Source: an optimization exercise on an open RTL-to-GDS flow (aim: a short achievable clock period and few clock cycles). Production flows keep margins and buffers that such runs may drop.
RTL that was checked went through simulation tests only; none was proved equivalent to the original.
The series may have gaps, and a smaller design here may also do less where the tests do not look.
Function not checked in runs 2, 5 to 8, 11 and 12: the RTL went through the layout flow alone.

==> flow/run.sh <==
#!/bin/bash
# synth_recipe.tcl (not shown) runs the flow's synth.tcl, then flattens the netlist and writes it again
# the make line also repeats each setting of config.mk as NAME=value (left out here)
make -C /OpenROAD-flow-scripts/flow DESIGN_CONFIG=/design/flow/config.mk WORK_HOME=/design/flow/orfs CLKGATE_MAP_FILE= SYNTH_SCRIPT=/design/flow/synth_recipe.tcl finish
==> flow/config.mk <==
export PLATFORM = sky130hd
export DESIGN_NAME = cr16_core
export DESIGN_NICKNAME = cr16_core
export VERILOG_FILES = /design/flow/design.v
export SDC_FILE = /design/flow/constraint.sdc
export NUM_CORES = 4
export LEC_CHECK = 0
export CAP_MARGIN = 20
export CORE_MARGIN = 2
export CORE_UTILIZATION = 40
export SLEW_MARGIN = 20
==> flow/constraint.sdc <==
create_clock -name core_clock -period 15.0 [get_ports {I_CLK}]
set_input_delay 3.0000 -clock core_clock [delete_from_list [all_inputs] [get_ports {I_CLK}]]
set_output_delay 3.0000 -clock core_clock [all_outputs]
set_load 0.01 [all_outputs]
==> flow/design.v <==
module mux
       #(parameter integer P_WIDTH = 'd2,
         parameter integer P_DEPTH = 'd1)
       (input wire [P_WIDTH - 1 : 0][P_DEPTH - 1 : 0] I_INPUT,
        input wire [$clog2(P_WIDTH) - 1 : 0] I_SELECT,
        output wire [P_DEPTH - 1 : 0] O_OUTPUT);
assign O_OUTPUT = I_INPUT[I_SELECT];
endmodule
module register #(parameter integer P_WIDTH = 16)
       (input wire I_CLK,
        input wire I_ENABLE,
        input wire I_NRESET,
        input wire [P_WIDTH - 1 : 0] I_DATA,
        output reg [P_WIDTH - 1 : 0] O_DATA);
always @(posedge I_CLK or negedge I_NRESET) begin
    if (!I_NRESET)
        O_DATA <= 0;
    else begin
        if (I_ENABLE)
            O_DATA <= I_DATA;
        else
            O_DATA <= O_DATA;
    end
end
endmodule
module decoder4_16
       (input wire [3:0] I_DATA,
        output reg [15:0] O_DATA);
always @(*) begin
    case (I_DATA)
        4'd0:
            O_DATA = 16'h0001;
        4'd1:
            O_DATA = 16'h0002;
        4'd2:
            O_DATA = 16'h0004;
        4'd3:
            O_DATA = 16'h0008;
        4'd4:
            O_DATA = 16'h0010;
        4'd5:
            O_DATA = 16'h0020;
        4'd6:
            O_DATA = 16'h0040;
        4'd7:
            O_DATA = 16'h0080;
        4'd8:
            O_DATA = 16'h0100;
        4'd9:
            O_DATA = 16'h0200;
        4'd10:
            O_DATA = 16'h0400;
        4'd11:
            O_DATA = 16'h0800;
        4'd12:
            O_DATA = 16'h1000;
        4'd13:
            O_DATA = 16'h2000;
        4'd14:
            O_DATA = 16'h4000;
        4'd15:
            O_DATA = 16'h8000;
        default:
            O_DATA = 16'h0;
    endcase
end
endmodule
module regfile
       #(parameter integer P_REG_WIDTH = 16,
         parameter integer P_FILE_WIDTH = 16)
       (input wire I_CLK,
        input wire I_NRESET,
        input wire [P_REG_WIDTH - 1 : 0] I_REG_BUS,
        input wire [P_FILE_WIDTH - 1 : 0] I_REG_ENABLE,
        output wire [P_FILE_WIDTH - 1 : 0][P_REG_WIDTH - 1 : 0] O_REG_DATA);
genvar reg_idx;
generate
    for (reg_idx = 0; reg_idx < P_FILE_WIDTH; reg_idx++) begin: g_registers
        register #(.P_WIDTH(P_REG_WIDTH))
                 i_register
                 (.I_CLK(I_CLK),
                  .I_ENABLE(I_REG_ENABLE[reg_idx]),
                  .I_NRESET(I_NRESET),
                  .I_DATA(I_REG_BUS),
                  .O_DATA(O_REG_DATA[reg_idx]));
    end
endgenerate
endmodule
module alu #(parameter integer P_WIDTH = 16)
       (input wire [3:0] I_OPCODE,
        input wire [P_WIDTH - 1 : 0] I_A,
        input wire [P_WIDTH - 1 : 0] I_B,
        output reg [P_WIDTH - 1 : 0] O_C,
        output reg [4:0] O_STATUS);
localparam [3:0]
           ADD  = 4'd0,   
           ADDC = 4'd1,   
           MUL  = 4'd2,   
           SUB  = 4'd3,   
           NOT  = 4'd4,   
           AND  = 4'd5,   
           OR   = 4'd6,   
           XOR  = 4'd7,   
           LSH  = 4'd8,   
           RSH  = 4'd9,   
           ALSH = 4'd10,  
           ARSH = 4'd11;  
localparam integer
           STATUS_INDEX_CARRY    = 0,  
           STATUS_INDEX_LOW      = 1,  
           STATUS_INDEX_FLAG     = 2,  
           STATUS_INDEX_ZERO     = 3,  
           STATUS_INDEX_NEGATIVE = 4;  
always @(*) begin
    case (I_OPCODE)
        ADD,
        ADDC: begin
            {O_STATUS[STATUS_INDEX_CARRY], O_C} = I_OPCODE == ADD ? I_B + I_A : I_B + I_A + 1'b1;
            if (I_B > I_A)
                O_STATUS[STATUS_INDEX_LOW] = 1'b1;
            else
                O_STATUS[STATUS_INDEX_LOW] = 1'b0;
            O_STATUS[STATUS_INDEX_FLAG] = (I_A[P_WIDTH - 1] == I_B[P_WIDTH - 1]) &
                                          (I_A[P_WIDTH - 1] != O_C[P_WIDTH - 1]);
            O_STATUS[STATUS_INDEX_ZERO] = O_C == 0;
            O_STATUS[STATUS_INDEX_NEGATIVE] =
                    (I_A[P_WIDTH - 1] != I_B[P_WIDTH - 1] & O_C[P_WIDTH - 1] == 1'b1) |
                    (I_A[P_WIDTH - 1] == 1'b1 & I_B[P_WIDTH - 1] == 1'b1);
        end
        MUL: begin
            O_C = $signed(I_A) * $signed(I_B);
            O_STATUS = 0;
        end
        SUB: begin
            O_C = I_B - I_A;
            if (I_B > I_A) begin
                O_STATUS[STATUS_INDEX_CARRY] = 1'b1;
                O_STATUS[STATUS_INDEX_LOW]   = 1'b1;
            end
            else begin
                O_STATUS[STATUS_INDEX_CARRY] = 1'b0;
                O_STATUS[STATUS_INDEX_LOW]   = 1'b0;
            end
            O_STATUS[STATUS_INDEX_FLAG] = (I_A[P_WIDTH - 1] != I_B[P_WIDTH - 1]) &
                                          (I_A[P_WIDTH - 1] == O_C[P_WIDTH - 1]);
            O_STATUS[STATUS_INDEX_ZERO] = O_C == 0;
            if ($signed(I_B) > $signed(I_A))
                O_STATUS[STATUS_INDEX_NEGATIVE] = 1'b1;
            else
                O_STATUS[STATUS_INDEX_NEGATIVE] = 1'b0;
        end
        NOT: begin
            O_C = ~I_A;
            O_STATUS[STATUS_INDEX_CARRY]    = 1'b0;
            O_STATUS[STATUS_INDEX_LOW]      = 1'b0;
            O_STATUS[STATUS_INDEX_FLAG]     = 1'b0;
            O_STATUS[STATUS_INDEX_ZERO]     = O_C == 0;
            O_STATUS[STATUS_INDEX_NEGATIVE] = 1'b0;
        end
        AND: begin
            O_C = I_A & I_B;
            O_STATUS[STATUS_INDEX_CARRY]    = 1'b0;
            O_STATUS[STATUS_INDEX_LOW]      = 1'b0;
            O_STATUS[STATUS_INDEX_FLAG]     = 1'b0;
            O_STATUS[STATUS_INDEX_ZERO]     = O_C == 0;
            O_STATUS[STATUS_INDEX_NEGATIVE] = 1'b0;
        end
        OR: begin
            O_C = I_A | I_B;
            O_STATUS[STATUS_INDEX_CARRY]    = 1'b0;
            O_STATUS[STATUS_INDEX_LOW]      = 1'b0;
            O_STATUS[STATUS_INDEX_FLAG]     = 1'b0;
            O_STATUS[STATUS_INDEX_ZERO]     = O_C == 0;
            O_STATUS[STATUS_INDEX_NEGATIVE] = 1'b0;
        end
        XOR: begin
            O_C = I_A ^ I_B;
            O_STATUS[STATUS_INDEX_CARRY]    = 1'b0;
            O_STATUS[STATUS_INDEX_LOW]      = 1'b0;
            O_STATUS[STATUS_INDEX_FLAG]     = 1'b0;
            O_STATUS[STATUS_INDEX_ZERO]     = O_C == 0;
            O_STATUS[STATUS_INDEX_NEGATIVE] = 1'b0;
        end
        LSH: begin
            O_C = I_B << I_A[3:0];
            O_STATUS[STATUS_INDEX_CARRY]    = 1'b0;
            O_STATUS[STATUS_INDEX_LOW]      = 1'b0;
            O_STATUS[STATUS_INDEX_FLAG]     = 1'b0;
            O_STATUS[STATUS_INDEX_ZERO]     = O_C == 0;
            O_STATUS[STATUS_INDEX_NEGATIVE] = 1'b0;
        end
        RSH: begin
            O_C = I_B >> I_A[3:0];
            O_STATUS[STATUS_INDEX_CARRY]    = 1'b0;
            O_STATUS[STATUS_INDEX_LOW]      = 1'b0;
            O_STATUS[STATUS_INDEX_FLAG]     = 1'b0;
            O_STATUS[STATUS_INDEX_ZERO]     = O_C == 0;
            O_STATUS[STATUS_INDEX_NEGATIVE] = 1'b0;
        end
        ALSH: begin
            O_C = I_B <<< I_A[3:0];
            O_STATUS[STATUS_INDEX_CARRY]    = 1'b0;
            O_STATUS[STATUS_INDEX_LOW]      = 1'b0;
            O_STATUS[STATUS_INDEX_FLAG]     = 1'b0;
            O_STATUS[STATUS_INDEX_ZERO]     = O_C == 0;
            O_STATUS[STATUS_INDEX_NEGATIVE] = 1'b0;
        end
        ARSH: begin
            O_C = I_B >>> I_A[3:0];
            O_STATUS[STATUS_INDEX_CARRY]    = 1'b0;
            O_STATUS[STATUS_INDEX_LOW]      = 1'b0;
            O_STATUS[STATUS_INDEX_FLAG]     = 1'b0;
            O_STATUS[STATUS_INDEX_ZERO]     = O_C == 0;
            O_STATUS[STATUS_INDEX_NEGATIVE] = 1'b0;
        end
        default: begin
            O_C      = 0;
            O_STATUS = 0;
        end
    endcase
end
endmodule
module datapath
       (input wire I_CLK,
        input wire I_ENABLE,
        input wire I_NRESET,
        input wire [15:0] I_REG_WRITE_ENABLE,
        input wire [3:0] I_REG_A_SELECT,
        input wire [3:0] I_REG_B_SELECT,
        input wire [15:0] I_IMMEDIATE,
        input wire I_IMMEDIATE_SELECT,
        input wire [3:0] I_OPCODE,
        input wire [15:0] I_REGFILE_DATA,
        input wire I_REGFILE_DATA_SELECT,
        output wire [15:0] O_A,
        output wire [15:0] O_B,
        output wire [15:0] O_RESULT_BUS,
        output reg [4:0] O_STATUS_FLAGS);
wire [15:0][15:0] regfile_data;  
wire [15:0] regfile_a;           
wire [15:0] regfile_b;           
wire [15:0] alu_input_a;         
wire [15:0] alu_input_b;         
wire [15:0] alu_output;          
assign O_A = regfile_a;
assign O_B = regfile_b;
assign alu_input_b = regfile_b;  
mux #(.P_WIDTH(16),
      .P_DEPTH(16))
    i_mux_regfile_reg_a_select
    (.I_INPUT(regfile_data),
     .I_SELECT(I_REG_A_SELECT),
     .O_OUTPUT(regfile_a));
mux #(.P_WIDTH(16),
      .P_DEPTH(16))
    i_mux_regfile_reg_b_select
    (.I_INPUT(regfile_data),
     .I_SELECT(I_REG_B_SELECT),
     .O_OUTPUT(regfile_b));
mux #(.P_WIDTH(2),
      .P_DEPTH(16))
    i_mux_immediate_select
    (.I_INPUT({I_IMMEDIATE, regfile_a}),
     .I_SELECT(I_IMMEDIATE_SELECT),
     .O_OUTPUT(alu_input_a));
regfile i_regfile
        (.I_CLK(I_CLK),
         .I_NRESET(I_NRESET),
         .I_REG_BUS(O_RESULT_BUS),
         .I_REG_ENABLE(I_REG_WRITE_ENABLE & {16{I_ENABLE}}),
         .O_REG_DATA(regfile_data));
mux #(.P_WIDTH(2),
      .P_DEPTH(16))
    i_mux_regfile_data_select
    (.I_INPUT({I_REGFILE_DATA, alu_output}),
     .I_SELECT(I_REGFILE_DATA_SELECT),
     .O_OUTPUT(O_RESULT_BUS));
alu #(.P_WIDTH(16))
    i_alu
    (.I_OPCODE(I_OPCODE),
     .I_A(alu_input_a),
     .I_B(alu_input_b),
     .O_C(alu_output),
     .O_STATUS(O_STATUS_FLAGS));
endmodule
module pc #(parameter integer P_ADDRESS_WIDTH = 16)
       (input wire I_CLK,
        input wire I_ENABLE,
        input wire I_NRESET,
        input wire [P_ADDRESS_WIDTH - 1 : 0] I_ADDRESS,
        input wire I_ADDRESS_SELECT,
        input wire I_ADDRESS_SELECT_DISPLACE,
        output reg [P_ADDRESS_WIDTH - 1 : 0] O_ADDRESS);
always @(posedge I_CLK or negedge I_NRESET) begin
    if (!I_NRESET)
        O_ADDRESS <= {P_ADDRESS_WIDTH{1'b0}};
    else if (I_ENABLE)
        if (I_ADDRESS_SELECT)
            if (I_ADDRESS_SELECT_DISPLACE)
                O_ADDRESS <= O_ADDRESS + $signed(I_ADDRESS);
            else
                O_ADDRESS <= I_ADDRESS;
        else
            O_ADDRESS <= O_ADDRESS + 1'b1;
    else
        O_ADDRESS <= O_ADDRESS;
end
endmodule
module cr16
       (input wire I_CLK,
        input wire I_ENABLE,
        input wire I_NRESET,
        input wire [15:0] I_MEM_DATA,
        input wire [15:0] I_EXT_MEM_DATA,
        output reg [15:0] O_MEM_DATA,
        output reg [15:0] O_MEM_ADDRESS,
        output reg O_MEM_WRITE_ENABLE,
        output reg [15:0] O_EXT_MEM_DATA,
        output reg [15:0] O_EXT_MEM_ADDRESS,
        output reg O_EXT_MEM_WRITE_ENABLE,
        output wire [15:0] O_RESULT_BUS,
        output wire [4:0] O_STATUS_FLAGS,
        output wire [15:0] O_PC);
localparam P_STATE_BIT_WIDTH = 5;
localparam [P_STATE_BIT_WIDTH - 1 : 0]
           S_FETCH                 = 0,
           S_DECODE                = 1,
           S_EXECUTE_ALU           = 2,
           S_EXECUTE_MOV           = 3,
           S_EXECUTE_J_COND        = 4,
           S_EXECUTE_CALL          = 5,
           S_EXECUTE_CALLD         = 6,
           S_EXECUTE_RET           = 7,
           S_EXECUTE_RET_SET_PC    = 8,
           S_EXECUTE_SSF           = 9,
           S_EXECUTE_PUSH          = 10,
           S_EXECUTE_POP           = 11,
           S_EXECUTE_POP_REGFILE   = 12,
           S_EXECUTE_LOAD          = 13,
           S_EXECUTE_LOAD_REGFILE  = 14,
           S_EXECUTE_STORE         = 15,
           S_DISABLE_PC_FETCH_WAIT = 16,
           S_FETCH_WAIT            = 17;
localparam [7:0]
           ADD    = 8'b0000_0000,
           ADDC   = 8'b0000_0001,
           MUL    = 8'b0000_0010,
           SUB    = 8'b0000_0011,
           CMP    = 8'b0000_0100,
           NOT    = 8'b0000_0101,
           AND    = 8'b0000_0110,
           OR     = 8'b0000_0111,
           XOR    = 8'b0000_1000,
           LSH    = 8'b0000_1001,
           LSHI   = 8'b0000_1010,
           RSH    = 8'b0000_1011,
           RSHI   = 8'b0000_1100,
           ALSH   = 8'b0000_1101,
           ALSHI  = 8'b0000_1110,
           ARSH   = 8'b0000_1111,
           ARSHI  = 8'b1111_0000,
           MOV    = 8'b1111_0001,
           J_COND = 8'b1111_0010,
           CALL   = 8'b1111_0011,
           RET    = 8'b1111_0100,
           LPC    = 8'b1111_0101,
           LSF    = 8'b1111_0110,
           SSF    = 8'b1111_0111,
           PUSH   = 8'b1111_1000,
           POP    = 8'b1111_1001,
           LOAD   = 8'b1111_1010,
           STORE  = 8'b1111_1011,
           LOADX  = 8'b1111_1100,
           STOREX = 8'b1111_1101;
localparam [3:0]
           ADDI   = 4'b0001,
           ADDCI  = 4'b0010,
           MULI   = 4'b0011,
           SUBI   = 4'b0100,
           CMPI   = 4'b0101,
           NOTI   = 4'b0110,
           ANDI   = 4'b0111,
           ORI    = 4'b1000,
           XORI   = 4'b1001,
           MOVIL  = 4'b1010,
           MOVIU  = 4'b1011,
           B_COND = 4'b1100,
           CALLD  = 4'b1101;
localparam [3:0]
           ALU_ADD   = 4'd0,
           ALU_ADDC  = 4'd1,
           ALU_MUL   = 4'd2,
           ALU_SUB   = 4'd3,
           ALU_NOT   = 4'd4,
           ALU_AND   = 4'd5,
           ALU_OR    = 4'd6,
           ALU_XOR   = 4'd7,
           ALU_LSH   = 4'd8,
           ALU_RSH   = 4'd9,
           ALU_ALSH  = 4'd10,
           ALU_ARSH  = 4'd11,
           ALU_CLEAR = 4'd12;  
localparam integer
           ALU_STATUS_INDEX_CARRY    = 0,  
           ALU_STATUS_INDEX_LOW      = 1,  
           ALU_STATUS_INDEX_FLAG     = 2,  
           ALU_STATUS_INDEX_ZERO     = 3,  
           ALU_STATUS_INDEX_NEGATIVE = 4;  
localparam [3:0]
           COND_EQ = 4'b0000,  
           COND_NE = 4'b0001,  
           COND_CS = 4'b0010,  
           COND_CC = 4'b0011,  
           COND_FS = 4'b0100,  
           COND_FC = 4'b0101,  
           COND_LT = 4'b0110,  
           COND_LE = 4'b0111,  
           COND_LO = 4'b1000,  
           COND_LS = 4'b1001,  
           COND_GT = 4'b1010,  
           COND_GE = 4'b1011,  
           COND_HI = 4'b1100,  
           COND_HS = 4'b1101,  
           COND_UC = 4'b1110;  
localparam [3:0] RSP = 4'd15;
localparam [15:0] REGFILE_WRITE_ENABLE_RSP = {1'b1, 15'b0};
reg pc_enable;
reg [15:0] pc_i_address;
reg pc_address_select;
reg pc_address_select_displace;
wire [15:0] pc_o_address;
assign O_PC = pc_o_address;
reg [15:0] reg_write_enable;
reg [3:0] reg_a_select, reg_b_select;
reg [15:0] immediate;
reg immediate_select;
reg [3:0] alu_opcode;
reg [15:0] regfile_data;
reg regfile_data_select;
wire [15:0] a, b;  
wire [15:0] result_bus;
wire [4:0] alu_status_flags;
assign O_RESULT_BUS = result_bus;
wire [15:0] regfile_instr_dest_reg;
reg [P_STATE_BIT_WIDTH - 1 : 0] state;
reg [15:0] instruction;
wire [3:0] instr_opcode         = instruction[15:12];
wire [3:0] instr_opcode_ext     = instruction[7:4];
wire [7:0] instr_opcode_and_ext = {instr_opcode, instr_opcode_ext};
wire [3:0] instr_rdest          = instruction[11:8];
wire [3:0] instr_rsrc           = instruction[3:0];
wire [3:0] instr_immhi          = instruction[7:4];
wire [3:0] instr_immlo          = instruction[3:0];
wire [7:0] instr_immhi_immlo    = {instr_immhi, instr_immlo};
wire instr_has_opcode_ext = instr_opcode == 4'b0000 || instr_opcode == 4'b1111;
wire instr_has_imm = !instr_has_opcode_ext ||
                     instr_opcode_and_ext == LSHI || instr_opcode_and_ext == RSHI ||
                     instr_opcode_and_ext == ALSHI || instr_opcode_and_ext == ARSHI;
reg [15:0] instr_alu_immediate;
reg instr_alu_immediate_select;
reg [3:0] instr_alu_opcode;
wire [15:0] instr_mov_imm_lower = {a[15:8], instr_immhi_immlo};
wire [15:0] instr_mov_imm_upper = {instr_immhi_immlo, a[7:0]};
wire [3:0] instr_load_raddr  = instr_rsrc;
wire [3:0] instr_store_raddr = instr_rdest;
wire [3:0] instr_store_rsrc  = instr_rsrc;
wire [15:0] instr_load_i_mem_data_port = instr_opcode_and_ext == LOADX
                                         ? I_EXT_MEM_DATA : I_MEM_DATA;
wire [3:0] instr_cond_condition      = instr_rdest;
wire [3:0] instr_jcond_rtarget       = instr_rsrc;
wire [15:0] instr_bcond_displacement = {{8{instr_immhi_immlo[7]}}, instr_immhi_immlo};
reg instr_cond_true;
wire [3:0] instr_call_rtarget = instr_rsrc;
wire [15:0] instr_calld_displacement = {{4{instruction[11]}}, instruction[11:0]};
reg [4:0] status_flags;
assign O_STATUS_FLAGS = status_flags;
pc #(.P_ADDRESS_WIDTH(16))
   i_pc
   (.I_CLK(I_CLK),
    .I_ENABLE(pc_enable),
    .I_NRESET(I_NRESET),
    .I_ADDRESS(pc_i_address),
    .I_ADDRESS_SELECT(pc_address_select),
    .I_ADDRESS_SELECT_DISPLACE(pc_address_select_displace),
    .O_ADDRESS(pc_o_address));
datapath i_datapath
         (.I_CLK(I_CLK),
          .I_ENABLE(I_ENABLE),
          .I_NRESET(I_NRESET),
          .I_REG_WRITE_ENABLE(reg_write_enable),
          .I_REG_A_SELECT(reg_a_select),
          .I_REG_B_SELECT(reg_b_select),
          .I_IMMEDIATE(immediate),
          .I_IMMEDIATE_SELECT(immediate_select),
          .I_OPCODE(alu_opcode),
          .I_REGFILE_DATA(regfile_data),
          .I_REGFILE_DATA_SELECT(regfile_data_select),
          .O_A(a),
          .O_B(b),
          .O_RESULT_BUS(result_bus),
          .O_STATUS_FLAGS(alu_status_flags));
decoder4_16 i_decoder_regfile_instr_dest_reg
            (.I_DATA(instr_rdest),
             .O_DATA(regfile_instr_dest_reg));
always @(posedge I_CLK or negedge I_NRESET) begin
    if (!I_NRESET) begin
        state        <= S_FETCH;
        instruction  <= 16'b0;
        status_flags <= 5'b0;
        pc_enable                  <= 1'b0;
        pc_i_address               <= 16'b0;
        pc_address_select          <= 1'b0;
        pc_address_select_displace <= 1'b0;
        reg_write_enable    <= 16'b0;
        reg_a_select        <= 4'b0;
        reg_b_select        <= 4'b0;
        immediate           <= 16'b0;
        immediate_select    <= 1'b0;
        alu_opcode          <= 4'b0;
        regfile_data        <= 16'b0;
        regfile_data_select <= 1'b0;
    end
    else if (I_ENABLE)
        case (state)
            S_FETCH: begin
                state        <= S_DECODE;
                instruction  <= I_MEM_DATA;
                pc_enable                  <= 1'b1;
                pc_address_select          <= 1'b0;
                pc_address_select_displace <= 1'b0;
                reg_write_enable    <= 16'b0;
                immediate_select    <= 1'b0;
                regfile_data_select <= 1'b0;
            end
            S_DECODE: begin
                if (instr_has_opcode_ext) begin
                    pc_enable <= 1'b0;
                    case (instr_opcode_and_ext)
                        ADD,
                        ADDC,
                        MUL,
                        SUB,
                        CMP,
                        NOT,
                        AND,
                        OR,
                        XOR,
                        LSH,
                        LSHI,
                        RSH,
                        RSHI,
                        ALSH,
                        ALSHI,
                        ARSH,
                        ARSHI: begin
                            state <= S_EXECUTE_ALU;
                            reg_a_select     <= instr_rsrc;
                            reg_b_select     <= instr_rdest;
                            immediate        <= instr_alu_immediate;
                            immediate_select <= instr_alu_immediate_select;
                            alu_opcode       <= instr_alu_opcode;
                        end
                        MOV: begin
                            state        <= S_EXECUTE_MOV;
                            reg_a_select <= instr_rsrc;
                        end
                        J_COND: begin
                            if (instr_cond_true) begin
                                state        <= S_EXECUTE_J_COND;
                                reg_a_select <= instr_jcond_rtarget;
                            end
                            else
                                state <= S_FETCH_WAIT;
                        end
                        CALL: begin
                            state <= S_EXECUTE_CALL;
                            reg_write_enable <= REGFILE_WRITE_ENABLE_RSP;
                            reg_a_select     <= instr_call_rtarget;
                            reg_b_select     <= RSP;
                            immediate        <= 16'd1;
                            immediate_select <= 1'b1;
                            alu_opcode       <= ALU_SUB;
                        end
                        RET: begin
                            state <= S_EXECUTE_RET;
                            reg_write_enable <= REGFILE_WRITE_ENABLE_RSP;
                            reg_b_select     <= RSP;
                            immediate        <= 16'd1;
                            immediate_select <= 1'b1;
                            alu_opcode       <= ALU_ADD;
                        end
                        LPC: begin
                            state <= S_FETCH_WAIT;
                            reg_write_enable    <= regfile_instr_dest_reg;
                            regfile_data        <= pc_o_address;
                            regfile_data_select <= 1'b1;
                        end
                        LSF: begin
                            state <= S_FETCH_WAIT;
                            reg_write_enable    <= regfile_instr_dest_reg;
                            regfile_data        <= {11'b0, status_flags};
                            regfile_data_select <= 1'b1;
                        end
                        SSF: begin
                            state        <= S_EXECUTE_SSF;
                            reg_a_select <= instr_rsrc;
                        end
                        PUSH: begin
                            state <= S_EXECUTE_PUSH;
                            reg_write_enable <= REGFILE_WRITE_ENABLE_RSP;
                            reg_a_select     <= instr_call_rtarget;
                            reg_b_select     <= RSP;
                            immediate        <= 16'd1;
                            immediate_select <= 1'b1;
                            alu_opcode       <= ALU_SUB;
                        end
                        POP: begin
                            state <= S_EXECUTE_POP;
                            reg_write_enable <= REGFILE_WRITE_ENABLE_RSP;
                            reg_b_select     <= RSP;
                            immediate        <= 16'd1;
                            immediate_select <= 1'b1;
                            alu_opcode       <= ALU_ADD;
                        end
                        LOAD,
                        LOADX: begin
                            state        <= S_EXECUTE_LOAD;
                            reg_a_select <= instr_load_raddr;
                        end
                        STORE,
                        STOREX: begin
                            state <= S_EXECUTE_STORE;
                            reg_a_select <= instr_store_rsrc;
                            reg_b_select <= instr_store_raddr;
                        end
                        default:
                            state <= S_FETCH_WAIT;
                    endcase
                end
                else begin
                    case (instr_opcode)
                        ADDI,
                        ADDCI,
                        MULI,
                        SUBI,
                        CMPI,
                        NOTI,
                        ANDI,
                        ORI,
                        XORI: begin
                            state <= S_EXECUTE_ALU;
                            pc_enable <= 1'b0;
                            reg_a_select     <= instr_rsrc;
                            reg_b_select     <= instr_rdest;
                            immediate        <= instr_alu_immediate;
                            immediate_select <= instr_alu_immediate_select;
                            alu_opcode       <= instr_alu_opcode;
                        end
                        MOVIL,
                        MOVIU: begin
                            state        <= S_EXECUTE_MOV;
                            pc_enable    <= 1'b0;
                            reg_a_select <= instr_rdest;
                        end
                        B_COND: begin
                            if (instr_cond_true) begin
                                state <= S_DISABLE_PC_FETCH_WAIT;
                                pc_enable                  <= 1'b1;
                                pc_i_address               <= instr_bcond_displacement;
                                pc_address_select          <= 1'b1;
                                pc_address_select_displace <= 1'b1;
                            end
                            else begin
                                state     <= S_FETCH_WAIT;
                                pc_enable <= 1'b0;
                            end
                        end
                        CALLD: begin
                            state <= S_EXECUTE_CALLD;
                            pc_enable                  <= 1'b1;
                            pc_i_address               <= instr_calld_displacement;
                            pc_address_select          <= 1'b1;
                            pc_address_select_displace <= 1'b1;
                            reg_write_enable <= REGFILE_WRITE_ENABLE_RSP;
                            reg_b_select     <= RSP;
                            immediate        <= 16'd1;
                            immediate_select <= 1'b1;
                            alu_opcode       <= ALU_SUB;
                        end
                        default: begin
                            state     <= S_FETCH_WAIT;
                            pc_enable <= 1'b0;
                        end
                    endcase
                end
            end
            S_EXECUTE_ALU: begin
                state <= S_FETCH;
                status_flags <= alu_status_flags;
                if (instr_opcode_and_ext != CMP && instr_opcode != CMPI)
                    reg_write_enable <= regfile_instr_dest_reg;
            end
            S_EXECUTE_MOV: begin
                state <= S_FETCH;
                reg_write_enable <= regfile_instr_dest_reg;
                if (instr_opcode_and_ext == MOV)
                    regfile_data <= a;
                else if (instr_opcode == MOVIL)
                    regfile_data <= instr_mov_imm_lower;
                else if (instr_opcode == MOVIU)
                    regfile_data <= instr_mov_imm_upper;
                regfile_data_select <= 1'b1;
            end
            S_EXECUTE_J_COND: begin
                state <= S_DISABLE_PC_FETCH_WAIT;
                pc_enable         <= 1'b1;
                pc_i_address      <= a;
                pc_address_select <= 1'b1;
            end
            S_EXECUTE_CALL: begin
                state <= S_DISABLE_PC_FETCH_WAIT;
                pc_enable         <= 1'b1;
                pc_i_address      <= a;
                pc_address_select <= 1'b1;
                reg_write_enable <= 16'b0;
            end
            S_EXECUTE_CALLD: begin
                state            <= S_FETCH_WAIT;
                pc_enable        <= 1'b0;
                reg_write_enable <= 16'b0;
            end
            S_EXECUTE_RET: begin
                state            <= S_EXECUTE_RET_SET_PC;
                reg_write_enable <= 16'b0;
            end
            S_EXECUTE_RET_SET_PC: begin
                state <= S_DISABLE_PC_FETCH_WAIT;
                pc_enable         <= 1'b1;
                pc_i_address      <= I_MEM_DATA;
                pc_address_select <= 1'b1;
            end
            S_EXECUTE_SSF: begin
                state        <= S_FETCH;
                status_flags <= a[4:0];
            end
            S_EXECUTE_PUSH: begin
                state            <= S_FETCH_WAIT;
                reg_write_enable <= 16'b0;
            end
            S_EXECUTE_POP: begin
                state            <= S_EXECUTE_POP_REGFILE;
                reg_write_enable <= 16'b0;
            end
            S_EXECUTE_POP_REGFILE: begin
                state <= S_FETCH;
                reg_write_enable    <= regfile_instr_dest_reg;
                regfile_data        <= I_MEM_DATA;
                regfile_data_select <= 1'b1;
            end
            S_EXECUTE_LOAD: begin
                state <= S_EXECUTE_LOAD_REGFILE;
            end
            S_EXECUTE_LOAD_REGFILE: begin
                state <= S_FETCH;
                reg_write_enable    <= regfile_instr_dest_reg;
                regfile_data        <= instr_load_i_mem_data_port;
                regfile_data_select <= 1'b1;
            end
            S_EXECUTE_STORE: begin
                state <= S_FETCH_WAIT;
            end
            S_DISABLE_PC_FETCH_WAIT: begin
                state     <= S_FETCH_WAIT;
                pc_enable <= 1'b0;
            end
            S_FETCH_WAIT: begin
                state <= S_FETCH;
            end
            default: begin
                state <= S_FETCH;
            end
        endcase
end
always @(instr_opcode, instr_opcode_and_ext, instr_has_opcode_ext, instr_has_imm,
         instr_immhi_immlo, instr_immlo) begin
    if (instr_has_imm)
        if (instr_has_opcode_ext)
            case (instr_opcode_and_ext)
                LSHI,
                RSHI,
                ALSHI,
                ARSHI: begin
                    instr_alu_immediate        = {12'b0, instr_immlo};
                    instr_alu_immediate_select = 1'b1;
                end
                default: begin
                    instr_alu_immediate        = 16'b0;
                    instr_alu_immediate_select = 1'b0;
                end
            endcase
        else
            case (instr_opcode)
                ADDI,
                ADDCI,
                MULI,
                SUBI,
                CMPI: begin
                    instr_alu_immediate        = {{8{instr_immhi_immlo[7]}}, instr_immhi_immlo};
                    instr_alu_immediate_select = 1'b1;
                end
                NOTI,
                ANDI,
                ORI,
                XORI: begin
                    instr_alu_immediate        = {8'b0, instr_immhi_immlo};
                    instr_alu_immediate_select = 1'b1;
                end
                default: begin
                    instr_alu_immediate        = 16'b0;
                    instr_alu_immediate_select = 1'b0;
                end
            endcase
    else begin
        instr_alu_immediate        = 16'b0;
        instr_alu_immediate_select = 1'b0;
    end
end
always @(instr_opcode, instr_opcode_and_ext, instr_has_opcode_ext) begin
    if (instr_has_opcode_ext)
        case (instr_opcode_and_ext)
            ADD:
                instr_alu_opcode = ALU_ADD;
            ADDC:
                instr_alu_opcode = ALU_ADDC;
            MUL:
                instr_alu_opcode = ALU_MUL;
            SUB:
                instr_alu_opcode = ALU_SUB;
            CMP:
                instr_alu_opcode = ALU_SUB;
            NOT:
                instr_alu_opcode = ALU_NOT;
            AND:
                instr_alu_opcode = ALU_AND;
            OR:
                instr_alu_opcode = ALU_OR;
            XOR:
                instr_alu_opcode = ALU_XOR;
            LSH,
            LSHI:
                instr_alu_opcode = ALU_LSH;
            RSH,
            RSHI:
                instr_alu_opcode = ALU_RSH;
            ALSH,
            ALSHI:
                instr_alu_opcode = ALU_ALSH;
            ARSH,
            ARSHI:
                instr_alu_opcode = ALU_ARSH;
            default:
                instr_alu_opcode = ALU_CLEAR;
        endcase
    else
        case (instr_opcode)
            ADDI:
                instr_alu_opcode = ALU_ADD;
            ADDCI:
                instr_alu_opcode = ALU_ADDC;
            MULI:
                instr_alu_opcode = ALU_MUL;
            SUBI:
                instr_alu_opcode = ALU_SUB;
            CMPI:
                instr_alu_opcode = ALU_SUB;
            NOTI:
                instr_alu_opcode = ALU_NOT;
            ANDI:
                instr_alu_opcode = ALU_AND;
            ORI:
                instr_alu_opcode = ALU_OR;
            XORI:
                instr_alu_opcode = ALU_XOR;
            default:
                instr_alu_opcode = ALU_CLEAR;
        endcase
end
always @(instr_cond_condition, status_flags) begin
    case (instr_cond_condition)
        COND_EQ:
            instr_cond_true = status_flags[ALU_STATUS_INDEX_ZERO];
        COND_NE:
            instr_cond_true = ~status_flags[ALU_STATUS_INDEX_ZERO];
        COND_CS:
            instr_cond_true = status_flags[ALU_STATUS_INDEX_CARRY];
        COND_CC:
            instr_cond_true = ~status_flags[ALU_STATUS_INDEX_CARRY];
        COND_FS:
            instr_cond_true = status_flags[ALU_STATUS_INDEX_FLAG];
        COND_FC:
            instr_cond_true = ~status_flags[ALU_STATUS_INDEX_FLAG];
        COND_LT:
            instr_cond_true = ~status_flags[ALU_STATUS_INDEX_NEGATIVE] &
                              ~status_flags[ALU_STATUS_INDEX_ZERO];
        COND_LE:
            instr_cond_true = ~status_flags[ALU_STATUS_INDEX_NEGATIVE];
        COND_LO:
            instr_cond_true = ~status_flags[ALU_STATUS_INDEX_LOW] &
                              ~status_flags[ALU_STATUS_INDEX_ZERO];
        COND_LS:
            instr_cond_true = ~status_flags[ALU_STATUS_INDEX_LOW];
        COND_GT:
            instr_cond_true = status_flags[ALU_STATUS_INDEX_NEGATIVE];
        COND_GE:
            instr_cond_true = status_flags[ALU_STATUS_INDEX_NEGATIVE] |
                              status_flags[ALU_STATUS_INDEX_ZERO];
        COND_HI:
            instr_cond_true = status_flags[ALU_STATUS_INDEX_LOW];
        COND_HS:
            instr_cond_true = status_flags[ALU_STATUS_INDEX_LOW] |
                              status_flags[ALU_STATUS_INDEX_ZERO];
        COND_UC:
            instr_cond_true = 1'b1;
        default:
            instr_cond_true = 1'b0;
    endcase
end
always @(I_NRESET, state, instr_has_opcode_ext, instr_opcode_and_ext, pc_o_address, a, b,
         result_bus) begin
    if (!I_NRESET) begin
        O_MEM_DATA             = 16'b0;
        O_MEM_ADDRESS          = 16'b0;
        O_MEM_WRITE_ENABLE     = 1'b0;
        O_EXT_MEM_DATA         = 16'b0;
        O_EXT_MEM_ADDRESS      = 16'b0;
        O_EXT_MEM_WRITE_ENABLE = 1'b0;
    end
    else
        case (state)
            S_EXECUTE_CALL,
            S_EXECUTE_CALLD: begin
                O_MEM_DATA             = pc_o_address;
                O_MEM_ADDRESS          = b;
                O_MEM_WRITE_ENABLE     = 1'b1;
                O_EXT_MEM_DATA         = 16'b0;
                O_EXT_MEM_ADDRESS      = 16'b0;
                O_EXT_MEM_WRITE_ENABLE = 1'b0;
            end
            S_EXECUTE_PUSH: begin
                O_MEM_DATA             = a;
                O_MEM_ADDRESS          = b;
                O_MEM_WRITE_ENABLE     = 1'b1;
                O_EXT_MEM_DATA         = 16'b0;
                O_EXT_MEM_ADDRESS      = 16'b0;
                O_EXT_MEM_WRITE_ENABLE = 1'b0;
            end
            S_EXECUTE_RET,
            S_EXECUTE_POP: begin
                O_MEM_DATA             = 16'b0;
                O_MEM_ADDRESS          = result_bus;
                O_MEM_WRITE_ENABLE     = 1'b0;
                O_EXT_MEM_DATA         = 16'b0;
                O_EXT_MEM_ADDRESS      = 16'b0;
                O_EXT_MEM_WRITE_ENABLE = 1'b0;
            end
            S_EXECUTE_LOAD: begin
                if (instr_opcode_and_ext == LOAD) begin
                    O_MEM_DATA             = 16'b0;
                    O_MEM_ADDRESS          = a;
                    O_MEM_WRITE_ENABLE     = 1'b0;
                    O_EXT_MEM_DATA         = 16'b0;
                    O_EXT_MEM_ADDRESS      = 16'b0;
                    O_EXT_MEM_WRITE_ENABLE = 1'b0;
                end
                else begin
                    O_MEM_DATA             = 16'b0;
                    O_MEM_ADDRESS          = pc_o_address;
                    O_MEM_WRITE_ENABLE     = 1'b0;
                    O_EXT_MEM_DATA         = 16'b0;
                    O_EXT_MEM_ADDRESS      = a;
                    O_EXT_MEM_WRITE_ENABLE = 1'b0;
                end
            end
            S_EXECUTE_STORE: begin
                if (instr_opcode_and_ext == STORE) begin
                    O_MEM_DATA             = a;
                    O_MEM_ADDRESS          = b;
                    O_MEM_WRITE_ENABLE     = 1'b1;
                    O_EXT_MEM_DATA         = 16'b0;
                    O_EXT_MEM_ADDRESS      = 16'b0;
                    O_EXT_MEM_WRITE_ENABLE = 1'b0;
                end
                else begin
                    O_MEM_DATA             = 16'b0;
                    O_MEM_ADDRESS          = 16'b0;
                    O_MEM_WRITE_ENABLE     = 1'b0;
                    O_EXT_MEM_DATA         = a;
                    O_EXT_MEM_ADDRESS      = b;
                    O_EXT_MEM_WRITE_ENABLE = 1'b1;
                end
            end
            default: begin
                O_MEM_DATA             = 16'b0;
                O_MEM_ADDRESS          = pc_o_address;
                O_MEM_WRITE_ENABLE     = 1'b0;
                O_EXT_MEM_DATA         = 16'b0;
                O_EXT_MEM_ADDRESS      = 16'b0;
                O_EXT_MEM_WRITE_ENABLE = 1'b0;
            end
        endcase
end
endmodule
module cr16_core
       (input wire I_CLK,
        input wire I_NRESET,
        input wire [15:0] I_MEM_DATA,
        input wire [15:0] I_EXT_MEM_DATA,
        output wire [15:0] O_MEM_DATA,
        output wire [15:0] O_MEM_ADDRESS,
        output wire O_MEM_WRITE_ENABLE,
        output wire [15:0] O_EXT_MEM_DATA,
        output wire [15:0] O_EXT_MEM_ADDRESS,
        output wire O_EXT_MEM_WRITE_ENABLE);
cr16 i_cr16
     (.I_CLK(I_CLK),
      .I_ENABLE(1'b1),
      .I_NRESET(I_NRESET),
      .I_MEM_DATA(I_MEM_DATA),
      .I_EXT_MEM_DATA(I_EXT_MEM_DATA),
      .O_MEM_DATA(O_MEM_DATA),
      .O_MEM_ADDRESS(O_MEM_ADDRESS),
      .O_MEM_WRITE_ENABLE(O_MEM_WRITE_ENABLE),
      .O_EXT_MEM_DATA(O_EXT_MEM_DATA),
      .O_EXT_MEM_ADDRESS(O_EXT_MEM_ADDRESS),
      .O_EXT_MEM_WRITE_ENABLE(O_EXT_MEM_WRITE_ENABLE),
      .O_RESULT_BUS(),
      .O_STATUS_FLAGS(),
      .O_PC());
endmodule
==> out/results.md, run 1 <==
| Item | Reported | Unit |
|---|---|---|
| Outcome | complete, no violations | - |
| Slowest stage delay, CP | 860 | ps |
| Library cell contributing the largest single delay on the critical path | dfrtp_4 | - |
| Number of detailed-route iterations in the first pass | 7 | - |
| Biggest area consumer among synthesized cells | dfrtp_1 | - |
| TritonCTS clock tree | yes | - |
| Ratio of cells with drive above 1 in the final layout | 13.0 | % |
| Number of synthesized flops with an enable pin | 0 | - |
| Hold Startpoint | i_cr16.immediate[3] | - |
| Finished layout cell area | 34400 | µm² |
| Number of design rule violations left after detail routing | 0 | - |
| Crit path launch type | flip-flop | - |
| Syn_nets | 3697 | - |
| RSZ-0062 raised after global routing | no | - |
| Gates resized, CTS repair | 0 | - |
| Hold/Removal Path Class | flip-flop to flip-flop | - |
| Wire length after detailed routing | 120 | mm |
| Total die area | 80300 | µm² |
| Period Utilization, post-route | 87.6 | % |
| Final HPWL from detailed placement | 84.9 | mm |
| Endpoint of the worst hold path | i_cr16.immediate[3] | - |
| Actual slew at the worst max-slew pin | 1120 | ps |
| Post-route worst hold slack | 474 | ps |
| Worst-path maximum fanout | 34 | - |
| Setup TNS | 0 | ps |
| Cell count after synthesis | 3450 | - |
| Via density | 6.25 | - |
| Buf/Inv on CP | 8 | - |
| Number of nets in the layout | 3663 | - |
| Dominant cells by area after synthesis | dfrtp_1 30%, mux4_2 9.0%, nor2_1 6.1% | - |
| Total global routing track utilization | 29.3 | % |
| Number of design-rule violations left by the first detailed-router iteration | 3373 | - |
| Antenna violations before repair | 0 | - |
| Share of synthesized cell area in and, or, nand and nor gates | 14.1 | % |
| Fraction of the yosys area taken by sequential cells | 29.8 | % |
| Vias in the first global route | 27.2k | - |
| Avg Cell Area, Syn | 9.05 | µm² |
| Reg-to-reg startpoint | i_cr16.reg_b_select[0] | - |
| Placed Instance Area | 33000 | µm² |
| Number of placed I/O pins | 100 | - |
| Total standard cell area after synthesis | 31200 | µm² |
| Adder and majority gate portion of the synthesized area | 10.5 | % |
| Worst setup endpoint | O_MEM_ADDRESS[15] | - |
| Arrival time at the worst endpoint | 10140 | ps |
| Area share of the largest cell type after synthesis | 29.8 | % |
| Initial core utilization | 40.4 | % |
| Vias | 28.0k | - |
| Most common cell after layout, fill and taps aside | nor2_1 | - |
| First-pass GRT wire length | 179 | mm |
| Post-synth ARST share | 100 | % |
| Top flip-flop cell by instance count after synthesis | dfrtp_1 | - |
| Leading cell types in the layout, fill and taps excluded | 508 x nor2_1, 377 x a21oi_1, 367 x dfrtp_1, 265 x nand2_1, 217 x inv_1 | - |
| Kind of cell adding the most delay to the critical path | adder cells | - |
| Crit path setup slack, layout | 1860 | ps |
| Clock transition at path regs | 70 | ps |
| Setup Slack @ Placement | 2510 | ps |
| Routability-driven placement congestion ratio | 1.05 | - |
| Ranking of synthesized cells by instance count | 509 x nor2_1, 377 x a21oi_1, 372 x dfrtp_1 | - |
| Reg-to-reg setup timing slack | 5330 | ps |
| Sinks on Clock Net | 372 | - |
| Category of the most critical setup path | flip-flop to output port | - |
| Clock latency of the later-clocked register in the worst-skew pair | 590 | ps |
| Final worst clock skew | 22.8 | ps |
| H-Tree Depth | 2 | - |
| Crit path depth | 29 | - |
| Placed Cells | 4413 | - |
| Routed length per instance | 26.7 | µm |
| Total overflow reported by the global router | 0 | - |
| Slew Viols, Final | 0 | - |
| Max-cap viol count | 0 | - |
| Combinational family with the most area after synthesis | multiplexers | - |
| Required time reported for the critical path endpoint | 12000 | ps |
| Remaining number of nets flagged by the antenna check after routing | 0 | - |
| Launch point of the worst path | i_cr16.reg_b_select[0] | - |
| Hold Path Depth | 2 | - |
| Post-synthesis register bit count | 372 | - |
| Final critical delay including setup and external delays | 13140 | ps |
| F_max | 76.1 | MHz |
| Worst-case headroom to the max-slew limit | 25.2 | % |
| Number of different library cells in the post-synthesis netlist | 105 | - |
| Clock tree buffer depth | 3 | - |
| Cell occurring most often along the worst timing path | inv_1 | - |
| Compound-Gate Fraction of Synth Area | 18.2 | % |
| Most frequently used cell type in the post-synthesis netlist | nor2_1 | - |
Testbench counts for the RTL of run 1, summed over its fixed seeds: cycles 799,184.
## run 1: cell type report
class / count / area (µm²)
Tap cell: 1040 / 1300
Sequential cell: 372 / 9320
Inverter: 227 / 857
Antenna cell: 1 / 2.50
Clock inverter: 14 / 221
Fill cell: 7616 / 42900
Multi-Input combinational cell: 2584 / 19900
Timing Repair Buffer: 190 / 1690
Clock buffer: 56 / 1170
## run 1: routing by layer
| metal | global-route usage (%) | share of wire [%] |
|---|---|---|
| met1 | 40.3 | 41 |
| met2 | 44.2 | 44 |
| met3 | 6.97 | 9.9 |
| met4 | 12.5 | 5.0 |
| met5 | 0 | 0 |
## run 1: registers in the layout, indices dropped and copies added, names as in the netlist
signal	count
i_cr16.pc_i_address	16
i_cr16.regfile_data	16
i_cr16.alu_opcode	4
i_cr16.immediate_select	1
i_cr16.regfile_data_select	1
i_cr16.reg_a_select	4
i_cr16.immediate	9
i_cr16.state	5
i_cr16.status_flags	5
i_cr16.i_pc.O_ADDRESS	16
i_cr16.pc_address_select_displace	1
i_cr16.reg_b_select	4
i_cr16.i_datapath.i_regfile.g_registers.i_register.O_DATA	256
i_cr16.pc_address_select	1
i_cr16.reg_write_enable	16
i_cr16.pc_enable	1
i_cr16.instruction	16
### Cell outlines without signal wires, run 1

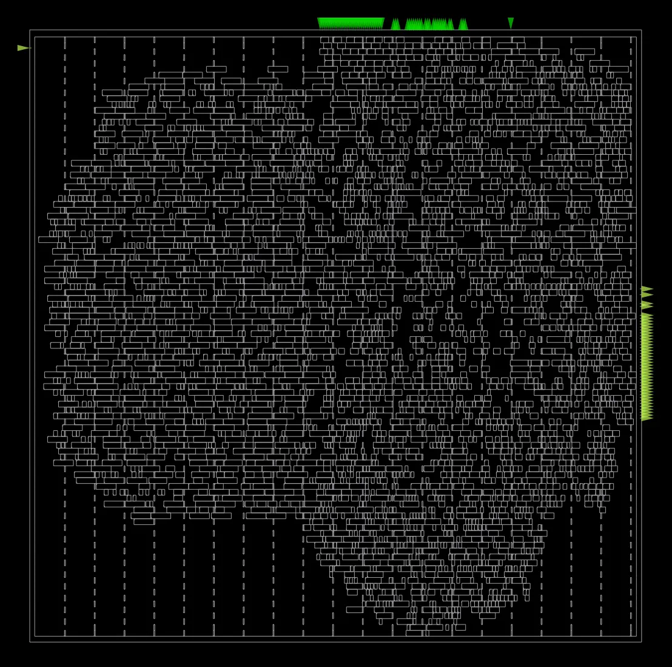
number of rows created at floorplan: 102
core footprint: 77300 µm²
TAP cells: 1040
non-filler cells, final: 4484
sequential share of cell area: 27.1%

### Logic cells by family, run 1

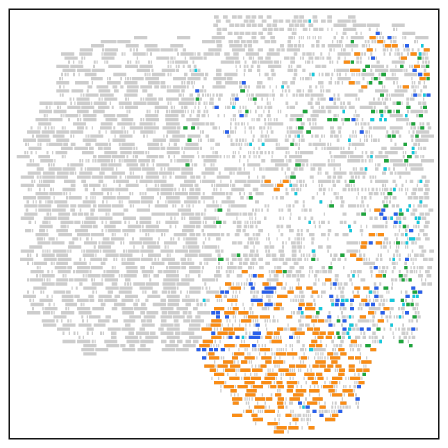
colour	family	cells	most used
blue	xor and xnor cells	84	xnor2_1
green	non-inverting ao/oa cells	85	a21o_1
cyan	and/or cells	68	and3_1
orange	fa/ha/maj cells	213	ha_1

### I/O pins on the die edge, run 1

Bar = 100 µm. Pins as bars across the die edge, other pins in grey.
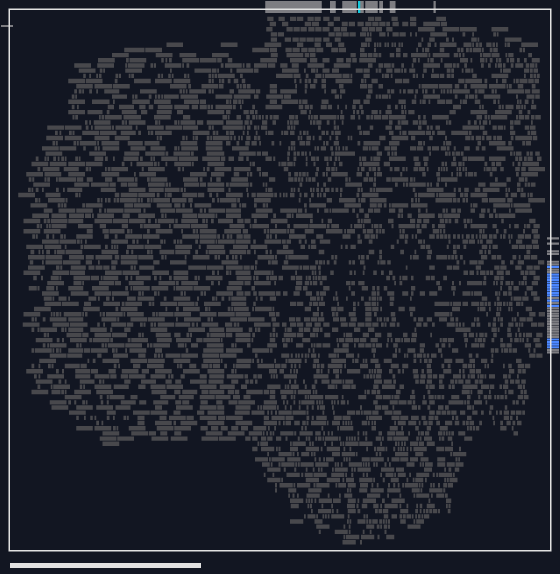
colour	port	pins	direction	edge
cyan	`O_MEM_WRITE_ENABLE`	1	output	north
blue	`O_EXT_MEM_DATA`	16	output	east
all pins by edge	59 north, 40 east, 1 west
horizontal die dimension: 283 µm
count of buffers inserted at the top-level ports: 99
vertical die dimension: 283 µm

==> run 2: a larger rewrite; changed files in full <==
==> flow/design.v <==
module cr16_core
       (input wire I_CLK,
        input wire I_NRESET,
        input wire [15:0] I_MEM_DATA,
        input wire [15:0] I_EXT_MEM_DATA,
        output wire [15:0] O_MEM_DATA,
        output wire [15:0] O_MEM_ADDRESS,
        output wire O_MEM_WRITE_ENABLE,
        output wire [15:0] O_EXT_MEM_DATA,
        output wire [15:0] O_EXT_MEM_ADDRESS,
        output wire O_EXT_MEM_WRITE_ENABLE);
reg [15:0][15:0] rf;      
reg [4:0] flags;          
reg [15:0] maddr, mwd;
reg mwe;
reg [15:0] xaddr, xwd;
reg xwe;
assign O_MEM_ADDRESS          = maddr;
assign O_MEM_DATA             = mwd;
assign O_MEM_WRITE_ENABLE     = mwe;
assign O_EXT_MEM_ADDRESS      = xaddr;
assign O_EXT_MEM_DATA         = xwd;
assign O_EXT_MEM_WRITE_ENABLE = xwe;
reg rq_f;                 
reg ar_f;                 
reg [15:0] ar_pc;
reg [15:0] lastf;         
reg pend_v;               
reg [15:0] pend_tgt;
reg ret_q, ret_a;         
reg lq_v, lq_x, la_v, la_x;
reg [3:0] lq_rd, la_rd;
reg [2:0] qv;
reg [2:0][15:0] qi, qpc;
reg mul_ph;
reg [15:0] ma, mb;
wire [15:0] ir   = qi[0];
wire [15:0] irpc = qpc[0];
wire iv          = qv[0];
wire [3:0] op  = ir[15:12];
wire [3:0] ex  = ir[7:4];
wire [3:0] rdf = ir[11:8];
wire [3:0] rsf = ir[3:0];
wire [15:0] ra = rf[rsf];
wire [15:0] rb = rf[rdf];
wire [15:0] sp = rf[15];
wire op0 = op == 4'h0;
wire opf = op == 4'hF;
wire d_aluim  = op >= 4'h1 && op <= 4'h9;
wire d_arshi  = opf && ex == 4'h0;
wire d_alu    = op0 || d_aluim || d_arshi;
wire d_mul    = (op0 && ex == 4'h2) || op == 4'h3;
wire d_cmp    = (op0 && ex == 4'h4) || op == 4'h5;
wire d_mov    = opf && ex == 4'h1;
wire d_jc     = opf && ex == 4'h2;
wire d_call   = opf && ex == 4'h3;
wire d_ret    = opf && ex == 4'h4;
wire d_lpc    = opf && ex == 4'h5;
wire d_lsf    = opf && ex == 4'h6;
wire d_ssf    = opf && ex == 4'h7;
wire d_push   = opf && ex == 4'h8;
wire d_pop    = opf && ex == 4'h9;
wire d_load   = opf && ex == 4'hA;
wire d_store  = opf && ex == 4'hB;
wire d_loadx  = opf && ex == 4'hC;
wire d_storex = opf && ex == 4'hD;
wire d_movil  = op == 4'hA;
wire d_moviu  = op == 4'hB;
wire d_bc     = op == 4'hC;
wire d_calld  = op == 4'hD;
wire imm_shift = op0 && (ex == 4'hA || ex == 4'hC || ex == 4'hE);
wire u_rs = (op0 && !imm_shift) || d_mov || d_jc || d_call || d_ssf || d_push ||
            d_load || d_loadx || d_store || d_storex;
wire u_rd = d_alu || d_movil || d_moviu || d_store || d_storex || d_mov || d_lpc || d_lsf ||
            d_pop || d_load || d_loadx;
wire u_sp = d_push || d_pop || d_call || d_calld || d_ret;
function automatic hz(input v, input [3:0] r, input urs, input urd, input usp,
                      input [3:0] rs_, input [3:0] rd_);
    hz = v && ((urs && rs_ == r) || (urd && rd_ == r) || (usp && r == 4'd15));
endfunction
wire stall_ld = hz(lq_v, lq_rd, u_rs, u_rd, u_sp, rsf, rdf) ||
                hz(la_v, la_rd, u_rs, u_rd, u_sp, rsf, rdf);
wire stall    = stall_ld || (d_mul && !mul_ph);
wire e_go     = iv && !stall;
reg ctrue;
always @(*) begin
    case (rdf)
        4'h0: ctrue = flags[3];
        4'h1: ctrue = !flags[3];
        4'h2: ctrue = flags[0];
        4'h3: ctrue = !flags[0];
        4'h4: ctrue = flags[2];
        4'h5: ctrue = !flags[2];
        4'h6: ctrue = !flags[4] && !flags[3];
        4'h7: ctrue = !flags[4];
        4'h8: ctrue = !flags[1] && !flags[3];
        4'h9: ctrue = !flags[1];
        4'hA: ctrue = flags[4];
        4'hB: ctrue = flags[4] || flags[3];
        4'hC: ctrue = flags[1];
        4'hD: ctrue = flags[1] || flags[3];
        4'hE: ctrue = 1'b1;
        default: ctrue = 1'b0;
    endcase
end
reg [15:0] aa;
always @(*) begin
    if (op0)
        aa = imm_shift ? {12'b0, ir[3:0]} : ra;
    else if (opf)
        aa = {12'b0, ir[3:0]};
    else if (op <= 4'h5)
        aa = {{8{ir[7]}}, ir[7:0]};
    else
        aa = {8'b0, ir[7:0]};
end
wire [15:0] bb = rb;
wire k_add  = (op0 && (ex == 4'h0 || ex == 4'h1)) || op == 4'h1 || op == 4'h2;
wire k_addc = (op0 && ex == 4'h1) || op == 4'h2;
wire k_sub  = (op0 && (ex == 4'h3 || ex == 4'h4)) || op == 4'h4 || op == 4'h5;
wire k_not  = (op0 && ex == 4'h5) || op == 4'h6;
wire k_and  = (op0 && ex == 4'h6) || op == 4'h7;
wire k_or   = (op0 && ex == 4'h7) || op == 4'h8;
wire k_xor  = (op0 && ex == 4'h8) || op == 4'h9;
wire k_lsh  = op0 && (ex == 4'h9 || ex == 4'hA || ex == 4'hD || ex == 4'hE);
wire k_rsh  = (op0 && (ex == 4'hB || ex == 4'hC || ex == 4'hF)) || d_arshi;
wire [15:0] a_x = k_sub ? ~aa : aa;
wire [16:0] sum = {1'b0, bb} + {1'b0, a_x} + {16'b0, k_sub || k_addc};
wire b_gt_a  = bb > aa;
wire b_gt_as = $signed(bb) > $signed(aa);
reg [15:0] alu_r;
always @(*) begin
    alu_r = 16'b0;
    if (k_add || k_sub) alu_r = sum[15:0];
    if (k_not) alu_r = ~aa;
    if (k_and) alu_r = aa & bb;
    if (k_or)  alu_r = aa | bb;
    if (k_xor) alu_r = aa ^ bb;
    if (k_lsh) alu_r = bb << aa[3:0];
    if (k_rsh) alu_r = bb >> aa[3:0];
end
reg [4:0] alu_f;
always @(*) begin
    alu_f = 5'b0;
    alu_f[3] = alu_r == 16'b0;
    if (k_add) begin
        alu_f[0] = sum[16];
        alu_f[1] = b_gt_a;
        alu_f[2] = (aa[15] == bb[15]) && (aa[15] != sum[15]);
        alu_f[4] = (aa[15] != bb[15] && sum[15]) || (aa[15] && bb[15]);
    end
    if (k_sub) begin
        alu_f[0] = b_gt_a;
        alu_f[1] = b_gt_a;
        alu_f[2] = (aa[15] != bb[15]) && (aa[15] == sum[15]);
        alu_f[4] = b_gt_as;
    end
    if (d_mul) alu_f = 5'b0;
end
wire [15:0] mul_r = ma * mb;
reg e_we;
reg [3:0] e_wr;
reg [15:0] e_wd;
always @(*) begin
    e_we = 1'b0;
    e_wr = rdf;
    e_wd = alu_r;
    if (d_mul)
        e_wd = mul_r;
    else if (d_mov)
        e_wd = ra;
    else if (d_movil)
        e_wd = {rb[15:8], ir[7:0]};
    else if (d_moviu)
        e_wd = {ir[7:0], rb[7:0]};
    else if (d_lpc)
        e_wd = irpc;
    else if (d_lsf)
        e_wd = {11'b0, flags};
    if ((d_alu && !d_cmp) || d_mov || d_movil || d_moviu || d_lpc || d_lsf)
        e_we = e_go;
    if (d_push || d_call || d_calld) begin
        e_we = e_go;
        e_wr = 4'd15;
        e_wd = sp - 16'd1;
    end
    if (d_pop || d_ret) begin
        e_we = e_go;
        e_wr = 4'd15;
        e_wd = sp + 16'd1;
    end
end
wire [15:0] pc1 = irpc + 16'd1;
wire [15:0] br_tgt = pc1 + {{8{ir[7]}}, ir[7:0]};
wire [15:0] cd_tgt = pc1 + {{4{ir[11]}}, ir[11:0]};
wire t_br   = e_go && ((d_bc || d_jc) && ctrue);
wire [15:0] t_tgt = d_bc ? br_tgt : ra;
wire t_call = e_go && (d_call || d_calld);
wire t_ret  = e_go && d_ret;
wire kill   = t_br || t_call || t_ret;
wire e_mw = e_go && (d_push || d_call || d_calld || d_store);
wire e_mr = e_go && (d_pop || d_ret || d_load);
reg [15:0] e_ma, e_md;
always @(*) begin
    e_ma = sp;
    e_md = ra;
    if (d_call || d_calld) e_md = pc1;
    if (d_pop || d_ret) e_ma = sp + 16'd1;
    if (d_load) e_ma = ra;
    if (d_store) e_ma = rb;
end
wire [2:0] sv = e_go ? {1'b0, qv[2:1]} : qv;
wire [2:0][15:0] si = e_go ? {qi[2], qi[2:1]} : qi;
wire [2:0][15:0] sp_ = e_go ? {qpc[2], qpc[2:1]} : qpc;
wire [1:0] scnt = {1'b0, sv[0]} + {1'b0, sv[1]} + {1'b0, sv[2]};
wire enq = ar_f && !kill;
wire [2:0] sv_prev = {sv[1:0], 1'b1};
wire [1:0] qcnt_n = kill ? 2'd0 : scnt + {1'b0, enq};
wire ar_f_n = rq_f && !kill;
wire room = ({1'b0, qcnt_n} + {2'b0, ar_f_n}) <= 3'd2;
integer i;
always @(posedge I_CLK or negedge I_NRESET) begin
    if (!I_NRESET) begin
        rf     <= '0;
        flags  <= 5'b0;
        maddr  <= 16'b0;
        mwd    <= 16'b0;
        mwe    <= 1'b0;
        xaddr  <= 16'b0;
        xwd    <= 16'b0;
        xwe    <= 1'b0;
        rq_f   <= 1'b0;
        ar_f   <= 1'b1;
        ar_pc  <= 16'b0;
        lastf  <= 16'b0;
        pend_v <= 1'b0;
        pend_tgt <= 16'b0;
        ret_q  <= 1'b0;
        ret_a  <= 1'b0;
        lq_v   <= 1'b0;
        lq_x   <= 1'b0;
        lq_rd  <= 4'b0;
        la_v   <= 1'b0;
        la_x   <= 1'b0;
        la_rd  <= 4'b0;
        qv     <= 3'b0;
        qi     <= '0;
        qpc    <= '0;
        mul_ph <= 1'b0;
        ma     <= 16'b0;
        mb     <= 16'b0;
    end
    else begin
        for (i = 0; i < 16; i = i + 1) begin
            if (e_we && e_wr == i)
                rf[i] <= e_wd;
            else if (la_v && la_rd == i)
                rf[i] <= la_x ? I_EXT_MEM_DATA : I_MEM_DATA;
        end
        if (e_go && d_alu) flags <= alu_f;
        if (e_go && d_ssf) flags <= ra[4:0];
        if (iv && d_mul && !stall_ld) begin
            mul_ph <= !mul_ph;
            ma <= aa;
            mb <= bb;
        end
        lq_v  <= e_go && (d_pop || d_load || d_loadx);
        lq_x  <= d_loadx;
        lq_rd <= rdf;
        la_v  <= lq_v;
        la_x  <= lq_x;
        la_rd <= lq_rd;
        ret_q <= t_ret;
        ret_a <= ret_q;
        xwe <= e_go && d_storex;
        if (e_go && (d_loadx || d_storex)) begin
            xaddr <= d_storex ? rb : ra;
            xwd   <= ra;
        end
        ar_f  <= ar_f_n;
        ar_pc <= maddr;
        if (t_call) begin
            pend_v   <= 1'b1;
            pend_tgt <= d_calld ? cd_tgt : ra;
        end
        mwe  <= e_mw;
        rq_f <= 1'b0;
        if (e_mw || e_mr) begin
            maddr <= e_ma;
            mwd   <= e_md;
        end
        else if (t_br) begin
            maddr <= t_tgt;
            lastf <= t_tgt;
            rq_f  <= 1'b1;
        end
        else if (pend_v) begin
            pend_v <= 1'b0;
            maddr  <= pend_tgt;
            lastf  <= pend_tgt;
            rq_f   <= 1'b1;
        end
        else if (ret_a) begin
            maddr <= I_MEM_DATA;
            lastf <= I_MEM_DATA;
            rq_f  <= 1'b1;
        end
        else if (!ret_q && room) begin
            maddr <= lastf + 16'd1;
            lastf <= lastf + 16'd1;
            rq_f  <= 1'b1;
        end
        for (i = 0; i < 3; i = i + 1) begin
            if (kill)
                qv[i] <= 1'b0;
            else if (sv[i]) begin
                qv[i]  <= 1'b1;
                qi[i]  <= si[i];
                qpc[i] <= sp_[i];
            end
            else if (enq && sv_prev[i]) begin
                qv[i]  <= 1'b1;
                qi[i]  <= I_MEM_DATA;
                qpc[i] <= ar_pc;
            end
            else
                qv[i] <= 1'b0;
        end
    end
end
endmodule
### Wiring by layer, run 2

Two of the layers only.
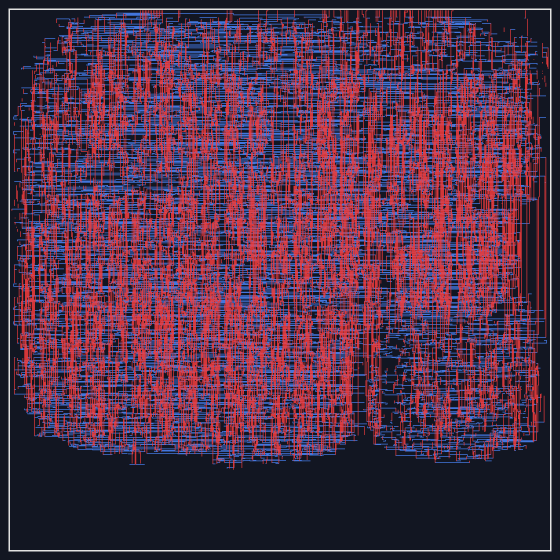
colour	layer	wire length
blue	M1	68.2 mm
red	M2	70.2 mm
total global routing track utilization: 33.3%
routed length per instance: 30.1 µm
wire length after detailed routing: 168 mm
vias: 36.5k

### Logic cells by family, run 2

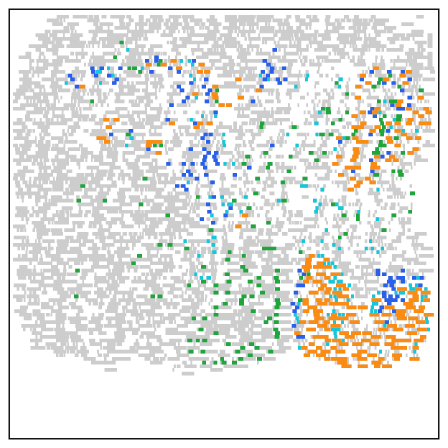
most common cell after layout, fill and taps aside: nand2_1
multi-input combinational area share: 55.5%
non-filler cells, final: 5577

==> run 2 against run 1 <==
Net effect:
- still clean
- synthesized cell count up 24%
- sequential cell count grew 152
- count of clock-buffer cells in the layout is 33 higher
- utilization is 0.50 points higher
- setup slack improved by 5200 ps
- worst hold slack got worse by 130 ps
- cell count rose by 24%
- critical path depth down 5
- design area increased by 26%
==> out/results.md, run 2 <==
| Item | Reported | Unit | Delta |
|---|---|---|---|
| Outcome | complete, no violations | - | unchanged |
| Total standard cell area after synthesis | 39000 | µm² | was 31200 µm² |
| Final HPWL from detailed placement | 118 | mm | was 84.9 mm |
| Number of design rule violations left after detail routing | 0 | - | unchanged |
| Max-cap viol count | 0 | - | unchanged |
| Clock latency of the later-clocked register in the worst-skew pair | 700 | ps | was 590 ps |
| Kind of cell adding the most delay to the critical path | simple AND/OR/NAND/NOR gates | - | was adder cells |
| Buf/Inv on CP | 5 | - | was 8 |
| Crit path depth | 24 | - | was 29 |
| TritonCTS clock tree | yes | - | unchanged |
| Number of design-rule violations left by the first detailed-router iteration | 5129 | - | was 3373 |
| Combinational family with the most area after synthesis | compound AO/OA/AOI/OAI gates | - | was multiplexers |
| Number of detailed-route iterations in the first pass | 7 | - | unchanged |
| Reg-to-reg startpoint | qi[13] | - | was i_cr16.reg_b_select[0] |
| Leading cell types in the layout, fill and taps excluded | 622 x nand2_1, 517 x dfrtp_1, 389 x o21ai_0, 302 x nor2_1, 192 x a21oi_1 | - | was 508 x nor2_1, 377 x a21oi_1, 367 x dfrtp_1, 265 x nand2_1, 217 x inv_1 |
| Launch point of the worst path | qi[13] | - | was i_cr16.reg_b_select[0] |
| Placed Instance Area | 41500 | µm² | was 33000 µm² |
| Category of the most critical setup path | flip-flop to flip-flop | - | was flip-flop to output port |
| Compound-Gate Fraction of Synth Area | 21.2 | % | was 18.2% |
| Number of nets in the layout | 4512 | - | was 3663 |
| Ranking of synthesized cells by instance count | 624 x nand2_1, 523 x dfrtp_1, 389 x o21ai_0 | - | was 509 x nor2_1, 377 x a21oi_1, 372 x dfrtp_1 |
| Slew Viols, Final | 0 | - | unchanged |
| Period Utilization, post-route | 53.1 | % | was 87.6% |
| Total overflow reported by the global router | 0 | - | unchanged |
| Crit path setup slack, layout | 7030 | ps | was 1860 ps |
| Initial core utilization | 40.4 | % | about the same |
| Placed Cells | 5466 | - | was 4413 |
| Endpoint of the worst hold path | la_x | - | was i_cr16.immediate[3] |
| Vias in the first global route | 34.3k | - | was 27.2k |
| Post-synth ARST share | 100 | % | unchanged |
| H-Tree Depth | 2 | - | unchanged |
| Final critical delay including setup and external delays | 7970 | ps | was 13140 ps |
| Number of placed I/O pins | 100 | - | unchanged |
| Arrival time at the worst endpoint | 8540 | ps | was 10140 ps |
| Gates resized, CTS repair | 0 | - | unchanged |
| Hold Path Depth | 0 | - | was 2 |
| Avg Cell Area, Syn | 9.13 | µm² | was 9.05 µm² |
| Adder and majority gate portion of the synthesized area | 8.89 | % | was 10.5% |
| Crit path launch type | flip-flop | - | unchanged |
| Dominant cells by area after synthesis | dfrtp_1 34%, mux4_2 7.8%, nand2_1 6.0% | - | was dfrtp_1 30%, mux4_2 9.0%, nor2_1 6.1% |
| Post-synthesis register bit count | 524 | - | was 372 |
| Hold/Removal Path Class | flip-flop to flip-flop | - | unchanged |
| Horizontal die dimension | 316 | µm | was 283 µm |
| Ratio of cells with drive above 1 in the final layout | 11.8 | % | was 13.0% |
| Largest register by flop count | rf | - | was i_cr16.i_datapath.i_regfile.g_registers.i_register.O_DATA |
| Syn_nets | 4538 | - | was 3697 |
| Number of rows created at floorplan | 114 | - | was 102 |
| Area share of the largest cell type after synthesis | 33.5 | % | was 29.8% |
| Setup TNS | 0 | ps | unchanged |
| Number of synthesized flops with an enable pin | 0 | - | unchanged |
| Hold Startpoint | lq_x | - | was i_cr16.immediate[3] |
| CP Capture Type | flip-flop | - | was output port |
| Count of buffers inserted at the top-level ports | 99 | - | unchanged |
| Max FFs per register | 256 | - | unchanged |
| Total die area | 100000 | µm² | was 80300 µm² |
| Final worst clock skew | 55.5 | ps | was 22.8 ps |
| Share of synthesized cell area in and, or, nand and nor gates | 15.0 | % | was 14.1% |
| Top flip-flop cell by instance count after synthesis | dfrtp_1 | - | unchanged |
| Vertical die dimension | 316 | µm | was 283 µm |
| Biggest area consumer among synthesized cells | dfrtp_1 | - | unchanged |
| Clock tree buffer depth | 3 | - | unchanged |
| Remaining number of nets flagged by the antenna check after routing | 0 | - | unchanged |
| Finished layout cell area | 43600 | µm² | was 34400 µm² |
| F_max | 125 | MHz | was 76.1 MHz |
| First-pass GRT wire length | 245 | mm | was 179 mm |
| Library cell contributing the largest single delay on the critical path | o31ai_4 | - | was dfrtp_4 |
| Routability-driven placement congestion ratio | 1.04 | - | was 1.05 |
| Core footprint | 96700 | µm² | was 77300 µm² |
| Largest registers ranked by flip-flop count | rf x256, qi x48, qpc x48 | - |  |
| Required time reported for the critical path endpoint | 15570 | ps | was 12000 ps |
| Sinks on Clock Net | 524 | - | was 372 |
| Worst-path maximum fanout | 24 | - | was 34 |
| Most frequently used cell type in the post-synthesis netlist | nand2_1 | - | was nor2_1 |
| Setup Slack @ Placement | 7170 | ps | was 2510 ps |
| Reg-to-reg setup timing slack | 7030 | ps | was 5330 ps |
| Actual slew at the worst max-slew pin | 1240 | ps | was 1120 ps |
### Floorplan with the power grid, run 2

Pins as bars on the die edge.
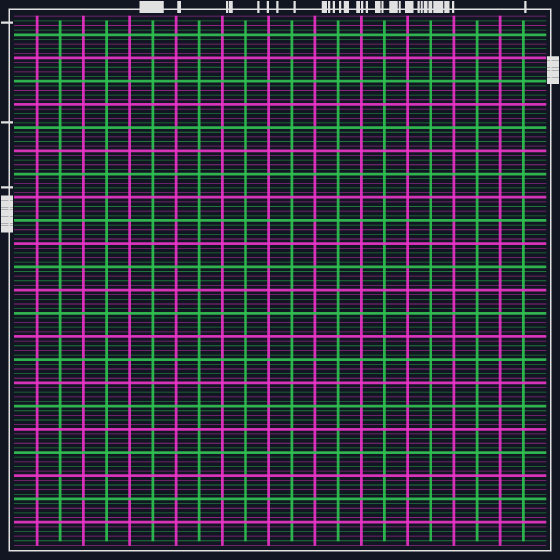
colour	net
green	VDD
magenta	VSS
rows	114
signal pins	100
met5 straps	22
met1 rails	115
met4 straps	22

-- run 2: cell count changes in the layout (fill, tap and decap cells not counted), sizes merged, moves of 45 or more --
cell    delta
nand2    +358
o21ai    +233
nor2     -198
a21oi    -186
dfrtp    +151
o211ai   +134
and2      +68
a221o     +65
nand3     +55
inv       -45
-- run 2: area by class of cell --
class | instances | area (µm²) | share of cell area [%]
flip-flops and latches | 524 | 13100 | 30.1
clock buffers | 89 | 1760 | 4.04
diodes | 3 | 7.51 | 0.0172
multi-input cells | 3261 | 24200 | 55.5
clock inverters | 18 | 213 | 0.488
well taps | 1276 | 1600 | 3.67
repair buffers | 229 | 2010 | 4.62
inverters | 177 | 664 | 1.53
-- run 2: per-layer routing --
| layer | up-vias | GRT usage [%] | part of all wire, % |
|---|---|---|---|
| met1 | 18100 | 46.2 | 41 |
| met2 | 2319 | 47.7 | 42 |
| met4 | 16 | 15.4 | 5.5 |
| li1 | 15600 | - | - |
| met3 | 523 | 9.69 | 12 |
| met5 | - | 0 | 0.060 |
-- run 2: stage by stage --
stage	hold WS (ps)
after floorplan	331
after global placement	334
after detailed placement	337
after CTS	348
after global routing	355
final	346
==> run 3: a larger rewrite; changed files in full <==
==> flow/design.v <==
module cr16_core
       (input wire I_CLK,
        input wire I_NRESET,
        input wire [15:0] I_MEM_DATA,
        input wire [15:0] I_EXT_MEM_DATA,
        output wire [15:0] O_MEM_DATA,
        output wire [15:0] O_MEM_ADDRESS,
        output wire O_MEM_WRITE_ENABLE,
        output wire [15:0] O_EXT_MEM_DATA,
        output wire [15:0] O_EXT_MEM_ADDRESS,
        output wire O_EXT_MEM_WRITE_ENABLE);
reg [15:0][15:0] rf;      
reg [4:0] flags;          
reg [15:0] maddr, mwd;
reg mwe;
reg [15:0] xaddr, xwd;
reg xwe;
assign O_MEM_ADDRESS          = maddr;
assign O_MEM_DATA             = mwd;
assign O_MEM_WRITE_ENABLE     = mwe;
assign O_EXT_MEM_ADDRESS      = xaddr;
assign O_EXT_MEM_DATA         = xwd;
assign O_EXT_MEM_WRITE_ENABLE = xwe;
reg rq_f;                 
reg ar_f;                 
reg [15:0] ar_pc;
reg [15:0] lastf;         
reg pend_v;               
reg [15:0] pend_tgt;
reg ret_q, ret_a;         
reg lq_v, lq_x, la_v, la_x;
reg [3:0] lq_rd, la_rd;
wire [15:0] ldata = la_x ? I_EXT_MEM_DATA : I_MEM_DATA;
reg [3:0] qv;
reg [3:0][15:0] qi, qpc;
reg e_v;
reg [15:0] opa, opx, opb, e_sd, e_tgt;
reg [3:0] sh;
reg [3:0] e_rd, e_ldrd, e_cc;
reg e_add, e_addc, e_sub, e_not, e_and, e_or, e_xor, e_lsh, e_rsh;
reg e_alu, e_mul, e_ssf, e_wrd;
reg e_push, e_call, e_store, e_pop, e_ret, e_load, e_loadx, e_storex, e_bc, e_jc;
reg mul_ph;
reg [15:0] ma, mb, mp0, mp1, mp2, mp3;
reg wb_v;
reg [3:0] wb_rd;
reg [15:0] wb_d;
wire e_stall = e_v && e_mul && !mul_ph;
wire e_go    = e_v && !e_stall;
reg ctrue;
always @(*) begin
    case (e_cc)
        4'h0: ctrue = flags[3];
        4'h1: ctrue = !flags[3];
        4'h2: ctrue = flags[0];
        4'h3: ctrue = !flags[0];
        4'h4: ctrue = flags[2];
        4'h5: ctrue = !flags[2];
        4'h6: ctrue = !flags[4] && !flags[3];
        4'h7: ctrue = !flags[4];
        4'h8: ctrue = !flags[1] && !flags[3];
        4'h9: ctrue = !flags[1];
        4'hA: ctrue = flags[4];
        4'hB: ctrue = flags[4] || flags[3];
        4'hC: ctrue = flags[1];
        4'hD: ctrue = flags[1] || flags[3];
        4'hE: ctrue = 1'b1;
        default: ctrue = 1'b0;
    endcase
end
wire cin = e_sub || e_addc;
wire [16:0] sum = {1'b0, opb} + {1'b0, opx} + {16'b0, cin};
wire z_sum = ((opb ^ opx) ^ {opb[14:0] | opx[14:0], cin}) == 16'b0;
wire b_gt_a  = opb > opa;
wire b_gt_as = $signed(opb) > $signed(opa);
reg [15:0] alu_r;
always @(*) begin
    alu_r = 16'b0;
    if (e_add || e_sub) alu_r = sum[15:0];
    if (e_not) alu_r = ~opa;
    if (e_and) alu_r = opa & opb;
    if (e_or)  alu_r = opa | opb;
    if (e_xor) alu_r = opa ^ opb;
    if (e_lsh) alu_r = opb << sh;
    if (e_rsh) alu_r = opb >> sh;
end
reg [4:0] alu_f;
always @(*) begin
    alu_f = 5'b0;
    alu_f[3] = (e_add || e_sub) ? z_sum : alu_r == 16'b0;
    if (e_add) begin
        alu_f[0] = sum[16];
        alu_f[1] = b_gt_a;
        alu_f[2] = (opa[15] == opb[15]) && (opa[15] != sum[15]);
        alu_f[4] = (opa[15] != opb[15] && sum[15]) || (opa[15] && opb[15]);
    end
    if (e_sub) begin
        alu_f[0] = b_gt_a;
        alu_f[1] = b_gt_a;
        alu_f[2] = (opa[15] != opb[15]) && (opa[15] == sum[15]);
        alu_f[4] = b_gt_as;
    end
    if (e_mul) alu_f = 5'b0;
end
wire [4:0] flags_n = (e_go && e_alu) ? alu_f : (e_go && e_ssf) ? opa[4:0] : flags;
wire [15:0] mul_r = mp0 + mp1 + mp2 + mp3;
wire e_we = e_go && e_wrd;
wire [3:0] e_wr = e_rd;
wire [15:0] e_wd = e_mul ? mul_r : alu_r;
wire t_br   = e_go && (e_bc || e_jc) && ctrue;
wire t_call = e_go && e_call;
wire t_ret  = e_go && e_ret;
wire kill   = t_br || t_call || t_ret;
wire e_mw = e_go && (e_push || e_call || e_store);
wire e_mr = e_go && (e_pop || e_ret || e_load);
wire [15:0] e_ma = (e_pop || e_ret) ? sum[15:0] : opb;
wire [15:0] ir   = qi[0];
wire [15:0] irpc = qpc[0];
wire [3:0] op  = ir[15:12];
wire [3:0] ex  = ir[7:4];
wire [3:0] rdf = ir[11:8];
wire [3:0] rsf = ir[3:0];
wire op0 = op == 4'h0;
wire opf = op == 4'hF;
wire d_aluim  = op >= 4'h1 && op <= 4'h9;
wire d_arshi  = opf && ex == 4'h0;
wire d_alu    = op0 || d_aluim || d_arshi;
wire d_mul    = (op0 && ex == 4'h2) || op == 4'h3;
wire d_cmp    = (op0 && ex == 4'h4) || op == 4'h5;
wire d_mov    = opf && ex == 4'h1;
wire d_jc     = opf && ex == 4'h2;
wire d_call   = opf && ex == 4'h3;
wire d_ret    = opf && ex == 4'h4;
wire d_lpc    = opf && ex == 4'h5;
wire d_lsf    = opf && ex == 4'h6;
wire d_ssf    = opf && ex == 4'h7;
wire d_push   = opf && ex == 4'h8;
wire d_pop    = opf && ex == 4'h9;
wire d_load   = opf && ex == 4'hA;
wire d_store  = opf && ex == 4'hB;
wire d_loadx  = opf && ex == 4'hC;
wire d_storex = opf && ex == 4'hD;
wire d_movil  = op == 4'hA;
wire d_moviu  = op == 4'hB;
wire d_bc     = op == 4'hC;
wire d_calld  = op == 4'hD;
wire d_lsh    = op0 && (ex == 4'h9 || ex == 4'hA || ex == 4'hD || ex == 4'hE);
wire d_rsh    = (op0 && (ex == 4'hB || ex == 4'hC || ex == 4'hF)) || d_arshi;
wire imm_shift = (op0 && (ex == 4'hA || ex == 4'hC || ex == 4'hE)) || d_arshi;
wire a_reg = (op0 && !imm_shift) || d_mov || d_ssf;    
wire u_rs = a_reg || d_jc || d_call || d_push || d_load || d_loadx || d_store || d_storex;
wire u_rd = d_alu || d_movil || d_moviu || d_store || d_storex || d_mov || d_lpc || d_lsf ||
            d_pop || d_load || d_loadx;
wire u_sp = d_push || d_pop || d_call || d_calld || d_ret;
wire d_pass = d_mov || d_movil || d_moviu || d_lpc || d_lsf;
wire b_rs   = d_load || d_loadx;                       
wire [3:0] bsel = u_sp ? 4'd15 : b_rs ? rsf : rdf;
wire [15:0] ra_w = (wb_v && wb_rd == rsf) ? wb_d : rf[rsf];
wire [15:0] rb_w = (wb_v && wb_rd == bsel) ? wb_d : rf[bsel];
wire fa = e_we && e_wr == rsf;               
wire fb = e_we && e_wr == bsel;              
wire la_a = la_v && la_rd == rsf && !fa;     
wire la_b = la_v && la_rd == bsel && !fb;    
wire e_isld = e_v && (e_pop || e_load || e_loadx);
function automatic hz(input v, input [3:0] r, input urs, input urd, input usp,
                      input [3:0] rs_, input [3:0] rd_);
    hz = v && ((urs && rs_ == r) || (urd && rd_ == r) || (usp && r == 4'd15));
endfunction
wire r_stall = hz(e_isld, e_ldrd, u_rs, u_rd, u_sp, rsf, rdf) ||
               hz(lq_v, lq_rd, u_rs, u_rd, u_sp, rsf, rdf) ||
               (d_mul && (fa || fb || la_a || la_b)) ||
               (d_lsf && e_v && (e_alu || e_ssf));
wire issue = qv[0] && !r_stall && !e_stall && !kill;
reg [15:0] opa_e;
always @(*) begin
    if (d_movil)
        opa_e = {rb_w[15:8], ir[7:0]};
    else if (d_moviu)
        opa_e = {ir[7:0], rb_w[7:0]};
    else if (d_lpc)
        opa_e = irpc;
    else if (u_sp)
        opa_e = 16'd1;
    else if (imm_shift)
        opa_e = {12'b0, ir[3:0]};
    else if (d_aluim && op <= 4'h5)
        opa_e = {{8{ir[7]}}, ir[7:0]};
    else if (d_aluim)
        opa_e = {8'b0, ir[7:0]};
    else if (d_lsf)
        opa_e = 16'b0;
    else
        opa_e = ra_w;
end
wire a_hi_f = (a_reg && fa) || (d_movil && fb);
wire a_lo_f = (a_reg && fa) || (d_moviu && fb);
wire a_hi_l = (a_reg && la_a) || (d_movil && la_b);
wire a_lo_l = (a_reg && la_a) || (d_moviu && la_b);
wire [15:0] opa_d;
assign opa_d[15:8] = a_hi_f ? e_wd[15:8] : a_hi_l ? ldata[15:8] : opa_e[15:8];
assign opa_d[7:0]  = a_lo_f ? e_wd[7:0] : a_lo_l ? ldata[7:0] :
                     d_lsf ? {3'b0, flags} : opa_e[7:0];
wire [15:0] opb_d = d_pass ? 16'b0 : fb ? e_wd : la_b ? ldata : rb_w;
wire [15:0] r_pc1 = irpc + 16'd1;
wire sd_call = d_call || d_calld;
wire [15:0] sd_d = sd_call ? r_pc1 : fa ? e_wd : la_a ? ldata : ra_w;
wire [15:0] r_disp = d_bc ? {{8{ir[7]}}, ir[7:0]} : {{4{ir[11]}}, ir[11:0]};
wire t_imm = d_bc || d_calld;
wire r_sub = (op0 && (ex == 4'h3 || ex == 4'h4)) || op == 4'h4 || op == 4'h5 ||
             d_push || d_call || d_calld;
wire [15:0] tgt_d = t_imm ? r_pc1 + r_disp : fa ? e_wd : la_a ? ldata : ra_w;
wire [3:0] sv = issue ? {1'b0, qv[3:1]} : qv;
wire [3:0][15:0] si = issue ? {qi[3], qi[3:1]} : qi;
wire [3:0][15:0] sp_ = issue ? {qpc[3], qpc[3:1]} : qpc;
wire enq = ar_f && !kill;
wire [3:0] sv_prev = {sv[2:0], 1'b1};
wire ar_f_n = rq_f && !kill;
wire room = !qv[3] && !(qv[2] && (ar_f || rq_f)) && !(qv[1] && ar_f && rq_f);
integer i;
always @(posedge I_CLK or negedge I_NRESET) begin
    if (!I_NRESET) begin
        rf       <= '0;
        flags    <= 5'b0;
        maddr    <= 16'b0;
        mwd      <= 16'b0;
        mwe      <= 1'b0;
        xaddr    <= 16'b0;
        xwd      <= 16'b0;
        xwe      <= 1'b0;
        rq_f     <= 1'b0;
        ar_f     <= 1'b1;
        ar_pc    <= 16'b0;
        lastf    <= 16'b0;
        pend_v   <= 1'b0;
        pend_tgt <= 16'b0;
        ret_q    <= 1'b0;
        ret_a    <= 1'b0;
        lq_v     <= 1'b0;
        lq_x     <= 1'b0;
        lq_rd    <= 4'b0;
        la_v     <= 1'b0;
        la_x     <= 1'b0;
        la_rd    <= 4'b0;
        qv       <= 4'b0;
        qi       <= '0;
        qpc      <= '0;
        e_v      <= 1'b0;
        opa      <= 16'b0;
        opx      <= 16'b0;
        opb      <= 16'b0;
        e_sd     <= 16'b0;
        e_tgt    <= 16'b0;
        sh       <= 4'b0;
        e_rd     <= 4'b0;
        e_ldrd   <= 4'b0;
        e_cc     <= 4'b0;
        {e_add, e_addc, e_sub, e_not, e_and, e_or, e_xor, e_lsh, e_rsh} <= 9'b0;
        {e_alu, e_mul, e_ssf, e_wrd} <= 4'b0;
        {e_push, e_call, e_store, e_pop, e_ret, e_load, e_loadx, e_storex, e_bc, e_jc} <= 10'b0;
        mul_ph   <= 1'b0;
        ma       <= 16'b0;
        mb       <= 16'b0;
        mp0      <= 16'b0;
        mp1      <= 16'b0;
        mp2      <= 16'b0;
        mp3      <= 16'b0;
        wb_v     <= 1'b0;
        wb_rd    <= 4'b0;
        wb_d     <= 16'b0;
    end
    else begin
        for (i = 0; i < 16; i = i + 1) begin
            if (wb_v && wb_rd == i)
                rf[i] <= wb_d;
            else if (la_v && la_rd == i)
                rf[i] <= ldata;
        end
        wb_v  <= e_we;
        wb_rd <= e_wr;
        wb_d  <= e_wd;
        flags <= flags_n;
        if (e_v && e_mul) begin
            mul_ph <= !mul_ph;
            mp0 <= ma * mb[3:0];
            mp1 <= (ma * mb[7:4]) << 4;
            mp2 <= (ma * mb[11:8]) << 8;
            mp3 <= (ma * mb[15:12]) << 12;
        end
        lq_v  <= e_go && (e_pop || e_load || e_loadx);
        lq_x  <= e_loadx;
        lq_rd <= e_ldrd;
        la_v  <= lq_v;
        la_x  <= lq_x;
        la_rd <= lq_rd;
        ret_q <= t_ret;
        ret_a <= ret_q;
        xwe <= e_go && e_storex;
        if (e_go && (e_loadx || e_storex)) begin
            xaddr <= opb;
            xwd   <= e_sd;
        end
        ar_f  <= ar_f_n;
        ar_pc <= maddr;
        if (t_call) begin
            pend_v   <= 1'b1;
            pend_tgt <= e_tgt;
        end
        mwe  <= e_mw;
        rq_f <= 1'b0;
        if (e_mw || e_mr) begin
            maddr <= e_ma;
            mwd   <= e_sd;
        end
        else if (t_br) begin
            maddr <= e_tgt;
            lastf <= e_tgt;
            rq_f  <= 1'b1;
        end
        else if (pend_v) begin
            pend_v <= 1'b0;
            maddr  <= pend_tgt;
            lastf  <= pend_tgt;
            rq_f   <= 1'b1;
        end
        else if (ret_a) begin
            maddr <= I_MEM_DATA;
            lastf <= I_MEM_DATA;
            rq_f  <= 1'b1;
        end
        else if (!ret_q && room) begin
            maddr <= lastf + 16'd1;
            lastf <= lastf + 16'd1;
            rq_f  <= 1'b1;
        end
        for (i = 0; i < 4; i = i + 1) begin
            if (kill)
                qv[i] <= 1'b0;
            else if (sv[i]) begin
                qv[i]  <= 1'b1;
                qi[i]  <= si[i];
                qpc[i] <= sp_[i];
            end
            else if (enq && sv_prev[i]) begin
                qv[i]  <= 1'b1;
                qi[i]  <= I_MEM_DATA;
                qpc[i] <= ar_pc;
            end
            else
                qv[i] <= 1'b0;
        end
        if (issue && d_mul) begin
            ma <= opa_e;
            mb <= rb_w;
        end
        if (issue && (d_lsh || d_rsh))
            sh <= opa_d[3:0];
        if (kill)
            e_v <= 1'b0;
        else if (!e_stall) begin
            e_v <= issue;
            if (issue) begin
                opa    <= opa_d;
                opx    <= r_sub ? ~opa_d : opa_d;
                opb    <= opb_d;
                e_sd   <= sd_d;
                e_tgt  <= tgt_d;
                e_rd   <= u_sp ? 4'd15 : rdf;
                e_ldrd <= rdf;
                e_cc   <= rdf;
                e_add  <= (op0 && (ex == 4'h0 || ex == 4'h1)) || op == 4'h1 || op == 4'h2 ||
                          d_pop || d_ret;
                e_addc <= (op0 && ex == 4'h1) || op == 4'h2;
                e_sub  <= r_sub;
                e_not  <= (op0 && ex == 4'h5) || op == 4'h6;
                e_and  <= (op0 && ex == 4'h6) || op == 4'h7;
                e_or   <= (op0 && ex == 4'h7) || op == 4'h8 || d_pass;
                e_xor  <= (op0 && ex == 4'h8) || op == 4'h9;
                e_lsh  <= d_lsh;
                e_rsh  <= d_rsh;
                e_alu  <= d_alu;
                e_mul  <= d_mul;
                e_ssf  <= d_ssf;
                e_wrd  <= (d_alu && !d_cmp) || d_pass || u_sp;
                e_push   <= d_push;
                e_call   <= d_call || d_calld;
                e_store  <= d_store;
                e_pop    <= d_pop;
                e_ret    <= d_ret;
                e_load   <= d_load;
                e_loadx  <= d_loadx;
                e_storex <= d_storex;
                e_bc     <= d_bc;
                e_jc     <= d_jc;
            end
        end
    end
end
endmodule
### Wiring by layer, run 3

Two of the layers only.
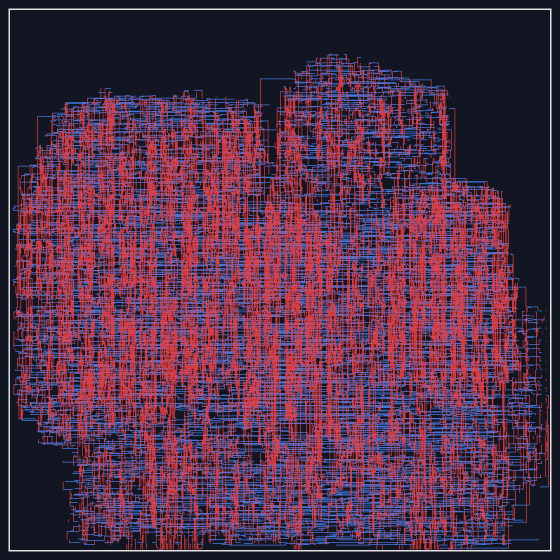
colour	layer	wire length
red	M2	82.3 mm
blue	M1	80.2 mm

### I/O pins on the die edge, run 3

Bar = 100 µm. Pins as bars across the die edge, other pins in grey.
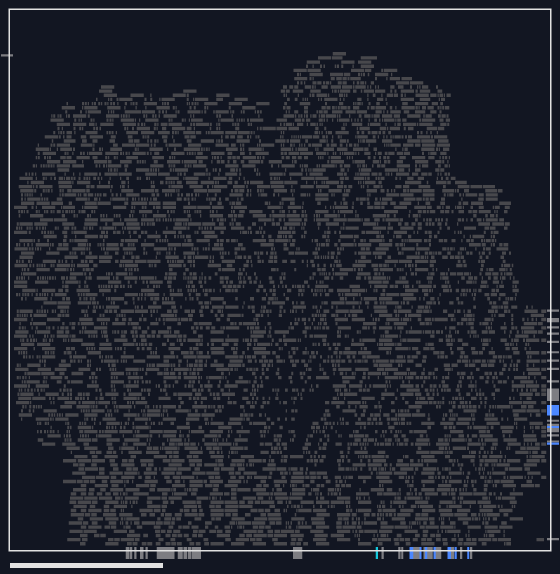
horizontal die dimension: 354 µm
vertical die dimension: 354 µm

==> run 3 against run 2 <==
Net effect:
- count of clock-buffer cells in the layout increased by 35
- non-clock buffer count increased by 4
- via count increased by 19%
- cell count increased by 27%
- register-to-register slack improved by 1300 ps
- design area increased by 25%
==> out/results.md, run 3 <==
| Item | Reported | Unit | Delta |
|---|---|---|---|
| Outcome | complete, no violations | - | unchanged |
| Routed length per instance | 26.8 | µm | was 30.1 µm |
| Launch point of the worst path | qi[13] | - | unchanged |
| Core footprint | 122000 | µm² | was 96700 µm² |
| Sinks on Clock Net | 734 | - | was 524 |
| Post-route worst hold slack | 358 | ps | was 346 ps |
| Clock transition at path regs | 60 | ps | was 70 ps |
| Number of design rule violations left after detail routing | 0 | - | unchanged |
| H-Tree Depth | 3 | - | was 2 |
| Worst-path maximum fanout | 25 | - | was 24 |
| Max-cap viol count | 0 | - | unchanged |
| TAP cells | 1625 | - | was 1276 |
| Fraction of the yosys area taken by sequential cells | 37.6 | % | was 33.6% |
| Dominant cells by area after synthesis | dfrtp_1 37%, nand2_1 7.8%, o21ai_0 7.6% | - | was dfrtp_1 34%, mux4_2 7.8%, nand2_1 6.0% |
| Post-synth ARST share | 100 | % | unchanged |
| Number of antenna repair diodes | 3 | - | unchanged |
| Most frequently used cell type in the post-synthesis netlist | nand2_1 | - | unchanged |
| Placed Instance Area | 51500 | µm² | was 41500 µm² |
| Initial core utilization | 40.2 | % | was 40.4% |
| CP Capture Type | flip-flop | - | unchanged |
| Number of detailed-route iterations in the first pass | 7 | - | unchanged |
| Reg-to-reg setup timing slack | 8360 | ps | was 7030 ps |
| Top class by area | multi-input gates | - | unchanged |
| Via density | 6.14 | - | was 6.55 |
| Sequential cell area | 18400 | µm² | was 13100 µm² |
| Hold/Removal Path Class | flip-flop to flip-flop | - | unchanged |
| Setup Slack @ Placement | 8460 | ps | was 7170 ps |
| Area share of the largest cell type after synthesis | 37.5 | % | was 33.5% |
| Clk tree area frac | 5.31 | % | was 4.52% |
| Top flip-flop cell by instance count after synthesis | dfrtp_1 | - | unchanged |
| Sequential share of cell area | 33.8 | % | was 30.1% |
| Arrival time at the worst endpoint | 7170 | ps | was 8540 ps |
| Crit path launch type | flip-flop | - | unchanged |
| TritonCTS clock tree | yes | - | unchanged |
| Combinational family with the most area after synthesis | compound AO/OA/AOI/OAI gates | - | unchanged |
| Non-CTS buffers | 233 | - | was 229 |
| Multi-input combinational cell count | 4187 | - | was 3261 |
| Worst setup endpoint | opx[7] | - | was maddr[15] |
| Required time reported for the critical path endpoint | 15540 | ps | was 15570 ps |
| Data buffer area share | 3.73 | % | was 4.62% |
| Footprint of the multi-input gates | 28400 | µm² | was 24200 µm² |
| Number of design-rule violations left by the first detailed-router iteration | 5022 | - | was 5129 |
| Biggest area consumer among synthesized cells | dfrtp_1 | - | unchanged |
| Count of buffers inserted at the top-level ports | 99 | - | unchanged |
| Vias in the first global route | 41.4k | - | was 34.3k |
| Number of placed I/O pins | 100 | - | unchanged |
| Number of nets in the layout | 5668 | - | was 4512 |
| Category of the most critical setup path | flip-flop to flip-flop | - | unchanged |
| Period Utilization, post-route | 44.2 | % | was 53.1% |
| First-pass GRT wire length | 283 | mm | was 245 mm |
| Actual slew at the worst max-slew pin | 1120 | ps | was 1240 ps |
| Total standard cell area after synthesis | 48900 | µm² | was 39000 µm² |
| Clock buffers | 124 | - | was 89 |
| Max FFs per register | 256 | - | unchanged |
| Multi-input combinational area share | 52.2 | % | was 55.5% |
| F_max | 151 | MHz | was 125 MHz |
| Setup TNS | 0 | ps | unchanged |
| Cell count after synthesis | 5546 | - | was 4277 |
| Crit path setup slack, layout | 8360 | ps | was 7030 ps |
| RSZ-0062 raised after global routing | no | - | unchanged |
| Ranking of synthesized cells by instance count | 1022 x nand2_1, 738 x o21ai_0, 733 x dfrtp_1 | - | was 624 x nand2_1, 523 x dfrtp_1, 389 x o21ai_0 |
| Worst-case headroom to the max-slew limit | 24.6 | % | was 17.2% |
| Final HPWL from detailed placement | 133 | mm | was 118 mm |
| Final worst clock skew | 54.2 | ps | was 55.5 ps |
| Total global routing track utilization | 30.0 | % | was 33.3% |
| Adder and majority gate portion of the synthesized area | 6.62 | % | was 8.89% |
| Finished layout cell area | 54400 | µm² | was 43600 µm² |
| Wire length after detailed routing | 190 | mm | was 168 mm |
Testbench counts for the RTL of run 3, summed over its fixed seeds: cycles 363,852.
### Cell outlines without signal wires, run 3

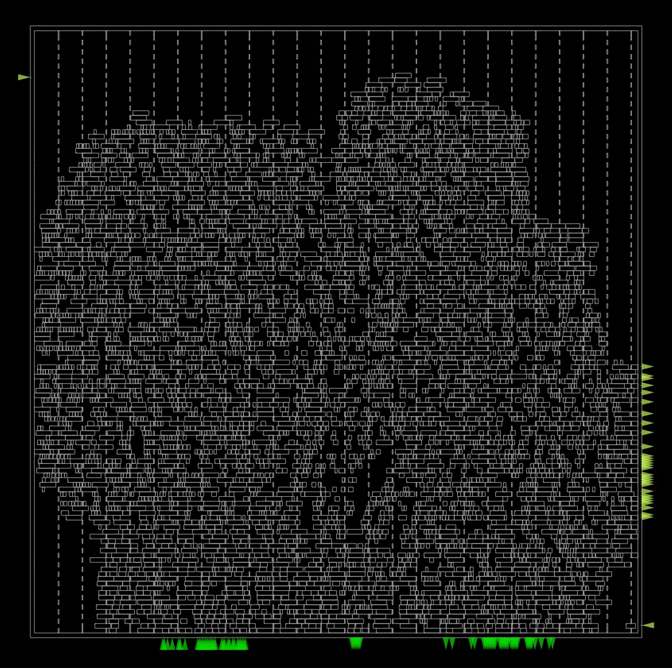
number of rows created at floorplan: 128
sequential cell count: 734
non-filler cells, final: 7109

-- run 3: cell types whose count changed in the layout (fill, tap and decap cells not counted), moves of 31 or more --
cell,delta
a22oi_1,-36
dfrtp_1,+210
o211ai_1,-107
mux2_2,+176
nand2_1,+398
o21ai_0,+347
mux4_2,-31
a21oi_1,+88
a221o_1,-60
-- run 3: how the worst min path moves through the flow --
stage               startpoint    to  slack [ps]  cells after the start
floorplan                 lq_x  la_x         330                      0
global placement          lq_x  la_x         330                      0
detailed placement        lq_x  la_x         340                      0
CTS                       lq_x  la_x         360                      0
global route              lq_x  la_x         380                      0
finish                    lq_x  la_x         360                      0
-- run 3: routing by layer --
layer  part of all wire [%]  vias to the layer above  GRT usage, %
met4                    5.1                        6          13.7
met5                  0.024                        -             0
li1                       -                    19300             -
met1                     42                    21500          42.0
met2                     43                     2317          44.6
met3                    9.5                      485          5.99
-- run 3: worst max-delay path, stage by stage (launching register included) --
cell and delay, ps:
dfrtp_1 840, nand4_2 510, nor3_4 710, mux2i_1 580, nand2_1 750, o211ai_1 970, and2_1 790, o31ai_1 300
o2bb2ai_1 240, o221ai_1 560, o221ai_1 190
--- run 4 (diff from run 3) ---
--- a/flow/config.mk
+++ b/flow/config.mk
@@ -7,5 +7,5 @@
 export LEC_CHECK = 0
-export CAP_MARGIN = 20
+export CAP_MARGIN = 80
 export CORE_MARGIN = 2
 export CORE_UTILIZATION = 40
-export SLEW_MARGIN = 20
+export SLEW_MARGIN = 80
### I/O pins on the die edge, run 4

Bar = 100 µm. Pins as bars across the die edge, other pins in grey.
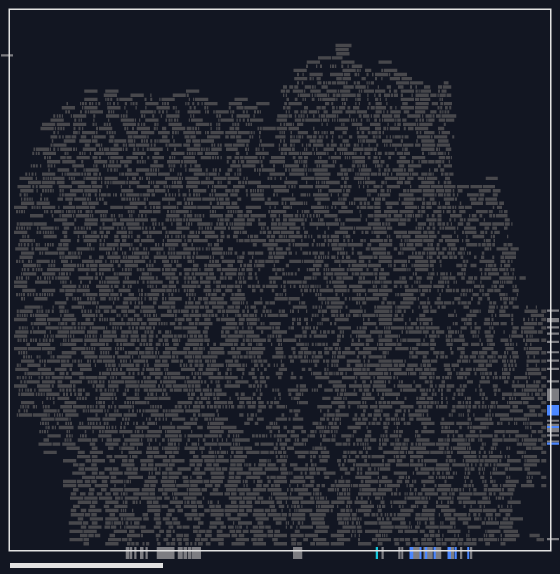
colour	port	pins	direction	edge
blue	`O_EXT_MEM_DATA`	16	output	9 south, 7 east
cyan	`O_MEM_WRITE_ENABLE`	1	output	south

### Cell outlines without signal wires, run 4

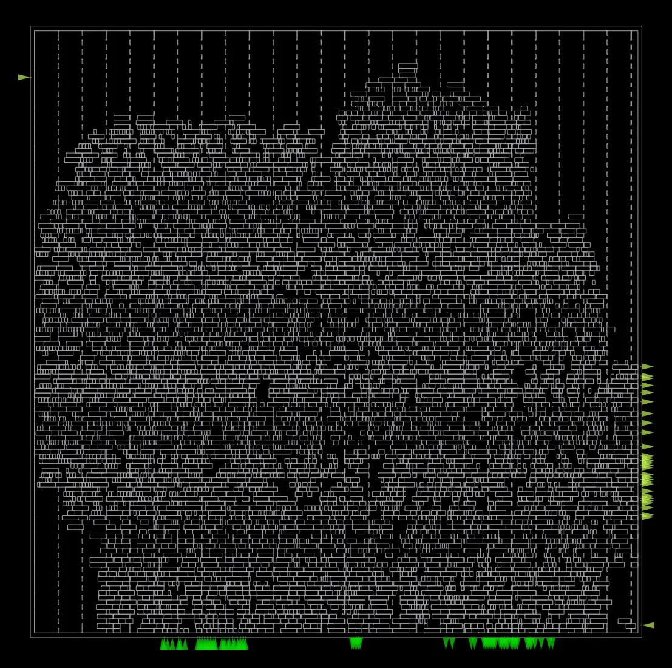
sequential share of cell area: 30.2%
non-filler cells, final: 7401

==> run 4 against run 3 <==
Net effect:
- first-iteration DRC count up 4.7%
- routed wire length up 3.0%
- highest routed layer unchanged
- cell count up 4.1%
- non-clock buffer count up 287
- design area up 14%
- count of clock-buffer cells in the layout down 1
- utilization up 6.1 points
- register-to-register slack better by 1200 ps
- via count up 3.8%
- still clean on timing, DRC and antenna
==> out/results.md, run 4 <==
| Item | Reported | Unit | Delta |
|---|---|---|---|
| Worst-case headroom to the max-slew limit | 74.7 | % | was 24.6% |
| Required time reported for the critical path endpoint | 15590 | ps | was 15540 ps |
| Cell count after synthesis | 5546 | - | unchanged |
| Number of synthesized flops with an enable pin | 0 | - | unchanged |
| Met1 usage in global routing | 42.3 | % | was 42.0% |
| Launch point of the worst path | qi[12] | - | was qi[13] |
| TritonCTS clock tree | yes | - | unchanged |
| Number of nets in the layout | 5958 | - | was 5668 |
| Total die area | 125000 | µm² | unchanged |
| Area share of the largest cell type after synthesis | 37.5 | % | unchanged |
| Setup Slack @ Placement | 9420 | ps | was 8460 ps |
| Met2 track demand over resource | 46.1 | % | was 44.6% |
| Library cell contributing the largest single delay on the critical path | o41ai_4 | - | was o211ai_1 |
| Grt peak-use layer | met2 | - | unchanged |
| Placed Cells | 7200 | - | was 6952 |
| Max FFs per register | 256 | - | unchanged |
| Max-cap viol count | 0 | - | unchanged |
| Outcome | complete, no violations | - | unchanged |
| Crit path launch type | flip-flop | - | unchanged |
| Vias | 45.3k | - | was 43.6k |
| Final HPWL from detailed placement | 144 | mm | was 133 mm |
| Total standard cell area after synthesis | 48900 | µm² | unchanged |
| Number of design rule violations left after detail routing | 0 | - | unchanged |
| Share of synthesized cell area in and, or, nand and nor gates | 15.6 | % | unchanged |
| Hold/Removal Path Class | flip-flop to flip-flop | - | unchanged |
| RSZ-0062 raised after global routing | no | - | unchanged |
| Placed Instance Area | 57600 | µm² | was 51500 µm² |
| CP Capture Type | flip-flop | - | unchanged |
| Cell occurring most often along the worst timing path | buf_2 | - | was o221ai_1 |
| Worst-path maximum fanout | 31 | - | was 25 |
| Met3 layer wire length in the routed design | 17.7 | mm | was 18.1 mm |
| Most frequently used cell type in the post-synthesis netlist | nand2_1 | - | unchanged |
| Routed length per instance | 26.5 | µm | was 26.8 µm |
| Number of detailed-route iterations in the first pass | 7 | - | unchanged |
| Top flip-flop cell by instance count after synthesis | dfrtp_1 | - | unchanged |
| Crit path depth | 22 | - | was 10 |
| Actual slew at the worst max-slew pin | 379 | ps | was 1120 ps |
| Vertical die dimension | 354 | µm | unchanged |
| Detailed-routing wirelength on met1 | 81.5 | mm | was 80.2 mm |
| Top routing layer in use | met5 | - | unchanged |
| Category of the most critical setup path | flip-flop to flip-flop | - | unchanged |
| Avg Cell Area, Syn | 8.82 | µm² | unchanged |
| Leading cell types in the layout, fill and taps excluded | 1006 x nand2_1, 663 x o21ai_0, 624 x dfrtp_1, 309 x nor2_1, 238 x a21oi_1 | - | was 1020 x nand2_1, 736 x o21ai_0, 727 x dfrtp_1, 326 x nor2_1, 280 x a21oi_1 |
| Most common cell after layout, fill and taps aside | nand2_1 | - | unchanged |
| Number of antenna repair diodes | 0 | - | was 3 |
| Total global routing track utilization | 30.8 | % | was 30.0% |
| F_max | 183 | MHz | was 151 MHz |
| Finished layout cell area | 61800 | µm² | was 54400 µm² |
| Buf/Inv on CP | 11 | - | was 0 |
| Total overflow reported by the global router | 0 | - | unchanged |
| Largest net degree at the start of global routing | 49 | - | was 145 |
| Remaining number of nets flagged by the antenna check after routing | 0 | - | unchanged |
| Clock latency of the later-clocked register in the worst-skew pair | 710 | ps | was 720 ps |
| Kind of cell adding the most delay to the critical path | buffers and inverters | - | was simple AND/OR/NAND/NOR gates |
| Number of fillers in the final layout | 10.9k | - | was 11.7k |
| Setup TNS | 0 | ps | unchanged |
| H-Tree Depth | 3 | - | unchanged |
| Final critical delay including setup and external delays | 5450 | ps | was 6640 ps |
| Worst setup endpoint | qi[16] | - | was opx[7] |
| Combinational family with the most area after synthesis | compound AO/OA/AOI/OAI gates | - | unchanged |
| Largest register by flop count | rf | - | unchanged |
| Initial core utilization | 40.2 | % | unchanged |
| Antenna violations before repair | 18 | - | was 13 |
| Count of buffers inserted at the top-level ports | 99 | - | unchanged |
| Cell-by-cell trace of the critical path | buf_8, nand4_4, buf_4, nor3_4, buf_2, buf_2, mux2i_4, buf_2, xnor2_1, a32o_1, and2_4, o41ai_4, buf_1, buf_1, buf_2, nand2_8, buf_12, a21boi_4, buf_8, buf_12, mux2_2, mux2_2 | - | was nand4_2, nor3_4, mux2i_1, nand2_1, o211ai_1, and2_1, o31ai_1, o2bb2ai_1, o221ai_1, o221ai_1 |
| Adder and majority gate portion of the synthesized area | 6.62 | % | unchanged |
| Endpoint of the lowest-slack register-to-register path | qi[16] | - | was opx[7] |
| Compound-Gate Fraction of Synth Area | 19.6 | % | unchanged |
| Clock transition at path regs | 60 | ps | about the same |
| First-pass GRT wire length | 292 | mm | was 283 mm |
| Gates resized, CTS repair | 0 | - | unchanged |
| Routability-driven placement congestion ratio | 0.995 | - | unchanged |
| Slowest stage delay, CP | 380 | ps | was 970 ps |
| Number of design-rule violations left by the first detailed-router iteration | 5260 | - | was 5022 |
| Fraction of met3 tracks used by global routing | 6.41 | % | was 5.99% |
| Crit path setup slack, layout | 9550 | ps | was 8360 ps |
| Reg-to-reg startpoint | qi[12] | - | was qi[13] |
| Met2 routed WL | 85.7 | mm | was 82.3 mm |
| Syn_nets | 5800 | - | unchanged |
| Post-route worst hold slack | 347 | ps | was 358 ps |
| Number of rows created at floorplan | 128 | - | unchanged |
| Ranking of synthesized cells by instance count | 1022 x nand2_1, 738 x o21ai_0, 733 x dfrtp_1 | - | unchanged |
| Sinks on Clock Net | 734 | - | unchanged |
| Slew Viols, Final | 0 | - | unchanged |
| Via density | 6.12 | - | was 6.14 |
| Number of different library cells in the post-synthesis netlist | 97 | - | unchanged |
### Floorplan with the power grid, run 4

Pins as bars on the die edge.
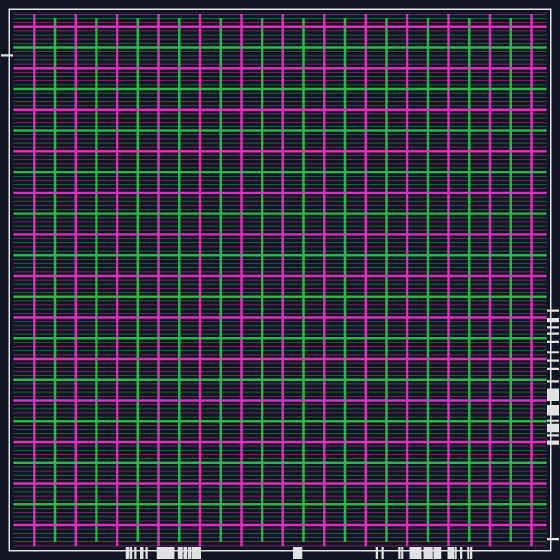
core footprint: 122000 µm²

==> run 4: cell count changes in the layout (fill, tap and decap cells not counted), moves of 49 or more <==
cell     previous run  this run
dfrtp_1           727       624
buf_2               1        88
o21ai_0           736       663
buf_6               2        73
buf_4             129        70
dfrtp_2             4        58
dfrtp_4             2        51
==> run 4: cell type report <==
cell class	count	area [µm²]	area share [%]
repair buffers	520	5660	9.16
well taps	1625	2030	3.29
multi-input cells	4187	31700	51.3
clock inverters	38	539	0.872
flip-flops and latches	734	18600	30.2
clock buffers	123	2560	4.14
inverters	174	666	1.08
==> run 4: worst min path at each step <==
stage | slack (ps) | to | depth (start not counted)
CTS | 350 | la_x | 0
floorplan | 330 | la_x | 0
global placement | 330 | la_x | 0
detailed placement | 340 | la_x | 0
finish | 350 | la_x | 0
global route | 370 | la_x | 0
==> run 5: a larger rewrite; changed files in full <==
==> flow/design.v <==
module cr16_core
       (input wire I_CLK,
        input wire I_NRESET,
        input wire [15:0] I_MEM_DATA,
        input wire [15:0] I_EXT_MEM_DATA,
        output wire [15:0] O_MEM_DATA,
        output wire [15:0] O_MEM_ADDRESS,
        output wire O_MEM_WRITE_ENABLE,
        output wire [15:0] O_EXT_MEM_DATA,
        output wire [15:0] O_EXT_MEM_ADDRESS,
        output wire O_EXT_MEM_WRITE_ENABLE);
reg [15:0][15:0] rf;      
reg [4:0] flags;          
reg [15:0] maddr, mwd;
reg mwe;
reg [15:0] xaddr, xwd;
reg xwe;
assign O_MEM_ADDRESS          = maddr;
assign O_MEM_DATA             = mwd;
assign O_MEM_WRITE_ENABLE     = mwe;
assign O_EXT_MEM_ADDRESS      = xaddr;
assign O_EXT_MEM_DATA         = xwd;
assign O_EXT_MEM_WRITE_ENABLE = xwe;
reg rq_f;                 
reg ar_f;                 
reg [15:0] ar_pc;
reg [15:0] fpc;           
reg [15:0] nextf;         
reg ar_pt;                
reg [15:0] ar_ptgt;
reg [31:0] btb_v;
reg [31:0][10:0] btb_tag;
reg [31:0][15:0] btb_tgt;
reg [31:0] fidx;          
reg bt_v;
reg [10:0] bt_tag;
reg [15:0] bt_tgt;
integer j;
always @(*) begin
    bt_v   = 1'b0;
    bt_tag = 11'b0;
    bt_tgt = 16'b0;
    for (j = 0; j < 32; j = j + 1) begin
        bt_v   = bt_v | (fidx[j] & btb_v[j]);
        bt_tag = bt_tag | ({11{fidx[j]}} & btb_tag[j]);
        bt_tgt = bt_tgt | ({16{fidx[j]}} & btb_tgt[j]);
    end
end
wire bt_hit = bt_v && bt_tag == fpc[15:5];
wire [15:0] succ = rq_f ? (bt_hit ? bt_tgt : fpc + 16'd1) : nextf;
reg pend_v;               
reg [15:0] pend_tgt;
reg ret_q, ret_a;         
reg lq_v, lq_x, la_v, la_x, lq_c, la_c;
reg [3:0] lq_rd, la_rd;
reg [15:0] lq_cd, la_cd;
wire [15:0] ldata = la_c ? la_cd : la_x ? I_EXT_MEM_DATA : I_MEM_DATA;
reg [15:0] wc_v;
reg [15:0] sp1;           
reg sp1_ok;
reg [15:0][15:0] wc_a, wc_d;
reg [3:0][15:0] qi, qpc, qptgt;
reg [3:0] qpt;
reg [3:0] qh, qt;
reg [2:0] qn;
reg e_v;
reg [15:0] opa, opx, opb, e_sd, e_tgt, e_pc, e_pc1, e_ptgt;
reg e_pt, e_chit;
reg [15:0] e_cdata;
reg [3:0] sh;
reg [3:0] e_rd, e_ldrd, e_cc;
reg e_add, e_addc, e_sub, e_not, e_and, e_or, e_xor, e_lsh, e_rsh;
reg e_alu, e_mul, e_ssf, e_wrd;
reg e_push, e_call, e_store, e_pop, e_ret, e_load, e_loadx, e_storex, e_bc, e_jc;
reg mul_ph;
reg [15:0] ma, mb, mp0, mp1, mp2, mp3;
reg wb_v;
reg [3:0] wb_rd;
reg [15:0] wb_d;
wire e_stall = e_v && e_mul && !mul_ph;
wire e_go    = e_v && !e_stall;
reg ctrue;
always @(*) begin
    case (e_cc)
        4'h0: ctrue = flags[3];
        4'h1: ctrue = !flags[3];
        4'h2: ctrue = flags[0];
        4'h3: ctrue = !flags[0];
        4'h4: ctrue = flags[2];
        4'h5: ctrue = !flags[2];
        4'h6: ctrue = !flags[4] && !flags[3];
        4'h7: ctrue = !flags[4];
        4'h8: ctrue = !flags[1] && !flags[3];
        4'h9: ctrue = !flags[1];
        4'hA: ctrue = flags[4];
        4'hB: ctrue = flags[4] || flags[3];
        4'hC: ctrue = flags[1];
        4'hD: ctrue = flags[1] || flags[3];
        4'hE: ctrue = 1'b1;
        default: ctrue = 1'b0;
    endcase
end
wire cin = e_sub || e_addc;
wire [16:0] sum = {1'b0, opb} + {1'b0, opx} + {16'b0, cin};
wire z_sum = ((opb ^ opx) ^ {opb[14:0] | opx[14:0], cin}) == 16'b0;
wire b_gt_a  = opb > opa;
wire b_gt_as = $signed(opb) > $signed(opa);
reg [15:0] alu_r;
always @(*) begin
    alu_r = 16'b0;
    if (e_add || e_sub) alu_r = sum[15:0];
    if (e_not) alu_r = ~opa;
    if (e_and) alu_r = opa & opb;
    if (e_or)  alu_r = opa | opb;
    if (e_xor) alu_r = opa ^ opb;
    if (e_lsh) alu_r = opb << sh;
    if (e_rsh) alu_r = opb >> sh;
end
reg [4:0] alu_f;
always @(*) begin
    alu_f = 5'b0;
    alu_f[3] = (e_add || e_sub) ? z_sum : alu_r == 16'b0;
    if (e_add) begin
        alu_f[0] = sum[16];
        alu_f[1] = b_gt_a;
        alu_f[2] = (opa[15] == opb[15]) && (opa[15] != sum[15]);
        alu_f[4] = (opa[15] != opb[15] && sum[15]) || (opa[15] && opb[15]);
    end
    if (e_sub) begin
        alu_f[0] = b_gt_a;
        alu_f[1] = b_gt_a;
        alu_f[2] = (opa[15] != opb[15]) && (opa[15] == sum[15]);
        alu_f[4] = b_gt_as;
    end
    if (e_mul) alu_f = 5'b0;
end
wire [4:0] flags_n = (e_go && e_alu) ? alu_f : (e_go && e_ssf) ? opa[4:0] : flags;
wire [15:0] mul_r = mp0 + mp1 + mp2 + mp3;
wire e_we = e_go && e_wrd;
wire [3:0] e_wr = e_rd;
wire [15:0] e_wd = e_mul ? mul_r : alu_r;
wire e_retm = e_ret && !e_chit;             
wire e_ctl  = e_bc || e_jc || e_call || e_ret;
wire taken  = ((e_bc || e_jc) && ctrue) || e_call || e_ret;
wire tgt_ok = e_tgt == e_ptgt;
wire mispr  = e_go && !e_retm && (taken ? !(e_pt && tgt_ok) : e_pt);
wire [15:0] fix_tgt = taken ? e_tgt : e_pc1;
wire t_call = e_go && e_call;
wire t_ret  = e_go && e_retm;
wire kill   = mispr || t_ret;
wire e_mw = e_go && (e_push || e_call || e_store);
wire e_mr = e_go && (((e_pop || e_load) && !e_chit) || e_retm);
wire [15:0] e_ma = (e_pop || e_ret) ? sum[15:0] : opb;
reg [15:0] ir, irpc, irptgt;
reg irpt;
integer k;
always @(*) begin
    ir = 16'b0;
    irpc = 16'b0;
    irptgt = 16'b0;
    irpt = 1'b0;
    for (k = 0; k < 4; k = k + 1) begin
        ir     = ir | ({16{qh[k]}} & qi[k]);
        irpc   = irpc | ({16{qh[k]}} & qpc[k]);
        irptgt = irptgt | ({16{qh[k]}} & qptgt[k]);
        irpt   = irpt | (qh[k] & qpt[k]);
    end
end
wire iv = qn != 3'd0;
wire [3:0] op  = ir[15:12];
wire [3:0] ex  = ir[7:4];
wire [3:0] rdf = ir[11:8];
wire [3:0] rsf = ir[3:0];
wire op0 = op == 4'h0;
wire opf = op == 4'hF;
wire d_aluim  = op >= 4'h1 && op <= 4'h9;
wire d_arshi  = opf && ex == 4'h0;
wire d_alu    = op0 || d_aluim || d_arshi;
wire d_mul    = (op0 && ex == 4'h2) || op == 4'h3;
wire d_cmp    = (op0 && ex == 4'h4) || op == 4'h5;
wire d_mov    = opf && ex == 4'h1;
wire d_jc     = opf && ex == 4'h2;
wire d_call   = opf && ex == 4'h3;
wire d_ret    = opf && ex == 4'h4;
wire d_lpc    = opf && ex == 4'h5;
wire d_lsf    = opf && ex == 4'h6;
wire d_ssf    = opf && ex == 4'h7;
wire d_push   = opf && ex == 4'h8;
wire d_pop    = opf && ex == 4'h9;
wire d_load   = opf && ex == 4'hA;
wire d_store  = opf && ex == 4'hB;
wire d_loadx  = opf && ex == 4'hC;
wire d_storex = opf && ex == 4'hD;
wire d_movil  = op == 4'hA;
wire d_moviu  = op == 4'hB;
wire d_bc     = op == 4'hC;
wire d_calld  = op == 4'hD;
wire d_lsh    = op0 && (ex == 4'h9 || ex == 4'hA || ex == 4'hD || ex == 4'hE);
wire d_rsh    = (op0 && (ex == 4'hB || ex == 4'hC || ex == 4'hF)) || d_arshi;
wire imm_shift = (op0 && (ex == 4'hA || ex == 4'hC || ex == 4'hE)) || d_arshi;
wire a_reg = (op0 && !imm_shift) || d_mov || d_ssf;    
wire u_rs = a_reg || d_jc || d_call || d_push || d_load || d_loadx || d_store || d_storex;
wire u_rd = d_alu || d_movil || d_moviu || d_store || d_storex || d_mov || d_lpc || d_lsf ||
            d_pop || d_load || d_loadx;
wire u_sp = d_push || d_pop || d_call || d_calld || d_ret;
wire d_pass = d_mov || d_movil || d_moviu || d_lpc || d_lsf;
wire r_sub = (op0 && (ex == 4'h3 || ex == 4'h4)) || op == 4'h4 || op == 4'h5 ||
             d_push || d_call || d_calld;
wire b_rs   = d_load || d_loadx;                       
wire [3:0] bsel = u_sp ? 4'd15 : b_rs ? rsf : rdf;
wire [15:0] ra_w = (wb_v && wb_rd == rsf) ? wb_d : rf[rsf];
wire [15:0] rb_w = (wb_v && wb_rd == bsel) ? wb_d : rf[bsel];
wire fa = e_we && e_wr == rsf;               
wire fb = e_we && e_wr == bsel;              
wire la_a = la_v && la_rd == rsf && !fa;     
wire la_b = la_v && la_rd == bsel && !fb;    
wire e_isld = e_v && (e_pop || e_load || e_loadx);
function automatic hz(input v, input [3:0] r, input urs, input urd, input usp,
                      input [3:0] rs_, input [3:0] rd_);
    hz = v && ((urs && rs_ == r) || (urd && rd_ == r) || (usp && r == 4'd15));
endfunction
wire r_stall = hz(e_isld, e_ldrd, u_rs, u_rd, u_sp, rsf, rdf) ||
               hz(lq_v, lq_rd, u_rs, u_rd, u_sp, rsf, rdf) ||
               (d_mul && (fa || fb || la_a || la_b)) ||
               (d_lsf && e_v && (e_alu || e_ssf)) ||
               (d_ret && (fb || la_b || (wb_v && wb_rd == 4'd15)));
wire issue = iv && !r_stall && !e_stall && !kill;
wire lk_sp = d_pop || d_ret;
wire sp_cur = !fb && !la_b && !(wb_v && wb_rd == 4'd15) && sp1_ok;    
wire [15:0] lk_a = lk_sp ? sp1 : ra_w;
wire lk_fwd = lk_sp ? !sp_cur : (fa || la_a);
wire e_wr_hit = e_mw && opb == lk_a;
wire c_hit = wc_v[lk_a[3:0]] && wc_a[lk_a[3:0]] == lk_a;
wire r_hit = (lk_sp || d_load) && !lk_fwd && (e_wr_hit || c_hit);
wire [15:0] r_cd = e_wr_hit ? e_sd : wc_d[lk_a[3:0]];
reg [15:0] opa_e;
always @(*) begin
    if (d_movil)
        opa_e = {rb_w[15:8], ir[7:0]};
    else if (d_moviu)
        opa_e = {ir[7:0], rb_w[7:0]};
    else if (d_lpc)
        opa_e = irpc;
    else if (u_sp)
        opa_e = 16'd1;
    else if (imm_shift)
        opa_e = {12'b0, ir[3:0]};
    else if (d_aluim && op <= 4'h5)
        opa_e = {{8{ir[7]}}, ir[7:0]};
    else if (d_aluim)
        opa_e = {8'b0, ir[7:0]};
    else if (d_lsf)
        opa_e = 16'b0;
    else
        opa_e = ra_w;
end
wire a_hi_f = (a_reg && fa) || (d_movil && fb);
wire a_lo_f = (a_reg && fa) || (d_moviu && fb);
wire a_hi_l = (a_reg && la_a) || (d_movil && la_b);
wire a_lo_l = (a_reg && la_a) || (d_moviu && la_b);
wire [15:0] opa_d, opa_n, opx_d;
assign opa_n[15:8] = a_hi_l ? ldata[15:8] : opa_e[15:8];
assign opa_n[7:0]  = a_lo_l ? ldata[7:0] : d_lsf ? {3'b0, flags} : opa_e[7:0];
assign opa_d[15:8] = a_hi_f ? e_wd[15:8] : opa_n[15:8];
assign opa_d[7:0]  = a_lo_f ? e_wd[7:0] : opa_n[7:0];
wire [15:0] subm = {16{r_sub}};
assign opx_d[15:8] = a_hi_f ? e_wd[15:8] ^ subm[15:8] : opa_n[15:8] ^ subm[15:8];
assign opx_d[7:0]  = a_lo_f ? e_wd[7:0] ^ subm[7:0] : opa_n[7:0] ^ subm[7:0];
wire [15:0] opb_d = (fb && !d_pass) ? e_wd : d_pass ? 16'b0 : la_b ? ldata : rb_w;
wire [15:0] r_pc1 = irpc + 16'd1;
wire sd_call = d_call || d_calld;
wire [15:0] sd_d = (fa && !sd_call) ? e_wd : sd_call ? r_pc1 : la_a ? ldata : ra_w;
wire [15:0] r_disp = d_bc ? {{8{ir[7]}}, ir[7:0]} : {{4{ir[11]}}, ir[11:0]};
wire t_imm = d_bc || d_calld;
wire [15:0] r_tgt = r_pc1 + r_disp;
wire [15:0] tgt_d = (fa && !t_imm && !d_ret) ? e_wd : t_imm ? r_tgt : d_ret ? r_cd :
                   la_a ? ldata : ra_w;
wire enq = ar_f && !kill;
wire ar_f_n = rq_f && !kill;
wire room = qn[2] ? 1'b0 : (qn == 3'd3) ? !(ar_f || rq_f) : (qn == 3'd2) ? !(ar_f && rq_f) : 1'b1;
integer i;
always @(posedge I_CLK or negedge I_NRESET) begin
    if (!I_NRESET) begin
        rf       <= '0;
        flags    <= 5'b0;
        maddr    <= 16'b0;
        mwd      <= 16'b0;
        mwe      <= 1'b0;
        xaddr    <= 16'b0;
        xwd      <= 16'b0;
        xwe      <= 1'b0;
        rq_f     <= 1'b0;
        ar_f     <= 1'b1;
        ar_pc    <= 16'b0;
        fpc      <= 16'b0;
        fidx     <= 32'b1;
        nextf    <= 16'd1;
        ar_pt    <= 1'b0;
        ar_ptgt  <= 16'b0;
        btb_v    <= 32'b0;
        btb_tag  <= '0;
        btb_tgt  <= '0;
        qpt      <= 4'b0;
        qptgt    <= '0;
        e_pc     <= 16'b0;
        e_pc1    <= 16'b0;
        e_ptgt   <= 16'b0;
        e_pt     <= 1'b0;
        e_chit   <= 1'b0;
        e_cdata  <= 16'b0;
        lq_c     <= 1'b0;
        la_c     <= 1'b0;
        lq_cd    <= 16'b0;
        la_cd    <= 16'b0;
        wc_v     <= 16'b0;
        sp1      <= 16'd1;
        sp1_ok   <= 1'b1;
        wc_a     <= '0;
        wc_d     <= '0;
        pend_v   <= 1'b0;
        pend_tgt <= 16'b0;
        ret_q    <= 1'b0;
        ret_a    <= 1'b0;
        lq_v     <= 1'b0;
        lq_x     <= 1'b0;
        lq_rd    <= 4'b0;
        la_v     <= 1'b0;
        la_x     <= 1'b0;
        la_rd    <= 4'b0;
        qh       <= 4'b1;
        qt       <= 4'b1;
        qn       <= 3'b0;
        qi       <= '0;
        qpc      <= '0;
        e_v      <= 1'b0;
        opa      <= 16'b0;
        opx      <= 16'b0;
        opb      <= 16'b0;
        e_sd     <= 16'b0;
        e_tgt    <= 16'b0;
        sh       <= 4'b0;
        e_rd     <= 4'b0;
        e_ldrd   <= 4'b0;
        e_cc     <= 4'b0;
        {e_add, e_addc, e_sub, e_not, e_and, e_or, e_xor, e_lsh, e_rsh} <= 9'b0;
        {e_alu, e_mul, e_ssf, e_wrd} <= 4'b0;
        {e_push, e_call, e_store, e_pop, e_ret, e_load, e_loadx, e_storex, e_bc, e_jc} <= 10'b0;
        mul_ph   <= 1'b0;
        ma       <= 16'b0;
        mb       <= 16'b0;
        mp0      <= 16'b0;
        mp1      <= 16'b0;
        mp2      <= 16'b0;
        mp3      <= 16'b0;
        wb_v     <= 1'b0;
        wb_rd    <= 4'b0;
        wb_d     <= 16'b0;
    end
    else begin
        for (i = 0; i < 16; i = i + 1) begin
            if (wb_v && wb_rd == i)
                rf[i] <= wb_d;
            else if (la_v && la_rd == i)
                rf[i] <= ldata;
        end
        if (wb_v && wb_rd == 4'd15) begin
            sp1    <= wb_d + 16'd1;
            sp1_ok <= 1'b1;
        end
        else if (la_v && la_rd == 4'd15)
            sp1_ok <= 1'b0;
        wb_v  <= e_we;
        wb_rd <= e_wr;
        wb_d  <= e_wd;
        flags <= flags_n;
        if (e_v && e_mul) begin
            mul_ph <= !mul_ph;
            mp0 <= ma * mb[3:0];
            mp1 <= (ma * mb[7:4]) << 4;
            mp2 <= (ma * mb[11:8]) << 8;
            mp3 <= (ma * mb[15:12]) << 12;
        end
        lq_v  <= e_go && (e_pop || e_load || e_loadx);
        lq_c  <= e_chit && !e_loadx;
        lq_cd <= e_cdata;
        la_c  <= lq_c;
        la_cd <= lq_cd;
        if (e_mw) begin
            wc_v[opb[3:0]] <= 1'b1;
            wc_a[opb[3:0]] <= opb;
            wc_d[opb[3:0]] <= e_sd;
        end
        lq_x  <= e_loadx;
        lq_rd <= e_ldrd;
        la_v  <= lq_v;
        la_x  <= lq_x;
        la_rd <= lq_rd;
        ret_q <= t_ret;
        ret_a <= ret_q;
        xwe <= e_go && e_storex;
        if (e_go && (e_loadx || e_storex)) begin
            xaddr <= opb;
            xwd   <= e_sd;
        end
        ar_f    <= ar_f_n;
        ar_pc   <= fpc;
        ar_pt   <= bt_hit;
        ar_ptgt <= bt_tgt;
        if (t_call && mispr) begin
            pend_v   <= 1'b1;
            pend_tgt <= e_tgt;
        end
        mwe   <= e_mw;
        rq_f  <= 1'b0;
        nextf <= succ;
        if (e_mw || e_mr) begin
            maddr <= e_ma;
            mwd   <= e_sd;
        end
        else if (mispr) begin
            maddr <= fix_tgt;
            fpc   <= fix_tgt;
            fidx   <= 32'b1 << fix_tgt[4:0];
            rq_f  <= 1'b1;
        end
        else if (pend_v) begin
            pend_v <= 1'b0;
            maddr  <= pend_tgt;
            fpc    <= pend_tgt;
            fidx    <= 32'b1 << pend_tgt[4:0];
            rq_f   <= 1'b1;
        end
        else if (ret_a) begin
            maddr <= I_MEM_DATA;
            fpc   <= I_MEM_DATA;
            fidx   <= 32'b1 << I_MEM_DATA[4:0];
            rq_f  <= 1'b1;
        end
        else if (!ret_q && room) begin
            maddr <= succ;
            fpc   <= succ;
            fidx   <= 32'b1 << succ[4:0];
            rq_f  <= 1'b1;
        end
        if (e_go && e_ctl) begin
            if (taken) begin
                btb_v[e_pc[4:0]]   <= 1'b1;
                btb_tag[e_pc[4:0]] <= e_pc[15:5];
                btb_tgt[e_pc[4:0]] <= e_tgt;
            end
            else if (e_pt)
                btb_v[e_pc[4:0]] <= 1'b0;
        end
        for (i = 0; i < 4; i = i + 1) begin
            if (enq && qt[i]) begin
                qi[i]    <= I_MEM_DATA;
                qpc[i]   <= ar_pc;
                qpt[i]   <= ar_pt;
                qptgt[i] <= ar_ptgt;
            end
        end
        if (kill) begin
            qh <= 4'b1;
            qt <= 4'b1;
            qn <= 3'b0;
        end
        else begin
            if (enq) qt <= {qt[2:0], qt[3]};
            if (issue) qh <= {qh[2:0], qh[3]};
            qn <= issue ? (enq ? qn : qn - 3'd1) : (enq ? qn + 3'd1 : qn);
        end
        if (!e_stall && d_mul) begin
            ma <= opa_e;
            mb <= rb_w;
        end
        if (!e_stall && (d_lsh || d_rsh))
            sh <= opa_d[3:0];
        if (kill)
            e_v <= 1'b0;
        else if (!e_stall) begin
            e_v <= issue;
            begin
                opa    <= opa_d;
                opx    <= opx_d;
                opb    <= opb_d;
                e_sd   <= sd_d;
                e_tgt  <= tgt_d;
                e_pc   <= irpc;
                e_pc1  <= r_pc1;
                e_pt   <= irpt;
                e_ptgt <= irptgt;
                e_chit <= r_hit;
                e_cdata <= r_cd;
                e_rd   <= u_sp ? 4'd15 : rdf;
                e_ldrd <= rdf;
                e_cc   <= rdf;
                e_add  <= (op0 && (ex == 4'h0 || ex == 4'h1)) || op == 4'h1 || op == 4'h2 ||
                          d_pop || d_ret;
                e_addc <= (op0 && ex == 4'h1) || op == 4'h2;
                e_sub  <= r_sub;
                e_not  <= (op0 && ex == 4'h5) || op == 4'h6;
                e_and  <= (op0 && ex == 4'h6) || op == 4'h7;
                e_or   <= (op0 && ex == 4'h7) || op == 4'h8 || d_pass;
                e_xor  <= (op0 && ex == 4'h8) || op == 4'h9;
                e_lsh  <= d_lsh;
                e_rsh  <= d_rsh;
                e_alu  <= d_alu;
                e_mul  <= d_mul;
                e_ssf  <= d_ssf;
                e_wrd  <= (d_alu && !d_cmp) || d_pass || u_sp;
                e_push   <= d_push;
                e_call   <= d_call || d_calld;
                e_store  <= d_store;
                e_pop    <= d_pop;
                e_ret    <= d_ret;
                e_load   <= d_load;
                e_loadx  <= d_loadx;
                e_storex <= d_storex;
                e_bc     <= d_bc;
                e_jc     <= d_jc;
            end
        end
    end
end
endmodule
### Wiring by layer, run 5

Two of the layers only.
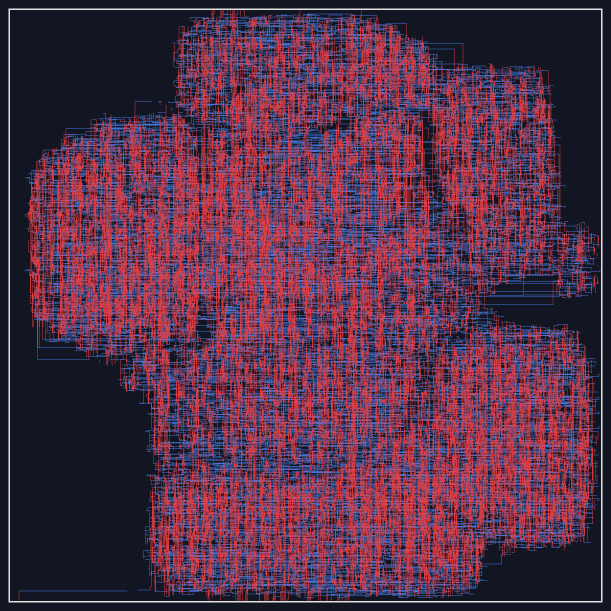
colour	layer	wire length
blue	M1	202 mm
red	M2	216 mm

### Floorplan with the power grid, run 5

Pins as bars on the die edge.
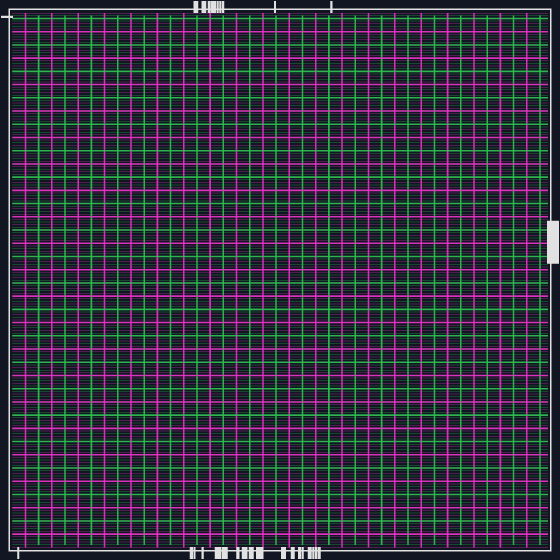
colour	net
green	VDD
magenta	VSS
signal pins	100
met4 straps	40
rows	202
met1 rails	203
core footprint: 303000 µm²
vertical die dimension: 555 µm
horizontal die dimension: 555 µm

==> run 5 against run 4 <==
Net effect:
- highest routed layer unchanged
- global-route usage increased by 1.6 points
- die area increased by 150%
- sequential share of layout area increased by 9.5 points
- sequential cell count increased by 1681
==> out/results.md, run 5 <==
| Item | Reported | Unit | Delta |
|---|---|---|---|
| Outcome | complete, no violations | - | unchanged |
| Post-synth ARST share | 100 | % | unchanged |
| Worst setup endpoint | e_chit | - | was qi[16] |
| Leading cell types in the layout, fill and taps excluded | 2289 x dfrtp_1, 1878 x nand2_1, 1070 x mux2_2, 647 x o21ai_0, 466 x nor2_1 | - | was 1006 x nand2_1, 663 x o21ai_0, 624 x dfrtp_1, 309 x nor2_1, 238 x a21oi_1 |
| Cell count after synthesis | 11.9k | - | was 5546 |
| Clk tree area frac | 6.13 | % | was 5.01% |
| Post-synthesis register bit count | 2415 | - | was 734 |
| Placed Cells | 16.0k | - | was 7200 |
| Sequential share of cell area | 39.6 | % | was 30.2% |
| Gates resized, CTS repair | 0 | - | unchanged |
| Ranking of synthesized cells by instance count | 2408 x dfrtp_1, 1989 x nand2_1, 1073 x mux2_2 | - | was 1022 x nand2_1, 738 x o21ai_0, 733 x dfrtp_1 |
| Launch point of the worst path | qh[0] | - | was qi[12] |
| Final HPWL from detailed placement | 361 | mm | was 144 mm |
| Number of synthesized flops with an enable pin | 0 | - | unchanged |
| Final critical delay including setup and external delays | 7020 | ps | was 5450 ps |
| Crit path launch type | flip-flop | - | unchanged |
| Via density | 6.35 | - | was 6.12 |
| Max-cap viol count | 0 | - | unchanged |
| Clock buffers | 399 | - | was 123 |
| Hold Startpoint | lq_cd[10] | - | was lq_x |
| Max FFs per register | 512 | - | was 256 |
| Endpoint of the lowest-slack register-to-register path | e_chit | - | was qi[16] |
| Fraction of the yosys area taken by sequential cells | 49.7 | % | was 37.6% |
| H-Tree Depth | 5 | - | was 3 |
| F_max | 143 | MHz | was 183 MHz |
| Count of buffers inserted at the top-level ports | 99 | - | unchanged |
| Number of detailed-route iterations in the first pass | 6 | - | was 7 |
| Non-CTS buffers | 1207 | - | was 520 |
| Crit path setup slack, layout | 7980 | ps | was 9550 ps |
| Number of design rule violations left after detail routing | 0 | - | unchanged |
| Category of the most critical setup path | flip-flop to flip-flop | - | unchanged |
| Number of different library cells in the post-synthesis netlist | 104 | - | was 97 |
| Most frequently used cell type in the post-synthesis netlist | dfrtp_1 | - | was nand2_1 |
| Final worst clock skew | 73.8 | ps | was 27.6 ps |
| Number of fillers in the final layout | 26.2k | - | was 10.9k |
| Number of design-rule violations left by the first detailed-router iteration | 13.9k | - | was 5260 |
| Setup Slack @ Placement | 8640 | ps | was 9420 ps |
| Slowest stage delay, CP | 800 | ps | was 380 ps |
| Slew Viols, Final | 0 | - | unchanged |
| Largest net degree at the start of global routing | 43 | - | was 49 |
| Worst-case headroom to the max-slew limit | 77.0 | % | was 74.7% |
| Required time reported for the critical path endpoint | 15830 | ps | was 15590 ps |
| Setup TNS | 0 | ps | unchanged |
| Cell occurring most often along the worst timing path | buf_8 | - | was buf_2 |
| Vias | 105k | - | was 45.3k |
| Post-route worst hold slack | 343 | ps | was 347 ps |
| Syn_nets | 12.2k | - | was 5800 |
| Library cell contributing the largest single delay on the critical path | dfstp_4 | - | was o41ai_4 |
| Footprint of the multi-input gates | 62800 | µm² | was 31700 µm² |
| Number of nets in the layout | 12.6k | - | was 5958 |
| Inverter count | 184 | - | was 174 |
### Cell outlines without signal wires, run 5

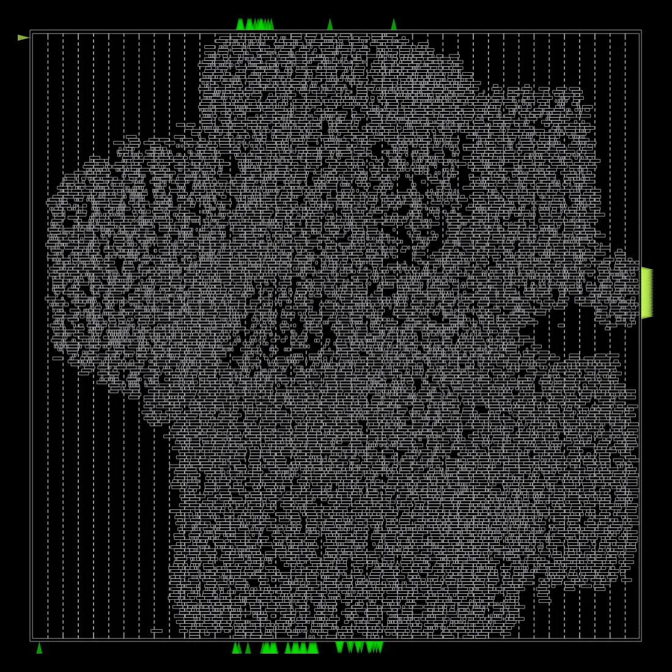
TAP cells: 3978
sequential cell count: 2415
non-filler cells, final: 16.6k
number of rows created at floorplan: 202

## run 5: changes by cell type after synthesis, moves of 226 or more
cell | before | now
clkbuf_1 | 371 | 727
nand2_1 | 1022 | 1989
nand3_1 | 85 | 431
mux2i_1 | 100 | 353
nor2_1 | 345 | 571
mux2_2 | 236 | 1073
a22o_1 | 11 | 288
a22oi_1 | 17 | 386
dfrtp_1 | 733 | 2408
## run 5: cell families (layout without fill, tap and decap cells)
group	Yosys count	count (layout)	share of synthesized area [%]
flip-flops	2415	2415	49.7
buffers and inverters	1196	1890	4.05
AO/OA/AOI/OAI	2787	2787	15.7
XOR/XNOR	265	265	1.91
other	0	13	0
adder cells (fa/ha/maj)	232	232	2.79
AND/OR/NAND/NOR	3544	3544	12.5
multiplexers	1456	1456	13.4
## run 5: worst max-delay path: cells and delay by family (launching register included)
| family | cells | cell delay, ps |
|---|---|---|
| and+or+nand+nor | 7 | 990 |
| buffers and inverters | 14 | 3350 |
| muxes | 1 | 360 |
| AOI/OAI and AO/OA | 6 | 1310 |
| DFF | 1 | 800 |
## run 5: per-layer routing
metal  wire length [µm]  GRT usage [%]
met1             202000           43.8
met2             216000           46.9
met3              58500           8.76
met4              34500           18.4
met5                169              0
--- run 6 (diff from run 5) ---
--- a/flow/config.mk
+++ b/flow/config.mk
@@ -7,5 +7,5 @@
 export LEC_CHECK = 0
-export CAP_MARGIN = 80
+export CAP_MARGIN = 90
 export CORE_MARGIN = 2
-export CORE_UTILIZATION = 40
-export SLEW_MARGIN = 80
+export CORE_UTILIZATION = 55
+export SLEW_MARGIN = 90
==> run 6 against run 5 <==
Net effect:
- area after synthesis is the same
- synthesized cell count did not move
- the flow now stops in clock tree synthesis (4_1_cts)
==> out/results.md, run 6 <==
| Item | Reported | Unit | Delta |
|---|---|---|---|
| Number of different library cells in the post-synthesis netlist | 104 | - | unchanged |
| Xor and xnor fraction of the mapped netlist area | 1.91 | % | unchanged |
| Combinational family with the most area after synthesis | compound AO/OA/AOI/OAI gates | - | unchanged |
| Post-synthesis register bit count | 2415 | - | unchanged |
| Clock tree buffer depth | 4 | - | unchanged |
| Compound-Gate Fraction of Synth Area | 15.7 | % | unchanged |
| Final HPWL from detailed placement | 566 | mm | was 361 mm |
| Fraction of the yosys area taken by sequential cells | 49.7 | % | unchanged |
| Area share of the largest cell type after synthesis | 49.5 | % | unchanged |
| Avg Cell Area, Syn | 10.2 | µm² | unchanged |
| Sinks on Clock Net | 2415 | - | unchanged |
| Cell count after synthesis | 11.9k | - | unchanged |
| Outcome | stopped before the end | - | was complete, no violations |
| Routability-driven placement congestion ratio | 1.03 | - | was 1.01 |
| Dominant cells by area after synthesis | dfrtp_1 50%, mux2_2 9.9%, nand2_1 6.1% | - | unchanged |
| Stopped at | clock tree synthesis (4_1_cts) | - |  |
| Count of hold buffers inserted by post-cts repair | 0 | - | unchanged |
| Fraction of synthesized area in multiplexers | 13.4 | % | unchanged |
| Syn_nets | 12.2k | - | unchanged |
| Yosys warnings | 1 | - | unchanged |
| H-Tree Depth | 5 | - | unchanged |
| Biggest area consumer among synthesized cells | dfrtp_1 | - | unchanged |
| Share of synthesized cell area in and, or, nand and nor gates | 12.5 | % | unchanged |
| Adder and majority gate portion of the synthesized area | 2.79 | % | unchanged |
| TritonCTS buffer count | 280 | - | was 278 |
| Initial core utilization | 55.4 | % | was 40.2% |
| Horizontal die dimension | 474 | µm | was 555 µm |
| Number of placed I/O pins | 100 | - | unchanged |
| Total standard cell area after synthesis | 122000 | µm² | unchanged |
| Number of rows created at floorplan | 172 | - | was 202 |
| Count of buffers inserted at the top-level ports | 99 | - | unchanged |
| Post-CTS setup buffer count | 39 | - | was 0 |
| Vertical die dimension | 474 | µm | was 555 µm |
| Post-synth ARST share | 100 | % | unchanged |
| Number of synthesized flops with an enable pin | 0 | - | unchanged |
| Most frequently used cell type in the post-synthesis netlist | dfrtp_1 | - | unchanged |
| Ranking of synthesized cells by instance count | 2408 x dfrtp_1, 1989 x nand2_1, 1073 x mux2_2 | - | unchanged |
| Root buffer cell | clkbuf_16 | - | unchanged |
| Top flip-flop cell by instance count after synthesis | dfrtp_1 | - | unchanged |
| Gates resized, CTS repair | 185 | - | was 0 |
| First Err | [ERROR DPL-0033] detailed placement checks failed during check placement. | - |  |
## run 6: cell counts after synthesis
Identical to the previous run, type by type.
## run 6: worst max path at each step
stage,startpoint,to,slack (ps),cells after the start
floorplan,qh[0],e_tgt[13],10340,23
global placement,qh[2],e_tgt[15],8240,17
detailed placement,qh[1],e_tgt[9],-10360,68
## run 6: cell families after synthesis
| kind of cell | Yosys count |
|---|---|
| compound gates | 2787 |
| xor+xnor | 265 |
| fa+ha+maj | 232 |
| buf+inv | 1196 |
| flops | 2415 |
| mux | 1456 |
| simple gates | 3544 |
## run 6: per-stage QoR
| stage | area (µm²) | std cells | setup slack (ps) | hold WS, ps | TNS, ps |
|---|---|---|---|---|---|
| after floorplan | 122000 | 11900 | 10340 | 331 | 0 |
| after detailed placement | 207000 | 19400 | -10360 | 340 | -543610 |
| after global placement | 125000 | 14300 | 8240 | 333 | 0 |
--- run 7 (diff from run 6) ---
--- a/flow/design.v
+++ b/flow/design.v
@@ -11,2 +11,23 @@
         output wire O_EXT_MEM_WRITE_ENABLE);
+function automatic [16:0] add16(input [15:0] a, input [15:0] b, input cin);
+    reg [15:0] g, p, gn, pn, c;
+    integer d, n;
+    begin
+        g = a & b;
+        p = a ^ b;
+        g[0] = g[0] | (p[0] & cin);
+        for (d = 1; d < 16; d = d * 2) begin
+            gn = g;
+            pn = p;
+            for (n = d; n < 16; n = n + 1) begin
+                gn[n] = g[n] | (p[n] & g[n - d]);
+                pn[n] = p[n] & p[n - d];
+            end
+            g = gn;
+            p = pn;
+        end
+        c = {g[14:0], cin};
+        add16 = {g[15], (a ^ b) ^ c};
+    end
+endfunction
 reg [15:0][15:0] rf;      
@@ -25,3 +46,3 @@
 reg ar_f;                 
-reg [15:0] ar_pc;
+reg [15:0] ar_pc, ar_pc1;    
 reg [15:0] fpc;           
@@ -33,6 +54,8 @@
 reg [31:0][15:0] btb_tgt;
+reg [31:0] btb_r;         
+reg [3:0][15:0] ras;
 reg [31:0] fidx;          
-reg bt_v;
+reg bt_v, bt_r;
 reg [10:0] bt_tag;
-reg [15:0] bt_tgt;
+reg [15:0] bt_tgt0;
 integer j;
@@ -40,4 +63,5 @@
     bt_v   = 1'b0;
+    bt_r   = 1'b0;
     bt_tag = 11'b0;
-    bt_tgt = 16'b0;
+    bt_tgt0 = 16'b0;
     for (j = 0; j < 32; j = j + 1) begin
@@ -45,3 +69,4 @@
         bt_tag = bt_tag | ({11{fidx[j]}} & btb_tag[j]);
-        bt_tgt = bt_tgt | ({16{fidx[j]}} & btb_tgt[j]);
+        bt_r   = bt_r | (fidx[j] & btb_r[j]);
+        bt_tgt0 = bt_tgt0 | ({16{fidx[j]}} & btb_tgt[j]);
     end
@@ -49,2 +74,3 @@
 wire bt_hit = bt_v && bt_tag == fpc[15:5];
+wire [15:0] bt_tgt = bt_r ? ras[0] : bt_tgt0;
 wire [15:0] succ = rq_f ? (bt_hit ? bt_tgt : fpc + 16'd1) : nextf;
@@ -61,9 +87,11 @@
 reg [15:0][15:0] wc_a, wc_d;
-reg [3:0][15:0] qi, qpc, qptgt;
-reg [3:0] qpt;
-reg [3:0] qh, qt;
-reg [2:0] qn;
+reg [2:0][15:0] qi, qpc, qpc1, qptgt;
+reg [2:0] qpt;
+reg [2:0] qh, qt;
+reg [1:0] qn;
+reg ir_v, irpt;
+reg [15:0] ir, irpc, r_pc1, irptgt;
 reg e_v;
 reg [15:0] opa, opx, opb, e_sd, e_tgt, e_pc, e_pc1, e_ptgt;
-reg e_pt, e_chit;
+reg e_pt, e_chit, e_topa;
 reg [15:0] e_cdata;
@@ -103,3 +131,3 @@
 wire cin = e_sub || e_addc;
-wire [16:0] sum = {1'b0, opb} + {1'b0, opx} + {16'b0, cin};
+wire [16:0] sum = add16(opb, opx, cin);
 wire z_sum = ((opb ^ opx) ^ {opb[14:0] | opx[14:0], cin}) == 16'b0;
@@ -144,5 +172,7 @@
 wire taken  = ((e_bc || e_jc) && ctrue) || e_call || e_ret;
-wire tgt_ok = e_tgt == e_ptgt;
+wire [15:0] e_rt = e_topa ? opa : e_tgt;     
+wire tgt_ok = e_rt == e_ptgt;
 wire mispr  = e_go && !e_retm && (taken ? !(e_pt && tgt_ok) : e_pt);
-wire [15:0] fix_tgt = taken ? e_tgt : e_pc1;
+wire [15:0] fix_tgt = taken ? e_rt : e_pc1;
+wire [15:0] e_wdat = e_call ? e_sd : opa;
 wire t_call = e_go && e_call;
@@ -153,18 +183,20 @@
 wire [15:0] e_ma = (e_pop || e_ret) ? sum[15:0] : opb;
-reg [15:0] ir, irpc, irptgt;
-reg irpt;
+wire iv = ir_v;
+reg [15:0] qh_i, qh_pc, qh_pc1, qh_ptgt;
+reg qh_pt;
 integer k;
 always @(*) begin
-    ir = 16'b0;
-    irpc = 16'b0;
-    irptgt = 16'b0;
-    irpt = 1'b0;
-    for (k = 0; k < 4; k = k + 1) begin
-        ir     = ir | ({16{qh[k]}} & qi[k]);
-        irpc   = irpc | ({16{qh[k]}} & qpc[k]);
-        irptgt = irptgt | ({16{qh[k]}} & qptgt[k]);
-        irpt   = irpt | (qh[k] & qpt[k]);
+    qh_i = 16'b0;
+    qh_pc = 16'b0;
+    qh_pc1 = 16'b0;
+    qh_ptgt = 16'b0;
+    qh_pt = 1'b0;
+    for (k = 0; k < 3; k = k + 1) begin
+        qh_i    = qh_i | ({16{qh[k]}} & qi[k]);
+        qh_pc   = qh_pc | ({16{qh[k]}} & qpc[k]);
+        qh_pc1  = qh_pc1 | ({16{qh[k]}} & qpc1[k]);
+        qh_ptgt = qh_ptgt | ({16{qh[k]}} & qptgt[k]);
+        qh_pt   = qh_pt | (qh[k] & qpt[k]);
     end
 end
-wire iv = qn != 3'd0;
 wire [3:0] op  = ir[15:12];
@@ -200,3 +232,4 @@
 wire imm_shift = (op0 && (ex == 4'hA || ex == 4'hC || ex == 4'hE)) || d_arshi;
-wire a_reg = (op0 && !imm_shift) || d_mov || d_ssf;    
+wire a_reg = (op0 && !imm_shift) || d_mov || d_ssf ||   
+             d_jc || d_call || d_push || d_store || d_storex;
 wire u_rs = a_reg || d_jc || d_call || d_push || d_load || d_loadx || d_store || d_storex;
@@ -234,3 +267,3 @@
 wire r_hit = (lk_sp || d_load) && !lk_fwd && (e_wr_hit || c_hit);
-wire [15:0] r_cd = e_wr_hit ? e_sd : wc_d[lk_a[3:0]];
+wire [15:0] r_cd = e_wr_hit ? e_wdat : wc_d[lk_a[3:0]];
 reg [15:0] opa_e;
@@ -243,4 +276,2 @@
         opa_e = irpc;
-    else if (u_sp)
-        opa_e = 16'd1;
     else if (imm_shift)
@@ -266,16 +297,22 @@
 wire [15:0] subm = {16{r_sub}};
-assign opx_d[15:8] = a_hi_f ? e_wd[15:8] ^ subm[15:8] : opa_n[15:8] ^ subm[15:8];
-assign opx_d[7:0]  = a_lo_f ? e_wd[7:0] ^ subm[7:0] : opa_n[7:0] ^ subm[7:0];
+wire [15:0] opx_sp = r_sub ? 16'hFFFE : 16'h0001;
+assign opx_d[15:8] = (a_hi_f && !u_sp) ? e_wd[15:8] ^ subm[15:8] :
+                     u_sp ? opx_sp[15:8] : opa_n[15:8] ^ subm[15:8];
+assign opx_d[7:0]  = (a_lo_f && !u_sp) ? e_wd[7:0] ^ subm[7:0] :
+                     u_sp ? opx_sp[7:0] : opa_n[7:0] ^ subm[7:0];
 wire [15:0] opb_d = (fb && !d_pass) ? e_wd : d_pass ? 16'b0 : la_b ? ldata : rb_w;
-wire [15:0] r_pc1 = irpc + 16'd1;
 wire sd_call = d_call || d_calld;
-wire [15:0] sd_d = (fa && !sd_call) ? e_wd : sd_call ? r_pc1 : la_a ? ldata : ra_w;
+wire [15:0] sd_d = r_pc1;
 wire [15:0] r_disp = d_bc ? {{8{ir[7]}}, ir[7:0]} : {{4{ir[11]}}, ir[11:0]};
 wire t_imm = d_bc || d_calld;
-wire [15:0] r_tgt = r_pc1 + r_disp;
-wire [15:0] tgt_d = (fa && !t_imm && !d_ret) ? e_wd : t_imm ? r_tgt : d_ret ? r_cd :
-                   la_a ? ldata : ra_w;
+wire [16:0] r_tgt17 = add16(r_pc1, r_disp, 1'b0);
+wire [15:0] r_tgt = r_tgt17[15:0];
+wire [15:0] tgt_d = d_ret ? r_cd : r_tgt;
 wire enq = ar_f && !kill;
 wire ar_f_n = rq_f && !kill;
-wire room = qn[2] ? 1'b0 : (qn == 3'd3) ? !(ar_f || rq_f) : (qn == 3'd2) ? !(ar_f && rq_f) : 1'b1;
+wire [2:0] held = {1'b0, qn} + {2'b0, ir_v};
+wire room = (held <= 3'd1) || (held == 3'd2 && !(ar_f && rq_f)) || (held == 3'd3 && !(ar_f || rq_f));
+wire ir_take = issue || !ir_v;          
+wire q_deq = ir_take && qn != 2'd0;    
+wire q_enq = enq && !(ir_take && qn == 2'd0);
 integer i;
@@ -294,2 +331,3 @@
         ar_pc    <= 16'b0;
+        ar_pc1   <= 16'd1;
         fpc      <= 16'b0;
@@ -302,3 +340,11 @@
         btb_tgt  <= '0;
-        qpt      <= 4'b0;
+        btb_r    <= 32'b0;
+        ras      <= '0;
+        qpt      <= 3'b0;
+        ir_v     <= 1'b0;
+        irpt     <= 1'b0;
+        ir       <= 16'b0;
+        irpc     <= 16'b0;
+        r_pc1    <= 16'b0;
+        irptgt   <= 16'b0;
         qptgt    <= '0;
@@ -309,2 +355,3 @@
         e_chit   <= 1'b0;
+        e_topa   <= 1'b0;
         e_cdata  <= 16'b0;
@@ -329,7 +376,8 @@
         la_rd    <= 4'b0;
-        qh       <= 4'b1;
-        qt       <= 4'b1;
-        qn       <= 3'b0;
+        qh       <= 3'b1;
+        qt       <= 3'b1;
+        qn       <= 2'b0;
         qi       <= '0;
         qpc      <= '0;
+        qpc1     <= '0;
         e_v      <= 1'b0;
@@ -390,3 +438,3 @@
             wc_a[opb[3:0]] <= opb;
-            wc_d[opb[3:0]] <= e_sd;
+            wc_d[opb[3:0]] <= e_wdat;
         end
@@ -402,3 +450,3 @@
             xaddr <= opb;
-            xwd   <= e_sd;
+            xwd   <= opa;
         end
@@ -406,2 +454,3 @@
         ar_pc   <= fpc;
+        ar_pc1  <= fpc + 16'd1;
         ar_pt   <= bt_hit;
@@ -410,3 +459,3 @@
             pend_v   <= 1'b1;
-            pend_tgt <= e_tgt;
+            pend_tgt <= e_rt;
         end
@@ -417,3 +466,3 @@
             maddr <= e_ma;
-            mwd   <= e_sd;
+            mwd   <= e_wdat;
         end
@@ -444,2 +493,6 @@
         end
+        if (e_go && e_call)
+            ras <= {ras[2:0], e_pc1};
+        else if (e_go && e_ret)
+            ras <= {ras[3], ras[3:1]};
         if (e_go && e_ctl) begin
@@ -448,3 +501,4 @@
                 btb_tag[e_pc[4:0]] <= e_pc[15:5];
-                btb_tgt[e_pc[4:0]] <= e_tgt;
+                btb_tgt[e_pc[4:0]] <= e_rt;
+                btb_r[e_pc[4:0]]   <= e_ret;
             end
@@ -453,6 +507,7 @@
         end
-        for (i = 0; i < 4; i = i + 1) begin
-            if (enq && qt[i]) begin
+        for (i = 0; i < 3; i = i + 1) begin
+            if (q_enq && qt[i]) begin
                 qi[i]    <= I_MEM_DATA;
                 qpc[i]   <= ar_pc;
+                qpc1[i]  <= ar_pc1;
                 qpt[i]   <= ar_pt;
@@ -462,10 +517,28 @@
         if (kill) begin
-            qh <= 4'b1;
-            qt <= 4'b1;
-            qn <= 3'b0;
+            qh <= 3'b1;
+            qt <= 3'b1;
+            qn <= 2'b0;
+            ir_v <= 1'b0;
         end
         else begin
-            if (enq) qt <= {qt[2:0], qt[3]};
-            if (issue) qh <= {qh[2:0], qh[3]};
-            qn <= issue ? (enq ? qn : qn - 3'd1) : (enq ? qn + 3'd1 : qn);
+            if (q_enq) qt <= {qt[1:0], qt[2]};
+            if (q_deq) qh <= {qh[1:0], qh[2]};
+            qn <= q_deq ? (q_enq ? qn : qn - 2'd1) : (q_enq ? qn + 2'd1 : qn);
+            if (ir_take) begin
+                ir_v <= qn != 2'd0 || enq;
+                if (qn != 2'd0) begin
+                    ir     <= qh_i;
+                    irpc   <= qh_pc;
+                    r_pc1  <= qh_pc1;
+                    irptgt <= qh_ptgt;
+                    irpt   <= qh_pt;
+                end
+                else begin
+                    ir     <= I_MEM_DATA;
+                    irpc   <= ar_pc;
+                    r_pc1  <= ar_pc1;
+                    irptgt <= ar_ptgt;
+                    irpt   <= ar_pt;
+                end
+            end
         end
@@ -487,2 +560,3 @@
                 e_tgt  <= tgt_d;
+                e_topa <= d_jc || d_call;
                 e_pc   <= irpc;
--- a/flow/config.mk
+++ b/flow/config.mk
@@ -7,5 +7,5 @@
 export LEC_CHECK = 0
-export CAP_MARGIN = 90
+export CAP_MARGIN = 80
 export CORE_MARGIN = 2
-export CORE_UTILIZATION = 55
-export SLEW_MARGIN = 90
+export CORE_UTILIZATION = 40
+export SLEW_MARGIN = 80
### Wiring by layer, run 7

Two of the layers only.
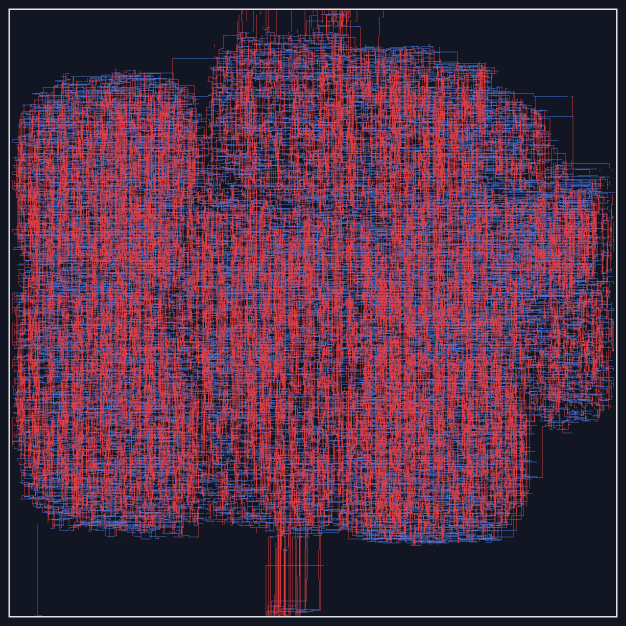
colour	layer	wire length
red	M2	227 mm
blue	M1	198 mm
vias: 109k
total global routing track utilization: 30.6%
routed length per instance: 28.3 µm

### Floorplan with the power grid, run 7

Pins as bars on the die edge.
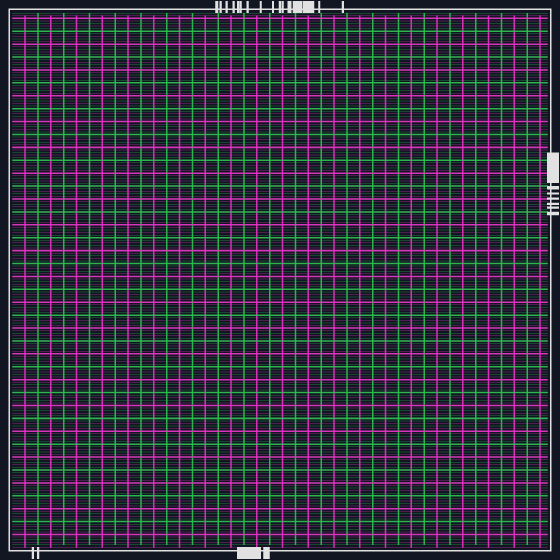
core footprint: 318000 µm²
vertical die dimension: 569 µm
horizontal die dimension: 569 µm

==> run 7 against run 6 <==
Net effect:
- now clean on timing, DRC and antenna
- synthesized cell count is 9.6% higher
- area after synthesis grew 5.0%
==> out/results.md, run 7 <==
| Item | Reported | Unit | Delta |
|---|---|---|---|
| Ratio of cells with drive above 1 in the final layout | 23.2 | % |  |
| Setup Slack @ Placement | 8660 | ps | was -10360 ps |
| Post-synthesis register bit count | 2574 | - | was 2415 |
| Yosys warnings | 1 | - | unchanged |
| Area share of the largest cell type after synthesis | 50.3 | % | was 49.5% |
| Placed Instance Area | 149000 | µm² | was 207000 µm² |
| Syn_nets | 13.3k | - | was 12.2k |
| First-pass GRT wire length | 737 | mm |  |
| H-Tree Depth | 5 | - | unchanged |
| Avg Cell Area, Syn | 9.80 | µm² | was 10.2 µm² |
| Crit path setup slack, layout | 8200 | ps |  |
| Largest register by flop count | btb_tgt | - |  |
| Number of design rule violations left after detail routing | 0 | - |  |
| Number of different library cells in the post-synthesis netlist | 98 | - | was 104 |
| Most common cell after layout, fill and taps aside | dfrtp_1 | - |  |
| Setup TNS | 0 | ps |  |
| Cell count after synthesis | 13.0k | - | was 11.9k |
| Number of synthesized flops with an enable pin | 0 | - | unchanged |
| Buf/Inv on CP | 12 | - |  |
| Largest net degree at the start of global routing | 41 | - |  |
| Number of design-rule violations left by the first detailed-router iteration | 13.1k | - |  |
| Endpoint of the worst hold path | la_cd[7] | - |  |
| Top flip-flop cell by instance count after synthesis | dfrtp_1 | - | unchanged |
| Met3 layer wire length in the routed design | 45.5 | mm |  |
| Number of nets in the layout | 13.7k | - |  |
| Clock latency of the later-clocked register in the worst-skew pair | 920 | ps |  |
| Number of placed I/O pins | 100 | - | unchanged |
| Crit path depth | 23 | - |  |
| Remaining number of nets flagged by the antenna check after routing | 0 | - |  |
| Clock transition at path regs | 60 | ps |  |
| Number of detailed-route iterations in the first pass | 8 | - |  |
| Hold/Removal Path Class | flip-flop to flip-flop | - |  |
| Library cell contributing the largest single delay on the critical path | clkdlybuf4s50_1 | - |  |
| Category of the most critical setup path | flip-flop to flip-flop | - |  |
| Routability-driven placement congestion ratio | 0.970 | - | was 1.03 |
| Kind of cell adding the most delay to the critical path | buffers and inverters | - |  |
| Root buffer cell | clkbuf_16 | - | unchanged |
| Arrival time at the worst endpoint | 7600 | ps |  |
| Hold Startpoint | lq_cd[7] | - |  |
| Total overflow reported by the global router | 0 | - |  |
| Required time reported for the critical path endpoint | 15790 | ps |  |
| Initial core utilization | 40.2 | % | was 55.4% |
| Biggest area consumer among synthesized cells | dfrtp_1 | - | unchanged |
| Crit path launch type | flip-flop | - |  |
| Fraction of met3 tracks used by global routing | 5.92 | % |  |
| Max FFs per register | 512 | - |  |
| Outcome | complete, no violations | - | was stopped before the end |
| Clock tree buffer depth | 4 | - | unchanged |
| TritonCTS buffer count | 286 | - | was 280 |
| TritonCTS clock tree | yes | - |  |
| Reg-to-reg startpoint | ir[7] | - |  |
| Actual slew at the worst max-slew pin | 317 | ps |  |
| Total standard cell area after synthesis | 128000 | µm² | was 122000 µm² |
| Dominant cells by area after synthesis | dfrtp_1 50%, nand2_1 5.6%, o21ai_0 4.8% | - | was dfrtp_1 50%, mux2_2 9.9%, nand2_1 6.1% |
| Slowest stage delay, CP | 560 | ps |  |
| Post-CTS setup buffer count | 0 | - | was 39 |
| Wire length after detailed routing | 506 | mm |  |
| Largest registers ranked by flip-flop count | btb_tgt x512, btb_tag x352 | - |  |
| Period Utilization, post-route | 45.4 | % |  |
| Worst setup endpoint | e_chit | - |  |
| Final worst clock skew | 80.8 | ps |  |
| Met2 routed WL | 227 | mm |  |
| RSZ-0062 raised after global routing | no | - |  |
| Reg-to-reg setup timing slack | 8200 | ps |  |
| CP Capture Type | flip-flop | - |  |
| Count of buffers inserted at the top-level ports | 99 | - | unchanged |
| Post-route worst hold slack | 349 | ps |  |
| Post-synth ARST share | 100 | % | unchanged |
| Most frequently used cell type in the post-synthesis netlist | dfrtp_1 | - | unchanged |
| Count of hold buffers inserted by post-cts repair | 0 | - | unchanged |
| Met1 usage in global routing | 40.1 | % |  |
| Ranking of synthesized cells by instance count | 2566 x dfrtp_1, 1896 x nand2_1, 1226 x o21ai_0 | - | was 2408 x dfrtp_1, 1989 x nand2_1, 1073 x mux2_2 |
| Number of rows created at floorplan | 207 | - | was 172 |
### Cell outlines without signal wires, run 7

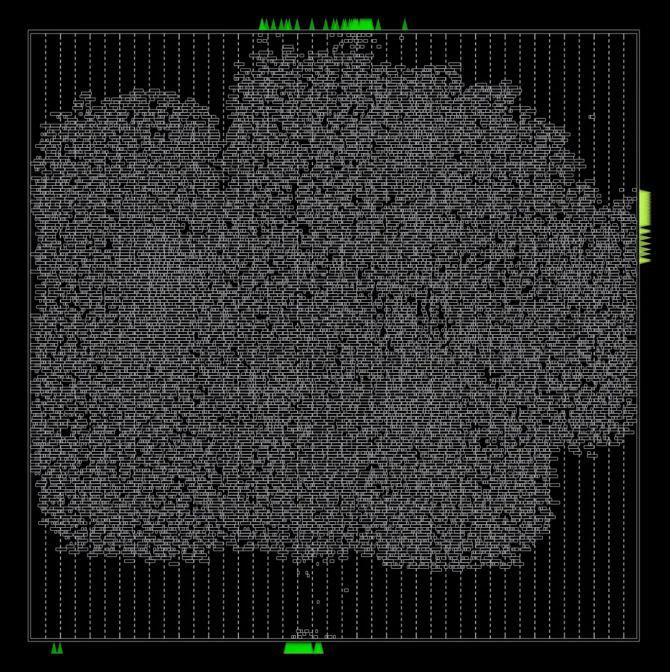
sequential share of cell area: 40.2%
sequential cell count: 2574
non-filler cells, final: 17.9k
TAP cells: 4180
number of fillers in the final layout: 27.9k

run 7: cell types whose count changed after synthesis, sizes merged, moves of 171 or more:
cell	before	now
mux2	1077	535
nor2	579	1080
a21oi	478	961
nand3	431	195
a22o	288	72
o21ai	766	1248
mux2i	354	584
clkbuf	731	902
run 7: cell type report:
class / instances / area, µm² / area share (%)
multi-input cells: 9142 / 65100 / 40.3
clock inverters: 98 / 1450 / 0.900
repair buffers: 1229 / 15400 / 9.58
flip-flops and latches: 2574 / 64800 / 40.2
inverters: 235 / 928 / 0.575
well taps: 4180 / 5230 / 3.24
clock buffers: 405 / 8380 / 5.19
diodes: 9 / 22.5 / 0.0140
run 7: cells by family (layout without fill, tap and decap cells):
group / after synthesis / in the layout / synth area share (%)
xor+xnor: 227 / 227 / 1.56
fa+ha+maj: 234 / 234 / 2.67
simple gates: 3861 / 3861 / 12.9
mux: 1212 / 1212 / 10.9
compound gates: 3608 / 3608 / 17.4
flops: 2574 / 2574 / 50.4
buf+inv: 1325 / 1967 / 4.08
other cells: 0 / 9 / 0
--- run 8 (diff from run 7) ---
==> flow/flow/run.sh (new file) <==
#!/bin/bash
# Layout flow: the standard flow, with the delay cells (clkdlybuf4s*, dlygate4sd*,
# dlymetal6s*) kept out of the layout steps so that buffering and resizing use ordinary buffers.
# The synthesis is the standard one, unchanged. Each step's full output goes to its own log here.
set -euo pipefail
DU="sky130_fd_sc_hd__probe_p_8 sky130_fd_sc_hd__probec_p_8 sky130_fd_sc_hd__lpflow_bleeder_1 sky130_fd_sc_hd__lpflow_clkbufkapwr_1 sky130_fd_sc_hd__lpflow_clkbufkapwr_16 sky130_fd_sc_hd__lpflow_clkbufkapwr_2 sky130_fd_sc_hd__lpflow_clkbufkapwr_4 sky130_fd_sc_hd__lpflow_clkbufkapwr_8 sky130_fd_sc_hd__lpflow_clkinvkapwr_1 sky130_fd_sc_hd__lpflow_clkinvkapwr_16 sky130_fd_sc_hd__lpflow_clkinvkapwr_2 sky130_fd_sc_hd__lpflow_clkinvkapwr_4 sky130_fd_sc_hd__lpflow_clkinvkapwr_8 sky130_fd_sc_hd__lpflow_decapkapwr_12 sky130_fd_sc_hd__lpflow_decapkapwr_3 sky130_fd_sc_hd__lpflow_decapkapwr_4 sky130_fd_sc_hd__lpflow_decapkapwr_6 sky130_fd_sc_hd__lpflow_decapkapwr_8 sky130_fd_sc_hd__lpflow_inputiso0n_1 sky130_fd_sc_hd__lpflow_inputiso0p_1 sky130_fd_sc_hd__lpflow_inputiso1n_1 sky130_fd_sc_hd__lpflow_inputiso1p_1 sky130_fd_sc_hd__lpflow_inputisolatch_1 sky130_fd_sc_hd__lpflow_isobufsrc_1 sky130_fd_sc_hd__lpflow_isobufsrc_16 sky130_fd_sc_hd__lpflow_isobufsrc_2 sky130_fd_sc_hd__lpflow_isobufsrc_4 sky130_fd_sc_hd__lpflow_isobufsrc_8 sky130_fd_sc_hd__lpflow_isobufsrckapwr_16 sky130_fd_sc_hd__lpflow_lsbuf_lh_hl_isowell_tap_1 sky130_fd_sc_hd__lpflow_lsbuf_lh_hl_isowell_tap_2 sky130_fd_sc_hd__lpflow_lsbuf_lh_hl_isowell_tap_4 sky130_fd_sc_hd__lpflow_lsbuf_lh_isowell_4 sky130_fd_sc_hd__lpflow_lsbuf_lh_isowell_tap_1 sky130_fd_sc_hd__lpflow_lsbuf_lh_isowell_tap_2 sky130_fd_sc_hd__lpflow_lsbuf_lh_isowell_tap_4  sky130_fd_sc_hd__clkdlybuf4s15_1 sky130_fd_sc_hd__clkdlybuf4s15_2 sky130_fd_sc_hd__clkdlybuf4s18_1 sky130_fd_sc_hd__clkdlybuf4s18_2 sky130_fd_sc_hd__clkdlybuf4s25_1 sky130_fd_sc_hd__clkdlybuf4s25_2 sky130_fd_sc_hd__clkdlybuf4s50_1 sky130_fd_sc_hd__clkdlybuf4s50_2 sky130_fd_sc_hd__dlygate4sd1_1 sky130_fd_sc_hd__dlygate4sd2_1 sky130_fd_sc_hd__dlygate4sd3_1 sky130_fd_sc_hd__dlymetal6s2s_1 sky130_fd_sc_hd__dlymetal6s4s_1 sky130_fd_sc_hd__dlymetal6s6s_1"
bash standard.sh synth > run_synth.log 2>&1
bash standard.sh "DONT_USE_CELLS=$DU" finish > run_layout.log 2>&1
==> flow/standard.sh (new file) <==
#!/bin/bash
# synth_recipe.tcl (not shown) runs the flow's synth.tcl, then flattens the netlist and writes it again
# the make line also repeats each setting of config.mk as NAME=value (left out here)
make -C /OpenROAD-flow-scripts/flow DESIGN_CONFIG=/design/flow/config.mk WORK_HOME=/design/flow/orfs CLKGATE_MAP_FILE= SYNTH_SCRIPT=/design/flow/synth_recipe.tcl "${@:-finish}"
removed: flow/run.sh
### I/O pins on the die edge, run 8

Bar = 200 µm. Pins as bars across the die edge, other pins in grey.
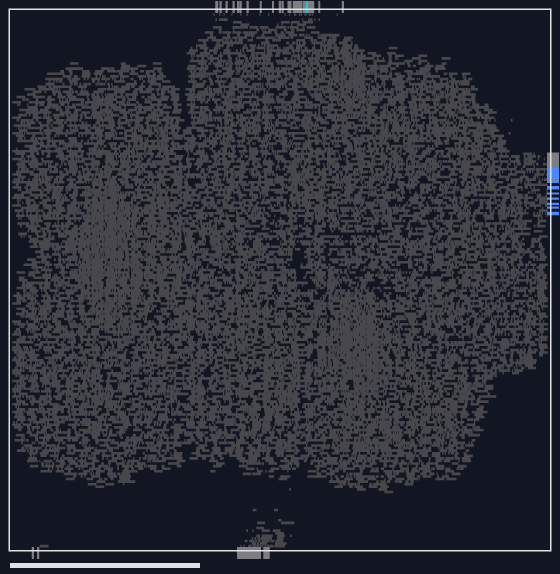
colour	port	pins	direction	edge
blue	`O_EXT_MEM_DATA`	16	output	east
cyan	`O_MEM_WRITE_ENABLE`	1	output	north
all pins by edge	35 north, 34 south, 31 east

### Cell outlines without signal wires, run 8

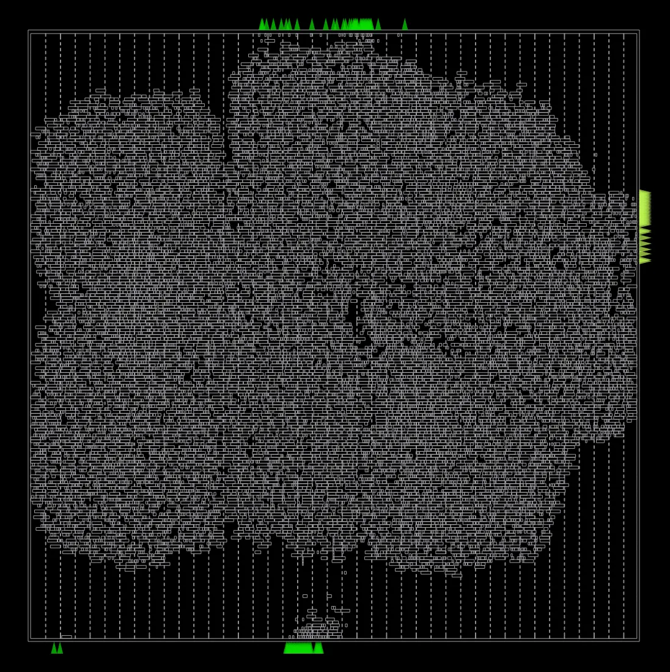
non-filler cells, final: 18.3k
fraction of the core area covered by cells at the end of the flow: 51.1%

==> run 8 against run 7 <==
Net effect:
- global-route usage grew 0.86 points
- via count grew 2.5%
- non-clock buffer count grew 449
- sequential share of layout area shrank 0.18 points
- utilization grew 0.37 points
- critical path type unchanged
- largest cell class unchanged
==> out/results.md, run 8 <==
| Item | Reported | Unit | Delta |
|---|---|---|---|
| Outcome | complete, no violations | - | unchanged |
| Leading cell types in the layout, fill and taps excluded | 2356 x dfrtp_1, 1790 x nand2_1, 1151 x o21ai_0, 949 x nor2_1, 888 x a21oi_1 | - | was 2386 x dfrtp_1, 1803 x nand2_1, 1154 x o21ai_0, 959 x nor2_1, 882 x a21oi_1 |
| Ranking of synthesized cells by instance count | 2566 x dfrtp_1, 1896 x nand2_1, 1226 x o21ai_0 | - | unchanged |
| Met1 usage in global routing | 40.7 | % | was 40.1% |
| Remaining number of nets flagged by the antenna check after routing | 0 | - | unchanged |
| Multi-input combinational area share | 40.7 | % | was 40.3% |
| CP Capture Type | flip-flop | - | unchanged |
| Worst setup endpoint | e_tgt[15] | - | was e_chit |
| Horizontal die dimension | 569 | µm | unchanged |
| TritonCTS buffer count | 290 | - | was 286 |
| Hold Path Depth | 0 | - | unchanged |
| Crit path launch type | flip-flop | - | unchanged |
| Sequential share of cell area | 40.0 | % | was 40.2% |
| Required time reported for the critical path endpoint | 15800 | ps | was 15790 ps |
| Avg Cell Area, Syn | 9.80 | µm² | unchanged |
| Slew Viols, Final | 0 | - | unchanged |
| RSZ-0062 raised after global routing | no | - | unchanged |
| Max FFs per register | 512 | - | unchanged |
| Arrival time at the worst endpoint | 6560 | ps | was 7600 ps |
| Final critical delay including setup and external delays | 5760 | ps | was 6800 ps |
| Grt peak-use layer | met2 | - | unchanged |
| Fraction of the yosys area taken by sequential cells | 50.4 | % | unchanged |
| Adder and majority gate portion of the synthesized area | 2.67 | % | unchanged |
| Max-cap viol count | 0 | - | unchanged |
| Number of synthesized flops with an enable pin | 0 | - | unchanged |
| Largest register by flop count | btb_tgt | - | unchanged |
| Hold/Removal Path Class | flip-flop to flip-flop | - | unchanged |
| Reg-to-reg startpoint | ir[7] | - | unchanged |
| Clock tree buffer depth | 4 | - | unchanged |
| Top routing layer in use | met5 | - | unchanged |
| Number of design-rule violations left by the first detailed-router iteration | 13.3k | - | was 13.1k |
| First-pass GRT wire length | 759 | mm | was 737 mm |
| Count of hold buffers inserted by post-cts repair | 0 | - | unchanged |
| Via density | 6.07 | - | was 6.09 |
| Top class by area | multi-input gates | - | unchanged |
| Initial core utilization | 40.2 | % | unchanged |
| Final HPWL from detailed placement | 387 | mm | was 357 mm |
| Category of the most critical setup path | flip-flop to flip-flop | - | unchanged |
| Worst-case headroom to the max-slew limit | 74.9 | % | was 78.4% |
| Clk tree area frac | 6.03 | % | was 6.09% |
| Period Utilization, post-route | 38.4 | % | was 45.4% |
| Top flip-flop cell by instance count after synthesis | dfrtp_1 | - | unchanged |
| Met2 track demand over resource | 47.8 | % | was 47.0% |
| Number of rows created at floorplan | 207 | - | unchanged |
| Cell count after synthesis | 13.0k | - | unchanged |
| Number of design rule violations left after detail routing | 0 | - | unchanged |
| Largest registers ranked by flip-flop count | btb_tgt x512, btb_tag x352 | - | unchanged |
| Footprint of the multi-input gates | 66100 | µm² | was 65100 µm² |
| Met3 layer wire length in the routed design | 49.5 | mm | was 45.5 mm |
| Number of nets in the layout | 14.2k | - | was 13.7k |
| Fraction of synthesized area in multiplexers | 10.9 | % | unchanged |
| Compound-Gate Fraction of Synth Area | 17.4 | % | unchanged |
| Non-CTS buffers | 1678 | - | was 1229 |
| Dominant cells by area after synthesis | dfrtp_1 50%, nand2_1 5.6%, o21ai_0 4.8% | - | unchanged |
| Share of synthesized cell area in and, or, nand and nor gates | 12.9 | % | unchanged |
| Clock latency of the later-clocked register in the worst-skew pair | 920 | ps | about the same |
| Ratio of cells with drive above 1 in the final layout | 26.9 | % | was 23.2% |
| Data buffer area share | 9.48 | % | was 9.58% |
| Final worst clock skew | 96.7 | ps | was 80.8 ps |
| Core footprint | 318000 | µm² | unchanged |
| Biggest area consumer among synthesized cells | dfrtp_1 | - | unchanged |
| Root buffer cell | clkbuf_16 | - | unchanged |
| Post-CTS setup buffer count | 0 | - | unchanged |
| Vertical die dimension | 569 | µm | unchanged |
| Area share of the largest cell type after synthesis | 50.3 | % | unchanged |
| Total standard cell area after synthesis | 128000 | µm² | unchanged |
| Sequential cell count | 2574 | - | unchanged |
| Fraction of met3 tracks used by global routing | 6.69 | % | was 5.92% |
| Gates resized, CTS repair | 0 | - | unchanged |
| Syn_nets | 13.3k | - | unchanged |
| Endpoint of the lowest-slack register-to-register path | e_tgt[15] | - | was e_chit |
| Launch point of the worst path | ir[7] | - | unchanged |
| Count of buffers inserted at the top-level ports | 99 | - | unchanged |
### Wiring by layer, run 8

Two of the layers only.
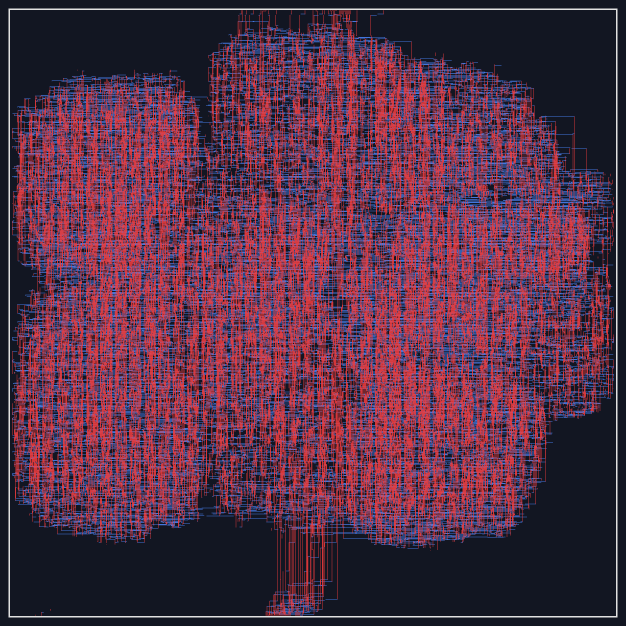
wire length after detailed routing: 520 mm
routed length per instance: 28.3 µm
total global routing track utilization: 31.5%
vias: 111k

run 8: worst max-delay path: stages (launching register included):
cell and delay [ps]:
dfrtp_4 530, buf_8 180, or3b_4 420, a211oi_4 290, buf_2 210, buf_2 170
a21oi_4 60, buf_2 170, buf_2 170, buf_2 160, a21oi_4 190, buf_2 220
buf_4 180, buf_2 180, buf_2 200, buf_8 140, buf_12 180, buf_12 200
buf_12 200, buf_8 210, buf_12 190, nand2_1 60, and3_1 160, a311oi_1 240
a211o_1 150, a21boi_1 90, or3_1 350, o211ai_1 100
run 8: per-stage QoR:
| stage | worst slack (ps) | area, µm² | std cells | util [%] |
|---|---|---|---|---|
| finish | 9240 | 163000 | 18300 | 51.1 |
| detailed placement | 8850 | 151000 | 17700 | 47.5 |
| CTS | 9350 | 161000 | 18300 | 50.6 |
| global placement | 8060 | 132000 | 16600 | 41.4 |
| floorplan | 10670 | 128000 | 13000 | - |
| global route | 9050 | 162000 | 18300 | 51.1 |
--- run 9 (diff from run 8) ---
--- a/flow/design.v
+++ b/flow/design.v
@@ -54,3 +54,7 @@
 reg [31:0][15:0] btb_tgt;
-reg [31:0] btb_r;         
+reg [31:0] btb_r;
+reg bu_set, bu_clr, bu_r;
+reg [4:0] bu_idx;
+reg [10:0] bu_tag;
+reg [15:0] bu_tgt;         
 reg [3:0][15:0] ras;
@@ -83,6 +87,6 @@
 wire [15:0] ldata = la_c ? la_cd : la_x ? I_EXT_MEM_DATA : I_MEM_DATA;
-reg [15:0] wc_v;
+reg [7:0] wc_v;
 reg [15:0] sp1;           
 reg sp1_ok;
-reg [15:0][15:0] wc_a, wc_d;
+reg [7:0][15:0] wc_a, wc_d;
 reg [2:0][15:0] qi, qpc, qpc1, qptgt;
@@ -95,3 +99,3 @@
 reg [15:0] opa, opx, opb, e_sd, e_tgt, e_pc, e_pc1, e_ptgt;
-reg e_pt, e_chit, e_topa;
+reg e_pt, e_chit, e_topa, e_lsf;
 reg [15:0] e_cdata;
@@ -141,3 +145,3 @@
     if (e_and) alu_r = opa & opb;
-    if (e_or)  alu_r = opa | opb;
+    if (e_or)  alu_r = opa | opb | {11'b0, e_lsf ? flags : 5'b0};    
     if (e_xor) alu_r = opa ^ opb;
@@ -257,5 +261,7 @@
                (d_mul && (fa || fb || la_a || la_b)) ||
-               (d_lsf && e_v && (e_alu || e_ssf)) ||
                (d_ret && (fb || la_b || (wb_v && wb_rd == 4'd15)));
 wire issue = iv && !r_stall && !e_stall && !kill;
+wire r_pbr = d_ret || d_calld || (d_bc && rdf != 4'hF && (ir[7] || rdf == 4'hE));
+wire rdr = iv && !irpt && r_pbr && !kill;
+wire [15:0] ras_eff = (e_go && e_call) ? e_pc1 : (e_go && e_ret) ? ras[1] : ras[0];
 wire lk_sp = d_pop || d_ret;
@@ -265,5 +271,5 @@
 wire e_wr_hit = e_mw && opb == lk_a;
-wire c_hit = wc_v[lk_a[3:0]] && wc_a[lk_a[3:0]] == lk_a;
+wire c_hit = wc_v[lk_a[2:0]] && wc_a[lk_a[2:0]] == lk_a;
 wire r_hit = (lk_sp || d_load) && !lk_fwd && (e_wr_hit || c_hit);
-wire [15:0] r_cd = e_wr_hit ? e_wdat : wc_d[lk_a[3:0]];
+wire [15:0] r_cd = e_wr_hit ? e_wdat : wc_d[lk_a[2:0]];
 reg [15:0] opa_e;
@@ -293,3 +299,3 @@
 assign opa_n[15:8] = a_hi_l ? ldata[15:8] : opa_e[15:8];
-assign opa_n[7:0]  = a_lo_l ? ldata[7:0] : d_lsf ? {3'b0, flags} : opa_e[7:0];
+assign opa_n[7:0]  = a_lo_l ? ldata[7:0] : opa_e[7:0];
 assign opa_d[15:8] = a_hi_f ? e_wd[15:8] : opa_n[15:8];
@@ -309,5 +315,8 @@
 wire [15:0] r_tgt = r_tgt17[15:0];
+wire [15:0] r_ptgt = d_ret ? ras_eff : r_tgt;
 wire [15:0] tgt_d = d_ret ? r_cd : r_tgt;
-wire enq = ar_f && !kill;
-wire ar_f_n = rq_f && !kill;
+wire a_pt = ar_pt;
+wire [15:0] a_ptgt = ar_ptgt;
+wire enq = ar_f && !kill && !rdr;
+wire ar_f_n = rq_f && !kill && !rdr;
 wire [2:0] held = {1'b0, qn} + {2'b0, ir_v};
@@ -341,2 +350,8 @@
         btb_r    <= 32'b0;
+        bu_set   <= 1'b0;
+        bu_clr   <= 1'b0;
+        bu_r     <= 1'b0;
+        bu_idx   <= 5'b0;
+        bu_tag   <= 11'b0;
+        bu_tgt   <= 16'b0;
         ras      <= '0;
@@ -356,2 +371,3 @@
         e_topa   <= 1'b0;
+        e_lsf    <= 1'b0;
         e_cdata  <= 16'b0;
@@ -361,3 +377,3 @@
         la_cd    <= 16'b0;
-        wc_v     <= 16'b0;
+        wc_v     <= 8'b0;
         sp1      <= 16'd1;
@@ -436,5 +452,5 @@
         if (e_mw) begin
-            wc_v[opb[3:0]] <= 1'b1;
-            wc_a[opb[3:0]] <= opb;
-            wc_d[opb[3:0]] <= e_wdat;
+            wc_v[opb[2:0]] <= 1'b1;
+            wc_a[opb[2:0]] <= opb;
+            wc_d[opb[2:0]] <= e_wdat;
         end
@@ -463,3 +479,3 @@
         rq_f  <= 1'b0;
-        nextf <= succ;
+        nextf <= rdr ? r_ptgt : succ;
         if (e_mw || e_mr) begin
@@ -474,2 +490,8 @@
         end
+        else if (rdr) begin
+            maddr <= r_ptgt;
+            fpc   <= r_ptgt;
+            fidx  <= 32'b1 << r_ptgt[4:0];
+            rq_f  <= 1'b1;
+        end
         else if (pend_v) begin
@@ -497,14 +519,18 @@
             ras <= {ras[3], ras[3:1]};
-        if (e_go && e_ctl) begin
-            if (taken) begin
-                btb_v[e_pc[4:0]]   <= 1'b1;
-                btb_tag[e_pc[4:0]] <= e_pc[15:5];
-                btb_tgt[e_pc[4:0]] <= e_rt;
-                btb_r[e_pc[4:0]]   <= e_ret;
-            end
-            else if (e_pt)
-                btb_v[e_pc[4:0]] <= 1'b0;
+        bu_set <= e_go && e_ctl && taken;
+        bu_clr <= e_go && e_ctl && !taken && e_pt;
+        bu_idx <= e_pc[4:0];
+        bu_tag <= e_pc[15:5];
+        bu_tgt <= e_rt;
+        bu_r   <= e_ret;
+        if (bu_set) begin
+            btb_v[bu_idx]   <= 1'b1;
+            btb_tag[bu_idx] <= bu_tag;
+            btb_tgt[bu_idx] <= bu_tgt;
+            btb_r[bu_idx]   <= bu_r;
         end
+        else if (bu_clr)
+            btb_v[bu_idx] <= 1'b0;
         for (i = 0; i < 3; i = i + 1) begin
-            if (q_enq && qt[i]) begin
+            if (enq && qt[i]) begin    
                 qi[i]    <= I_MEM_DATA;
@@ -512,4 +538,4 @@
                 qpc1[i]  <= ar_pc1;
-                qpt[i]   <= ar_pt;
-                qptgt[i] <= ar_ptgt;
+                qpt[i]   <= a_pt;
+                qptgt[i] <= a_ptgt;
             end
@@ -522,2 +548,13 @@
         end
+        else if (rdr) begin
+            qh <= 3'b1;
+            qt <= 3'b1;
+            qn <= 2'b0;
+            if (issue)
+                ir_v <= 1'b0;
+            else begin
+                irpt   <= 1'b1;
+                irptgt <= r_ptgt;
+            end
+        end
         else begin
@@ -539,4 +576,4 @@
                     r_pc1  <= ar_pc1;
-                    irptgt <= ar_ptgt;
-                    irpt   <= ar_pt;
+                    irptgt <= a_ptgt;
+                    irpt   <= a_pt;
                 end
@@ -561,6 +598,7 @@
                 e_topa <= d_jc || d_call;
+                e_lsf  <= d_lsf;
                 e_pc   <= irpc;
                 e_pc1  <= r_pc1;
-                e_pt   <= irpt;
-                e_ptgt <= irptgt;
+                e_pt   <= irpt || rdr;
+                e_ptgt <= rdr ? r_ptgt : irptgt;
                 e_chit <= r_hit;
### Cell outlines without signal wires, run 9

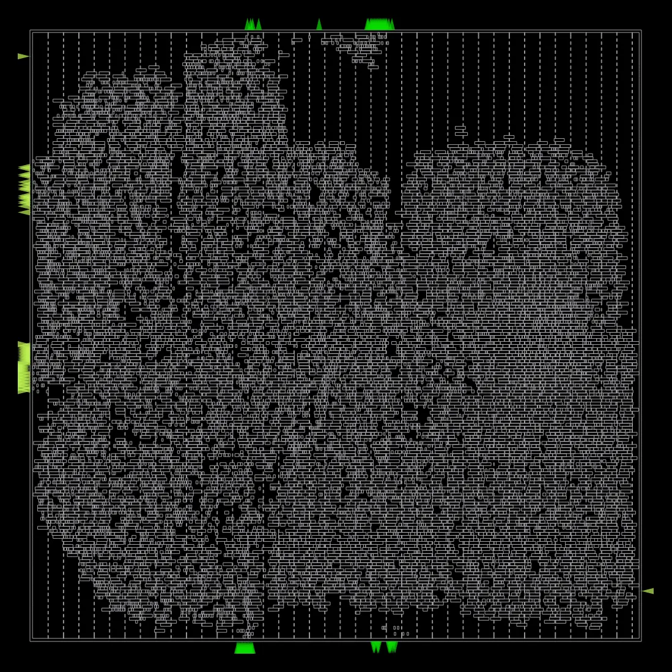
number of fillers in the final layout: 25.8k
number of rows created at floorplan: 200
core footprint: 296000 µm²
TAP cells: 3939

### Wiring by layer, run 9

Two of the layers only.
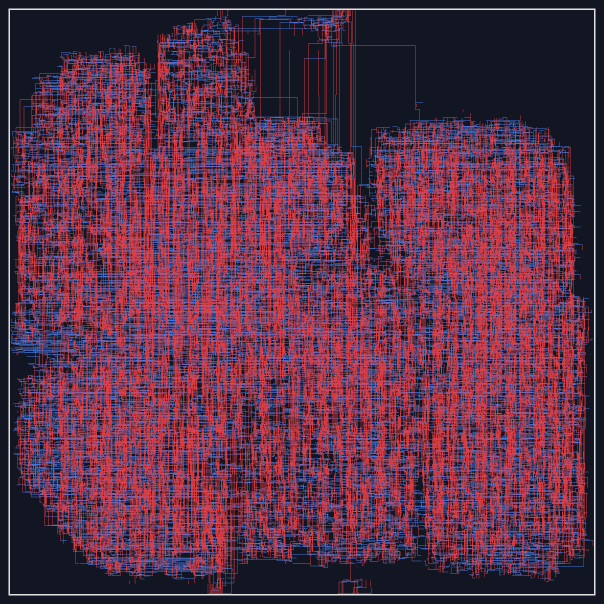
colour	layer	wire length
blue	M1	198 mm
red	M2	237 mm

==> run 9 against run 8 <==
Net effect:
- routed wire length grew 3.6%
- area after synthesis shrank 7.0%
- register-to-register slack lost 90 ps
- cell count shrank 9.4%
- global-route usage grew 3.6 points
- die area shrank 6.9%
- first-iteration DRC count shrank 4.3%
- non-clock buffer count shrank 90
- fmax shrank 1.5%
- highest routed layer unchanged
==> out/results.md, run 9 <==
| Item | Reported | Unit | Delta |
|---|---|---|---|
| Via density | 6.30 | - | was 6.07 |
| Number of synthesized flops with an enable pin | 0 | - | unchanged |
| Final Hold Fails | 0 | - | unchanged |
| Cell occurring most often along the worst timing path | buf_2 | - | unchanged |
| Routed length per instance | 32.4 | µm | was 28.3 µm |
| Setup TNS | 0 | ps | unchanged |
| Top routing layer in use | met5 | - | unchanged |
| Post-CTS setup buffer count | 0 | - | unchanged |
| Reg-to-reg setup timing slack | 9150 | ps | was 9240 ps |
| Top flip-flop cell by instance count after synthesis | dfrtp_1 | - | unchanged |
| Number of placed I/O pins | 100 | - | unchanged |
| Grt peak-use layer | met2 | - | unchanged |
| Sequential cell count | 2346 | - | was 2574 |
| H-Tree Depth | 5 | - | unchanged |
| Slew Viols, Final | 0 | - | unchanged |
| Worst-path maximum fanout | 16 | - | was 25 |
| Number of different library cells in the post-synthesis netlist | 107 | - | was 98 |
| Non-CTS buffers | 1588 | - | was 1678 |
| Reg-to-reg startpoint | ir[0] | - | was ir[7] |
| Worst-case headroom to the max-slew limit | 75.8 | % | was 74.9% |
| Number of design rule violations left after detail routing | 0 | - | unchanged |
| Most common cell after layout, fill and taps aside | dfrtp_1 | - | unchanged |
| Hold/Removal Path Class | flip-flop to flip-flop | - | unchanged |
| Root buffer cell | clkbuf_16 | - | unchanged |
| TritonCTS buffer count | 272 | - | was 290 |
| Met3 layer wire length in the routed design | 52.2 | mm | was 49.5 mm |
| Initial core utilization | 40.1 | % | was 40.2% |
| Biggest area consumer among synthesized cells | dfrtp_1 | - | unchanged |
| RSZ-0062 raised after global routing | no | - | unchanged |
| Clk tree area frac | 5.91 | % | was 6.03% |
| TritonCTS clock tree | yes | - | unchanged |
| Footprint of the multi-input gates | 63100 | µm² | was 66100 µm² |
| Sequential cell area | 59400 | µm² | was 65000 µm² |
| Actual slew at the worst max-slew pin | 363 | ps | was 367 ps |
| Total die area | 301000 | µm² | was 324000 µm² |
| Hold Startpoint | lq_cd[12] | - | unchanged |
| Number of design-rule violations left by the first detailed-router iteration | 12.8k | - | was 13.3k |
| CP Capture Type | flip-flop | - | unchanged |
| Wire length after detailed routing | 538 | mm | was 520 mm |
| F_max | 171 | MHz | was 174 MHz |
| Outcome | complete, no violations | - | unchanged |
| Multi-input combinational area share | 41.6 | % | was 40.7% |
| Cell count after synthesis | 11.5k | - | was 13.0k |
| Count of buffers inserted at the top-level ports | 99 | - | unchanged |
| Met2 routed WL | 237 | mm | was 230 mm |
| Cell-by-cell trace of the critical path | buf_8, buf_12, buf_12, mux4_2, mux4_2, o2111a_2, a211o_4, xnor2_1, nand2_1, or4_1, a211oi_4, buf_2, buf_2, buf_2, buf_2, buf_2, buf_4, buf_4, a311oi_2, a211o_1, a31oi_1 | - |  |
| Area share of the largest cell type after synthesis | 49.2 | % | was 50.3% |
| Largest net degree at the start of global routing | 43 | - | was 48 |
| Sinks on Clock Net | 2346 | - | was 2574 |
| Max FFs per register | 512 | - | unchanged |
| Met1 usage in global routing | 42.8 | % | was 40.7% |
| Slowest stage delay, CP | 620 | ps | was 530 ps |
| Crit path depth | 21 | - | was 27 |
| Hold Path Depth | 0 | - | unchanged |
| Inverter count | 201 | - | was 235 |
| Clock tree buffer depth | 4 | - | unchanged |
| Largest registers ranked by flip-flop count | btb_tgt x512, btb_tag x352, rf x256 | - | was btb_tgt x512, btb_tag x352 |
| Crit path launch type | flip-flop | - | unchanged |
| Number of detailed-route iterations in the first pass | 8 | - | was 9 |
| Count of hold buffers inserted by post-cts repair | 0 | - | unchanged |
| Launch point of the worst path | ir[0] | - | was ir[7] |
| Post-route worst hold slack | 302 | ps | was 347 ps |
| Total global routing track utilization | 35.1 | % | was 31.5% |
| Fraction of met3 tracks used by global routing | 8.75 | % | was 6.69% |
| Remaining number of nets flagged by the antenna check after routing | 0 | - | unchanged |
| Max-cap viol count | 0 | - | unchanged |
| Top class by area | multi-input gates | - | unchanged |
| Total standard cell area after synthesis | 119000 | µm² | was 128000 µm² |
| Vias | 105k | - | was 111k |
| Period Utilization, post-route | 39.0 | % | was 38.4% |
| Multi-input combinational cell count | 8040 | - | was 9142 |
| Kind of cell adding the most delay to the critical path | buffers and inverters | - | unchanged |
| Arrival time at the worst endpoint | 6640 | ps | was 6560 ps |
| Antenna violations before repair | 29 | - | was 24 |
| Gates resized, CTS repair | 0 | - | unchanged |
| Number of nets in the layout | 12.7k | - | was 14.2k |
| Category of the most critical setup path | flip-flop to flip-flop | - | unchanged |
| Data buffer area share | 9.47 | % | was 9.48% |
| Sequential share of cell area | 39.2 | % | was 40.0% |
| First-pass GRT wire length | 768 | mm | was 759 mm |
| Final critical delay including setup and external delays | 5850 | ps | was 5760 ps |
| Leading cell types in the layout, fill and taps excluded | 2089 x dfrtp_1, 1431 x nand2_1, 1004 x mux2_2, 870 x o21ai_0, 523 x nor2_1 | - | was 2356 x dfrtp_1, 1790 x nand2_1, 1151 x o21ai_0, 949 x nor2_1, 888 x a21oi_1 |
| Fraction of the yosys area taken by sequential cells | 49.4 | % | was 50.4% |
| Endpoint of the lowest-slack register-to-register path | e_tgt[7] | - | was e_tgt[15] |
| Required time reported for the critical path endpoint | 15790 | ps | was 15800 ps |
| Dominant cells by area after synthesis | dfrtp_1 49%, mux2_2 9.5%, nand2_1 4.9% | - | was dfrtp_1 50%, nand2_1 5.6%, o21ai_0 4.8% |
| Most frequently used cell type in the post-synthesis netlist | dfrtp_1 | - | unchanged |
| Routability-driven placement congestion ratio | 1.05 | - | was 1.01 |
| Ratio of cells with drive above 1 in the final layout | 33.8 | % | was 26.9% |
| Post-synth ARST share | 100 | % | unchanged |
| Final HPWL from detailed placement | 409 | mm | was 387 mm |
| Met2 track demand over resource | 53.6 | % | was 47.8% |
| Number of antenna repair diodes | 15 | - | was 25 |
| Endpoint of the worst hold path | la_cd[12] | - | unchanged |
| Library cell contributing the largest single delay on the critical path | mux4_2 | - | was dfrtp_4 |
| Vias in the first global route | 104k | - | was 108k |
Testbench counts for the RTL of run 9, summed over its fixed seeds: cycles 300,718.
### Floorplan with the power grid, run 9

Pins as bars on the die edge.
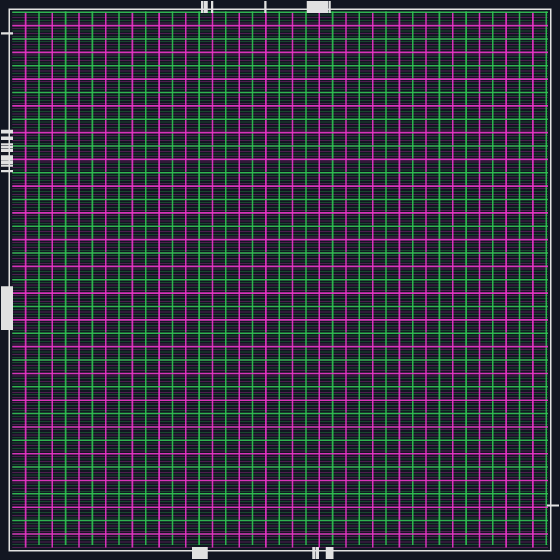
colour	net
magenta	VSS
green	VDD
met5 straps	40
met1 rails	201
horizontal die dimension: 549 µm
vertical die dimension: 549 µm

[run 9: changes by cell type after synthesis, moves of 33 or more]
| cell | previous run | this run |
|---|---|---|
| mux2_2 | 491 | 1004 |
| nand3_1 | 195 | 260 |
| mux2i_1 | 584 | 357 |
| a21oi_1 | 959 | 532 |
| and3_1 | 53 | 86 |
| clkbuf_1 | 902 | 824 |
| nand2_1 | 1896 | 1549 |
| mux2_1 | 44 | 4 |
| dfrtp_1 | 2566 | 2338 |
| nor2_1 | 1080 | 648 |
| o21ai_0 | 1226 | 987 |
| buf_2 | 70 | 28 |
[run 9: through the flow]
step	util (%)	instances	instance area [µm²]	setup WS (ps)
floorplan	-	11500	119000	10760
global route	51.2	16600	152000	8990
detailed placement	47.6	16100	141000	9240
CTS	50.7	16600	150000	9190
finish	51.2	16600	152000	9150
global placement	41.4	15000	123000	8340
[run 9: cells by family after synthesis]
kind of cell / share of synthesized area, %
adder cells (fa/ha/maj): 2.87
AO/OA/AOI/OAI: 16.1
AND/OR/NAND/NOR: 11.7
buffers and inverters: 3.76
multiplexers: 14.6
XOR/XNOR: 1.53
flip-flops: 49.4
--- run 10 (diff from run 9) ---
--- a/flow/config.mk
+++ b/flow/config.mk
@@ -10,2 +10,2 @@
 export CORE_UTILIZATION = 40
-export SLEW_MARGIN = 80
+export SLEW_MARGIN = 60
### I/O pins on the die edge, run 10

Bar = 200 µm. Pins as bars across the die edge, other pins in grey.
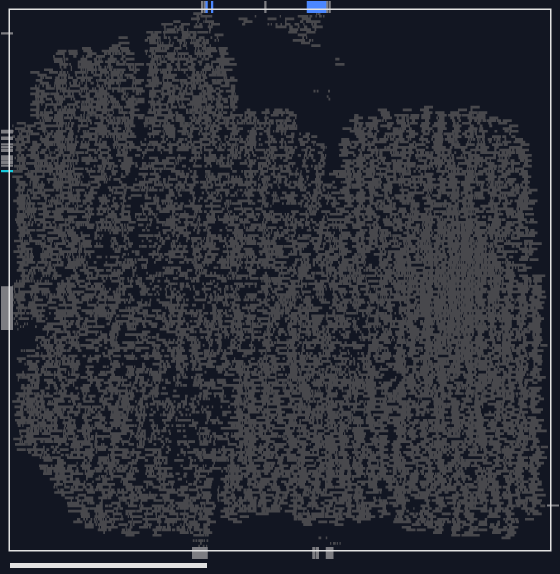
colour	port	pins	direction	edge
cyan	`O_MEM_WRITE_ENABLE`	1	output	west
blue	`O_EXT_MEM_DATA`	16	output	north

### Cell outlines without signal wires, run 10

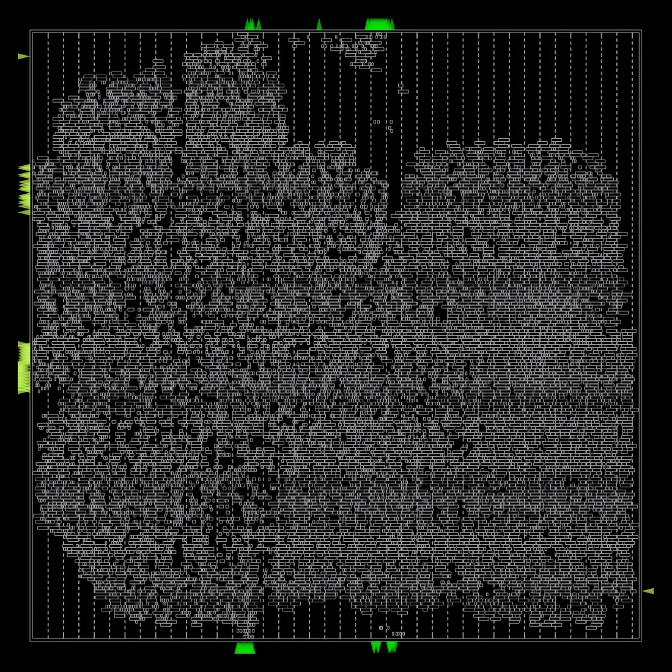
sequential cell count: 2346
fraction of the core area covered by cells at the end of the flow: 50.0%

==> run 10 against run 9 <==
Net effect:
- synthesized cell count stayed put
- utilization down 1.2 points
- first-iteration DRC count is 11% higher
- global-route usage down 0.30 points
- count of clock-buffer cells in the layout decreased by 21
- sequential cell count stayed put
- clock skew rose by 18 ps
- non-clock buffer count up 364
- critical path type unchanged
- highest routed layer unchanged
==> out/results.md, run 10 <==
| Item | Reported | Unit | Delta |
|---|---|---|---|
| Outcome | complete, no violations | - | unchanged |
| Crit path launch type | flip-flop | - | unchanged |
| Post-CTS setup buffer count | 0 | - | unchanged |
| First-pass GRT wire length | 765 | mm | was 768 mm |
| Post-synthesis register bit count | 2346 | - | unchanged |
| Via density | 6.24 | - | was 6.30 |
| Non-filler cells, final | 17.0k | - | was 16.6k |
| Max-cap viol count | 0 | - | unchanged |
| Final Hold Fails | 0 | - | unchanged |
| Syn_nets | 11.8k | - | unchanged |
| Library cell contributing the largest single delay on the critical path | mux4_2 | - | unchanged |
| Number of synthesized flops with an enable pin | 0 | - | unchanged |
| TritonCTS buffer count | 271 | - | was 272 |
| Largest register by flop count | btb_tgt | - | unchanged |
| Total overflow reported by the global router | 0 | - | unchanged |
| Remaining number of nets flagged by the antenna check after routing | 0 | - | unchanged |
| Category of the most critical setup path | flip-flop to flip-flop | - | unchanged |
| Area share of the largest cell type after synthesis | 49.2 | % | unchanged |
| Leading cell types in the layout, fill and taps excluded | 2238 x dfrtp_1, 1492 x nand2_1, 1004 x mux2_2, 956 x o21ai_0, 665 x buf_2 | - | was 2089 x dfrtp_1, 1431 x nand2_1, 1004 x mux2_2, 870 x o21ai_0, 523 x nor2_1 |
| Placed Instance Area | 138000 | µm² | was 141000 µm² |
| Actual slew at the worst max-slew pin | 575 | ps | was 363 ps |
| Combinational family with the most area after synthesis | compound AO/OA/AOI/OAI gates | - | unchanged |
| Finished layout cell area | 148000 | µm² | was 152000 µm² |
| Top flip-flop cell by instance count after synthesis | dfrtp_1 | - | unchanged |
| Hold/Removal Path Class | flip-flop to flip-flop | - | unchanged |
| Clock latency of the later-clocked register in the worst-skew pair | 950 | ps | was 940 ps |
| Core footprint | 296000 | µm² | unchanged |
| Crit path setup slack, layout | 9320 | ps | was 9150 ps |
| Final worst clock skew | 90.5 | ps | was 73.0 ps |
| Horizontal die dimension | 549 | µm | unchanged |
| RSZ-0062 raised after global routing | no | - | unchanged |
| Slew Viols, Final | 0 | - | unchanged |
| Worst-path maximum fanout | 15 | - | was 16 |
| Max FFs per register | 512 | - | unchanged |
| Wire length after detailed routing | 533 | mm | was 538 mm |
| Adder and majority gate portion of the synthesized area | 2.87 | % | unchanged |
| Arrival time at the worst endpoint | 6510 | ps | was 6640 ps |
| CP Capture Type | flip-flop | - | unchanged |
| Yosys warnings | 1 | - | unchanged |
| Period Utilization, post-route | 37.9 | % | was 39.0% |
| Ratio of cells with drive above 1 in the final layout | 28.8 | % | was 33.8% |
| Gates resized, CTS repair | 0 | - | unchanged |
| Cell-by-cell trace of the critical path | buf_12, buf_12, buf_12, mux4_2, mux4_2, a21boi_1, buf_2, o31a_4, buf_12, xnor2_1, nand2_1, or4_1, a211oi_4, buf_2, buf_2, buf_2, buf_8, mux2_2, o211ai_1, o21a_1 | - | was buf_8, buf_12, buf_12, mux4_2, mux4_2, o2111a_2, a211o_4, xnor2_1, nand2_1, or4_1, a211oi_4, buf_2, buf_2, buf_2, buf_2, buf_2, buf_4, buf_4, a311oi_2, a211o_1, a31oi_1 |
| Number of nets in the layout | 13.1k | - | was 12.7k |
| Total die area | 301000 | µm² | unchanged |
| Number of design-rule violations left by the first detailed-router iteration | 14.1k | - | was 12.8k |
| Number of rows created at floorplan | 200 | - | unchanged |
| Routed length per instance | 31.4 | µm | was 32.4 µm |
| Vertical die dimension | 549 | µm | unchanged |
| Routability-driven placement congestion ratio | 1.05 | - | unchanged |
| Cell count after synthesis | 11.5k | - | unchanged |
| Clock tree buffer depth | 4 | - | unchanged |
### Wiring by layer, run 10

Two of the layers only.
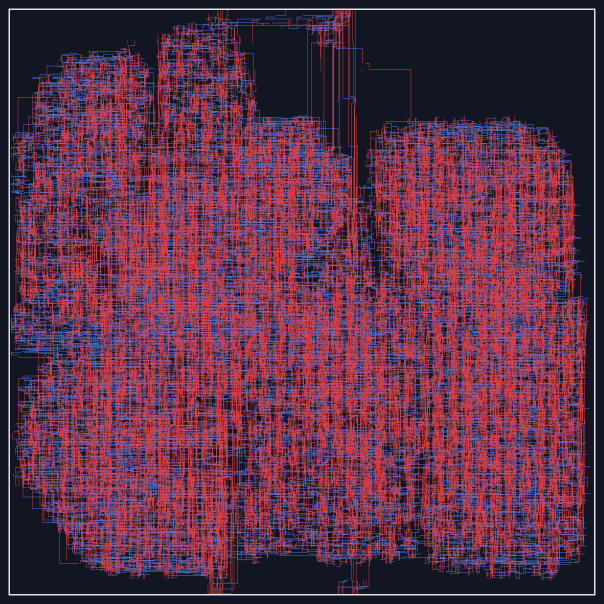
colour	layer	wire length
red	M2	239 mm
blue	M1	196 mm

==> run 10: cell count changes in the layout (fill, tap and decap cells not counted), moves of 58 or more <==
cell,delta
nor2_1,+72
dfrtp_1,+149
buf_6,+98
dfrtp_4,-128
o21ai_0,+86
a21oi_1,+66
nand2_4,-58
nand2_1,+61
buf_1,+65
buf_2,+225
==> run 10: layer usage <==
metal	routed length [µm]	part of all wire, %
met2	239000	45
met1	196000	37
met4	46400	8.7
met3	51900	9.7
met5	197	0.037
==> run 10: final cells by class <==
type	count	area [µm²]
fillers	26600	148000
flip-flops and latches	2346	58900
multi-input cells	8040	57700
repair buffers	1952	16700
clock buffers	379	7840
well taps	3939	4930
clock inverters	96	1280
inverters	201	758
diodes	10	25.0
==> run 10: worst max path at each step <==
stage | from | to | cells after the start
after CTS | ir[0] | e_tgt[11] | 20
after detailed placement | I_NRESET | bu_tag[1] | 9
after floorplan | I_EXT_MEM_DATA[10] | opx[10] | 5
after global placement | ir[6] | r_pc1[12] | 12
final | ir[0] | e_tgt[11] | 20
after global routing | ir[0] | e_tgt[11] | 20
--- run 11 (diff from run 10) ---
--- a/flow/design.v
+++ b/flow/design.v
@@ -32,2 +32,37 @@
 endfunction
+function automatic [15:0] inc16(input [15:0] a);
+    reg [15:0] c;
+    integer d, n;
+    begin
+        c = a;                                   
+        for (d = 1; d < 16; d = d * 2)
+            for (n = 15; n >= d; n = n - 1)
+                c[n] = c[n] & c[n - d];
+        inc16 = a ^ {c[14:0], 1'b1};
+    end
+endfunction
+function automatic [31:0] csa(input [15:0] a, input [15:0] b, input [15:0] c);
+    reg [15:0] sm, cy;
+    begin
+        sm = a ^ b ^ c;
+        cy = (a & b) | (a & c) | (b & c);
+        csa = {cy[14:0], 1'b0, sm};
+    end
+endfunction
+function automatic [15:0] add4(input [15:0] a, input [15:0] b, input [15:0] c, input [15:0] d);
+    reg [31:0] x, y;
+    reg [16:0] r;
+    begin
+        x = csa(a, b, c);
+        y = csa(x[15:0], x[31:16], d);
+        r = add16(y[15:0], y[31:16], 1'b0);
+        add4 = r[15:0];
+    end
+endfunction
+function automatic [15:0] mul4(input [15:0] a, input [3:0] b);
+    begin
+        mul4 = add4(b[0] ? a : 16'b0, b[1] ? a << 1 : 16'b0, b[2] ? a << 2 : 16'b0,
+                    b[3] ? a << 3 : 16'b0);
+    end
+endfunction
 reg [15:0][15:0] rf;      
@@ -79,3 +114,4 @@
 wire [15:0] bt_tgt = bt_r ? ras[0] : bt_tgt0;
-wire [15:0] succ = rq_f ? (bt_hit ? bt_tgt : fpc + 16'd1) : nextf;
+wire [15:0] fpc_inc = inc16(fpc);
+wire [15:0] succ = rq_f ? (bt_hit ? bt_tgt : fpc_inc) : nextf;
 reg pend_v;               
@@ -91,6 +127,6 @@
 reg [7:0][15:0] wc_a, wc_d;
-reg [2:0][15:0] qi, qpc, qpc1, qptgt;
-reg [2:0] qpt;
-reg [2:0] qh, qt;
-reg [1:0] qn;
+reg [3:0][15:0] qi, qpc, qpc1, qptgt;
+reg [3:0] qpt;
+reg [3:0] qh, qt;
+reg [2:0] qn;
 reg ir_v, irpt;
@@ -106,3 +142,4 @@
 reg e_push, e_call, e_store, e_pop, e_ret, e_load, e_loadx, e_storex, e_bc, e_jc;
-reg mul_ph;
+reg m_v;                  
+reg [3:0] m_rd;
 reg [15:0] ma, mb, mp0, mp1, mp2, mp3;
@@ -111,3 +148,3 @@
 reg [15:0] wb_d;
-wire e_stall = e_v && e_mul && !mul_ph;
+wire e_stall = 1'b0;
 wire e_go    = e_v && !e_stall;
@@ -137,14 +174,16 @@
 wire z_sum = ((opb ^ opx) ^ {opb[14:0] | opx[14:0], cin}) == 16'b0;
-wire b_gt_a  = opb > opa;
-wire b_gt_as = $signed(opb) > $signed(opa);
-reg [15:0] alu_r;
+wire [16:0] cmp_u = add16(opb, ~opa, 1'b0);
+wire [16:0] cmp_s = add16({~opb[15], opb[14:0]}, {opa[15], ~opa[14:0]}, 1'b0);
+wire b_gt_a  = cmp_u[16];
+wire b_gt_as = cmp_s[16];
+reg [15:0] alu_r, alu_o;
 always @(*) begin
-    alu_r = 16'b0;
-    if (e_add || e_sub) alu_r = sum[15:0];
-    if (e_not) alu_r = ~opa;
-    if (e_and) alu_r = opa & opb;
-    if (e_or)  alu_r = opa | opb | {11'b0, e_lsf ? flags : 5'b0};    
-    if (e_xor) alu_r = opa ^ opb;
-    if (e_lsh) alu_r = opb << sh;
-    if (e_rsh) alu_r = opb >> sh;
+    alu_o = 16'b0;
+    if (e_not) alu_o = ~opa;
+    if (e_and) alu_o = opa & opb;
+    if (e_or)  alu_o = opa | opb | {11'b0, e_lsf ? flags : 5'b0};    
+    if (e_xor) alu_o = opa ^ opb;
+    if (e_lsh) alu_o = opb << sh;
+    if (e_rsh) alu_o = opb >> sh;
+    alu_r = (e_add || e_sub) ? sum[15:0] : alu_o;
 end
@@ -153,3 +192,3 @@
     alu_f = 5'b0;
-    alu_f[3] = (e_add || e_sub) ? z_sum : alu_r == 16'b0;
+    alu_f[3] = (e_add || e_sub) ? z_sum : alu_o == 16'b0;
     if (e_add) begin
@@ -169,6 +208,6 @@
 wire [4:0] flags_n = (e_go && e_alu) ? alu_f : (e_go && e_ssf) ? opa[4:0] : flags;
-wire [15:0] mul_r = mp0 + mp1 + mp2 + mp3;
+wire [15:0] mul_r = add4(mp0, mp1, mp2, mp3);
 wire e_we = e_go && e_wrd;
 wire [3:0] e_wr = e_rd;
-wire [15:0] e_wd = e_mul ? mul_r : alu_r;
+wire [15:0] e_wd = alu_r;
 wire e_retm = e_ret && !e_chit;             
@@ -197,3 +236,3 @@
     qh_pt = 1'b0;
-    for (k = 0; k < 3; k = k + 1) begin
+    for (k = 0; k < 4; k = k + 1) begin
         qh_i    = qh_i | ({16{qh[k]}} & qi[k]);
@@ -247,4 +286,4 @@
 wire [3:0] bsel = u_sp ? 4'd15 : b_rs ? rsf : rdf;
-wire [15:0] ra_w = (wb_v && wb_rd == rsf) ? wb_d : rf[rsf];
-wire [15:0] rb_w = (wb_v && wb_rd == bsel) ? wb_d : rf[bsel];
+wire [15:0] ra_w = (wb_v && wb_rd == rsf) ? wb_d : (m_v && m_rd == rsf) ? mul_r : rf[rsf];
+wire [15:0] rb_w = (wb_v && wb_rd == bsel) ? wb_d : (m_v && m_rd == bsel) ? mul_r : rf[bsel];
 wire fa = e_we && e_wr == rsf;               
@@ -253,3 +292,3 @@
 wire la_b = la_v && la_rd == bsel && !fb;    
-wire e_isld = e_v && (e_pop || e_load || e_loadx);
+wire e_isld = e_v && (e_pop || e_load || e_loadx || e_mul);
 function automatic hz(input v, input [3:0] r, input urs, input urd, input usp,
@@ -267,8 +306,8 @@
 wire lk_sp = d_pop || d_ret;
-wire sp_cur = !fb && !la_b && !(wb_v && wb_rd == 4'd15) && sp1_ok;    
-wire [15:0] lk_a = lk_sp ? sp1 : ra_w;
-wire lk_fwd = lk_sp ? !sp_cur : (fa || la_a);
+wire sp_cur = !fb && !la_b && !(wb_v && wb_rd == 4'd15) && !(m_v && m_rd == 4'd15) && sp1_ok;    
+wire [15:0] lk_a = sp1;
+wire lk_fwd = !sp_cur;
 wire e_wr_hit = e_mw && opb == lk_a;
 wire c_hit = wc_v[lk_a[2:0]] && wc_a[lk_a[2:0]] == lk_a;
-wire r_hit = (lk_sp || d_load) && !lk_fwd && (e_wr_hit || c_hit);
+wire r_hit = lk_sp && !lk_fwd && (e_wr_hit || c_hit);
 wire [15:0] r_cd = e_wr_hit ? e_wdat : wc_d[lk_a[2:0]];
@@ -313,4 +352,13 @@
 wire t_imm = d_bc || d_calld;
-wire [16:0] r_tgt17 = add16(r_pc1, r_disp, 1'b0);
-wire [15:0] r_tgt = r_tgt17[15:0];
+wire [16:0] t8_s = add16({8'b0, r_pc1[7:0]}, {8'b0, ir[7:0]}, 1'b0);
+wire [8:0] t8_lo = t8_s[8:0];
+wire [7:0] p1_hi = r_pc1[15:8];
+wire [7:0] p1_hi_inc = p1_hi + 8'd1;
+wire [7:0] p1_hi_dec = p1_hi - 8'd1;
+wire [7:0] t8_hi = (ir[7] == t8_lo[8]) ? p1_hi : t8_lo[8] ? p1_hi_inc : p1_hi_dec;
+wire [16:0] t12_s = add16({4'b0, r_pc1[11:0]}, {4'b0, ir[11:0]}, 1'b0);
+wire [12:0] t12_lo = t12_s[12:0];
+wire [3:0] p1_h4 = r_pc1[15:12];
+wire [3:0] t12_hi = (ir[11] == t12_lo[12]) ? p1_h4 : t12_lo[12] ? p1_h4 + 4'd1 : p1_h4 - 4'd1;
+wire [15:0] r_tgt = d_bc ? {t8_hi, t8_lo[7:0]} : {t12_hi, t12_lo[11:0]};
 wire [15:0] r_ptgt = d_ret ? ras_eff : r_tgt;
@@ -321,7 +369,7 @@
 wire ar_f_n = rq_f && !kill && !rdr;
-wire [2:0] held = {1'b0, qn} + {2'b0, ir_v};
-wire room = (held <= 3'd1) || (held == 3'd2 && !(ar_f && rq_f)) || (held == 3'd3 && !(ar_f || rq_f));
+wire [3:0] held = {1'b0, qn} + {3'b0, ir_v};
+wire room = ({2'b0, ar_f} + {2'b0, rq_f} + {1'b0, held}) <= 4'd4;
 wire ir_take = issue || !ir_v;          
-wire q_deq = ir_take && qn != 2'd0;    
-wire q_enq = enq && !(ir_take && qn == 2'd0);
+wire q_deq = ir_take && qn != 3'd0;    
+wire q_enq = enq && !(ir_take && qn == 3'd0);
 integer i;
@@ -357,3 +405,3 @@
         ras      <= '0;
-        qpt      <= 3'b0;
+        qpt      <= 4'b0;
         ir_v     <= 1'b0;
@@ -392,5 +440,5 @@
         la_rd    <= 4'b0;
-        qh       <= 3'b1;
-        qt       <= 3'b1;
-        qn       <= 2'b0;
+        qh       <= 4'b1;
+        qt       <= 4'b1;
+        qn       <= 3'b0;
         qi       <= '0;
@@ -411,3 +459,4 @@
         {e_push, e_call, e_store, e_pop, e_ret, e_load, e_loadx, e_storex, e_bc, e_jc} <= 10'b0;
-        mul_ph   <= 1'b0;
+        m_v      <= 1'b0;
+        m_rd     <= 4'b0;
         ma       <= 16'b0;
@@ -426,2 +475,4 @@
                 rf[i] <= wb_d;
+            else if (m_v && m_rd == i)
+                rf[i] <= mul_r;
             else if (la_v && la_rd == i)
@@ -430,6 +481,6 @@
         if (wb_v && wb_rd == 4'd15) begin
-            sp1    <= wb_d + 16'd1;
+            sp1    <= inc16(wb_d);
             sp1_ok <= 1'b1;
         end
-        else if (la_v && la_rd == 4'd15)
+        else if ((la_v && la_rd == 4'd15) || (m_v && m_rd == 4'd15))
             sp1_ok <= 1'b0;
@@ -439,8 +490,9 @@
         flags <= flags_n;
-        if (e_v && e_mul) begin
-            mul_ph <= !mul_ph;
-            mp0 <= ma * mb[3:0];
-            mp1 <= (ma * mb[7:4]) << 4;
-            mp2 <= (ma * mb[11:8]) << 8;
-            mp3 <= (ma * mb[15:12]) << 12;
+        m_v  <= e_go && e_mul;
+        m_rd <= e_rd;
+        if (e_go && e_mul) begin
+            mp0 <= mul4(ma, mb[3:0]);
+            mp1 <= mul4(ma << 4, mb[7:4]);
+            mp2 <= mul4(ma << 8, mb[11:8]);
+            mp3 <= mul4(ma << 12, mb[15:12]);
         end
@@ -470,3 +522,3 @@
         ar_pc   <= fpc;
-        ar_pc1  <= fpc + 16'd1;
+        ar_pc1  <= fpc_inc;
         ar_pt   <= bt_hit;
@@ -533,3 +585,3 @@
             btb_v[bu_idx] <= 1'b0;
-        for (i = 0; i < 3; i = i + 1) begin
+        for (i = 0; i < 4; i = i + 1) begin
             if (enq && qt[i]) begin    
@@ -543,5 +595,5 @@
         if (kill) begin
-            qh <= 3'b1;
-            qt <= 3'b1;
-            qn <= 2'b0;
+            qh <= 4'b1;
+            qt <= 4'b1;
+            qn <= 3'b0;
             ir_v <= 1'b0;
@@ -549,5 +601,5 @@
         else if (rdr) begin
-            qh <= 3'b1;
-            qt <= 3'b1;
-            qn <= 2'b0;
+            qh <= 4'b1;
+            qt <= 4'b1;
+            qn <= 3'b0;
             if (issue)
@@ -560,8 +612,8 @@
         else begin
-            if (q_enq) qt <= {qt[1:0], qt[2]};
-            if (q_deq) qh <= {qh[1:0], qh[2]};
-            qn <= q_deq ? (q_enq ? qn : qn - 2'd1) : (q_enq ? qn + 2'd1 : qn);
+            if (q_enq) qt <= {qt[2:0], qt[3]};
+            if (q_deq) qh <= {qh[2:0], qh[3]};
+            qn <= q_deq ? (q_enq ? qn : qn - 3'd1) : (q_enq ? qn + 3'd1 : qn);
             if (ir_take) begin
-                ir_v <= qn != 2'd0 || enq;
-                if (qn != 2'd0) begin
+                ir_v <= qn != 3'd0 || enq;
+                if (qn != 3'd0) begin
                     ir     <= qh_i;
@@ -621,3 +673,3 @@
                 e_ssf  <= d_ssf;
-                e_wrd  <= (d_alu && !d_cmp) || d_pass || u_sp;
+                e_wrd  <= (d_alu && !d_cmp && !d_mul) || d_pass || u_sp;
                 e_push   <= d_push;
--- a/flow/config.mk
+++ b/flow/config.mk
@@ -10,2 +10,2 @@
 export CORE_UTILIZATION = 40
-export SLEW_MARGIN = 60
+export SLEW_MARGIN = 40
### I/O pins on the die edge, run 11

Bar = 200 µm. Pins as bars across the die edge, other pins in grey.
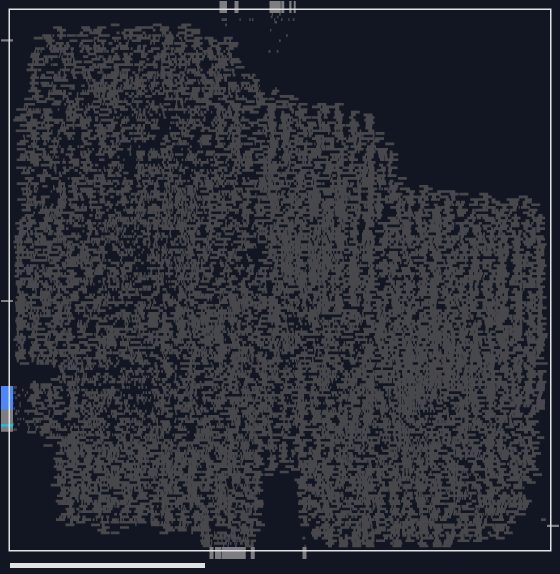
colour	port	pins	direction	edge
blue	`O_EXT_MEM_DATA`	16	output	west
cyan	`O_MEM_WRITE_ENABLE`	1	output	west
all pins by edge	40 south, 36 west, 23 north, 1 east

### Wiring by layer, run 11

Two of the layers only.
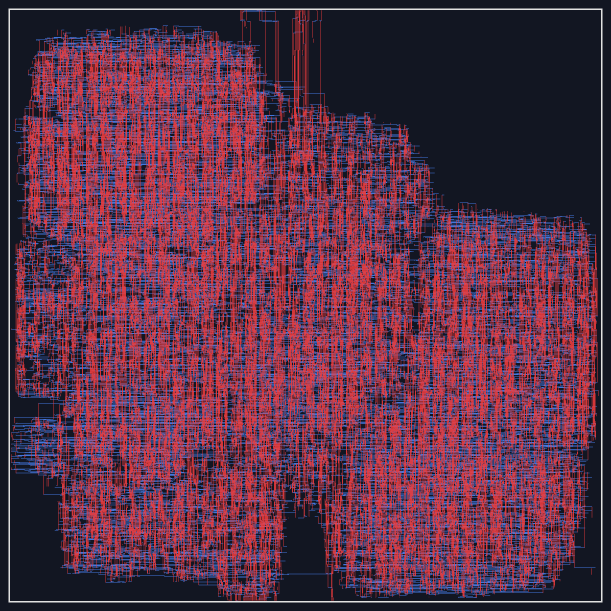
colour	layer	wire length
blue	M1	199 mm
red	M2	239 mm

==> run 11 against run 10 <==
Net effect:
- routed wire length grew 0.48%
- sequential share of layout area about the same
- sequential cell count is 68 higher
- utilization increased by 0.33 points
- register-to-register slack hardly changed
- critical path depth rose by 6
- setup slack got worse by 10 ps
- non-clock buffer count increased by 587
- synthesized cell count decreased by 2.6%
- critical path type unchanged
- critical endpoint is now qn[2]
- largest cell class unchanged
- highest routed layer unchanged
==> out/results.md, run 11 <==
| Item | Reported | Unit | Delta |
|---|---|---|---|
| Actual slew at the worst max-slew pin | 594 | ps | was 575 ps |
| Max FFs per register | 512 | - | unchanged |
| Vias | 110k | - | was 106k |
| Fraction of the core area covered by cells at the end of the flow | 50.3 | % | was 50.0% |
| Hold Path Depth | 0 | - | unchanged |
| Cell count after synthesis | 11.2k | - | was 11.5k |
| Max-cap viol count | 0 | - | unchanged |
| RSZ-0062 raised after global routing | no | - | unchanged |
| Number of fillers in the final layout | 26.8k | - | was 26.6k |
| Remaining number of nets flagged by the antenna check after routing | 0 | - | unchanged |
| Endpoint of the lowest-slack register-to-register path | qn[2] | - | was e_tgt[11] |
| Arrival time at the worst endpoint | 6480 | ps | was 6510 ps |
| Total overflow reported by the global router | 0 | - | unchanged |
| Hold/Removal Path Class | flip-flop to flip-flop | - | unchanged |
| Worst-case headroom to the max-slew limit | 60.4 | % | was 61.7% |
| Footprint of the multi-input gates | 57800 | µm² | was 57700 µm² |
| Total die area | 308000 | µm² | was 301000 µm² |
| Non-filler cells, final | 17.4k | - | was 17.0k |
| Dominant cells by area after synthesis | dfrtp_1 50%, mux2_2 9.8%, nand2_1 3.8% | - | was dfrtp_1 49%, mux2_2 9.5%, nand2_1 4.9% |
| Final critical delay including setup and external delays | 5690 | ps | was 5680 ps |
| Most common cell after layout, fill and taps aside | dfrtp_1 | - | unchanged |
| Fraction of the yosys area taken by sequential cells | 49.7 | % | was 49.4% |
| Number of design rule violations left after detail routing | 0 | - | unchanged |
| Fraction of met3 tracks used by global routing | 7.84 | % | was 7.98% |
| Slew Viols, Final | 0 | - | unchanged |
| Largest registers ranked by flip-flop count | btb_tgt x512, btb_tag x352, rf x256 | - | unchanged |
| Top flip-flop cell by instance count after synthesis | dfrtp_1 | - | unchanged |
| Area share of the largest cell type after synthesis | 49.5 | % | was 49.2% |
| Hold Startpoint | lq_cd[5] | - | was lq_cd[14] |
| Via density | 6.32 | - | was 6.24 |
| Kind of cell adding the most delay to the critical path | buffers and inverters | - | unchanged |
| Antenna violations before repair | 24 | - | was 42 |
| Reg-to-reg startpoint | ir[14] | - | was ir[0] |
| Period Utilization, post-route | 38.0 | % | was 37.9% |
| Horizontal die dimension | 555 | µm | was 549 µm |
| Number of rows created at floorplan | 202 | - | was 200 |
| Met1 usage in global routing | 42.6 | % | was 42.7% |
| Sequential cell area | 60500 | µm² | was 58900 µm² |
| Vias in the first global route | 109k | - | was 105k |
| Outcome | complete, no violations | - | unchanged |
| Placed Instance Area | 142000 | µm² | was 138000 µm² |
| Final Hold Fails | 0 | - | unchanged |
| Avg Cell Area, Syn | 10.8 | µm² | was 10.3 µm² |
| Number of detailed-route iterations in the first pass | 11 | - | was 7 |
| Biggest area consumer among synthesized cells | dfrtp_1 | - | unchanged |
| Final worst clock skew | 72.7 | ps | was 90.5 ps |
| Worst setup endpoint | qn[2] | - | was e_tgt[11] |
| Post-synthesis register bit count | 2414 | - | was 2346 |
| Largest net degree at the start of global routing | 151 | - | was 83 |
| Library cell contributing the largest single delay on the critical path | dfrtp_1 | - | was mux4_2 |
| Clock latency of the later-clocked register in the worst-skew pair | 940 | ps | was 950 ps |
| Crit path setup slack, layout | 9310 | ps | was 9320 ps |
| Routability-driven placement congestion ratio | 1.02 | - | was 1.05 |
| Launch point of the worst path | ir[14] | - | was ir[0] |
| Grt peak-use layer | met2 | - | unchanged |
| Crit path launch type | flip-flop | - | unchanged |
| Buf/Inv on CP | 12 | - | was 9 |
| Gates resized, CTS repair | 0 | - | unchanged |
| Number of synthesized flops with an enable pin | 0 | - | unchanged |
| TritonCTS clock tree | yes | - | unchanged |
| Count of hold buffers inserted by post-cts repair | 0 | - | unchanged |
| Finished layout cell area | 152000 | µm² | was 148000 µm² |
| Slowest stage delay, CP | 460 | ps | was 610 ps |
| Count of buffers inserted at the top-level ports | 99 | - | unchanged |
| Final HPWL from detailed placement | 419 | mm | was 409 mm |
| Number of placed I/O pins | 100 | - | unchanged |
| Syn_nets | 11.5k | - | was 11.8k |
| Setup TNS | 0 | ps | unchanged |
| CP Capture Type | flip-flop | - | unchanged |
| Met2 track demand over resource | 52.7 | % | was 54.0% |
| Ratio of cells with drive above 1 in the final layout | 30.4 | % | was 28.8% |
| F_max | 176 | MHz | about the same |
| First-pass GRT wire length | 774 | mm | was 765 mm |
| H-Tree Depth | 5 | - | unchanged |
| Initial core utilization | 40.2 | % | was 40.1% |
| Wire length after detailed routing | 536 | mm | was 533 mm |
| Number of design-rule violations left by the first detailed-router iteration | 15.1k | - | was 14.1k |
| Post-CTS setup buffer count | 0 | - | unchanged |
| Reg-to-reg setup timing slack | 9310 | ps | was 9320 ps |
| Post-synth ARST share | 100 | % | unchanged |
| Ranking of synthesized cells by instance count | 2406 x dfrtp_1, 1229 x nand2_1, 1057 x mux2_2 | - | was 2338 x dfrtp_1, 1549 x nand2_1, 1004 x mux2_2 |
| Post-route worst hold slack | 332 | ps | was 323 ps |
| Cell occurring most often along the worst timing path | buf_2 | - |  |
| Required time reported for the critical path endpoint | 15780 | ps | was 15830 ps |
| Endpoint of the worst hold path | la_cd[5] | - | was la_cd[14] |
| Crit path depth | 26 | - | was 20 |
| Routed length per instance | 30.9 | µm | was 31.4 µm |
| Worst-path maximum fanout | 10 | - | was 15 |
| Total global routing track utilization | 34.0 | % | was 34.8% |
| Clock transition at path regs | 60 | ps | about the same |
| Clock tree buffer depth | 4 | - | unchanged |
| Sinks on Clock Net | 2414 | - | was 2346 |
### Floorplan with the power grid, run 11

Pins as bars on the die edge.
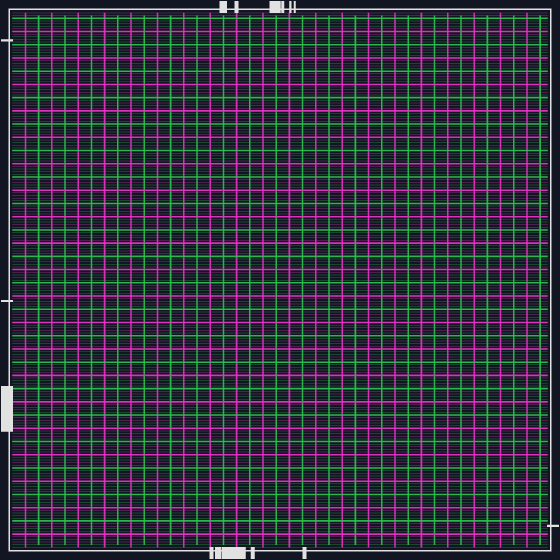
core footprint: 303000 µm²
vertical die dimension: 555 µm

-- run 11: final cells by class --
| cell class | count | area share (%) |
|---|---|---|
| antenna | 12 | 0.0197 |
| multi-input combinational | 7746 | 38.0 |
| clock buffer | 407 | 5.39 |
| clock inverter | 90 | 0.777 |
| sequential | 2414 | 39.7 |
| inverter | 170 | 0.419 |
| tap | 3978 | 3.27 |
| timing repair buffer | 2539 | 12.4 |
-- run 11: cells by family (layout without fill, tap and decap cells) --
group | count (synthesis) | in the layout | share of synthesized area (%)
mux | 1391 | 1391 | 14.1
buf+inv | 1086 | 3206 | 3.57
other cells | 0 | 12 | 0
simple gates | 2698 | 2698 | 10.1
flops | 2414 | 2414 | 49.7
compound gates | 3196 | 3196 | 18.0
fa+ha+maj | 239 | 239 | 2.92
xor+xnor | 222 | 222 | 1.61
-- run 11: layer usage --
layer / wire length [µm] / up-vias
li1: - / 45300
met5: 127 / -
met1: 199000 / 55400
met4: 42800 / 22
met2: 239000 / 7116
met3: 55100 / 1892
--- run 12 (diff from run 11) ---
--- a/flow/config.mk
+++ b/flow/config.mk
@@ -10,2 +10,2 @@
 export CORE_UTILIZATION = 40
-export SLEW_MARGIN = 40
+export SLEW_MARGIN = 60
### I/O pins on the die edge, run 12

Bar = 200 µm. Pins as bars across the die edge, other pins in grey.
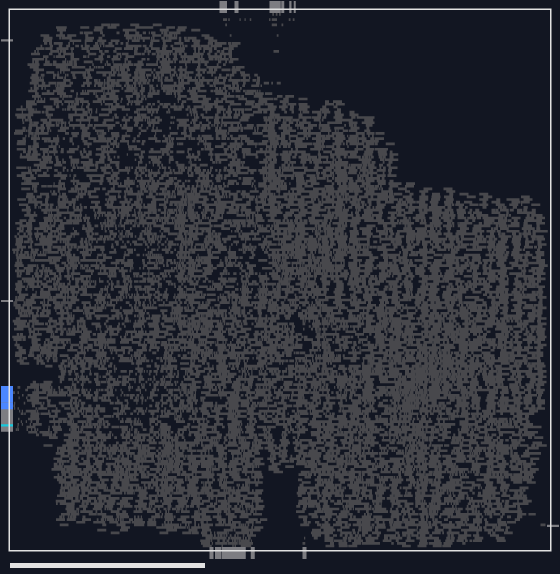
horizontal die dimension: 555 µm

### Wiring by layer, run 12

Two of the layers only.
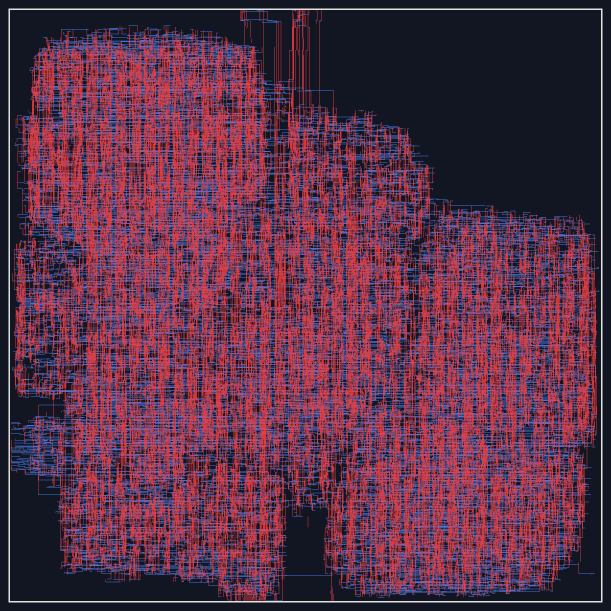
vias: 107k
wire length after detailed routing: 532 mm
total global routing track utilization: 33.8%
routed length per instance: 31.7 µm

==> run 12 against run 11 <==
Net effect:
- still clean on timing, DRC and antenna
- design area decreased by 0.75%
- first-iteration DRC count is 5.4% lower
- area after synthesis stayed put
- largest cell class unchanged
==> out/results.md, run 12 <==
| Item | Reported | Unit | Delta |
|---|---|---|---|
| Outcome | complete, no violations | - | unchanged |
| Core footprint | 303000 | µm² | unchanged |
| TritonCTS clock tree | yes | - | unchanged |
| Actual slew at the worst max-slew pin | 590 | ps | was 594 ps |
| Cell occurring most often along the worst timing path | buf_2 | - | unchanged |
| Ranking of synthesized cells by instance count | 2406 x dfrtp_1, 1229 x nand2_1, 1057 x mux2_2 | - | unchanged |
| Biggest area consumer among synthesized cells | dfrtp_1 | - | unchanged |
| Endpoint of the lowest-slack register-to-register path | qn[2] | - | unchanged |
| Top routing layer in use | met5 | - | unchanged |
| First-pass GRT wire length | 766 | mm | was 774 mm |
| Final HPWL from detailed placement | 406 | mm | was 419 mm |
| Hold/Removal Path Class | flip-flop to flip-flop | - | unchanged |
| Syn_nets | 11.5k | - | unchanged |
| Number of design-rule violations left by the first detailed-router iteration | 14.3k | - | was 15.1k |
| H-Tree Depth | 5 | - | unchanged |
| Antenna violations before repair | 31 | - | was 24 |
| Via density | 6.39 | - | was 6.32 |
| Arrival time at the worst endpoint | 6350 | ps | was 6480 ps |
| Gates resized, CTS repair | 0 | - | unchanged |
| Category of the most critical setup path | flip-flop to flip-flop | - | unchanged |
| Met2 track demand over resource | 51.7 | % | was 52.7% |
| TritonCTS buffer count | 276 | - | unchanged |
| Clock transition at path regs | 60 | ps | about the same |
| Setup Slack @ Placement | 9050 | ps | was 9200 ps |
| Setup TNS | 0 | ps | unchanged |
| Crit path setup slack, layout | 9450 | ps | was 9310 ps |
| Number of synthesized flops with an enable pin | 0 | - | unchanged |
| Post-route worst hold slack | 346 | ps | was 332 ps |
| Crit path depth | 22 | - | was 26 |
| Placed Cells | 16.2k | - | was 16.8k |
| Clock tree buffer depth | 4 | - | unchanged |
| Crit path launch type | flip-flop | - | unchanged |
| Count of hold buffers inserted by post-cts repair | 0 | - | unchanged |
| Number of fillers in the final layout | 26.8k | - | about the same |
| Clock latency of the later-clocked register in the worst-skew pair | 960 | ps | was 940 ps |
| Largest register by flop count | btb_tgt | - | unchanged |
| Slowest stage delay, CP | 440 | ps | was 460 ps |
| Required time reported for the critical path endpoint | 15800 | ps | was 15780 ps |
| Ratio of cells with drive above 1 in the final layout | 30.4 | % | about the same |
| Total standard cell area after synthesis | 122000 | µm² | unchanged |
| Kind of cell adding the most delay to the critical path | buffers and inverters | - | unchanged |
| Dominant cells by area after synthesis | dfrtp_1 50%, mux2_2 9.8%, nand2_1 3.8% | - | unchanged |
| F_max | 180 | MHz | was 176 MHz |
| Count of buffers inserted at the top-level ports | 99 | - | unchanged |
| Final worst clock skew | 66.2 | ps | was 72.7 ps |
| Worst setup endpoint | qn[2] | - | unchanged |
| Post-synthesis register bit count | 2414 | - | unchanged |
| Total overflow reported by the global router | 0 | - | unchanged |
| Worst-case headroom to the max-slew limit | 60.7 | % | was 60.4% |
| Yosys warnings | 1 | - | unchanged |
| Placed Instance Area | 141000 | µm² | was 142000 µm² |
| Most frequently used cell type in the post-synthesis netlist | dfrtp_1 | - | unchanged |
| Reg-to-reg startpoint | ir[12] | - | was ir[14] |
| Final critical delay including setup and external delays | 5550 | ps | was 5690 ps |
| Period Utilization, post-route | 37.0 | % | was 38.0% |
| Library cell contributing the largest single delay on the critical path | dfrtp_1 | - | unchanged |
| Number of detailed-route iterations in the first pass | 15 | - | was 11 |
| Post-CTS setup buffer count | 0 | - | unchanged |
| Max FFs per register | 512 | - | unchanged |
| Remaining number of nets flagged by the antenna check after routing | 0 | - | unchanged |
### Cell outlines without signal wires, run 12

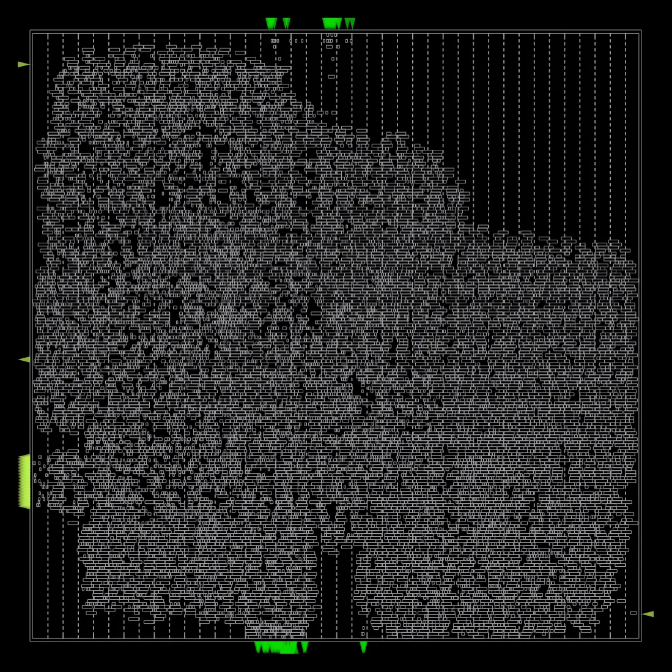
fraction of the core area covered by cells at the end of the flow: 49.9%
TAP cells: 3978
non-filler cells, final: 16.8k
sequential cell count: 2414

-- run 12: cell types whose count changed in the layout (fill, tap and decap cells not counted), moves of 37 or more --
cell     change
dfrtp_1     -59
nand2_1     -40
buf_1      -161
dfrtp_2     +37
buf_2      -315
buf_4      -176
buf_6       +40
-- run 12: cell type report --
class	count	area, µm²	area share, %
multi-input combinational	7746	58900	39.0
tap	3978	4980	3.29
clock inverter	106	1400	0.927
inverter	170	639	0.423
clock buffer	393	8100	5.36
sequential	2414	60600	40.1
antenna	12	30.0	0.0199
timing repair buffer	1953	16400	10.9
-- run 12: cell families after synthesis --
group,synth area share (%)
adders and majority gates,2.92
xor gates and xnor gates,1.61
buffers and inverters,3.57
muxes,14.1
DFF,49.7
and+or+nand+nor,10.1
AOI/OAI and AO/OA,18.0
-- run 12: worst min-delay path by stage --
stage	endpoint	startpoint	depth (start not counted)	slack, ps
6_report	la_cd[5]	lq_cd[5]	0	350
5_1_grt	la_cd[6]	lq_cd[6]	0	350
4_1_cts	la_cd[5]	lq_cd[5]	0	350
3_5_place_dp	la_cd[4]	lq_cd[4]	0	340
3_3_place_gp	la_cd[15]	lq_cd[15]	0	330
2_1_floorplan	la_c	lq_c	0	330
--- run 13 (diff from run 12) ---
--- a/flow/design.v
+++ b/flow/design.v
@@ -51,2 +51,37 @@
 endfunction
+function automatic [63:0] mulcs16(input [15:0] a, input [15:0] b);
+    reg [15:0][15:0] r;
+    reg [31:0] t0, t1, t2, t3, t4, t5, t6, t7, t8, t9, t10, t11;
+    begin
+        r[0] = b[0] ? a << 0 : 16'b0;
+        r[1] = b[1] ? a << 1 : 16'b0;
+        r[2] = b[2] ? a << 2 : 16'b0;
+        r[3] = b[3] ? a << 3 : 16'b0;
+        r[4] = b[4] ? a << 4 : 16'b0;
+        r[5] = b[5] ? a << 5 : 16'b0;
+        r[6] = b[6] ? a << 6 : 16'b0;
+        r[7] = b[7] ? a << 7 : 16'b0;
+        r[8] = b[8] ? a << 8 : 16'b0;
+        r[9] = b[9] ? a << 9 : 16'b0;
+        r[10] = b[10] ? a << 10 : 16'b0;
+        r[11] = b[11] ? a << 11 : 16'b0;
+        r[12] = b[12] ? a << 12 : 16'b0;
+        r[13] = b[13] ? a << 13 : 16'b0;
+        r[14] = b[14] ? a << 14 : 16'b0;
+        r[15] = b[15] ? a << 15 : 16'b0;
+        t0 = csa(r[0], r[1], r[2]);
+        t1 = csa(r[3], r[4], r[5]);
+        t2 = csa(r[6], r[7], r[8]);
+        t3 = csa(r[9], r[10], r[11]);
+        t4 = csa(r[12], r[13], r[14]);
+        t5 = csa(t0[15:0], t0[31:16], t1[15:0]);
+        t6 = csa(t1[31:16], t2[15:0], t2[31:16]);
+        t7 = csa(t3[15:0], t3[31:16], t4[15:0]);
+        t8 = csa(t5[15:0], t5[31:16], t6[15:0]);
+        t9 = csa(t6[31:16], t7[15:0], t7[31:16]);
+        t10 = csa(t8[15:0], t8[31:16], t9[15:0]);
+        t11 = csa(t9[31:16], t4[31:16], r[15]);
+        mulcs16 = {t11[31:16], t11[15:0], t10[31:16], t10[15:0]};
+    end
+endfunction
 function automatic [15:0] add4(input [15:0] a, input [15:0] b, input [15:0] c, input [15:0] d);
@@ -61,8 +96,2 @@
 endfunction
-function automatic [15:0] mul4(input [15:0] a, input [3:0] b);
-    begin
-        mul4 = add4(b[0] ? a : 16'b0, b[1] ? a << 1 : 16'b0, b[2] ? a << 2 : 16'b0,
-                    b[3] ? a << 3 : 16'b0);
-    end
-endfunction
 reg [15:0][15:0] rf;      
@@ -144,3 +173,3 @@
 reg [3:0] m_rd;
-reg [15:0] ma, mb, mp0, mp1, mp2, mp3;
+reg [15:0] ma, mb, mp0, mp1, mp2, mp3;    
 reg wb_v;
@@ -355,4 +384,6 @@
 wire [7:0] p1_hi = r_pc1[15:8];
-wire [7:0] p1_hi_inc = p1_hi + 8'd1;
-wire [7:0] p1_hi_dec = p1_hi - 8'd1;
+wire [15:0] p1_hi_i16 = inc16({8'b0, p1_hi});
+wire [15:0] p1_hi_d16 = ~inc16({8'hFF, ~p1_hi});    
+wire [7:0] p1_hi_inc = p1_hi_i16[7:0];
+wire [7:0] p1_hi_dec = p1_hi_d16[7:0];
 wire [7:0] t8_hi = (ir[7] == t8_lo[8]) ? p1_hi : t8_lo[8] ? p1_hi_inc : p1_hi_dec;
@@ -361,3 +392,5 @@
 wire [3:0] p1_h4 = r_pc1[15:12];
-wire [3:0] t12_hi = (ir[11] == t12_lo[12]) ? p1_h4 : t12_lo[12] ? p1_h4 + 4'd1 : p1_h4 - 4'd1;
+wire [15:0] p1_h4_i16 = inc16({12'b0, p1_h4});
+wire [15:0] p1_h4_d16 = ~inc16({12'hFFF, ~p1_h4});
+wire [3:0] t12_hi = (ir[11] == t12_lo[12]) ? p1_h4 : t12_lo[12] ? p1_h4_i16[3:0] : p1_h4_d16[3:0];
 wire [15:0] r_tgt = d_bc ? {t8_hi, t8_lo[7:0]} : {t12_hi, t12_lo[11:0]};
@@ -372,2 +405,5 @@
 wire ir_take = issue || !ir_v;          
+wire [2:0] qn_p1 = {qn[1] & qn[0], qn[1] ^ qn[0], ~qn[0]};           
+wire [2:0] qn_m1 = {1'b0, qn[2] | (qn[1] & qn[0]), ~qn[0]};           
+wire ir_ld = (iv && !r_stall && !e_stall) || !ir_v;
 wire q_deq = ir_take && qn != 3'd0;    
@@ -493,6 +529,3 @@
         if (e_go && e_mul) begin
-            mp0 <= mul4(ma, mb[3:0]);
-            mp1 <= mul4(ma << 4, mb[7:4]);
-            mp2 <= mul4(ma << 8, mb[11:8]);
-            mp3 <= mul4(ma << 12, mb[15:12]);
+            {mp3, mp2, mp1, mp0} <= mulcs16(ma, mb);
         end
@@ -614,3 +647,3 @@
             if (q_deq) qh <= {qh[2:0], qh[3]};
-            qn <= q_deq ? (q_enq ? qn : qn - 3'd1) : (q_enq ? qn + 3'd1 : qn);
+            qn <= (q_deq == q_enq) ? qn : q_enq ? qn_p1 : qn_m1;
             if (ir_take) begin
@@ -618,5 +651,2 @@
                 if (qn != 3'd0) begin
-                    ir     <= qh_i;
-                    irpc   <= qh_pc;
-                    r_pc1  <= qh_pc1;
                     irptgt <= qh_ptgt;
@@ -625,5 +655,2 @@
                 else begin
-                    ir     <= I_MEM_DATA;
-                    irpc   <= ar_pc;
-                    r_pc1  <= ar_pc1;
                     irptgt <= a_ptgt;
@@ -633,2 +660,7 @@
         end
+        if (ir_ld) begin
+            ir    <= (qn != 3'd0) ? qh_i : I_MEM_DATA;
+            irpc  <= (qn != 3'd0) ? qh_pc : ar_pc;
+            r_pc1 <= (qn != 3'd0) ? qh_pc1 : ar_pc1;
+        end
         if (!e_stall && d_mul) begin
--- a/flow/config.mk
+++ b/flow/config.mk
@@ -7,3 +7,3 @@
 export LEC_CHECK = 0
-export CAP_MARGIN = 80
+export CAP_MARGIN = 60
 export CORE_MARGIN = 2
### Wiring by layer, run 13

Two of the layers only.
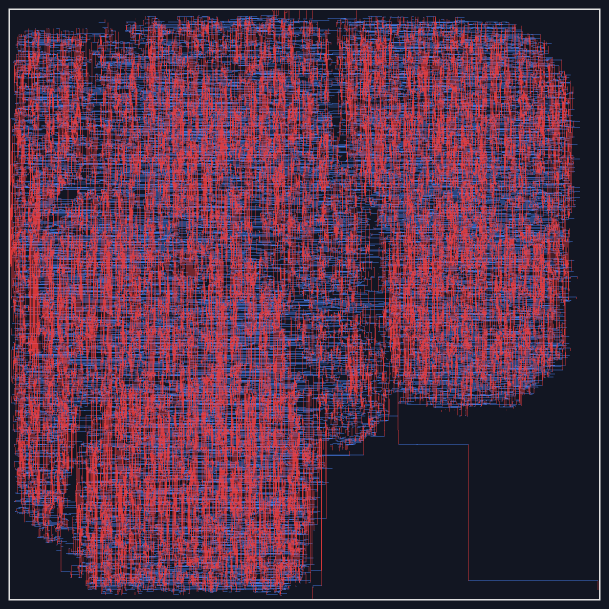
colour	layer	wire length
blue	M1	202 mm
red	M2	225 mm
wire length after detailed routing: 519 mm
routed length per instance: 33.8 µm

### Cell outlines without signal wires, run 13

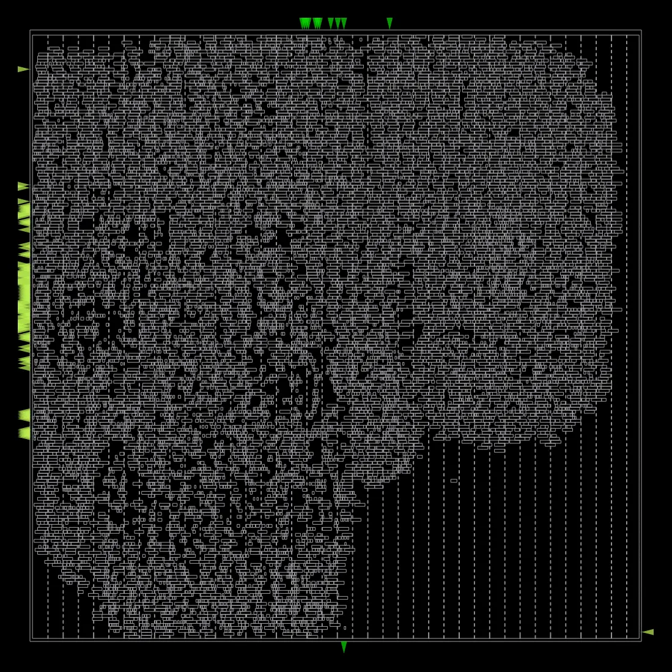
non-filler cells, final: 15.3k
fraction of the core area covered by cells at the end of the flow: 46.2%

==> run 13 against run 12 <==
Net effect:
- critical endpoint is now fidx[20]
- first-iteration DRC count shrank 8.9%
- via count shrank 6.1%
- register-to-register slack worse by 300 ps
- utilization fell by 3.8 points
- sequential share of layout area up 3.5 points
- synthesized cell count fell by 0.44%
- critical path type unchanged
- clock skew up 27 ps
- still clean on timing, DRC and antenna
- global-route usage down 0.83 points
- count of clock-buffer cells in the layout shrank 10
==> out/results.md, run 13 <==
| Item | Reported | Unit | Delta |
|---|---|---|---|
| Outcome | complete, no violations | - | unchanged |
| Final Hold Fails | 0 | - | unchanged |
| Top flip-flop cell by instance count after synthesis | dfrtp_1 | - | unchanged |
| Setup Slack @ Placement | 9220 | ps | was 9050 ps |
| Multi-input combinational area share | 42.2 | % | was 39.0% |
| Number of different library cells in the post-synthesis netlist | 110 | - | was 118 |
| Met2 routed WL | 225 | mm | was 235 mm |
| Number of rows created at floorplan | 201 | - | was 202 |
| Category of the most critical setup path | flip-flop to flip-flop | - | unchanged |
| Clock latency of the later-clocked register in the worst-skew pair | 930 | ps | was 960 ps |
| TritonCTS clock tree | yes | - | unchanged |
| Total overflow reported by the global router | 0 | - | unchanged |
| Root buffer cell | clkbuf_16 | - | unchanged |
| Avg Cell Area, Syn | 10.8 | µm² | about the same |
| Post-route worst hold slack | 340 | ps | was 346 ps |
| Footprint of the multi-input gates | 58500 | µm² | was 58900 µm² |
| TAP cells | 3958 | - | was 3978 |
| F_max | 171 | MHz | was 180 MHz |
| Vias | 101k | - | was 107k |
| Final worst clock skew | 93.4 | ps | was 66.2 ps |
| Yosys warnings | 1 | - | unchanged |
| Total die area | 307000 | µm² | was 308000 µm² |
| First-pass GRT wire length | 738 | mm | was 766 mm |
| H-Tree Depth | 5 | - | unchanged |
| Actual slew at the worst max-slew pin | 705 | ps | was 590 ps |
| RSZ-0062 raised after global routing | no | - | unchanged |
| Sinks on Clock Net | 2408 | - | was 2414 |
| Leading cell types in the layout, fill and taps excluded | 2287 x dfrtp_1, 1085 x mux2_2, 989 x nand2_1, 733 x nor2_1, 703 x o21ai_0 | - | was 2298 x dfrtp_1, 1160 x nand2_1, 1057 x mux2_2, 795 x o21ai_0, 678 x buf_2 |
| Most common cell after layout, fill and taps aside | dfrtp_1 | - | unchanged |
| Total global routing track utilization | 33.0 | % | was 33.8% |
| Cell-by-cell trace of the critical path | buf_2, a22oi_1, nand4_1, nor4_2, buf_1, xor2_1, nand4_1, nand3b_1, buf_2, mux2i_1, o21a_1, a2bb2oi_1, nor2b_1, nand2_1, o21ai_0 | - | was buf_4, and4_1, buf_2, buf_1, buf_2, a31oi_1, buf_1, or3_1, a211oi_2, o221a_2, a21oi_1, o221ai_2, buf_2, o21ai_4, buf_4, nand2_1, inv_1, fa_1, or3_1, mux2i_1, xnor2_1, nor2_1 |
| Grt peak-use layer | met2 | - | unchanged |
| Ranking of synthesized cells by instance count | 2400 x dfrtp_1, 1087 x mux2_2, 1047 x nand2_1 | - | was 2406 x dfrtp_1, 1229 x nand2_1, 1057 x mux2_2 |
| Clock buffers | 383 | - | was 393 |
| CP Capture Type | flip-flop | - | unchanged |
| Max FFs per register | 512 | - | unchanged |
| Top routing layer in use | met5 | - | unchanged |
| Remaining number of nets flagged by the antenna check after routing | 0 | - | unchanged |
| Post-synthesis register bit count | 2408 | - | was 2414 |
| Syn_nets | 11.5k | - | about the same |
| Crit path launch type | flip-flop | - | unchanged |
| Inverter count | 201 | - | was 170 |
| Clk tree area frac | 6.67 | % | was 6.29% |
| Sequential share of cell area | 43.6 | % | was 40.1% |
| Cell count after synthesis | 11.2k | - | about the same |
| Via density | 6.56 | - | was 6.39 |
Testbench counts for the RTL of run 13, summed over its fixed seeds: cycles 300,005.
### Floorplan with the power grid, run 13

Pins as bars on the die edge.
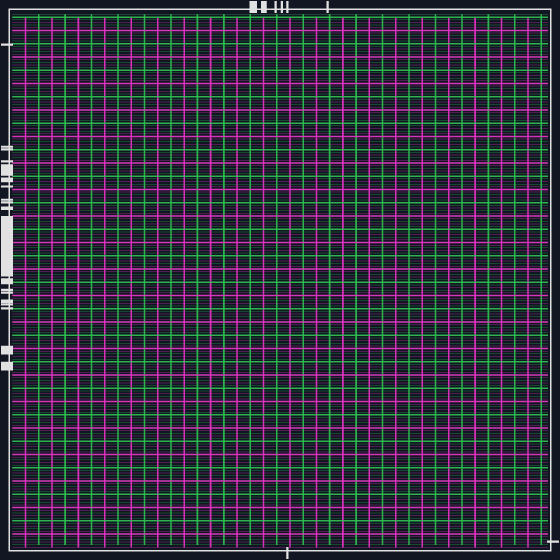
colour	net
magenta	VSS
green	VDD
met4 straps	40
met5 straps	40
horizontal die dimension: 554 µm
core footprint: 301000 µm²

run 13: cell types whose count changed in the layout (fill, tap and decap cells not counted), sizes merged, moves of 60 or more:
cell    change
buf      -1323
nor2      +200
nand2     -185
a22o      +147
a222oi     -99
o21ai      -94
a22oi      +61
o21a       -60
run 13: final timing paths:
| kind | startpoint | endpoint | slack [ps] | cells past startpoint |
|---|---|---|---|---|
| worst max-delay path | fidx[28] | fidx[20] | 9150 | 15 |
| worst min-delay path | e_pc[0] | bu_idx[0] | 340 | 0 |
| worst max register to register | fidx[28] | fidx[20] | 9150 | 15 |
| worst min register to register | e_pc[0] | bu_idx[0] | 340 | 0 |
| max in group asynchronous | I_NRESET | rf[84] | 10710 | 7 |
| min in group asynchronous | I_NRESET | mp1[7] | 1990 | 1 |
run 13: logic make-up after synthesis:
group,after synthesis,share of synthesized area [%]
AOI/OAI and AO/OA,3115,17.7
and+or+nand+nor,2694,9.97
DFF,2408,49.8
muxes,1393,14.3
buffers and inverters,1128,3.61
adders and majority gates,242,3.05
xor gates and xnor gates,216,1.60
--- run 14 (diff from run 13) ---
--- a/flow/config.mk
+++ b/flow/config.mk
@@ -7,3 +7,3 @@
 export LEC_CHECK = 0
-export CAP_MARGIN = 60
+export CAP_MARGIN = 80
 export CORE_MARGIN = 2
### Wiring by layer, run 14

Two of the layers only.
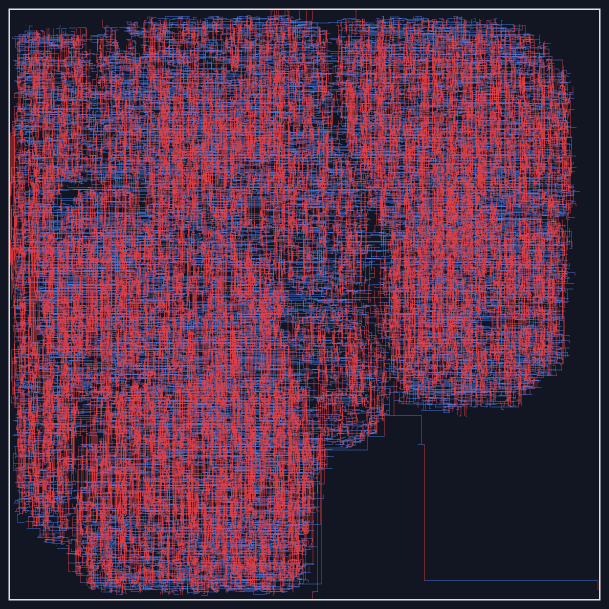
routed length per instance: 31.6 µm
wire length after detailed routing: 529 mm
total global routing track utilization: 33.6%

### Cell outlines without signal wires, run 14

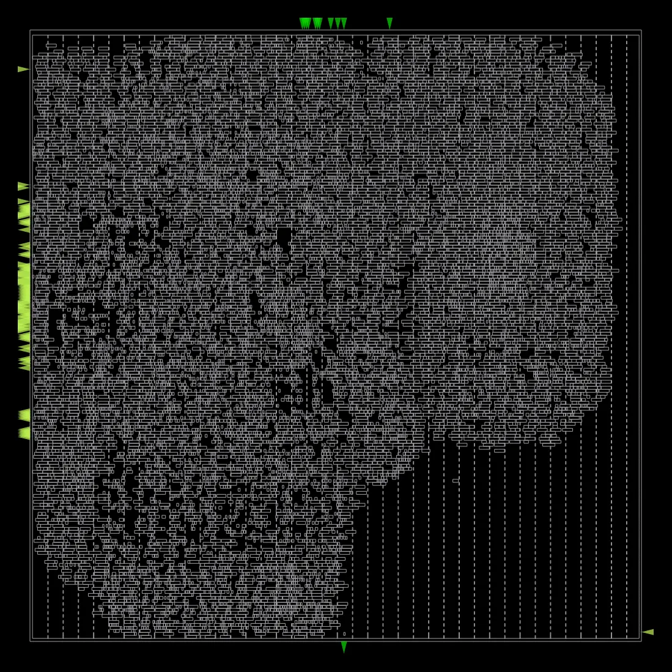
number of rows created at floorplan: 201
non-filler cells, final: 16.7k

==> run 14 against run 13 <==
Net effect:
- still clean on timing, DRC and antenna
- sequential cell count unchanged
- design area up 8.4%
- utilization increased by 3.9 points
- non-clock buffer count is 1421 higher
- via count grew 6.6%
- count of clock-buffer cells in the layout is 2 higher
- register-to-register slack better by 340 ps
- critical path depth grew 7
- routed wire length grew 2.1%
==> out/results.md, run 14 <==
| Item | Reported | Unit | Delta |
|---|---|---|---|
| Met3 layer wire length in the routed design | 56.3 | mm | was 55.7 mm |
| Area share of the largest cell type after synthesis | 49.6 | % | unchanged |
| Top flip-flop cell by instance count after synthesis | dfrtp_1 | - | unchanged |
| TritonCTS clock tree | yes | - | unchanged |
| Crit path setup slack, layout | 9490 | ps | was 9150 ps |
| Clock latency of the later-clocked register in the worst-skew pair | 920 | ps | was 930 ps |
| Outcome | complete, no violations | - | unchanged |
| Total die area | 307000 | µm² | unchanged |
| Reg-to-reg setup timing slack | 9490 | ps | was 9150 ps |
| Buf/Inv on CP | 10 | - | was 3 |
| Worst-case headroom to the max-slew limit | 62.6 | % | was 53.0% |
| Number of detailed-route iterations in the first pass | 10 | - | was 14 |
| Hold/Removal Path Class | flip-flop to flip-flop | - | unchanged |
| Initial core utilization | 40.3 | % | unchanged |
| H-Tree Depth | 5 | - | unchanged |
| Number of design rule violations left after detail routing | 0 | - | unchanged |
| Antenna violations before repair | 22 | - | was 21 |
| Library cell contributing the largest single delay on the critical path | dfrtp_1 | - | was dfrtp_4 |
| Period Utilization, post-route | 36.7 | % | was 39.0% |
| Hold Path Depth | 0 | - | unchanged |
| Setup TNS | 0 | ps | unchanged |
| Max FFs per register | 512 | - | unchanged |
| Reg-to-reg startpoint | ir[13] | - | was fidx[28] |
| Category of the most critical setup path | flip-flop to flip-flop | - | unchanged |
| Placed Cells | 16.2k | - | was 14.8k |
| Largest registers ranked by flip-flop count | btb_tgt x512, btb_tag x352, rf x256 | - | unchanged |
| Post-route worst hold slack | 345 | ps | was 340 ps |
| Core footprint | 301000 | µm² | unchanged |
| Endpoint of the lowest-slack register-to-register path | opx[0] | - | was fidx[20] |
| Setup Slack @ Placement | 9550 | ps | was 9220 ps |
| Clock tree buffer depth | 4 | - | unchanged |
| Number of different library cells in the post-synthesis netlist | 110 | - | unchanged |
| Top routing layer in use | met5 | - | unchanged |
| Remaining number of nets flagged by the antenna check after routing | 0 | - | unchanged |
| Number of fillers in the final layout | 26.3k | - | was 27.3k |
| Number of synthesized flops with an enable pin | 0 | - | unchanged |
| Finished layout cell area | 150000 | µm² | was 139000 µm² |
| Largest register by flop count | btb_tgt | - | unchanged |
| Syn_nets | 11.5k | - | unchanged |
| Slew Viols, Final | 0 | - | unchanged |
| Final HPWL from detailed placement | 404 | mm | was 362 mm |
| Most frequently used cell type in the post-synthesis netlist | dfrtp_1 | - | unchanged |
| Cell occurring most often along the worst timing path | buf_2 | - |  |
| Sinks on Clock Net | 2408 | - | unchanged |
| Number of placed I/O pins | 100 | - | unchanged |
| Number of nets in the layout | 12.8k | - | was 11.4k |
| Vias | 107k | - | was 101k |
| RSZ-0062 raised after global routing | no | - | unchanged |
### I/O pins on the die edge, run 14

Bar = 200 µm. Pins as bars across the die edge, other pins in grey.
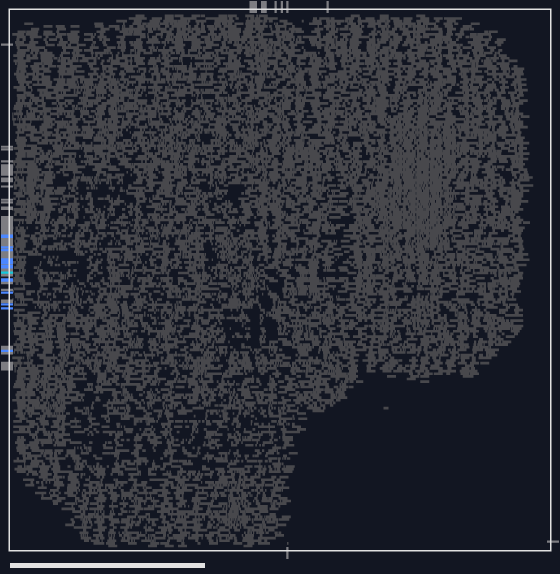
colour	port	pins	direction	edge
blue	`O_EXT_MEM_DATA`	16	output	west
cyan	`O_MEM_WRITE_ENABLE`	1	output	west
all pins by edge	87 west, 11 north, 1 east, 1 south
vertical die dimension: 554 µm

-- run 14: area by class of cell --
class / instances / area (µm²) / area share, %
flip-flops and latches: 2408 / 60500 / 40.2
clock inverters: 97 / 1230 / 0.818
diodes: 10 / 25.0 / 0.0166
multi-input cells: 7660 / 58300 / 38.7
well taps: 3958 / 4950 / 3.29
clock buffers: 385 / 7880 / 5.24
inverters: 201 / 759 / 0.505
repair buffers: 2021 / 16900 / 11.2
-- run 14: logic make-up after synthesis --
group                    count (synthesis)  share of synthesized area, %
AND/OR/NAND/NOR                       2694                          9.97
flip-flops                            2408                          49.8
AO/OA/AOI/OAI                         3115                          17.7
XOR/XNOR                               216                          1.60
buffers and inverters                 1128                          3.61
multiplexers                          1393                          14.3
adder cells (fa/ha/maj)                242                          3.05
-- run 14: how the worst max path moves through the flow --
stage	from	end	slack [ps]	cells after the start
floorplan	I_EXT_MEM_DATA[13]	rf[109]	10650	7
global placement	ir[12]	ir[0]	7250	12
detailed placement	I_NRESET	btb_tgt[236]	9550	9
CTS	fidx[17]	fidx[20]	9630	22
global route	ir[13]	opx[0]	9320	22
finish	ir[13]	opx[0]	9490	22

==> layout pictures side by side <==
I/O pins on the die edge.
panel A
Bar = 200 µm. Pins as bars across the die edge, other pins in grey.
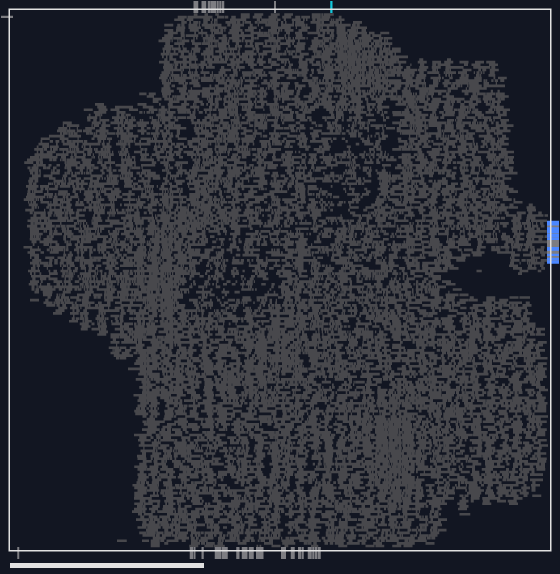
panel B
Bar = 200 µm. Pins as bars across the die edge, other pins in grey.
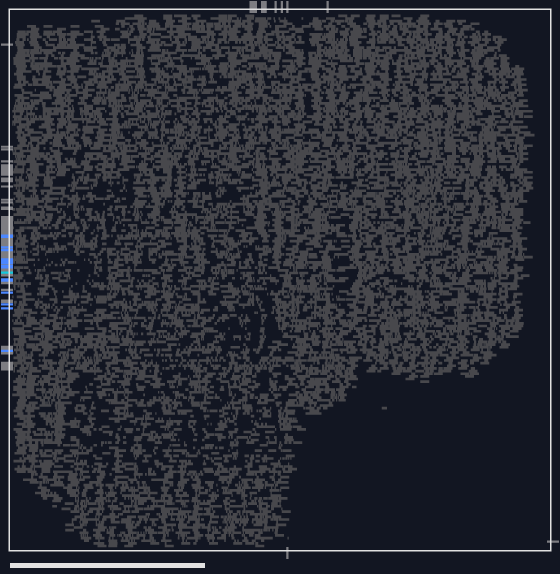
panel C
Bar = 200 µm. Pins as bars across the die edge, other pins in grey.
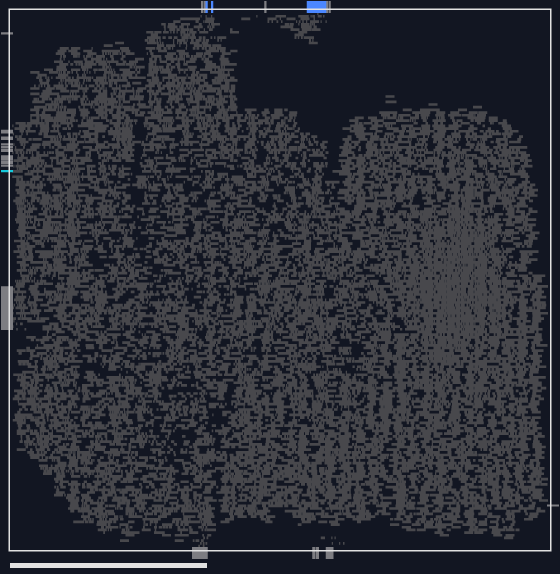
panel D
Bar = 200 µm. Pins as bars across the die edge, other pins in grey.
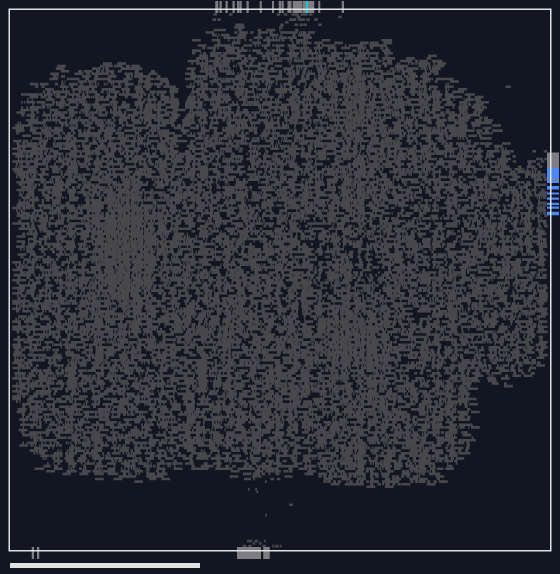
panel E
Bar = 100 µm. Pins as bars across the die edge, other pins in grey.
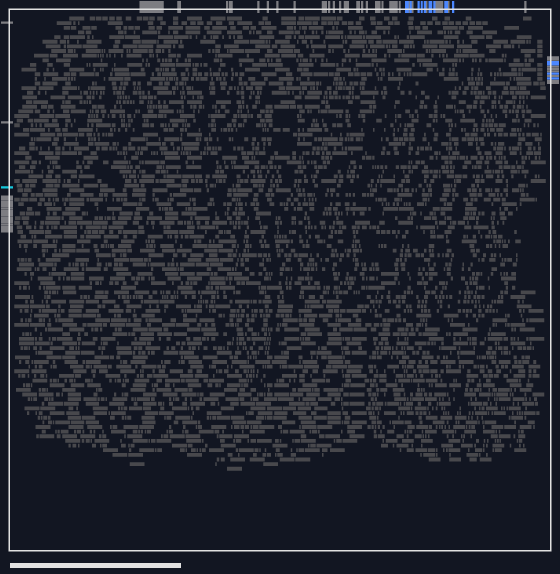
run 5 -> panel A
run 9 -> panel C
run 13 -> panel B
run 7 -> panel D
run 2 -> panel E
- smallest die: panel E

Key to panel E:
colour	port	pins	direction	edge
blue	`O_EXT_MEM_DATA`	16	output	12 north, 4 east
cyan	`O_MEM_WRITE_ENABLE`	1	output	west
all pins by edge	69 north, 19 west, 12 east

## afterwards: timing with drivers on the ports
The flow's constraints put no driver on any port. The routed layouts listed below were extracted and timed again, unchanged, in two steps. Step 1 (the two cells are an assumption about what drives the block):
set clk [get_ports {I_CLK}]
set_driving_cell -lib_cell sky130_fd_sc_hd__clkbuf_16 $clk
set_driving_cell -lib_cell sky130_fd_sc_hd__buf_2 [delete_from_list [all_inputs] $clk]
Step 2 adds t to the input delays and takes it off the output delays; t is the mean of the earliest and latest rising clock arrival at the registers after step 1. Input paths then give back, and output paths get back, about the clock's delay inside the block. Three values: ideal ports, drivers, drivers and shift; two values: the first two.
run | t (ns) | setup WS [ns] | worst data-port slew with drivers (ns)
run 1 | 0.640 | 1.861 / 1.794 / 2.434 | 0.05
run 2 | 0.746 | 7.029 / 7.029 / 7.029 | 0.07
run 3 | 0.774 | 8.364 / 8.364 / 8.364 | 0.05
run 4 | 0.770 | 9.546 / 9.546 / 9.546 | 0.05
run 5 | 1.003 | 7.985 / 7.985 / 7.985 | 0.15
run 7 | 0.972 | 8.196 / 8.196 / 8.196 | 0.12
run 8 | 1.002 | 9.240 / 9.240 / 8.861 | 0.08
run 9 | 1.008 | 9.153 / 9.153 / 9.153 | 0.11
run 10 | 1.004 | 9.316 / 9.316 / 9.316 | 0.10
run 11 | 1.025 | 9.306 / 9.306 / 9.222 | 0.21
run 12 | 1.022 | 9.449 / 9.449 / 9.097 | 0.19
run 13 | 1.002 | 9.151 / 9.151 / 9.151 | 0.19
run 14 | 0.997 | 9.494 / 9.494 / 9.387 | 0.18
After both steps every run listed still meets setup and hold. For run 8, which loses most, drivers alone change the setup slack by 0.000 ns; drivers and shift together by -0.379 ns. The worst setup slack also covers recovery checks on asynchronous resets.
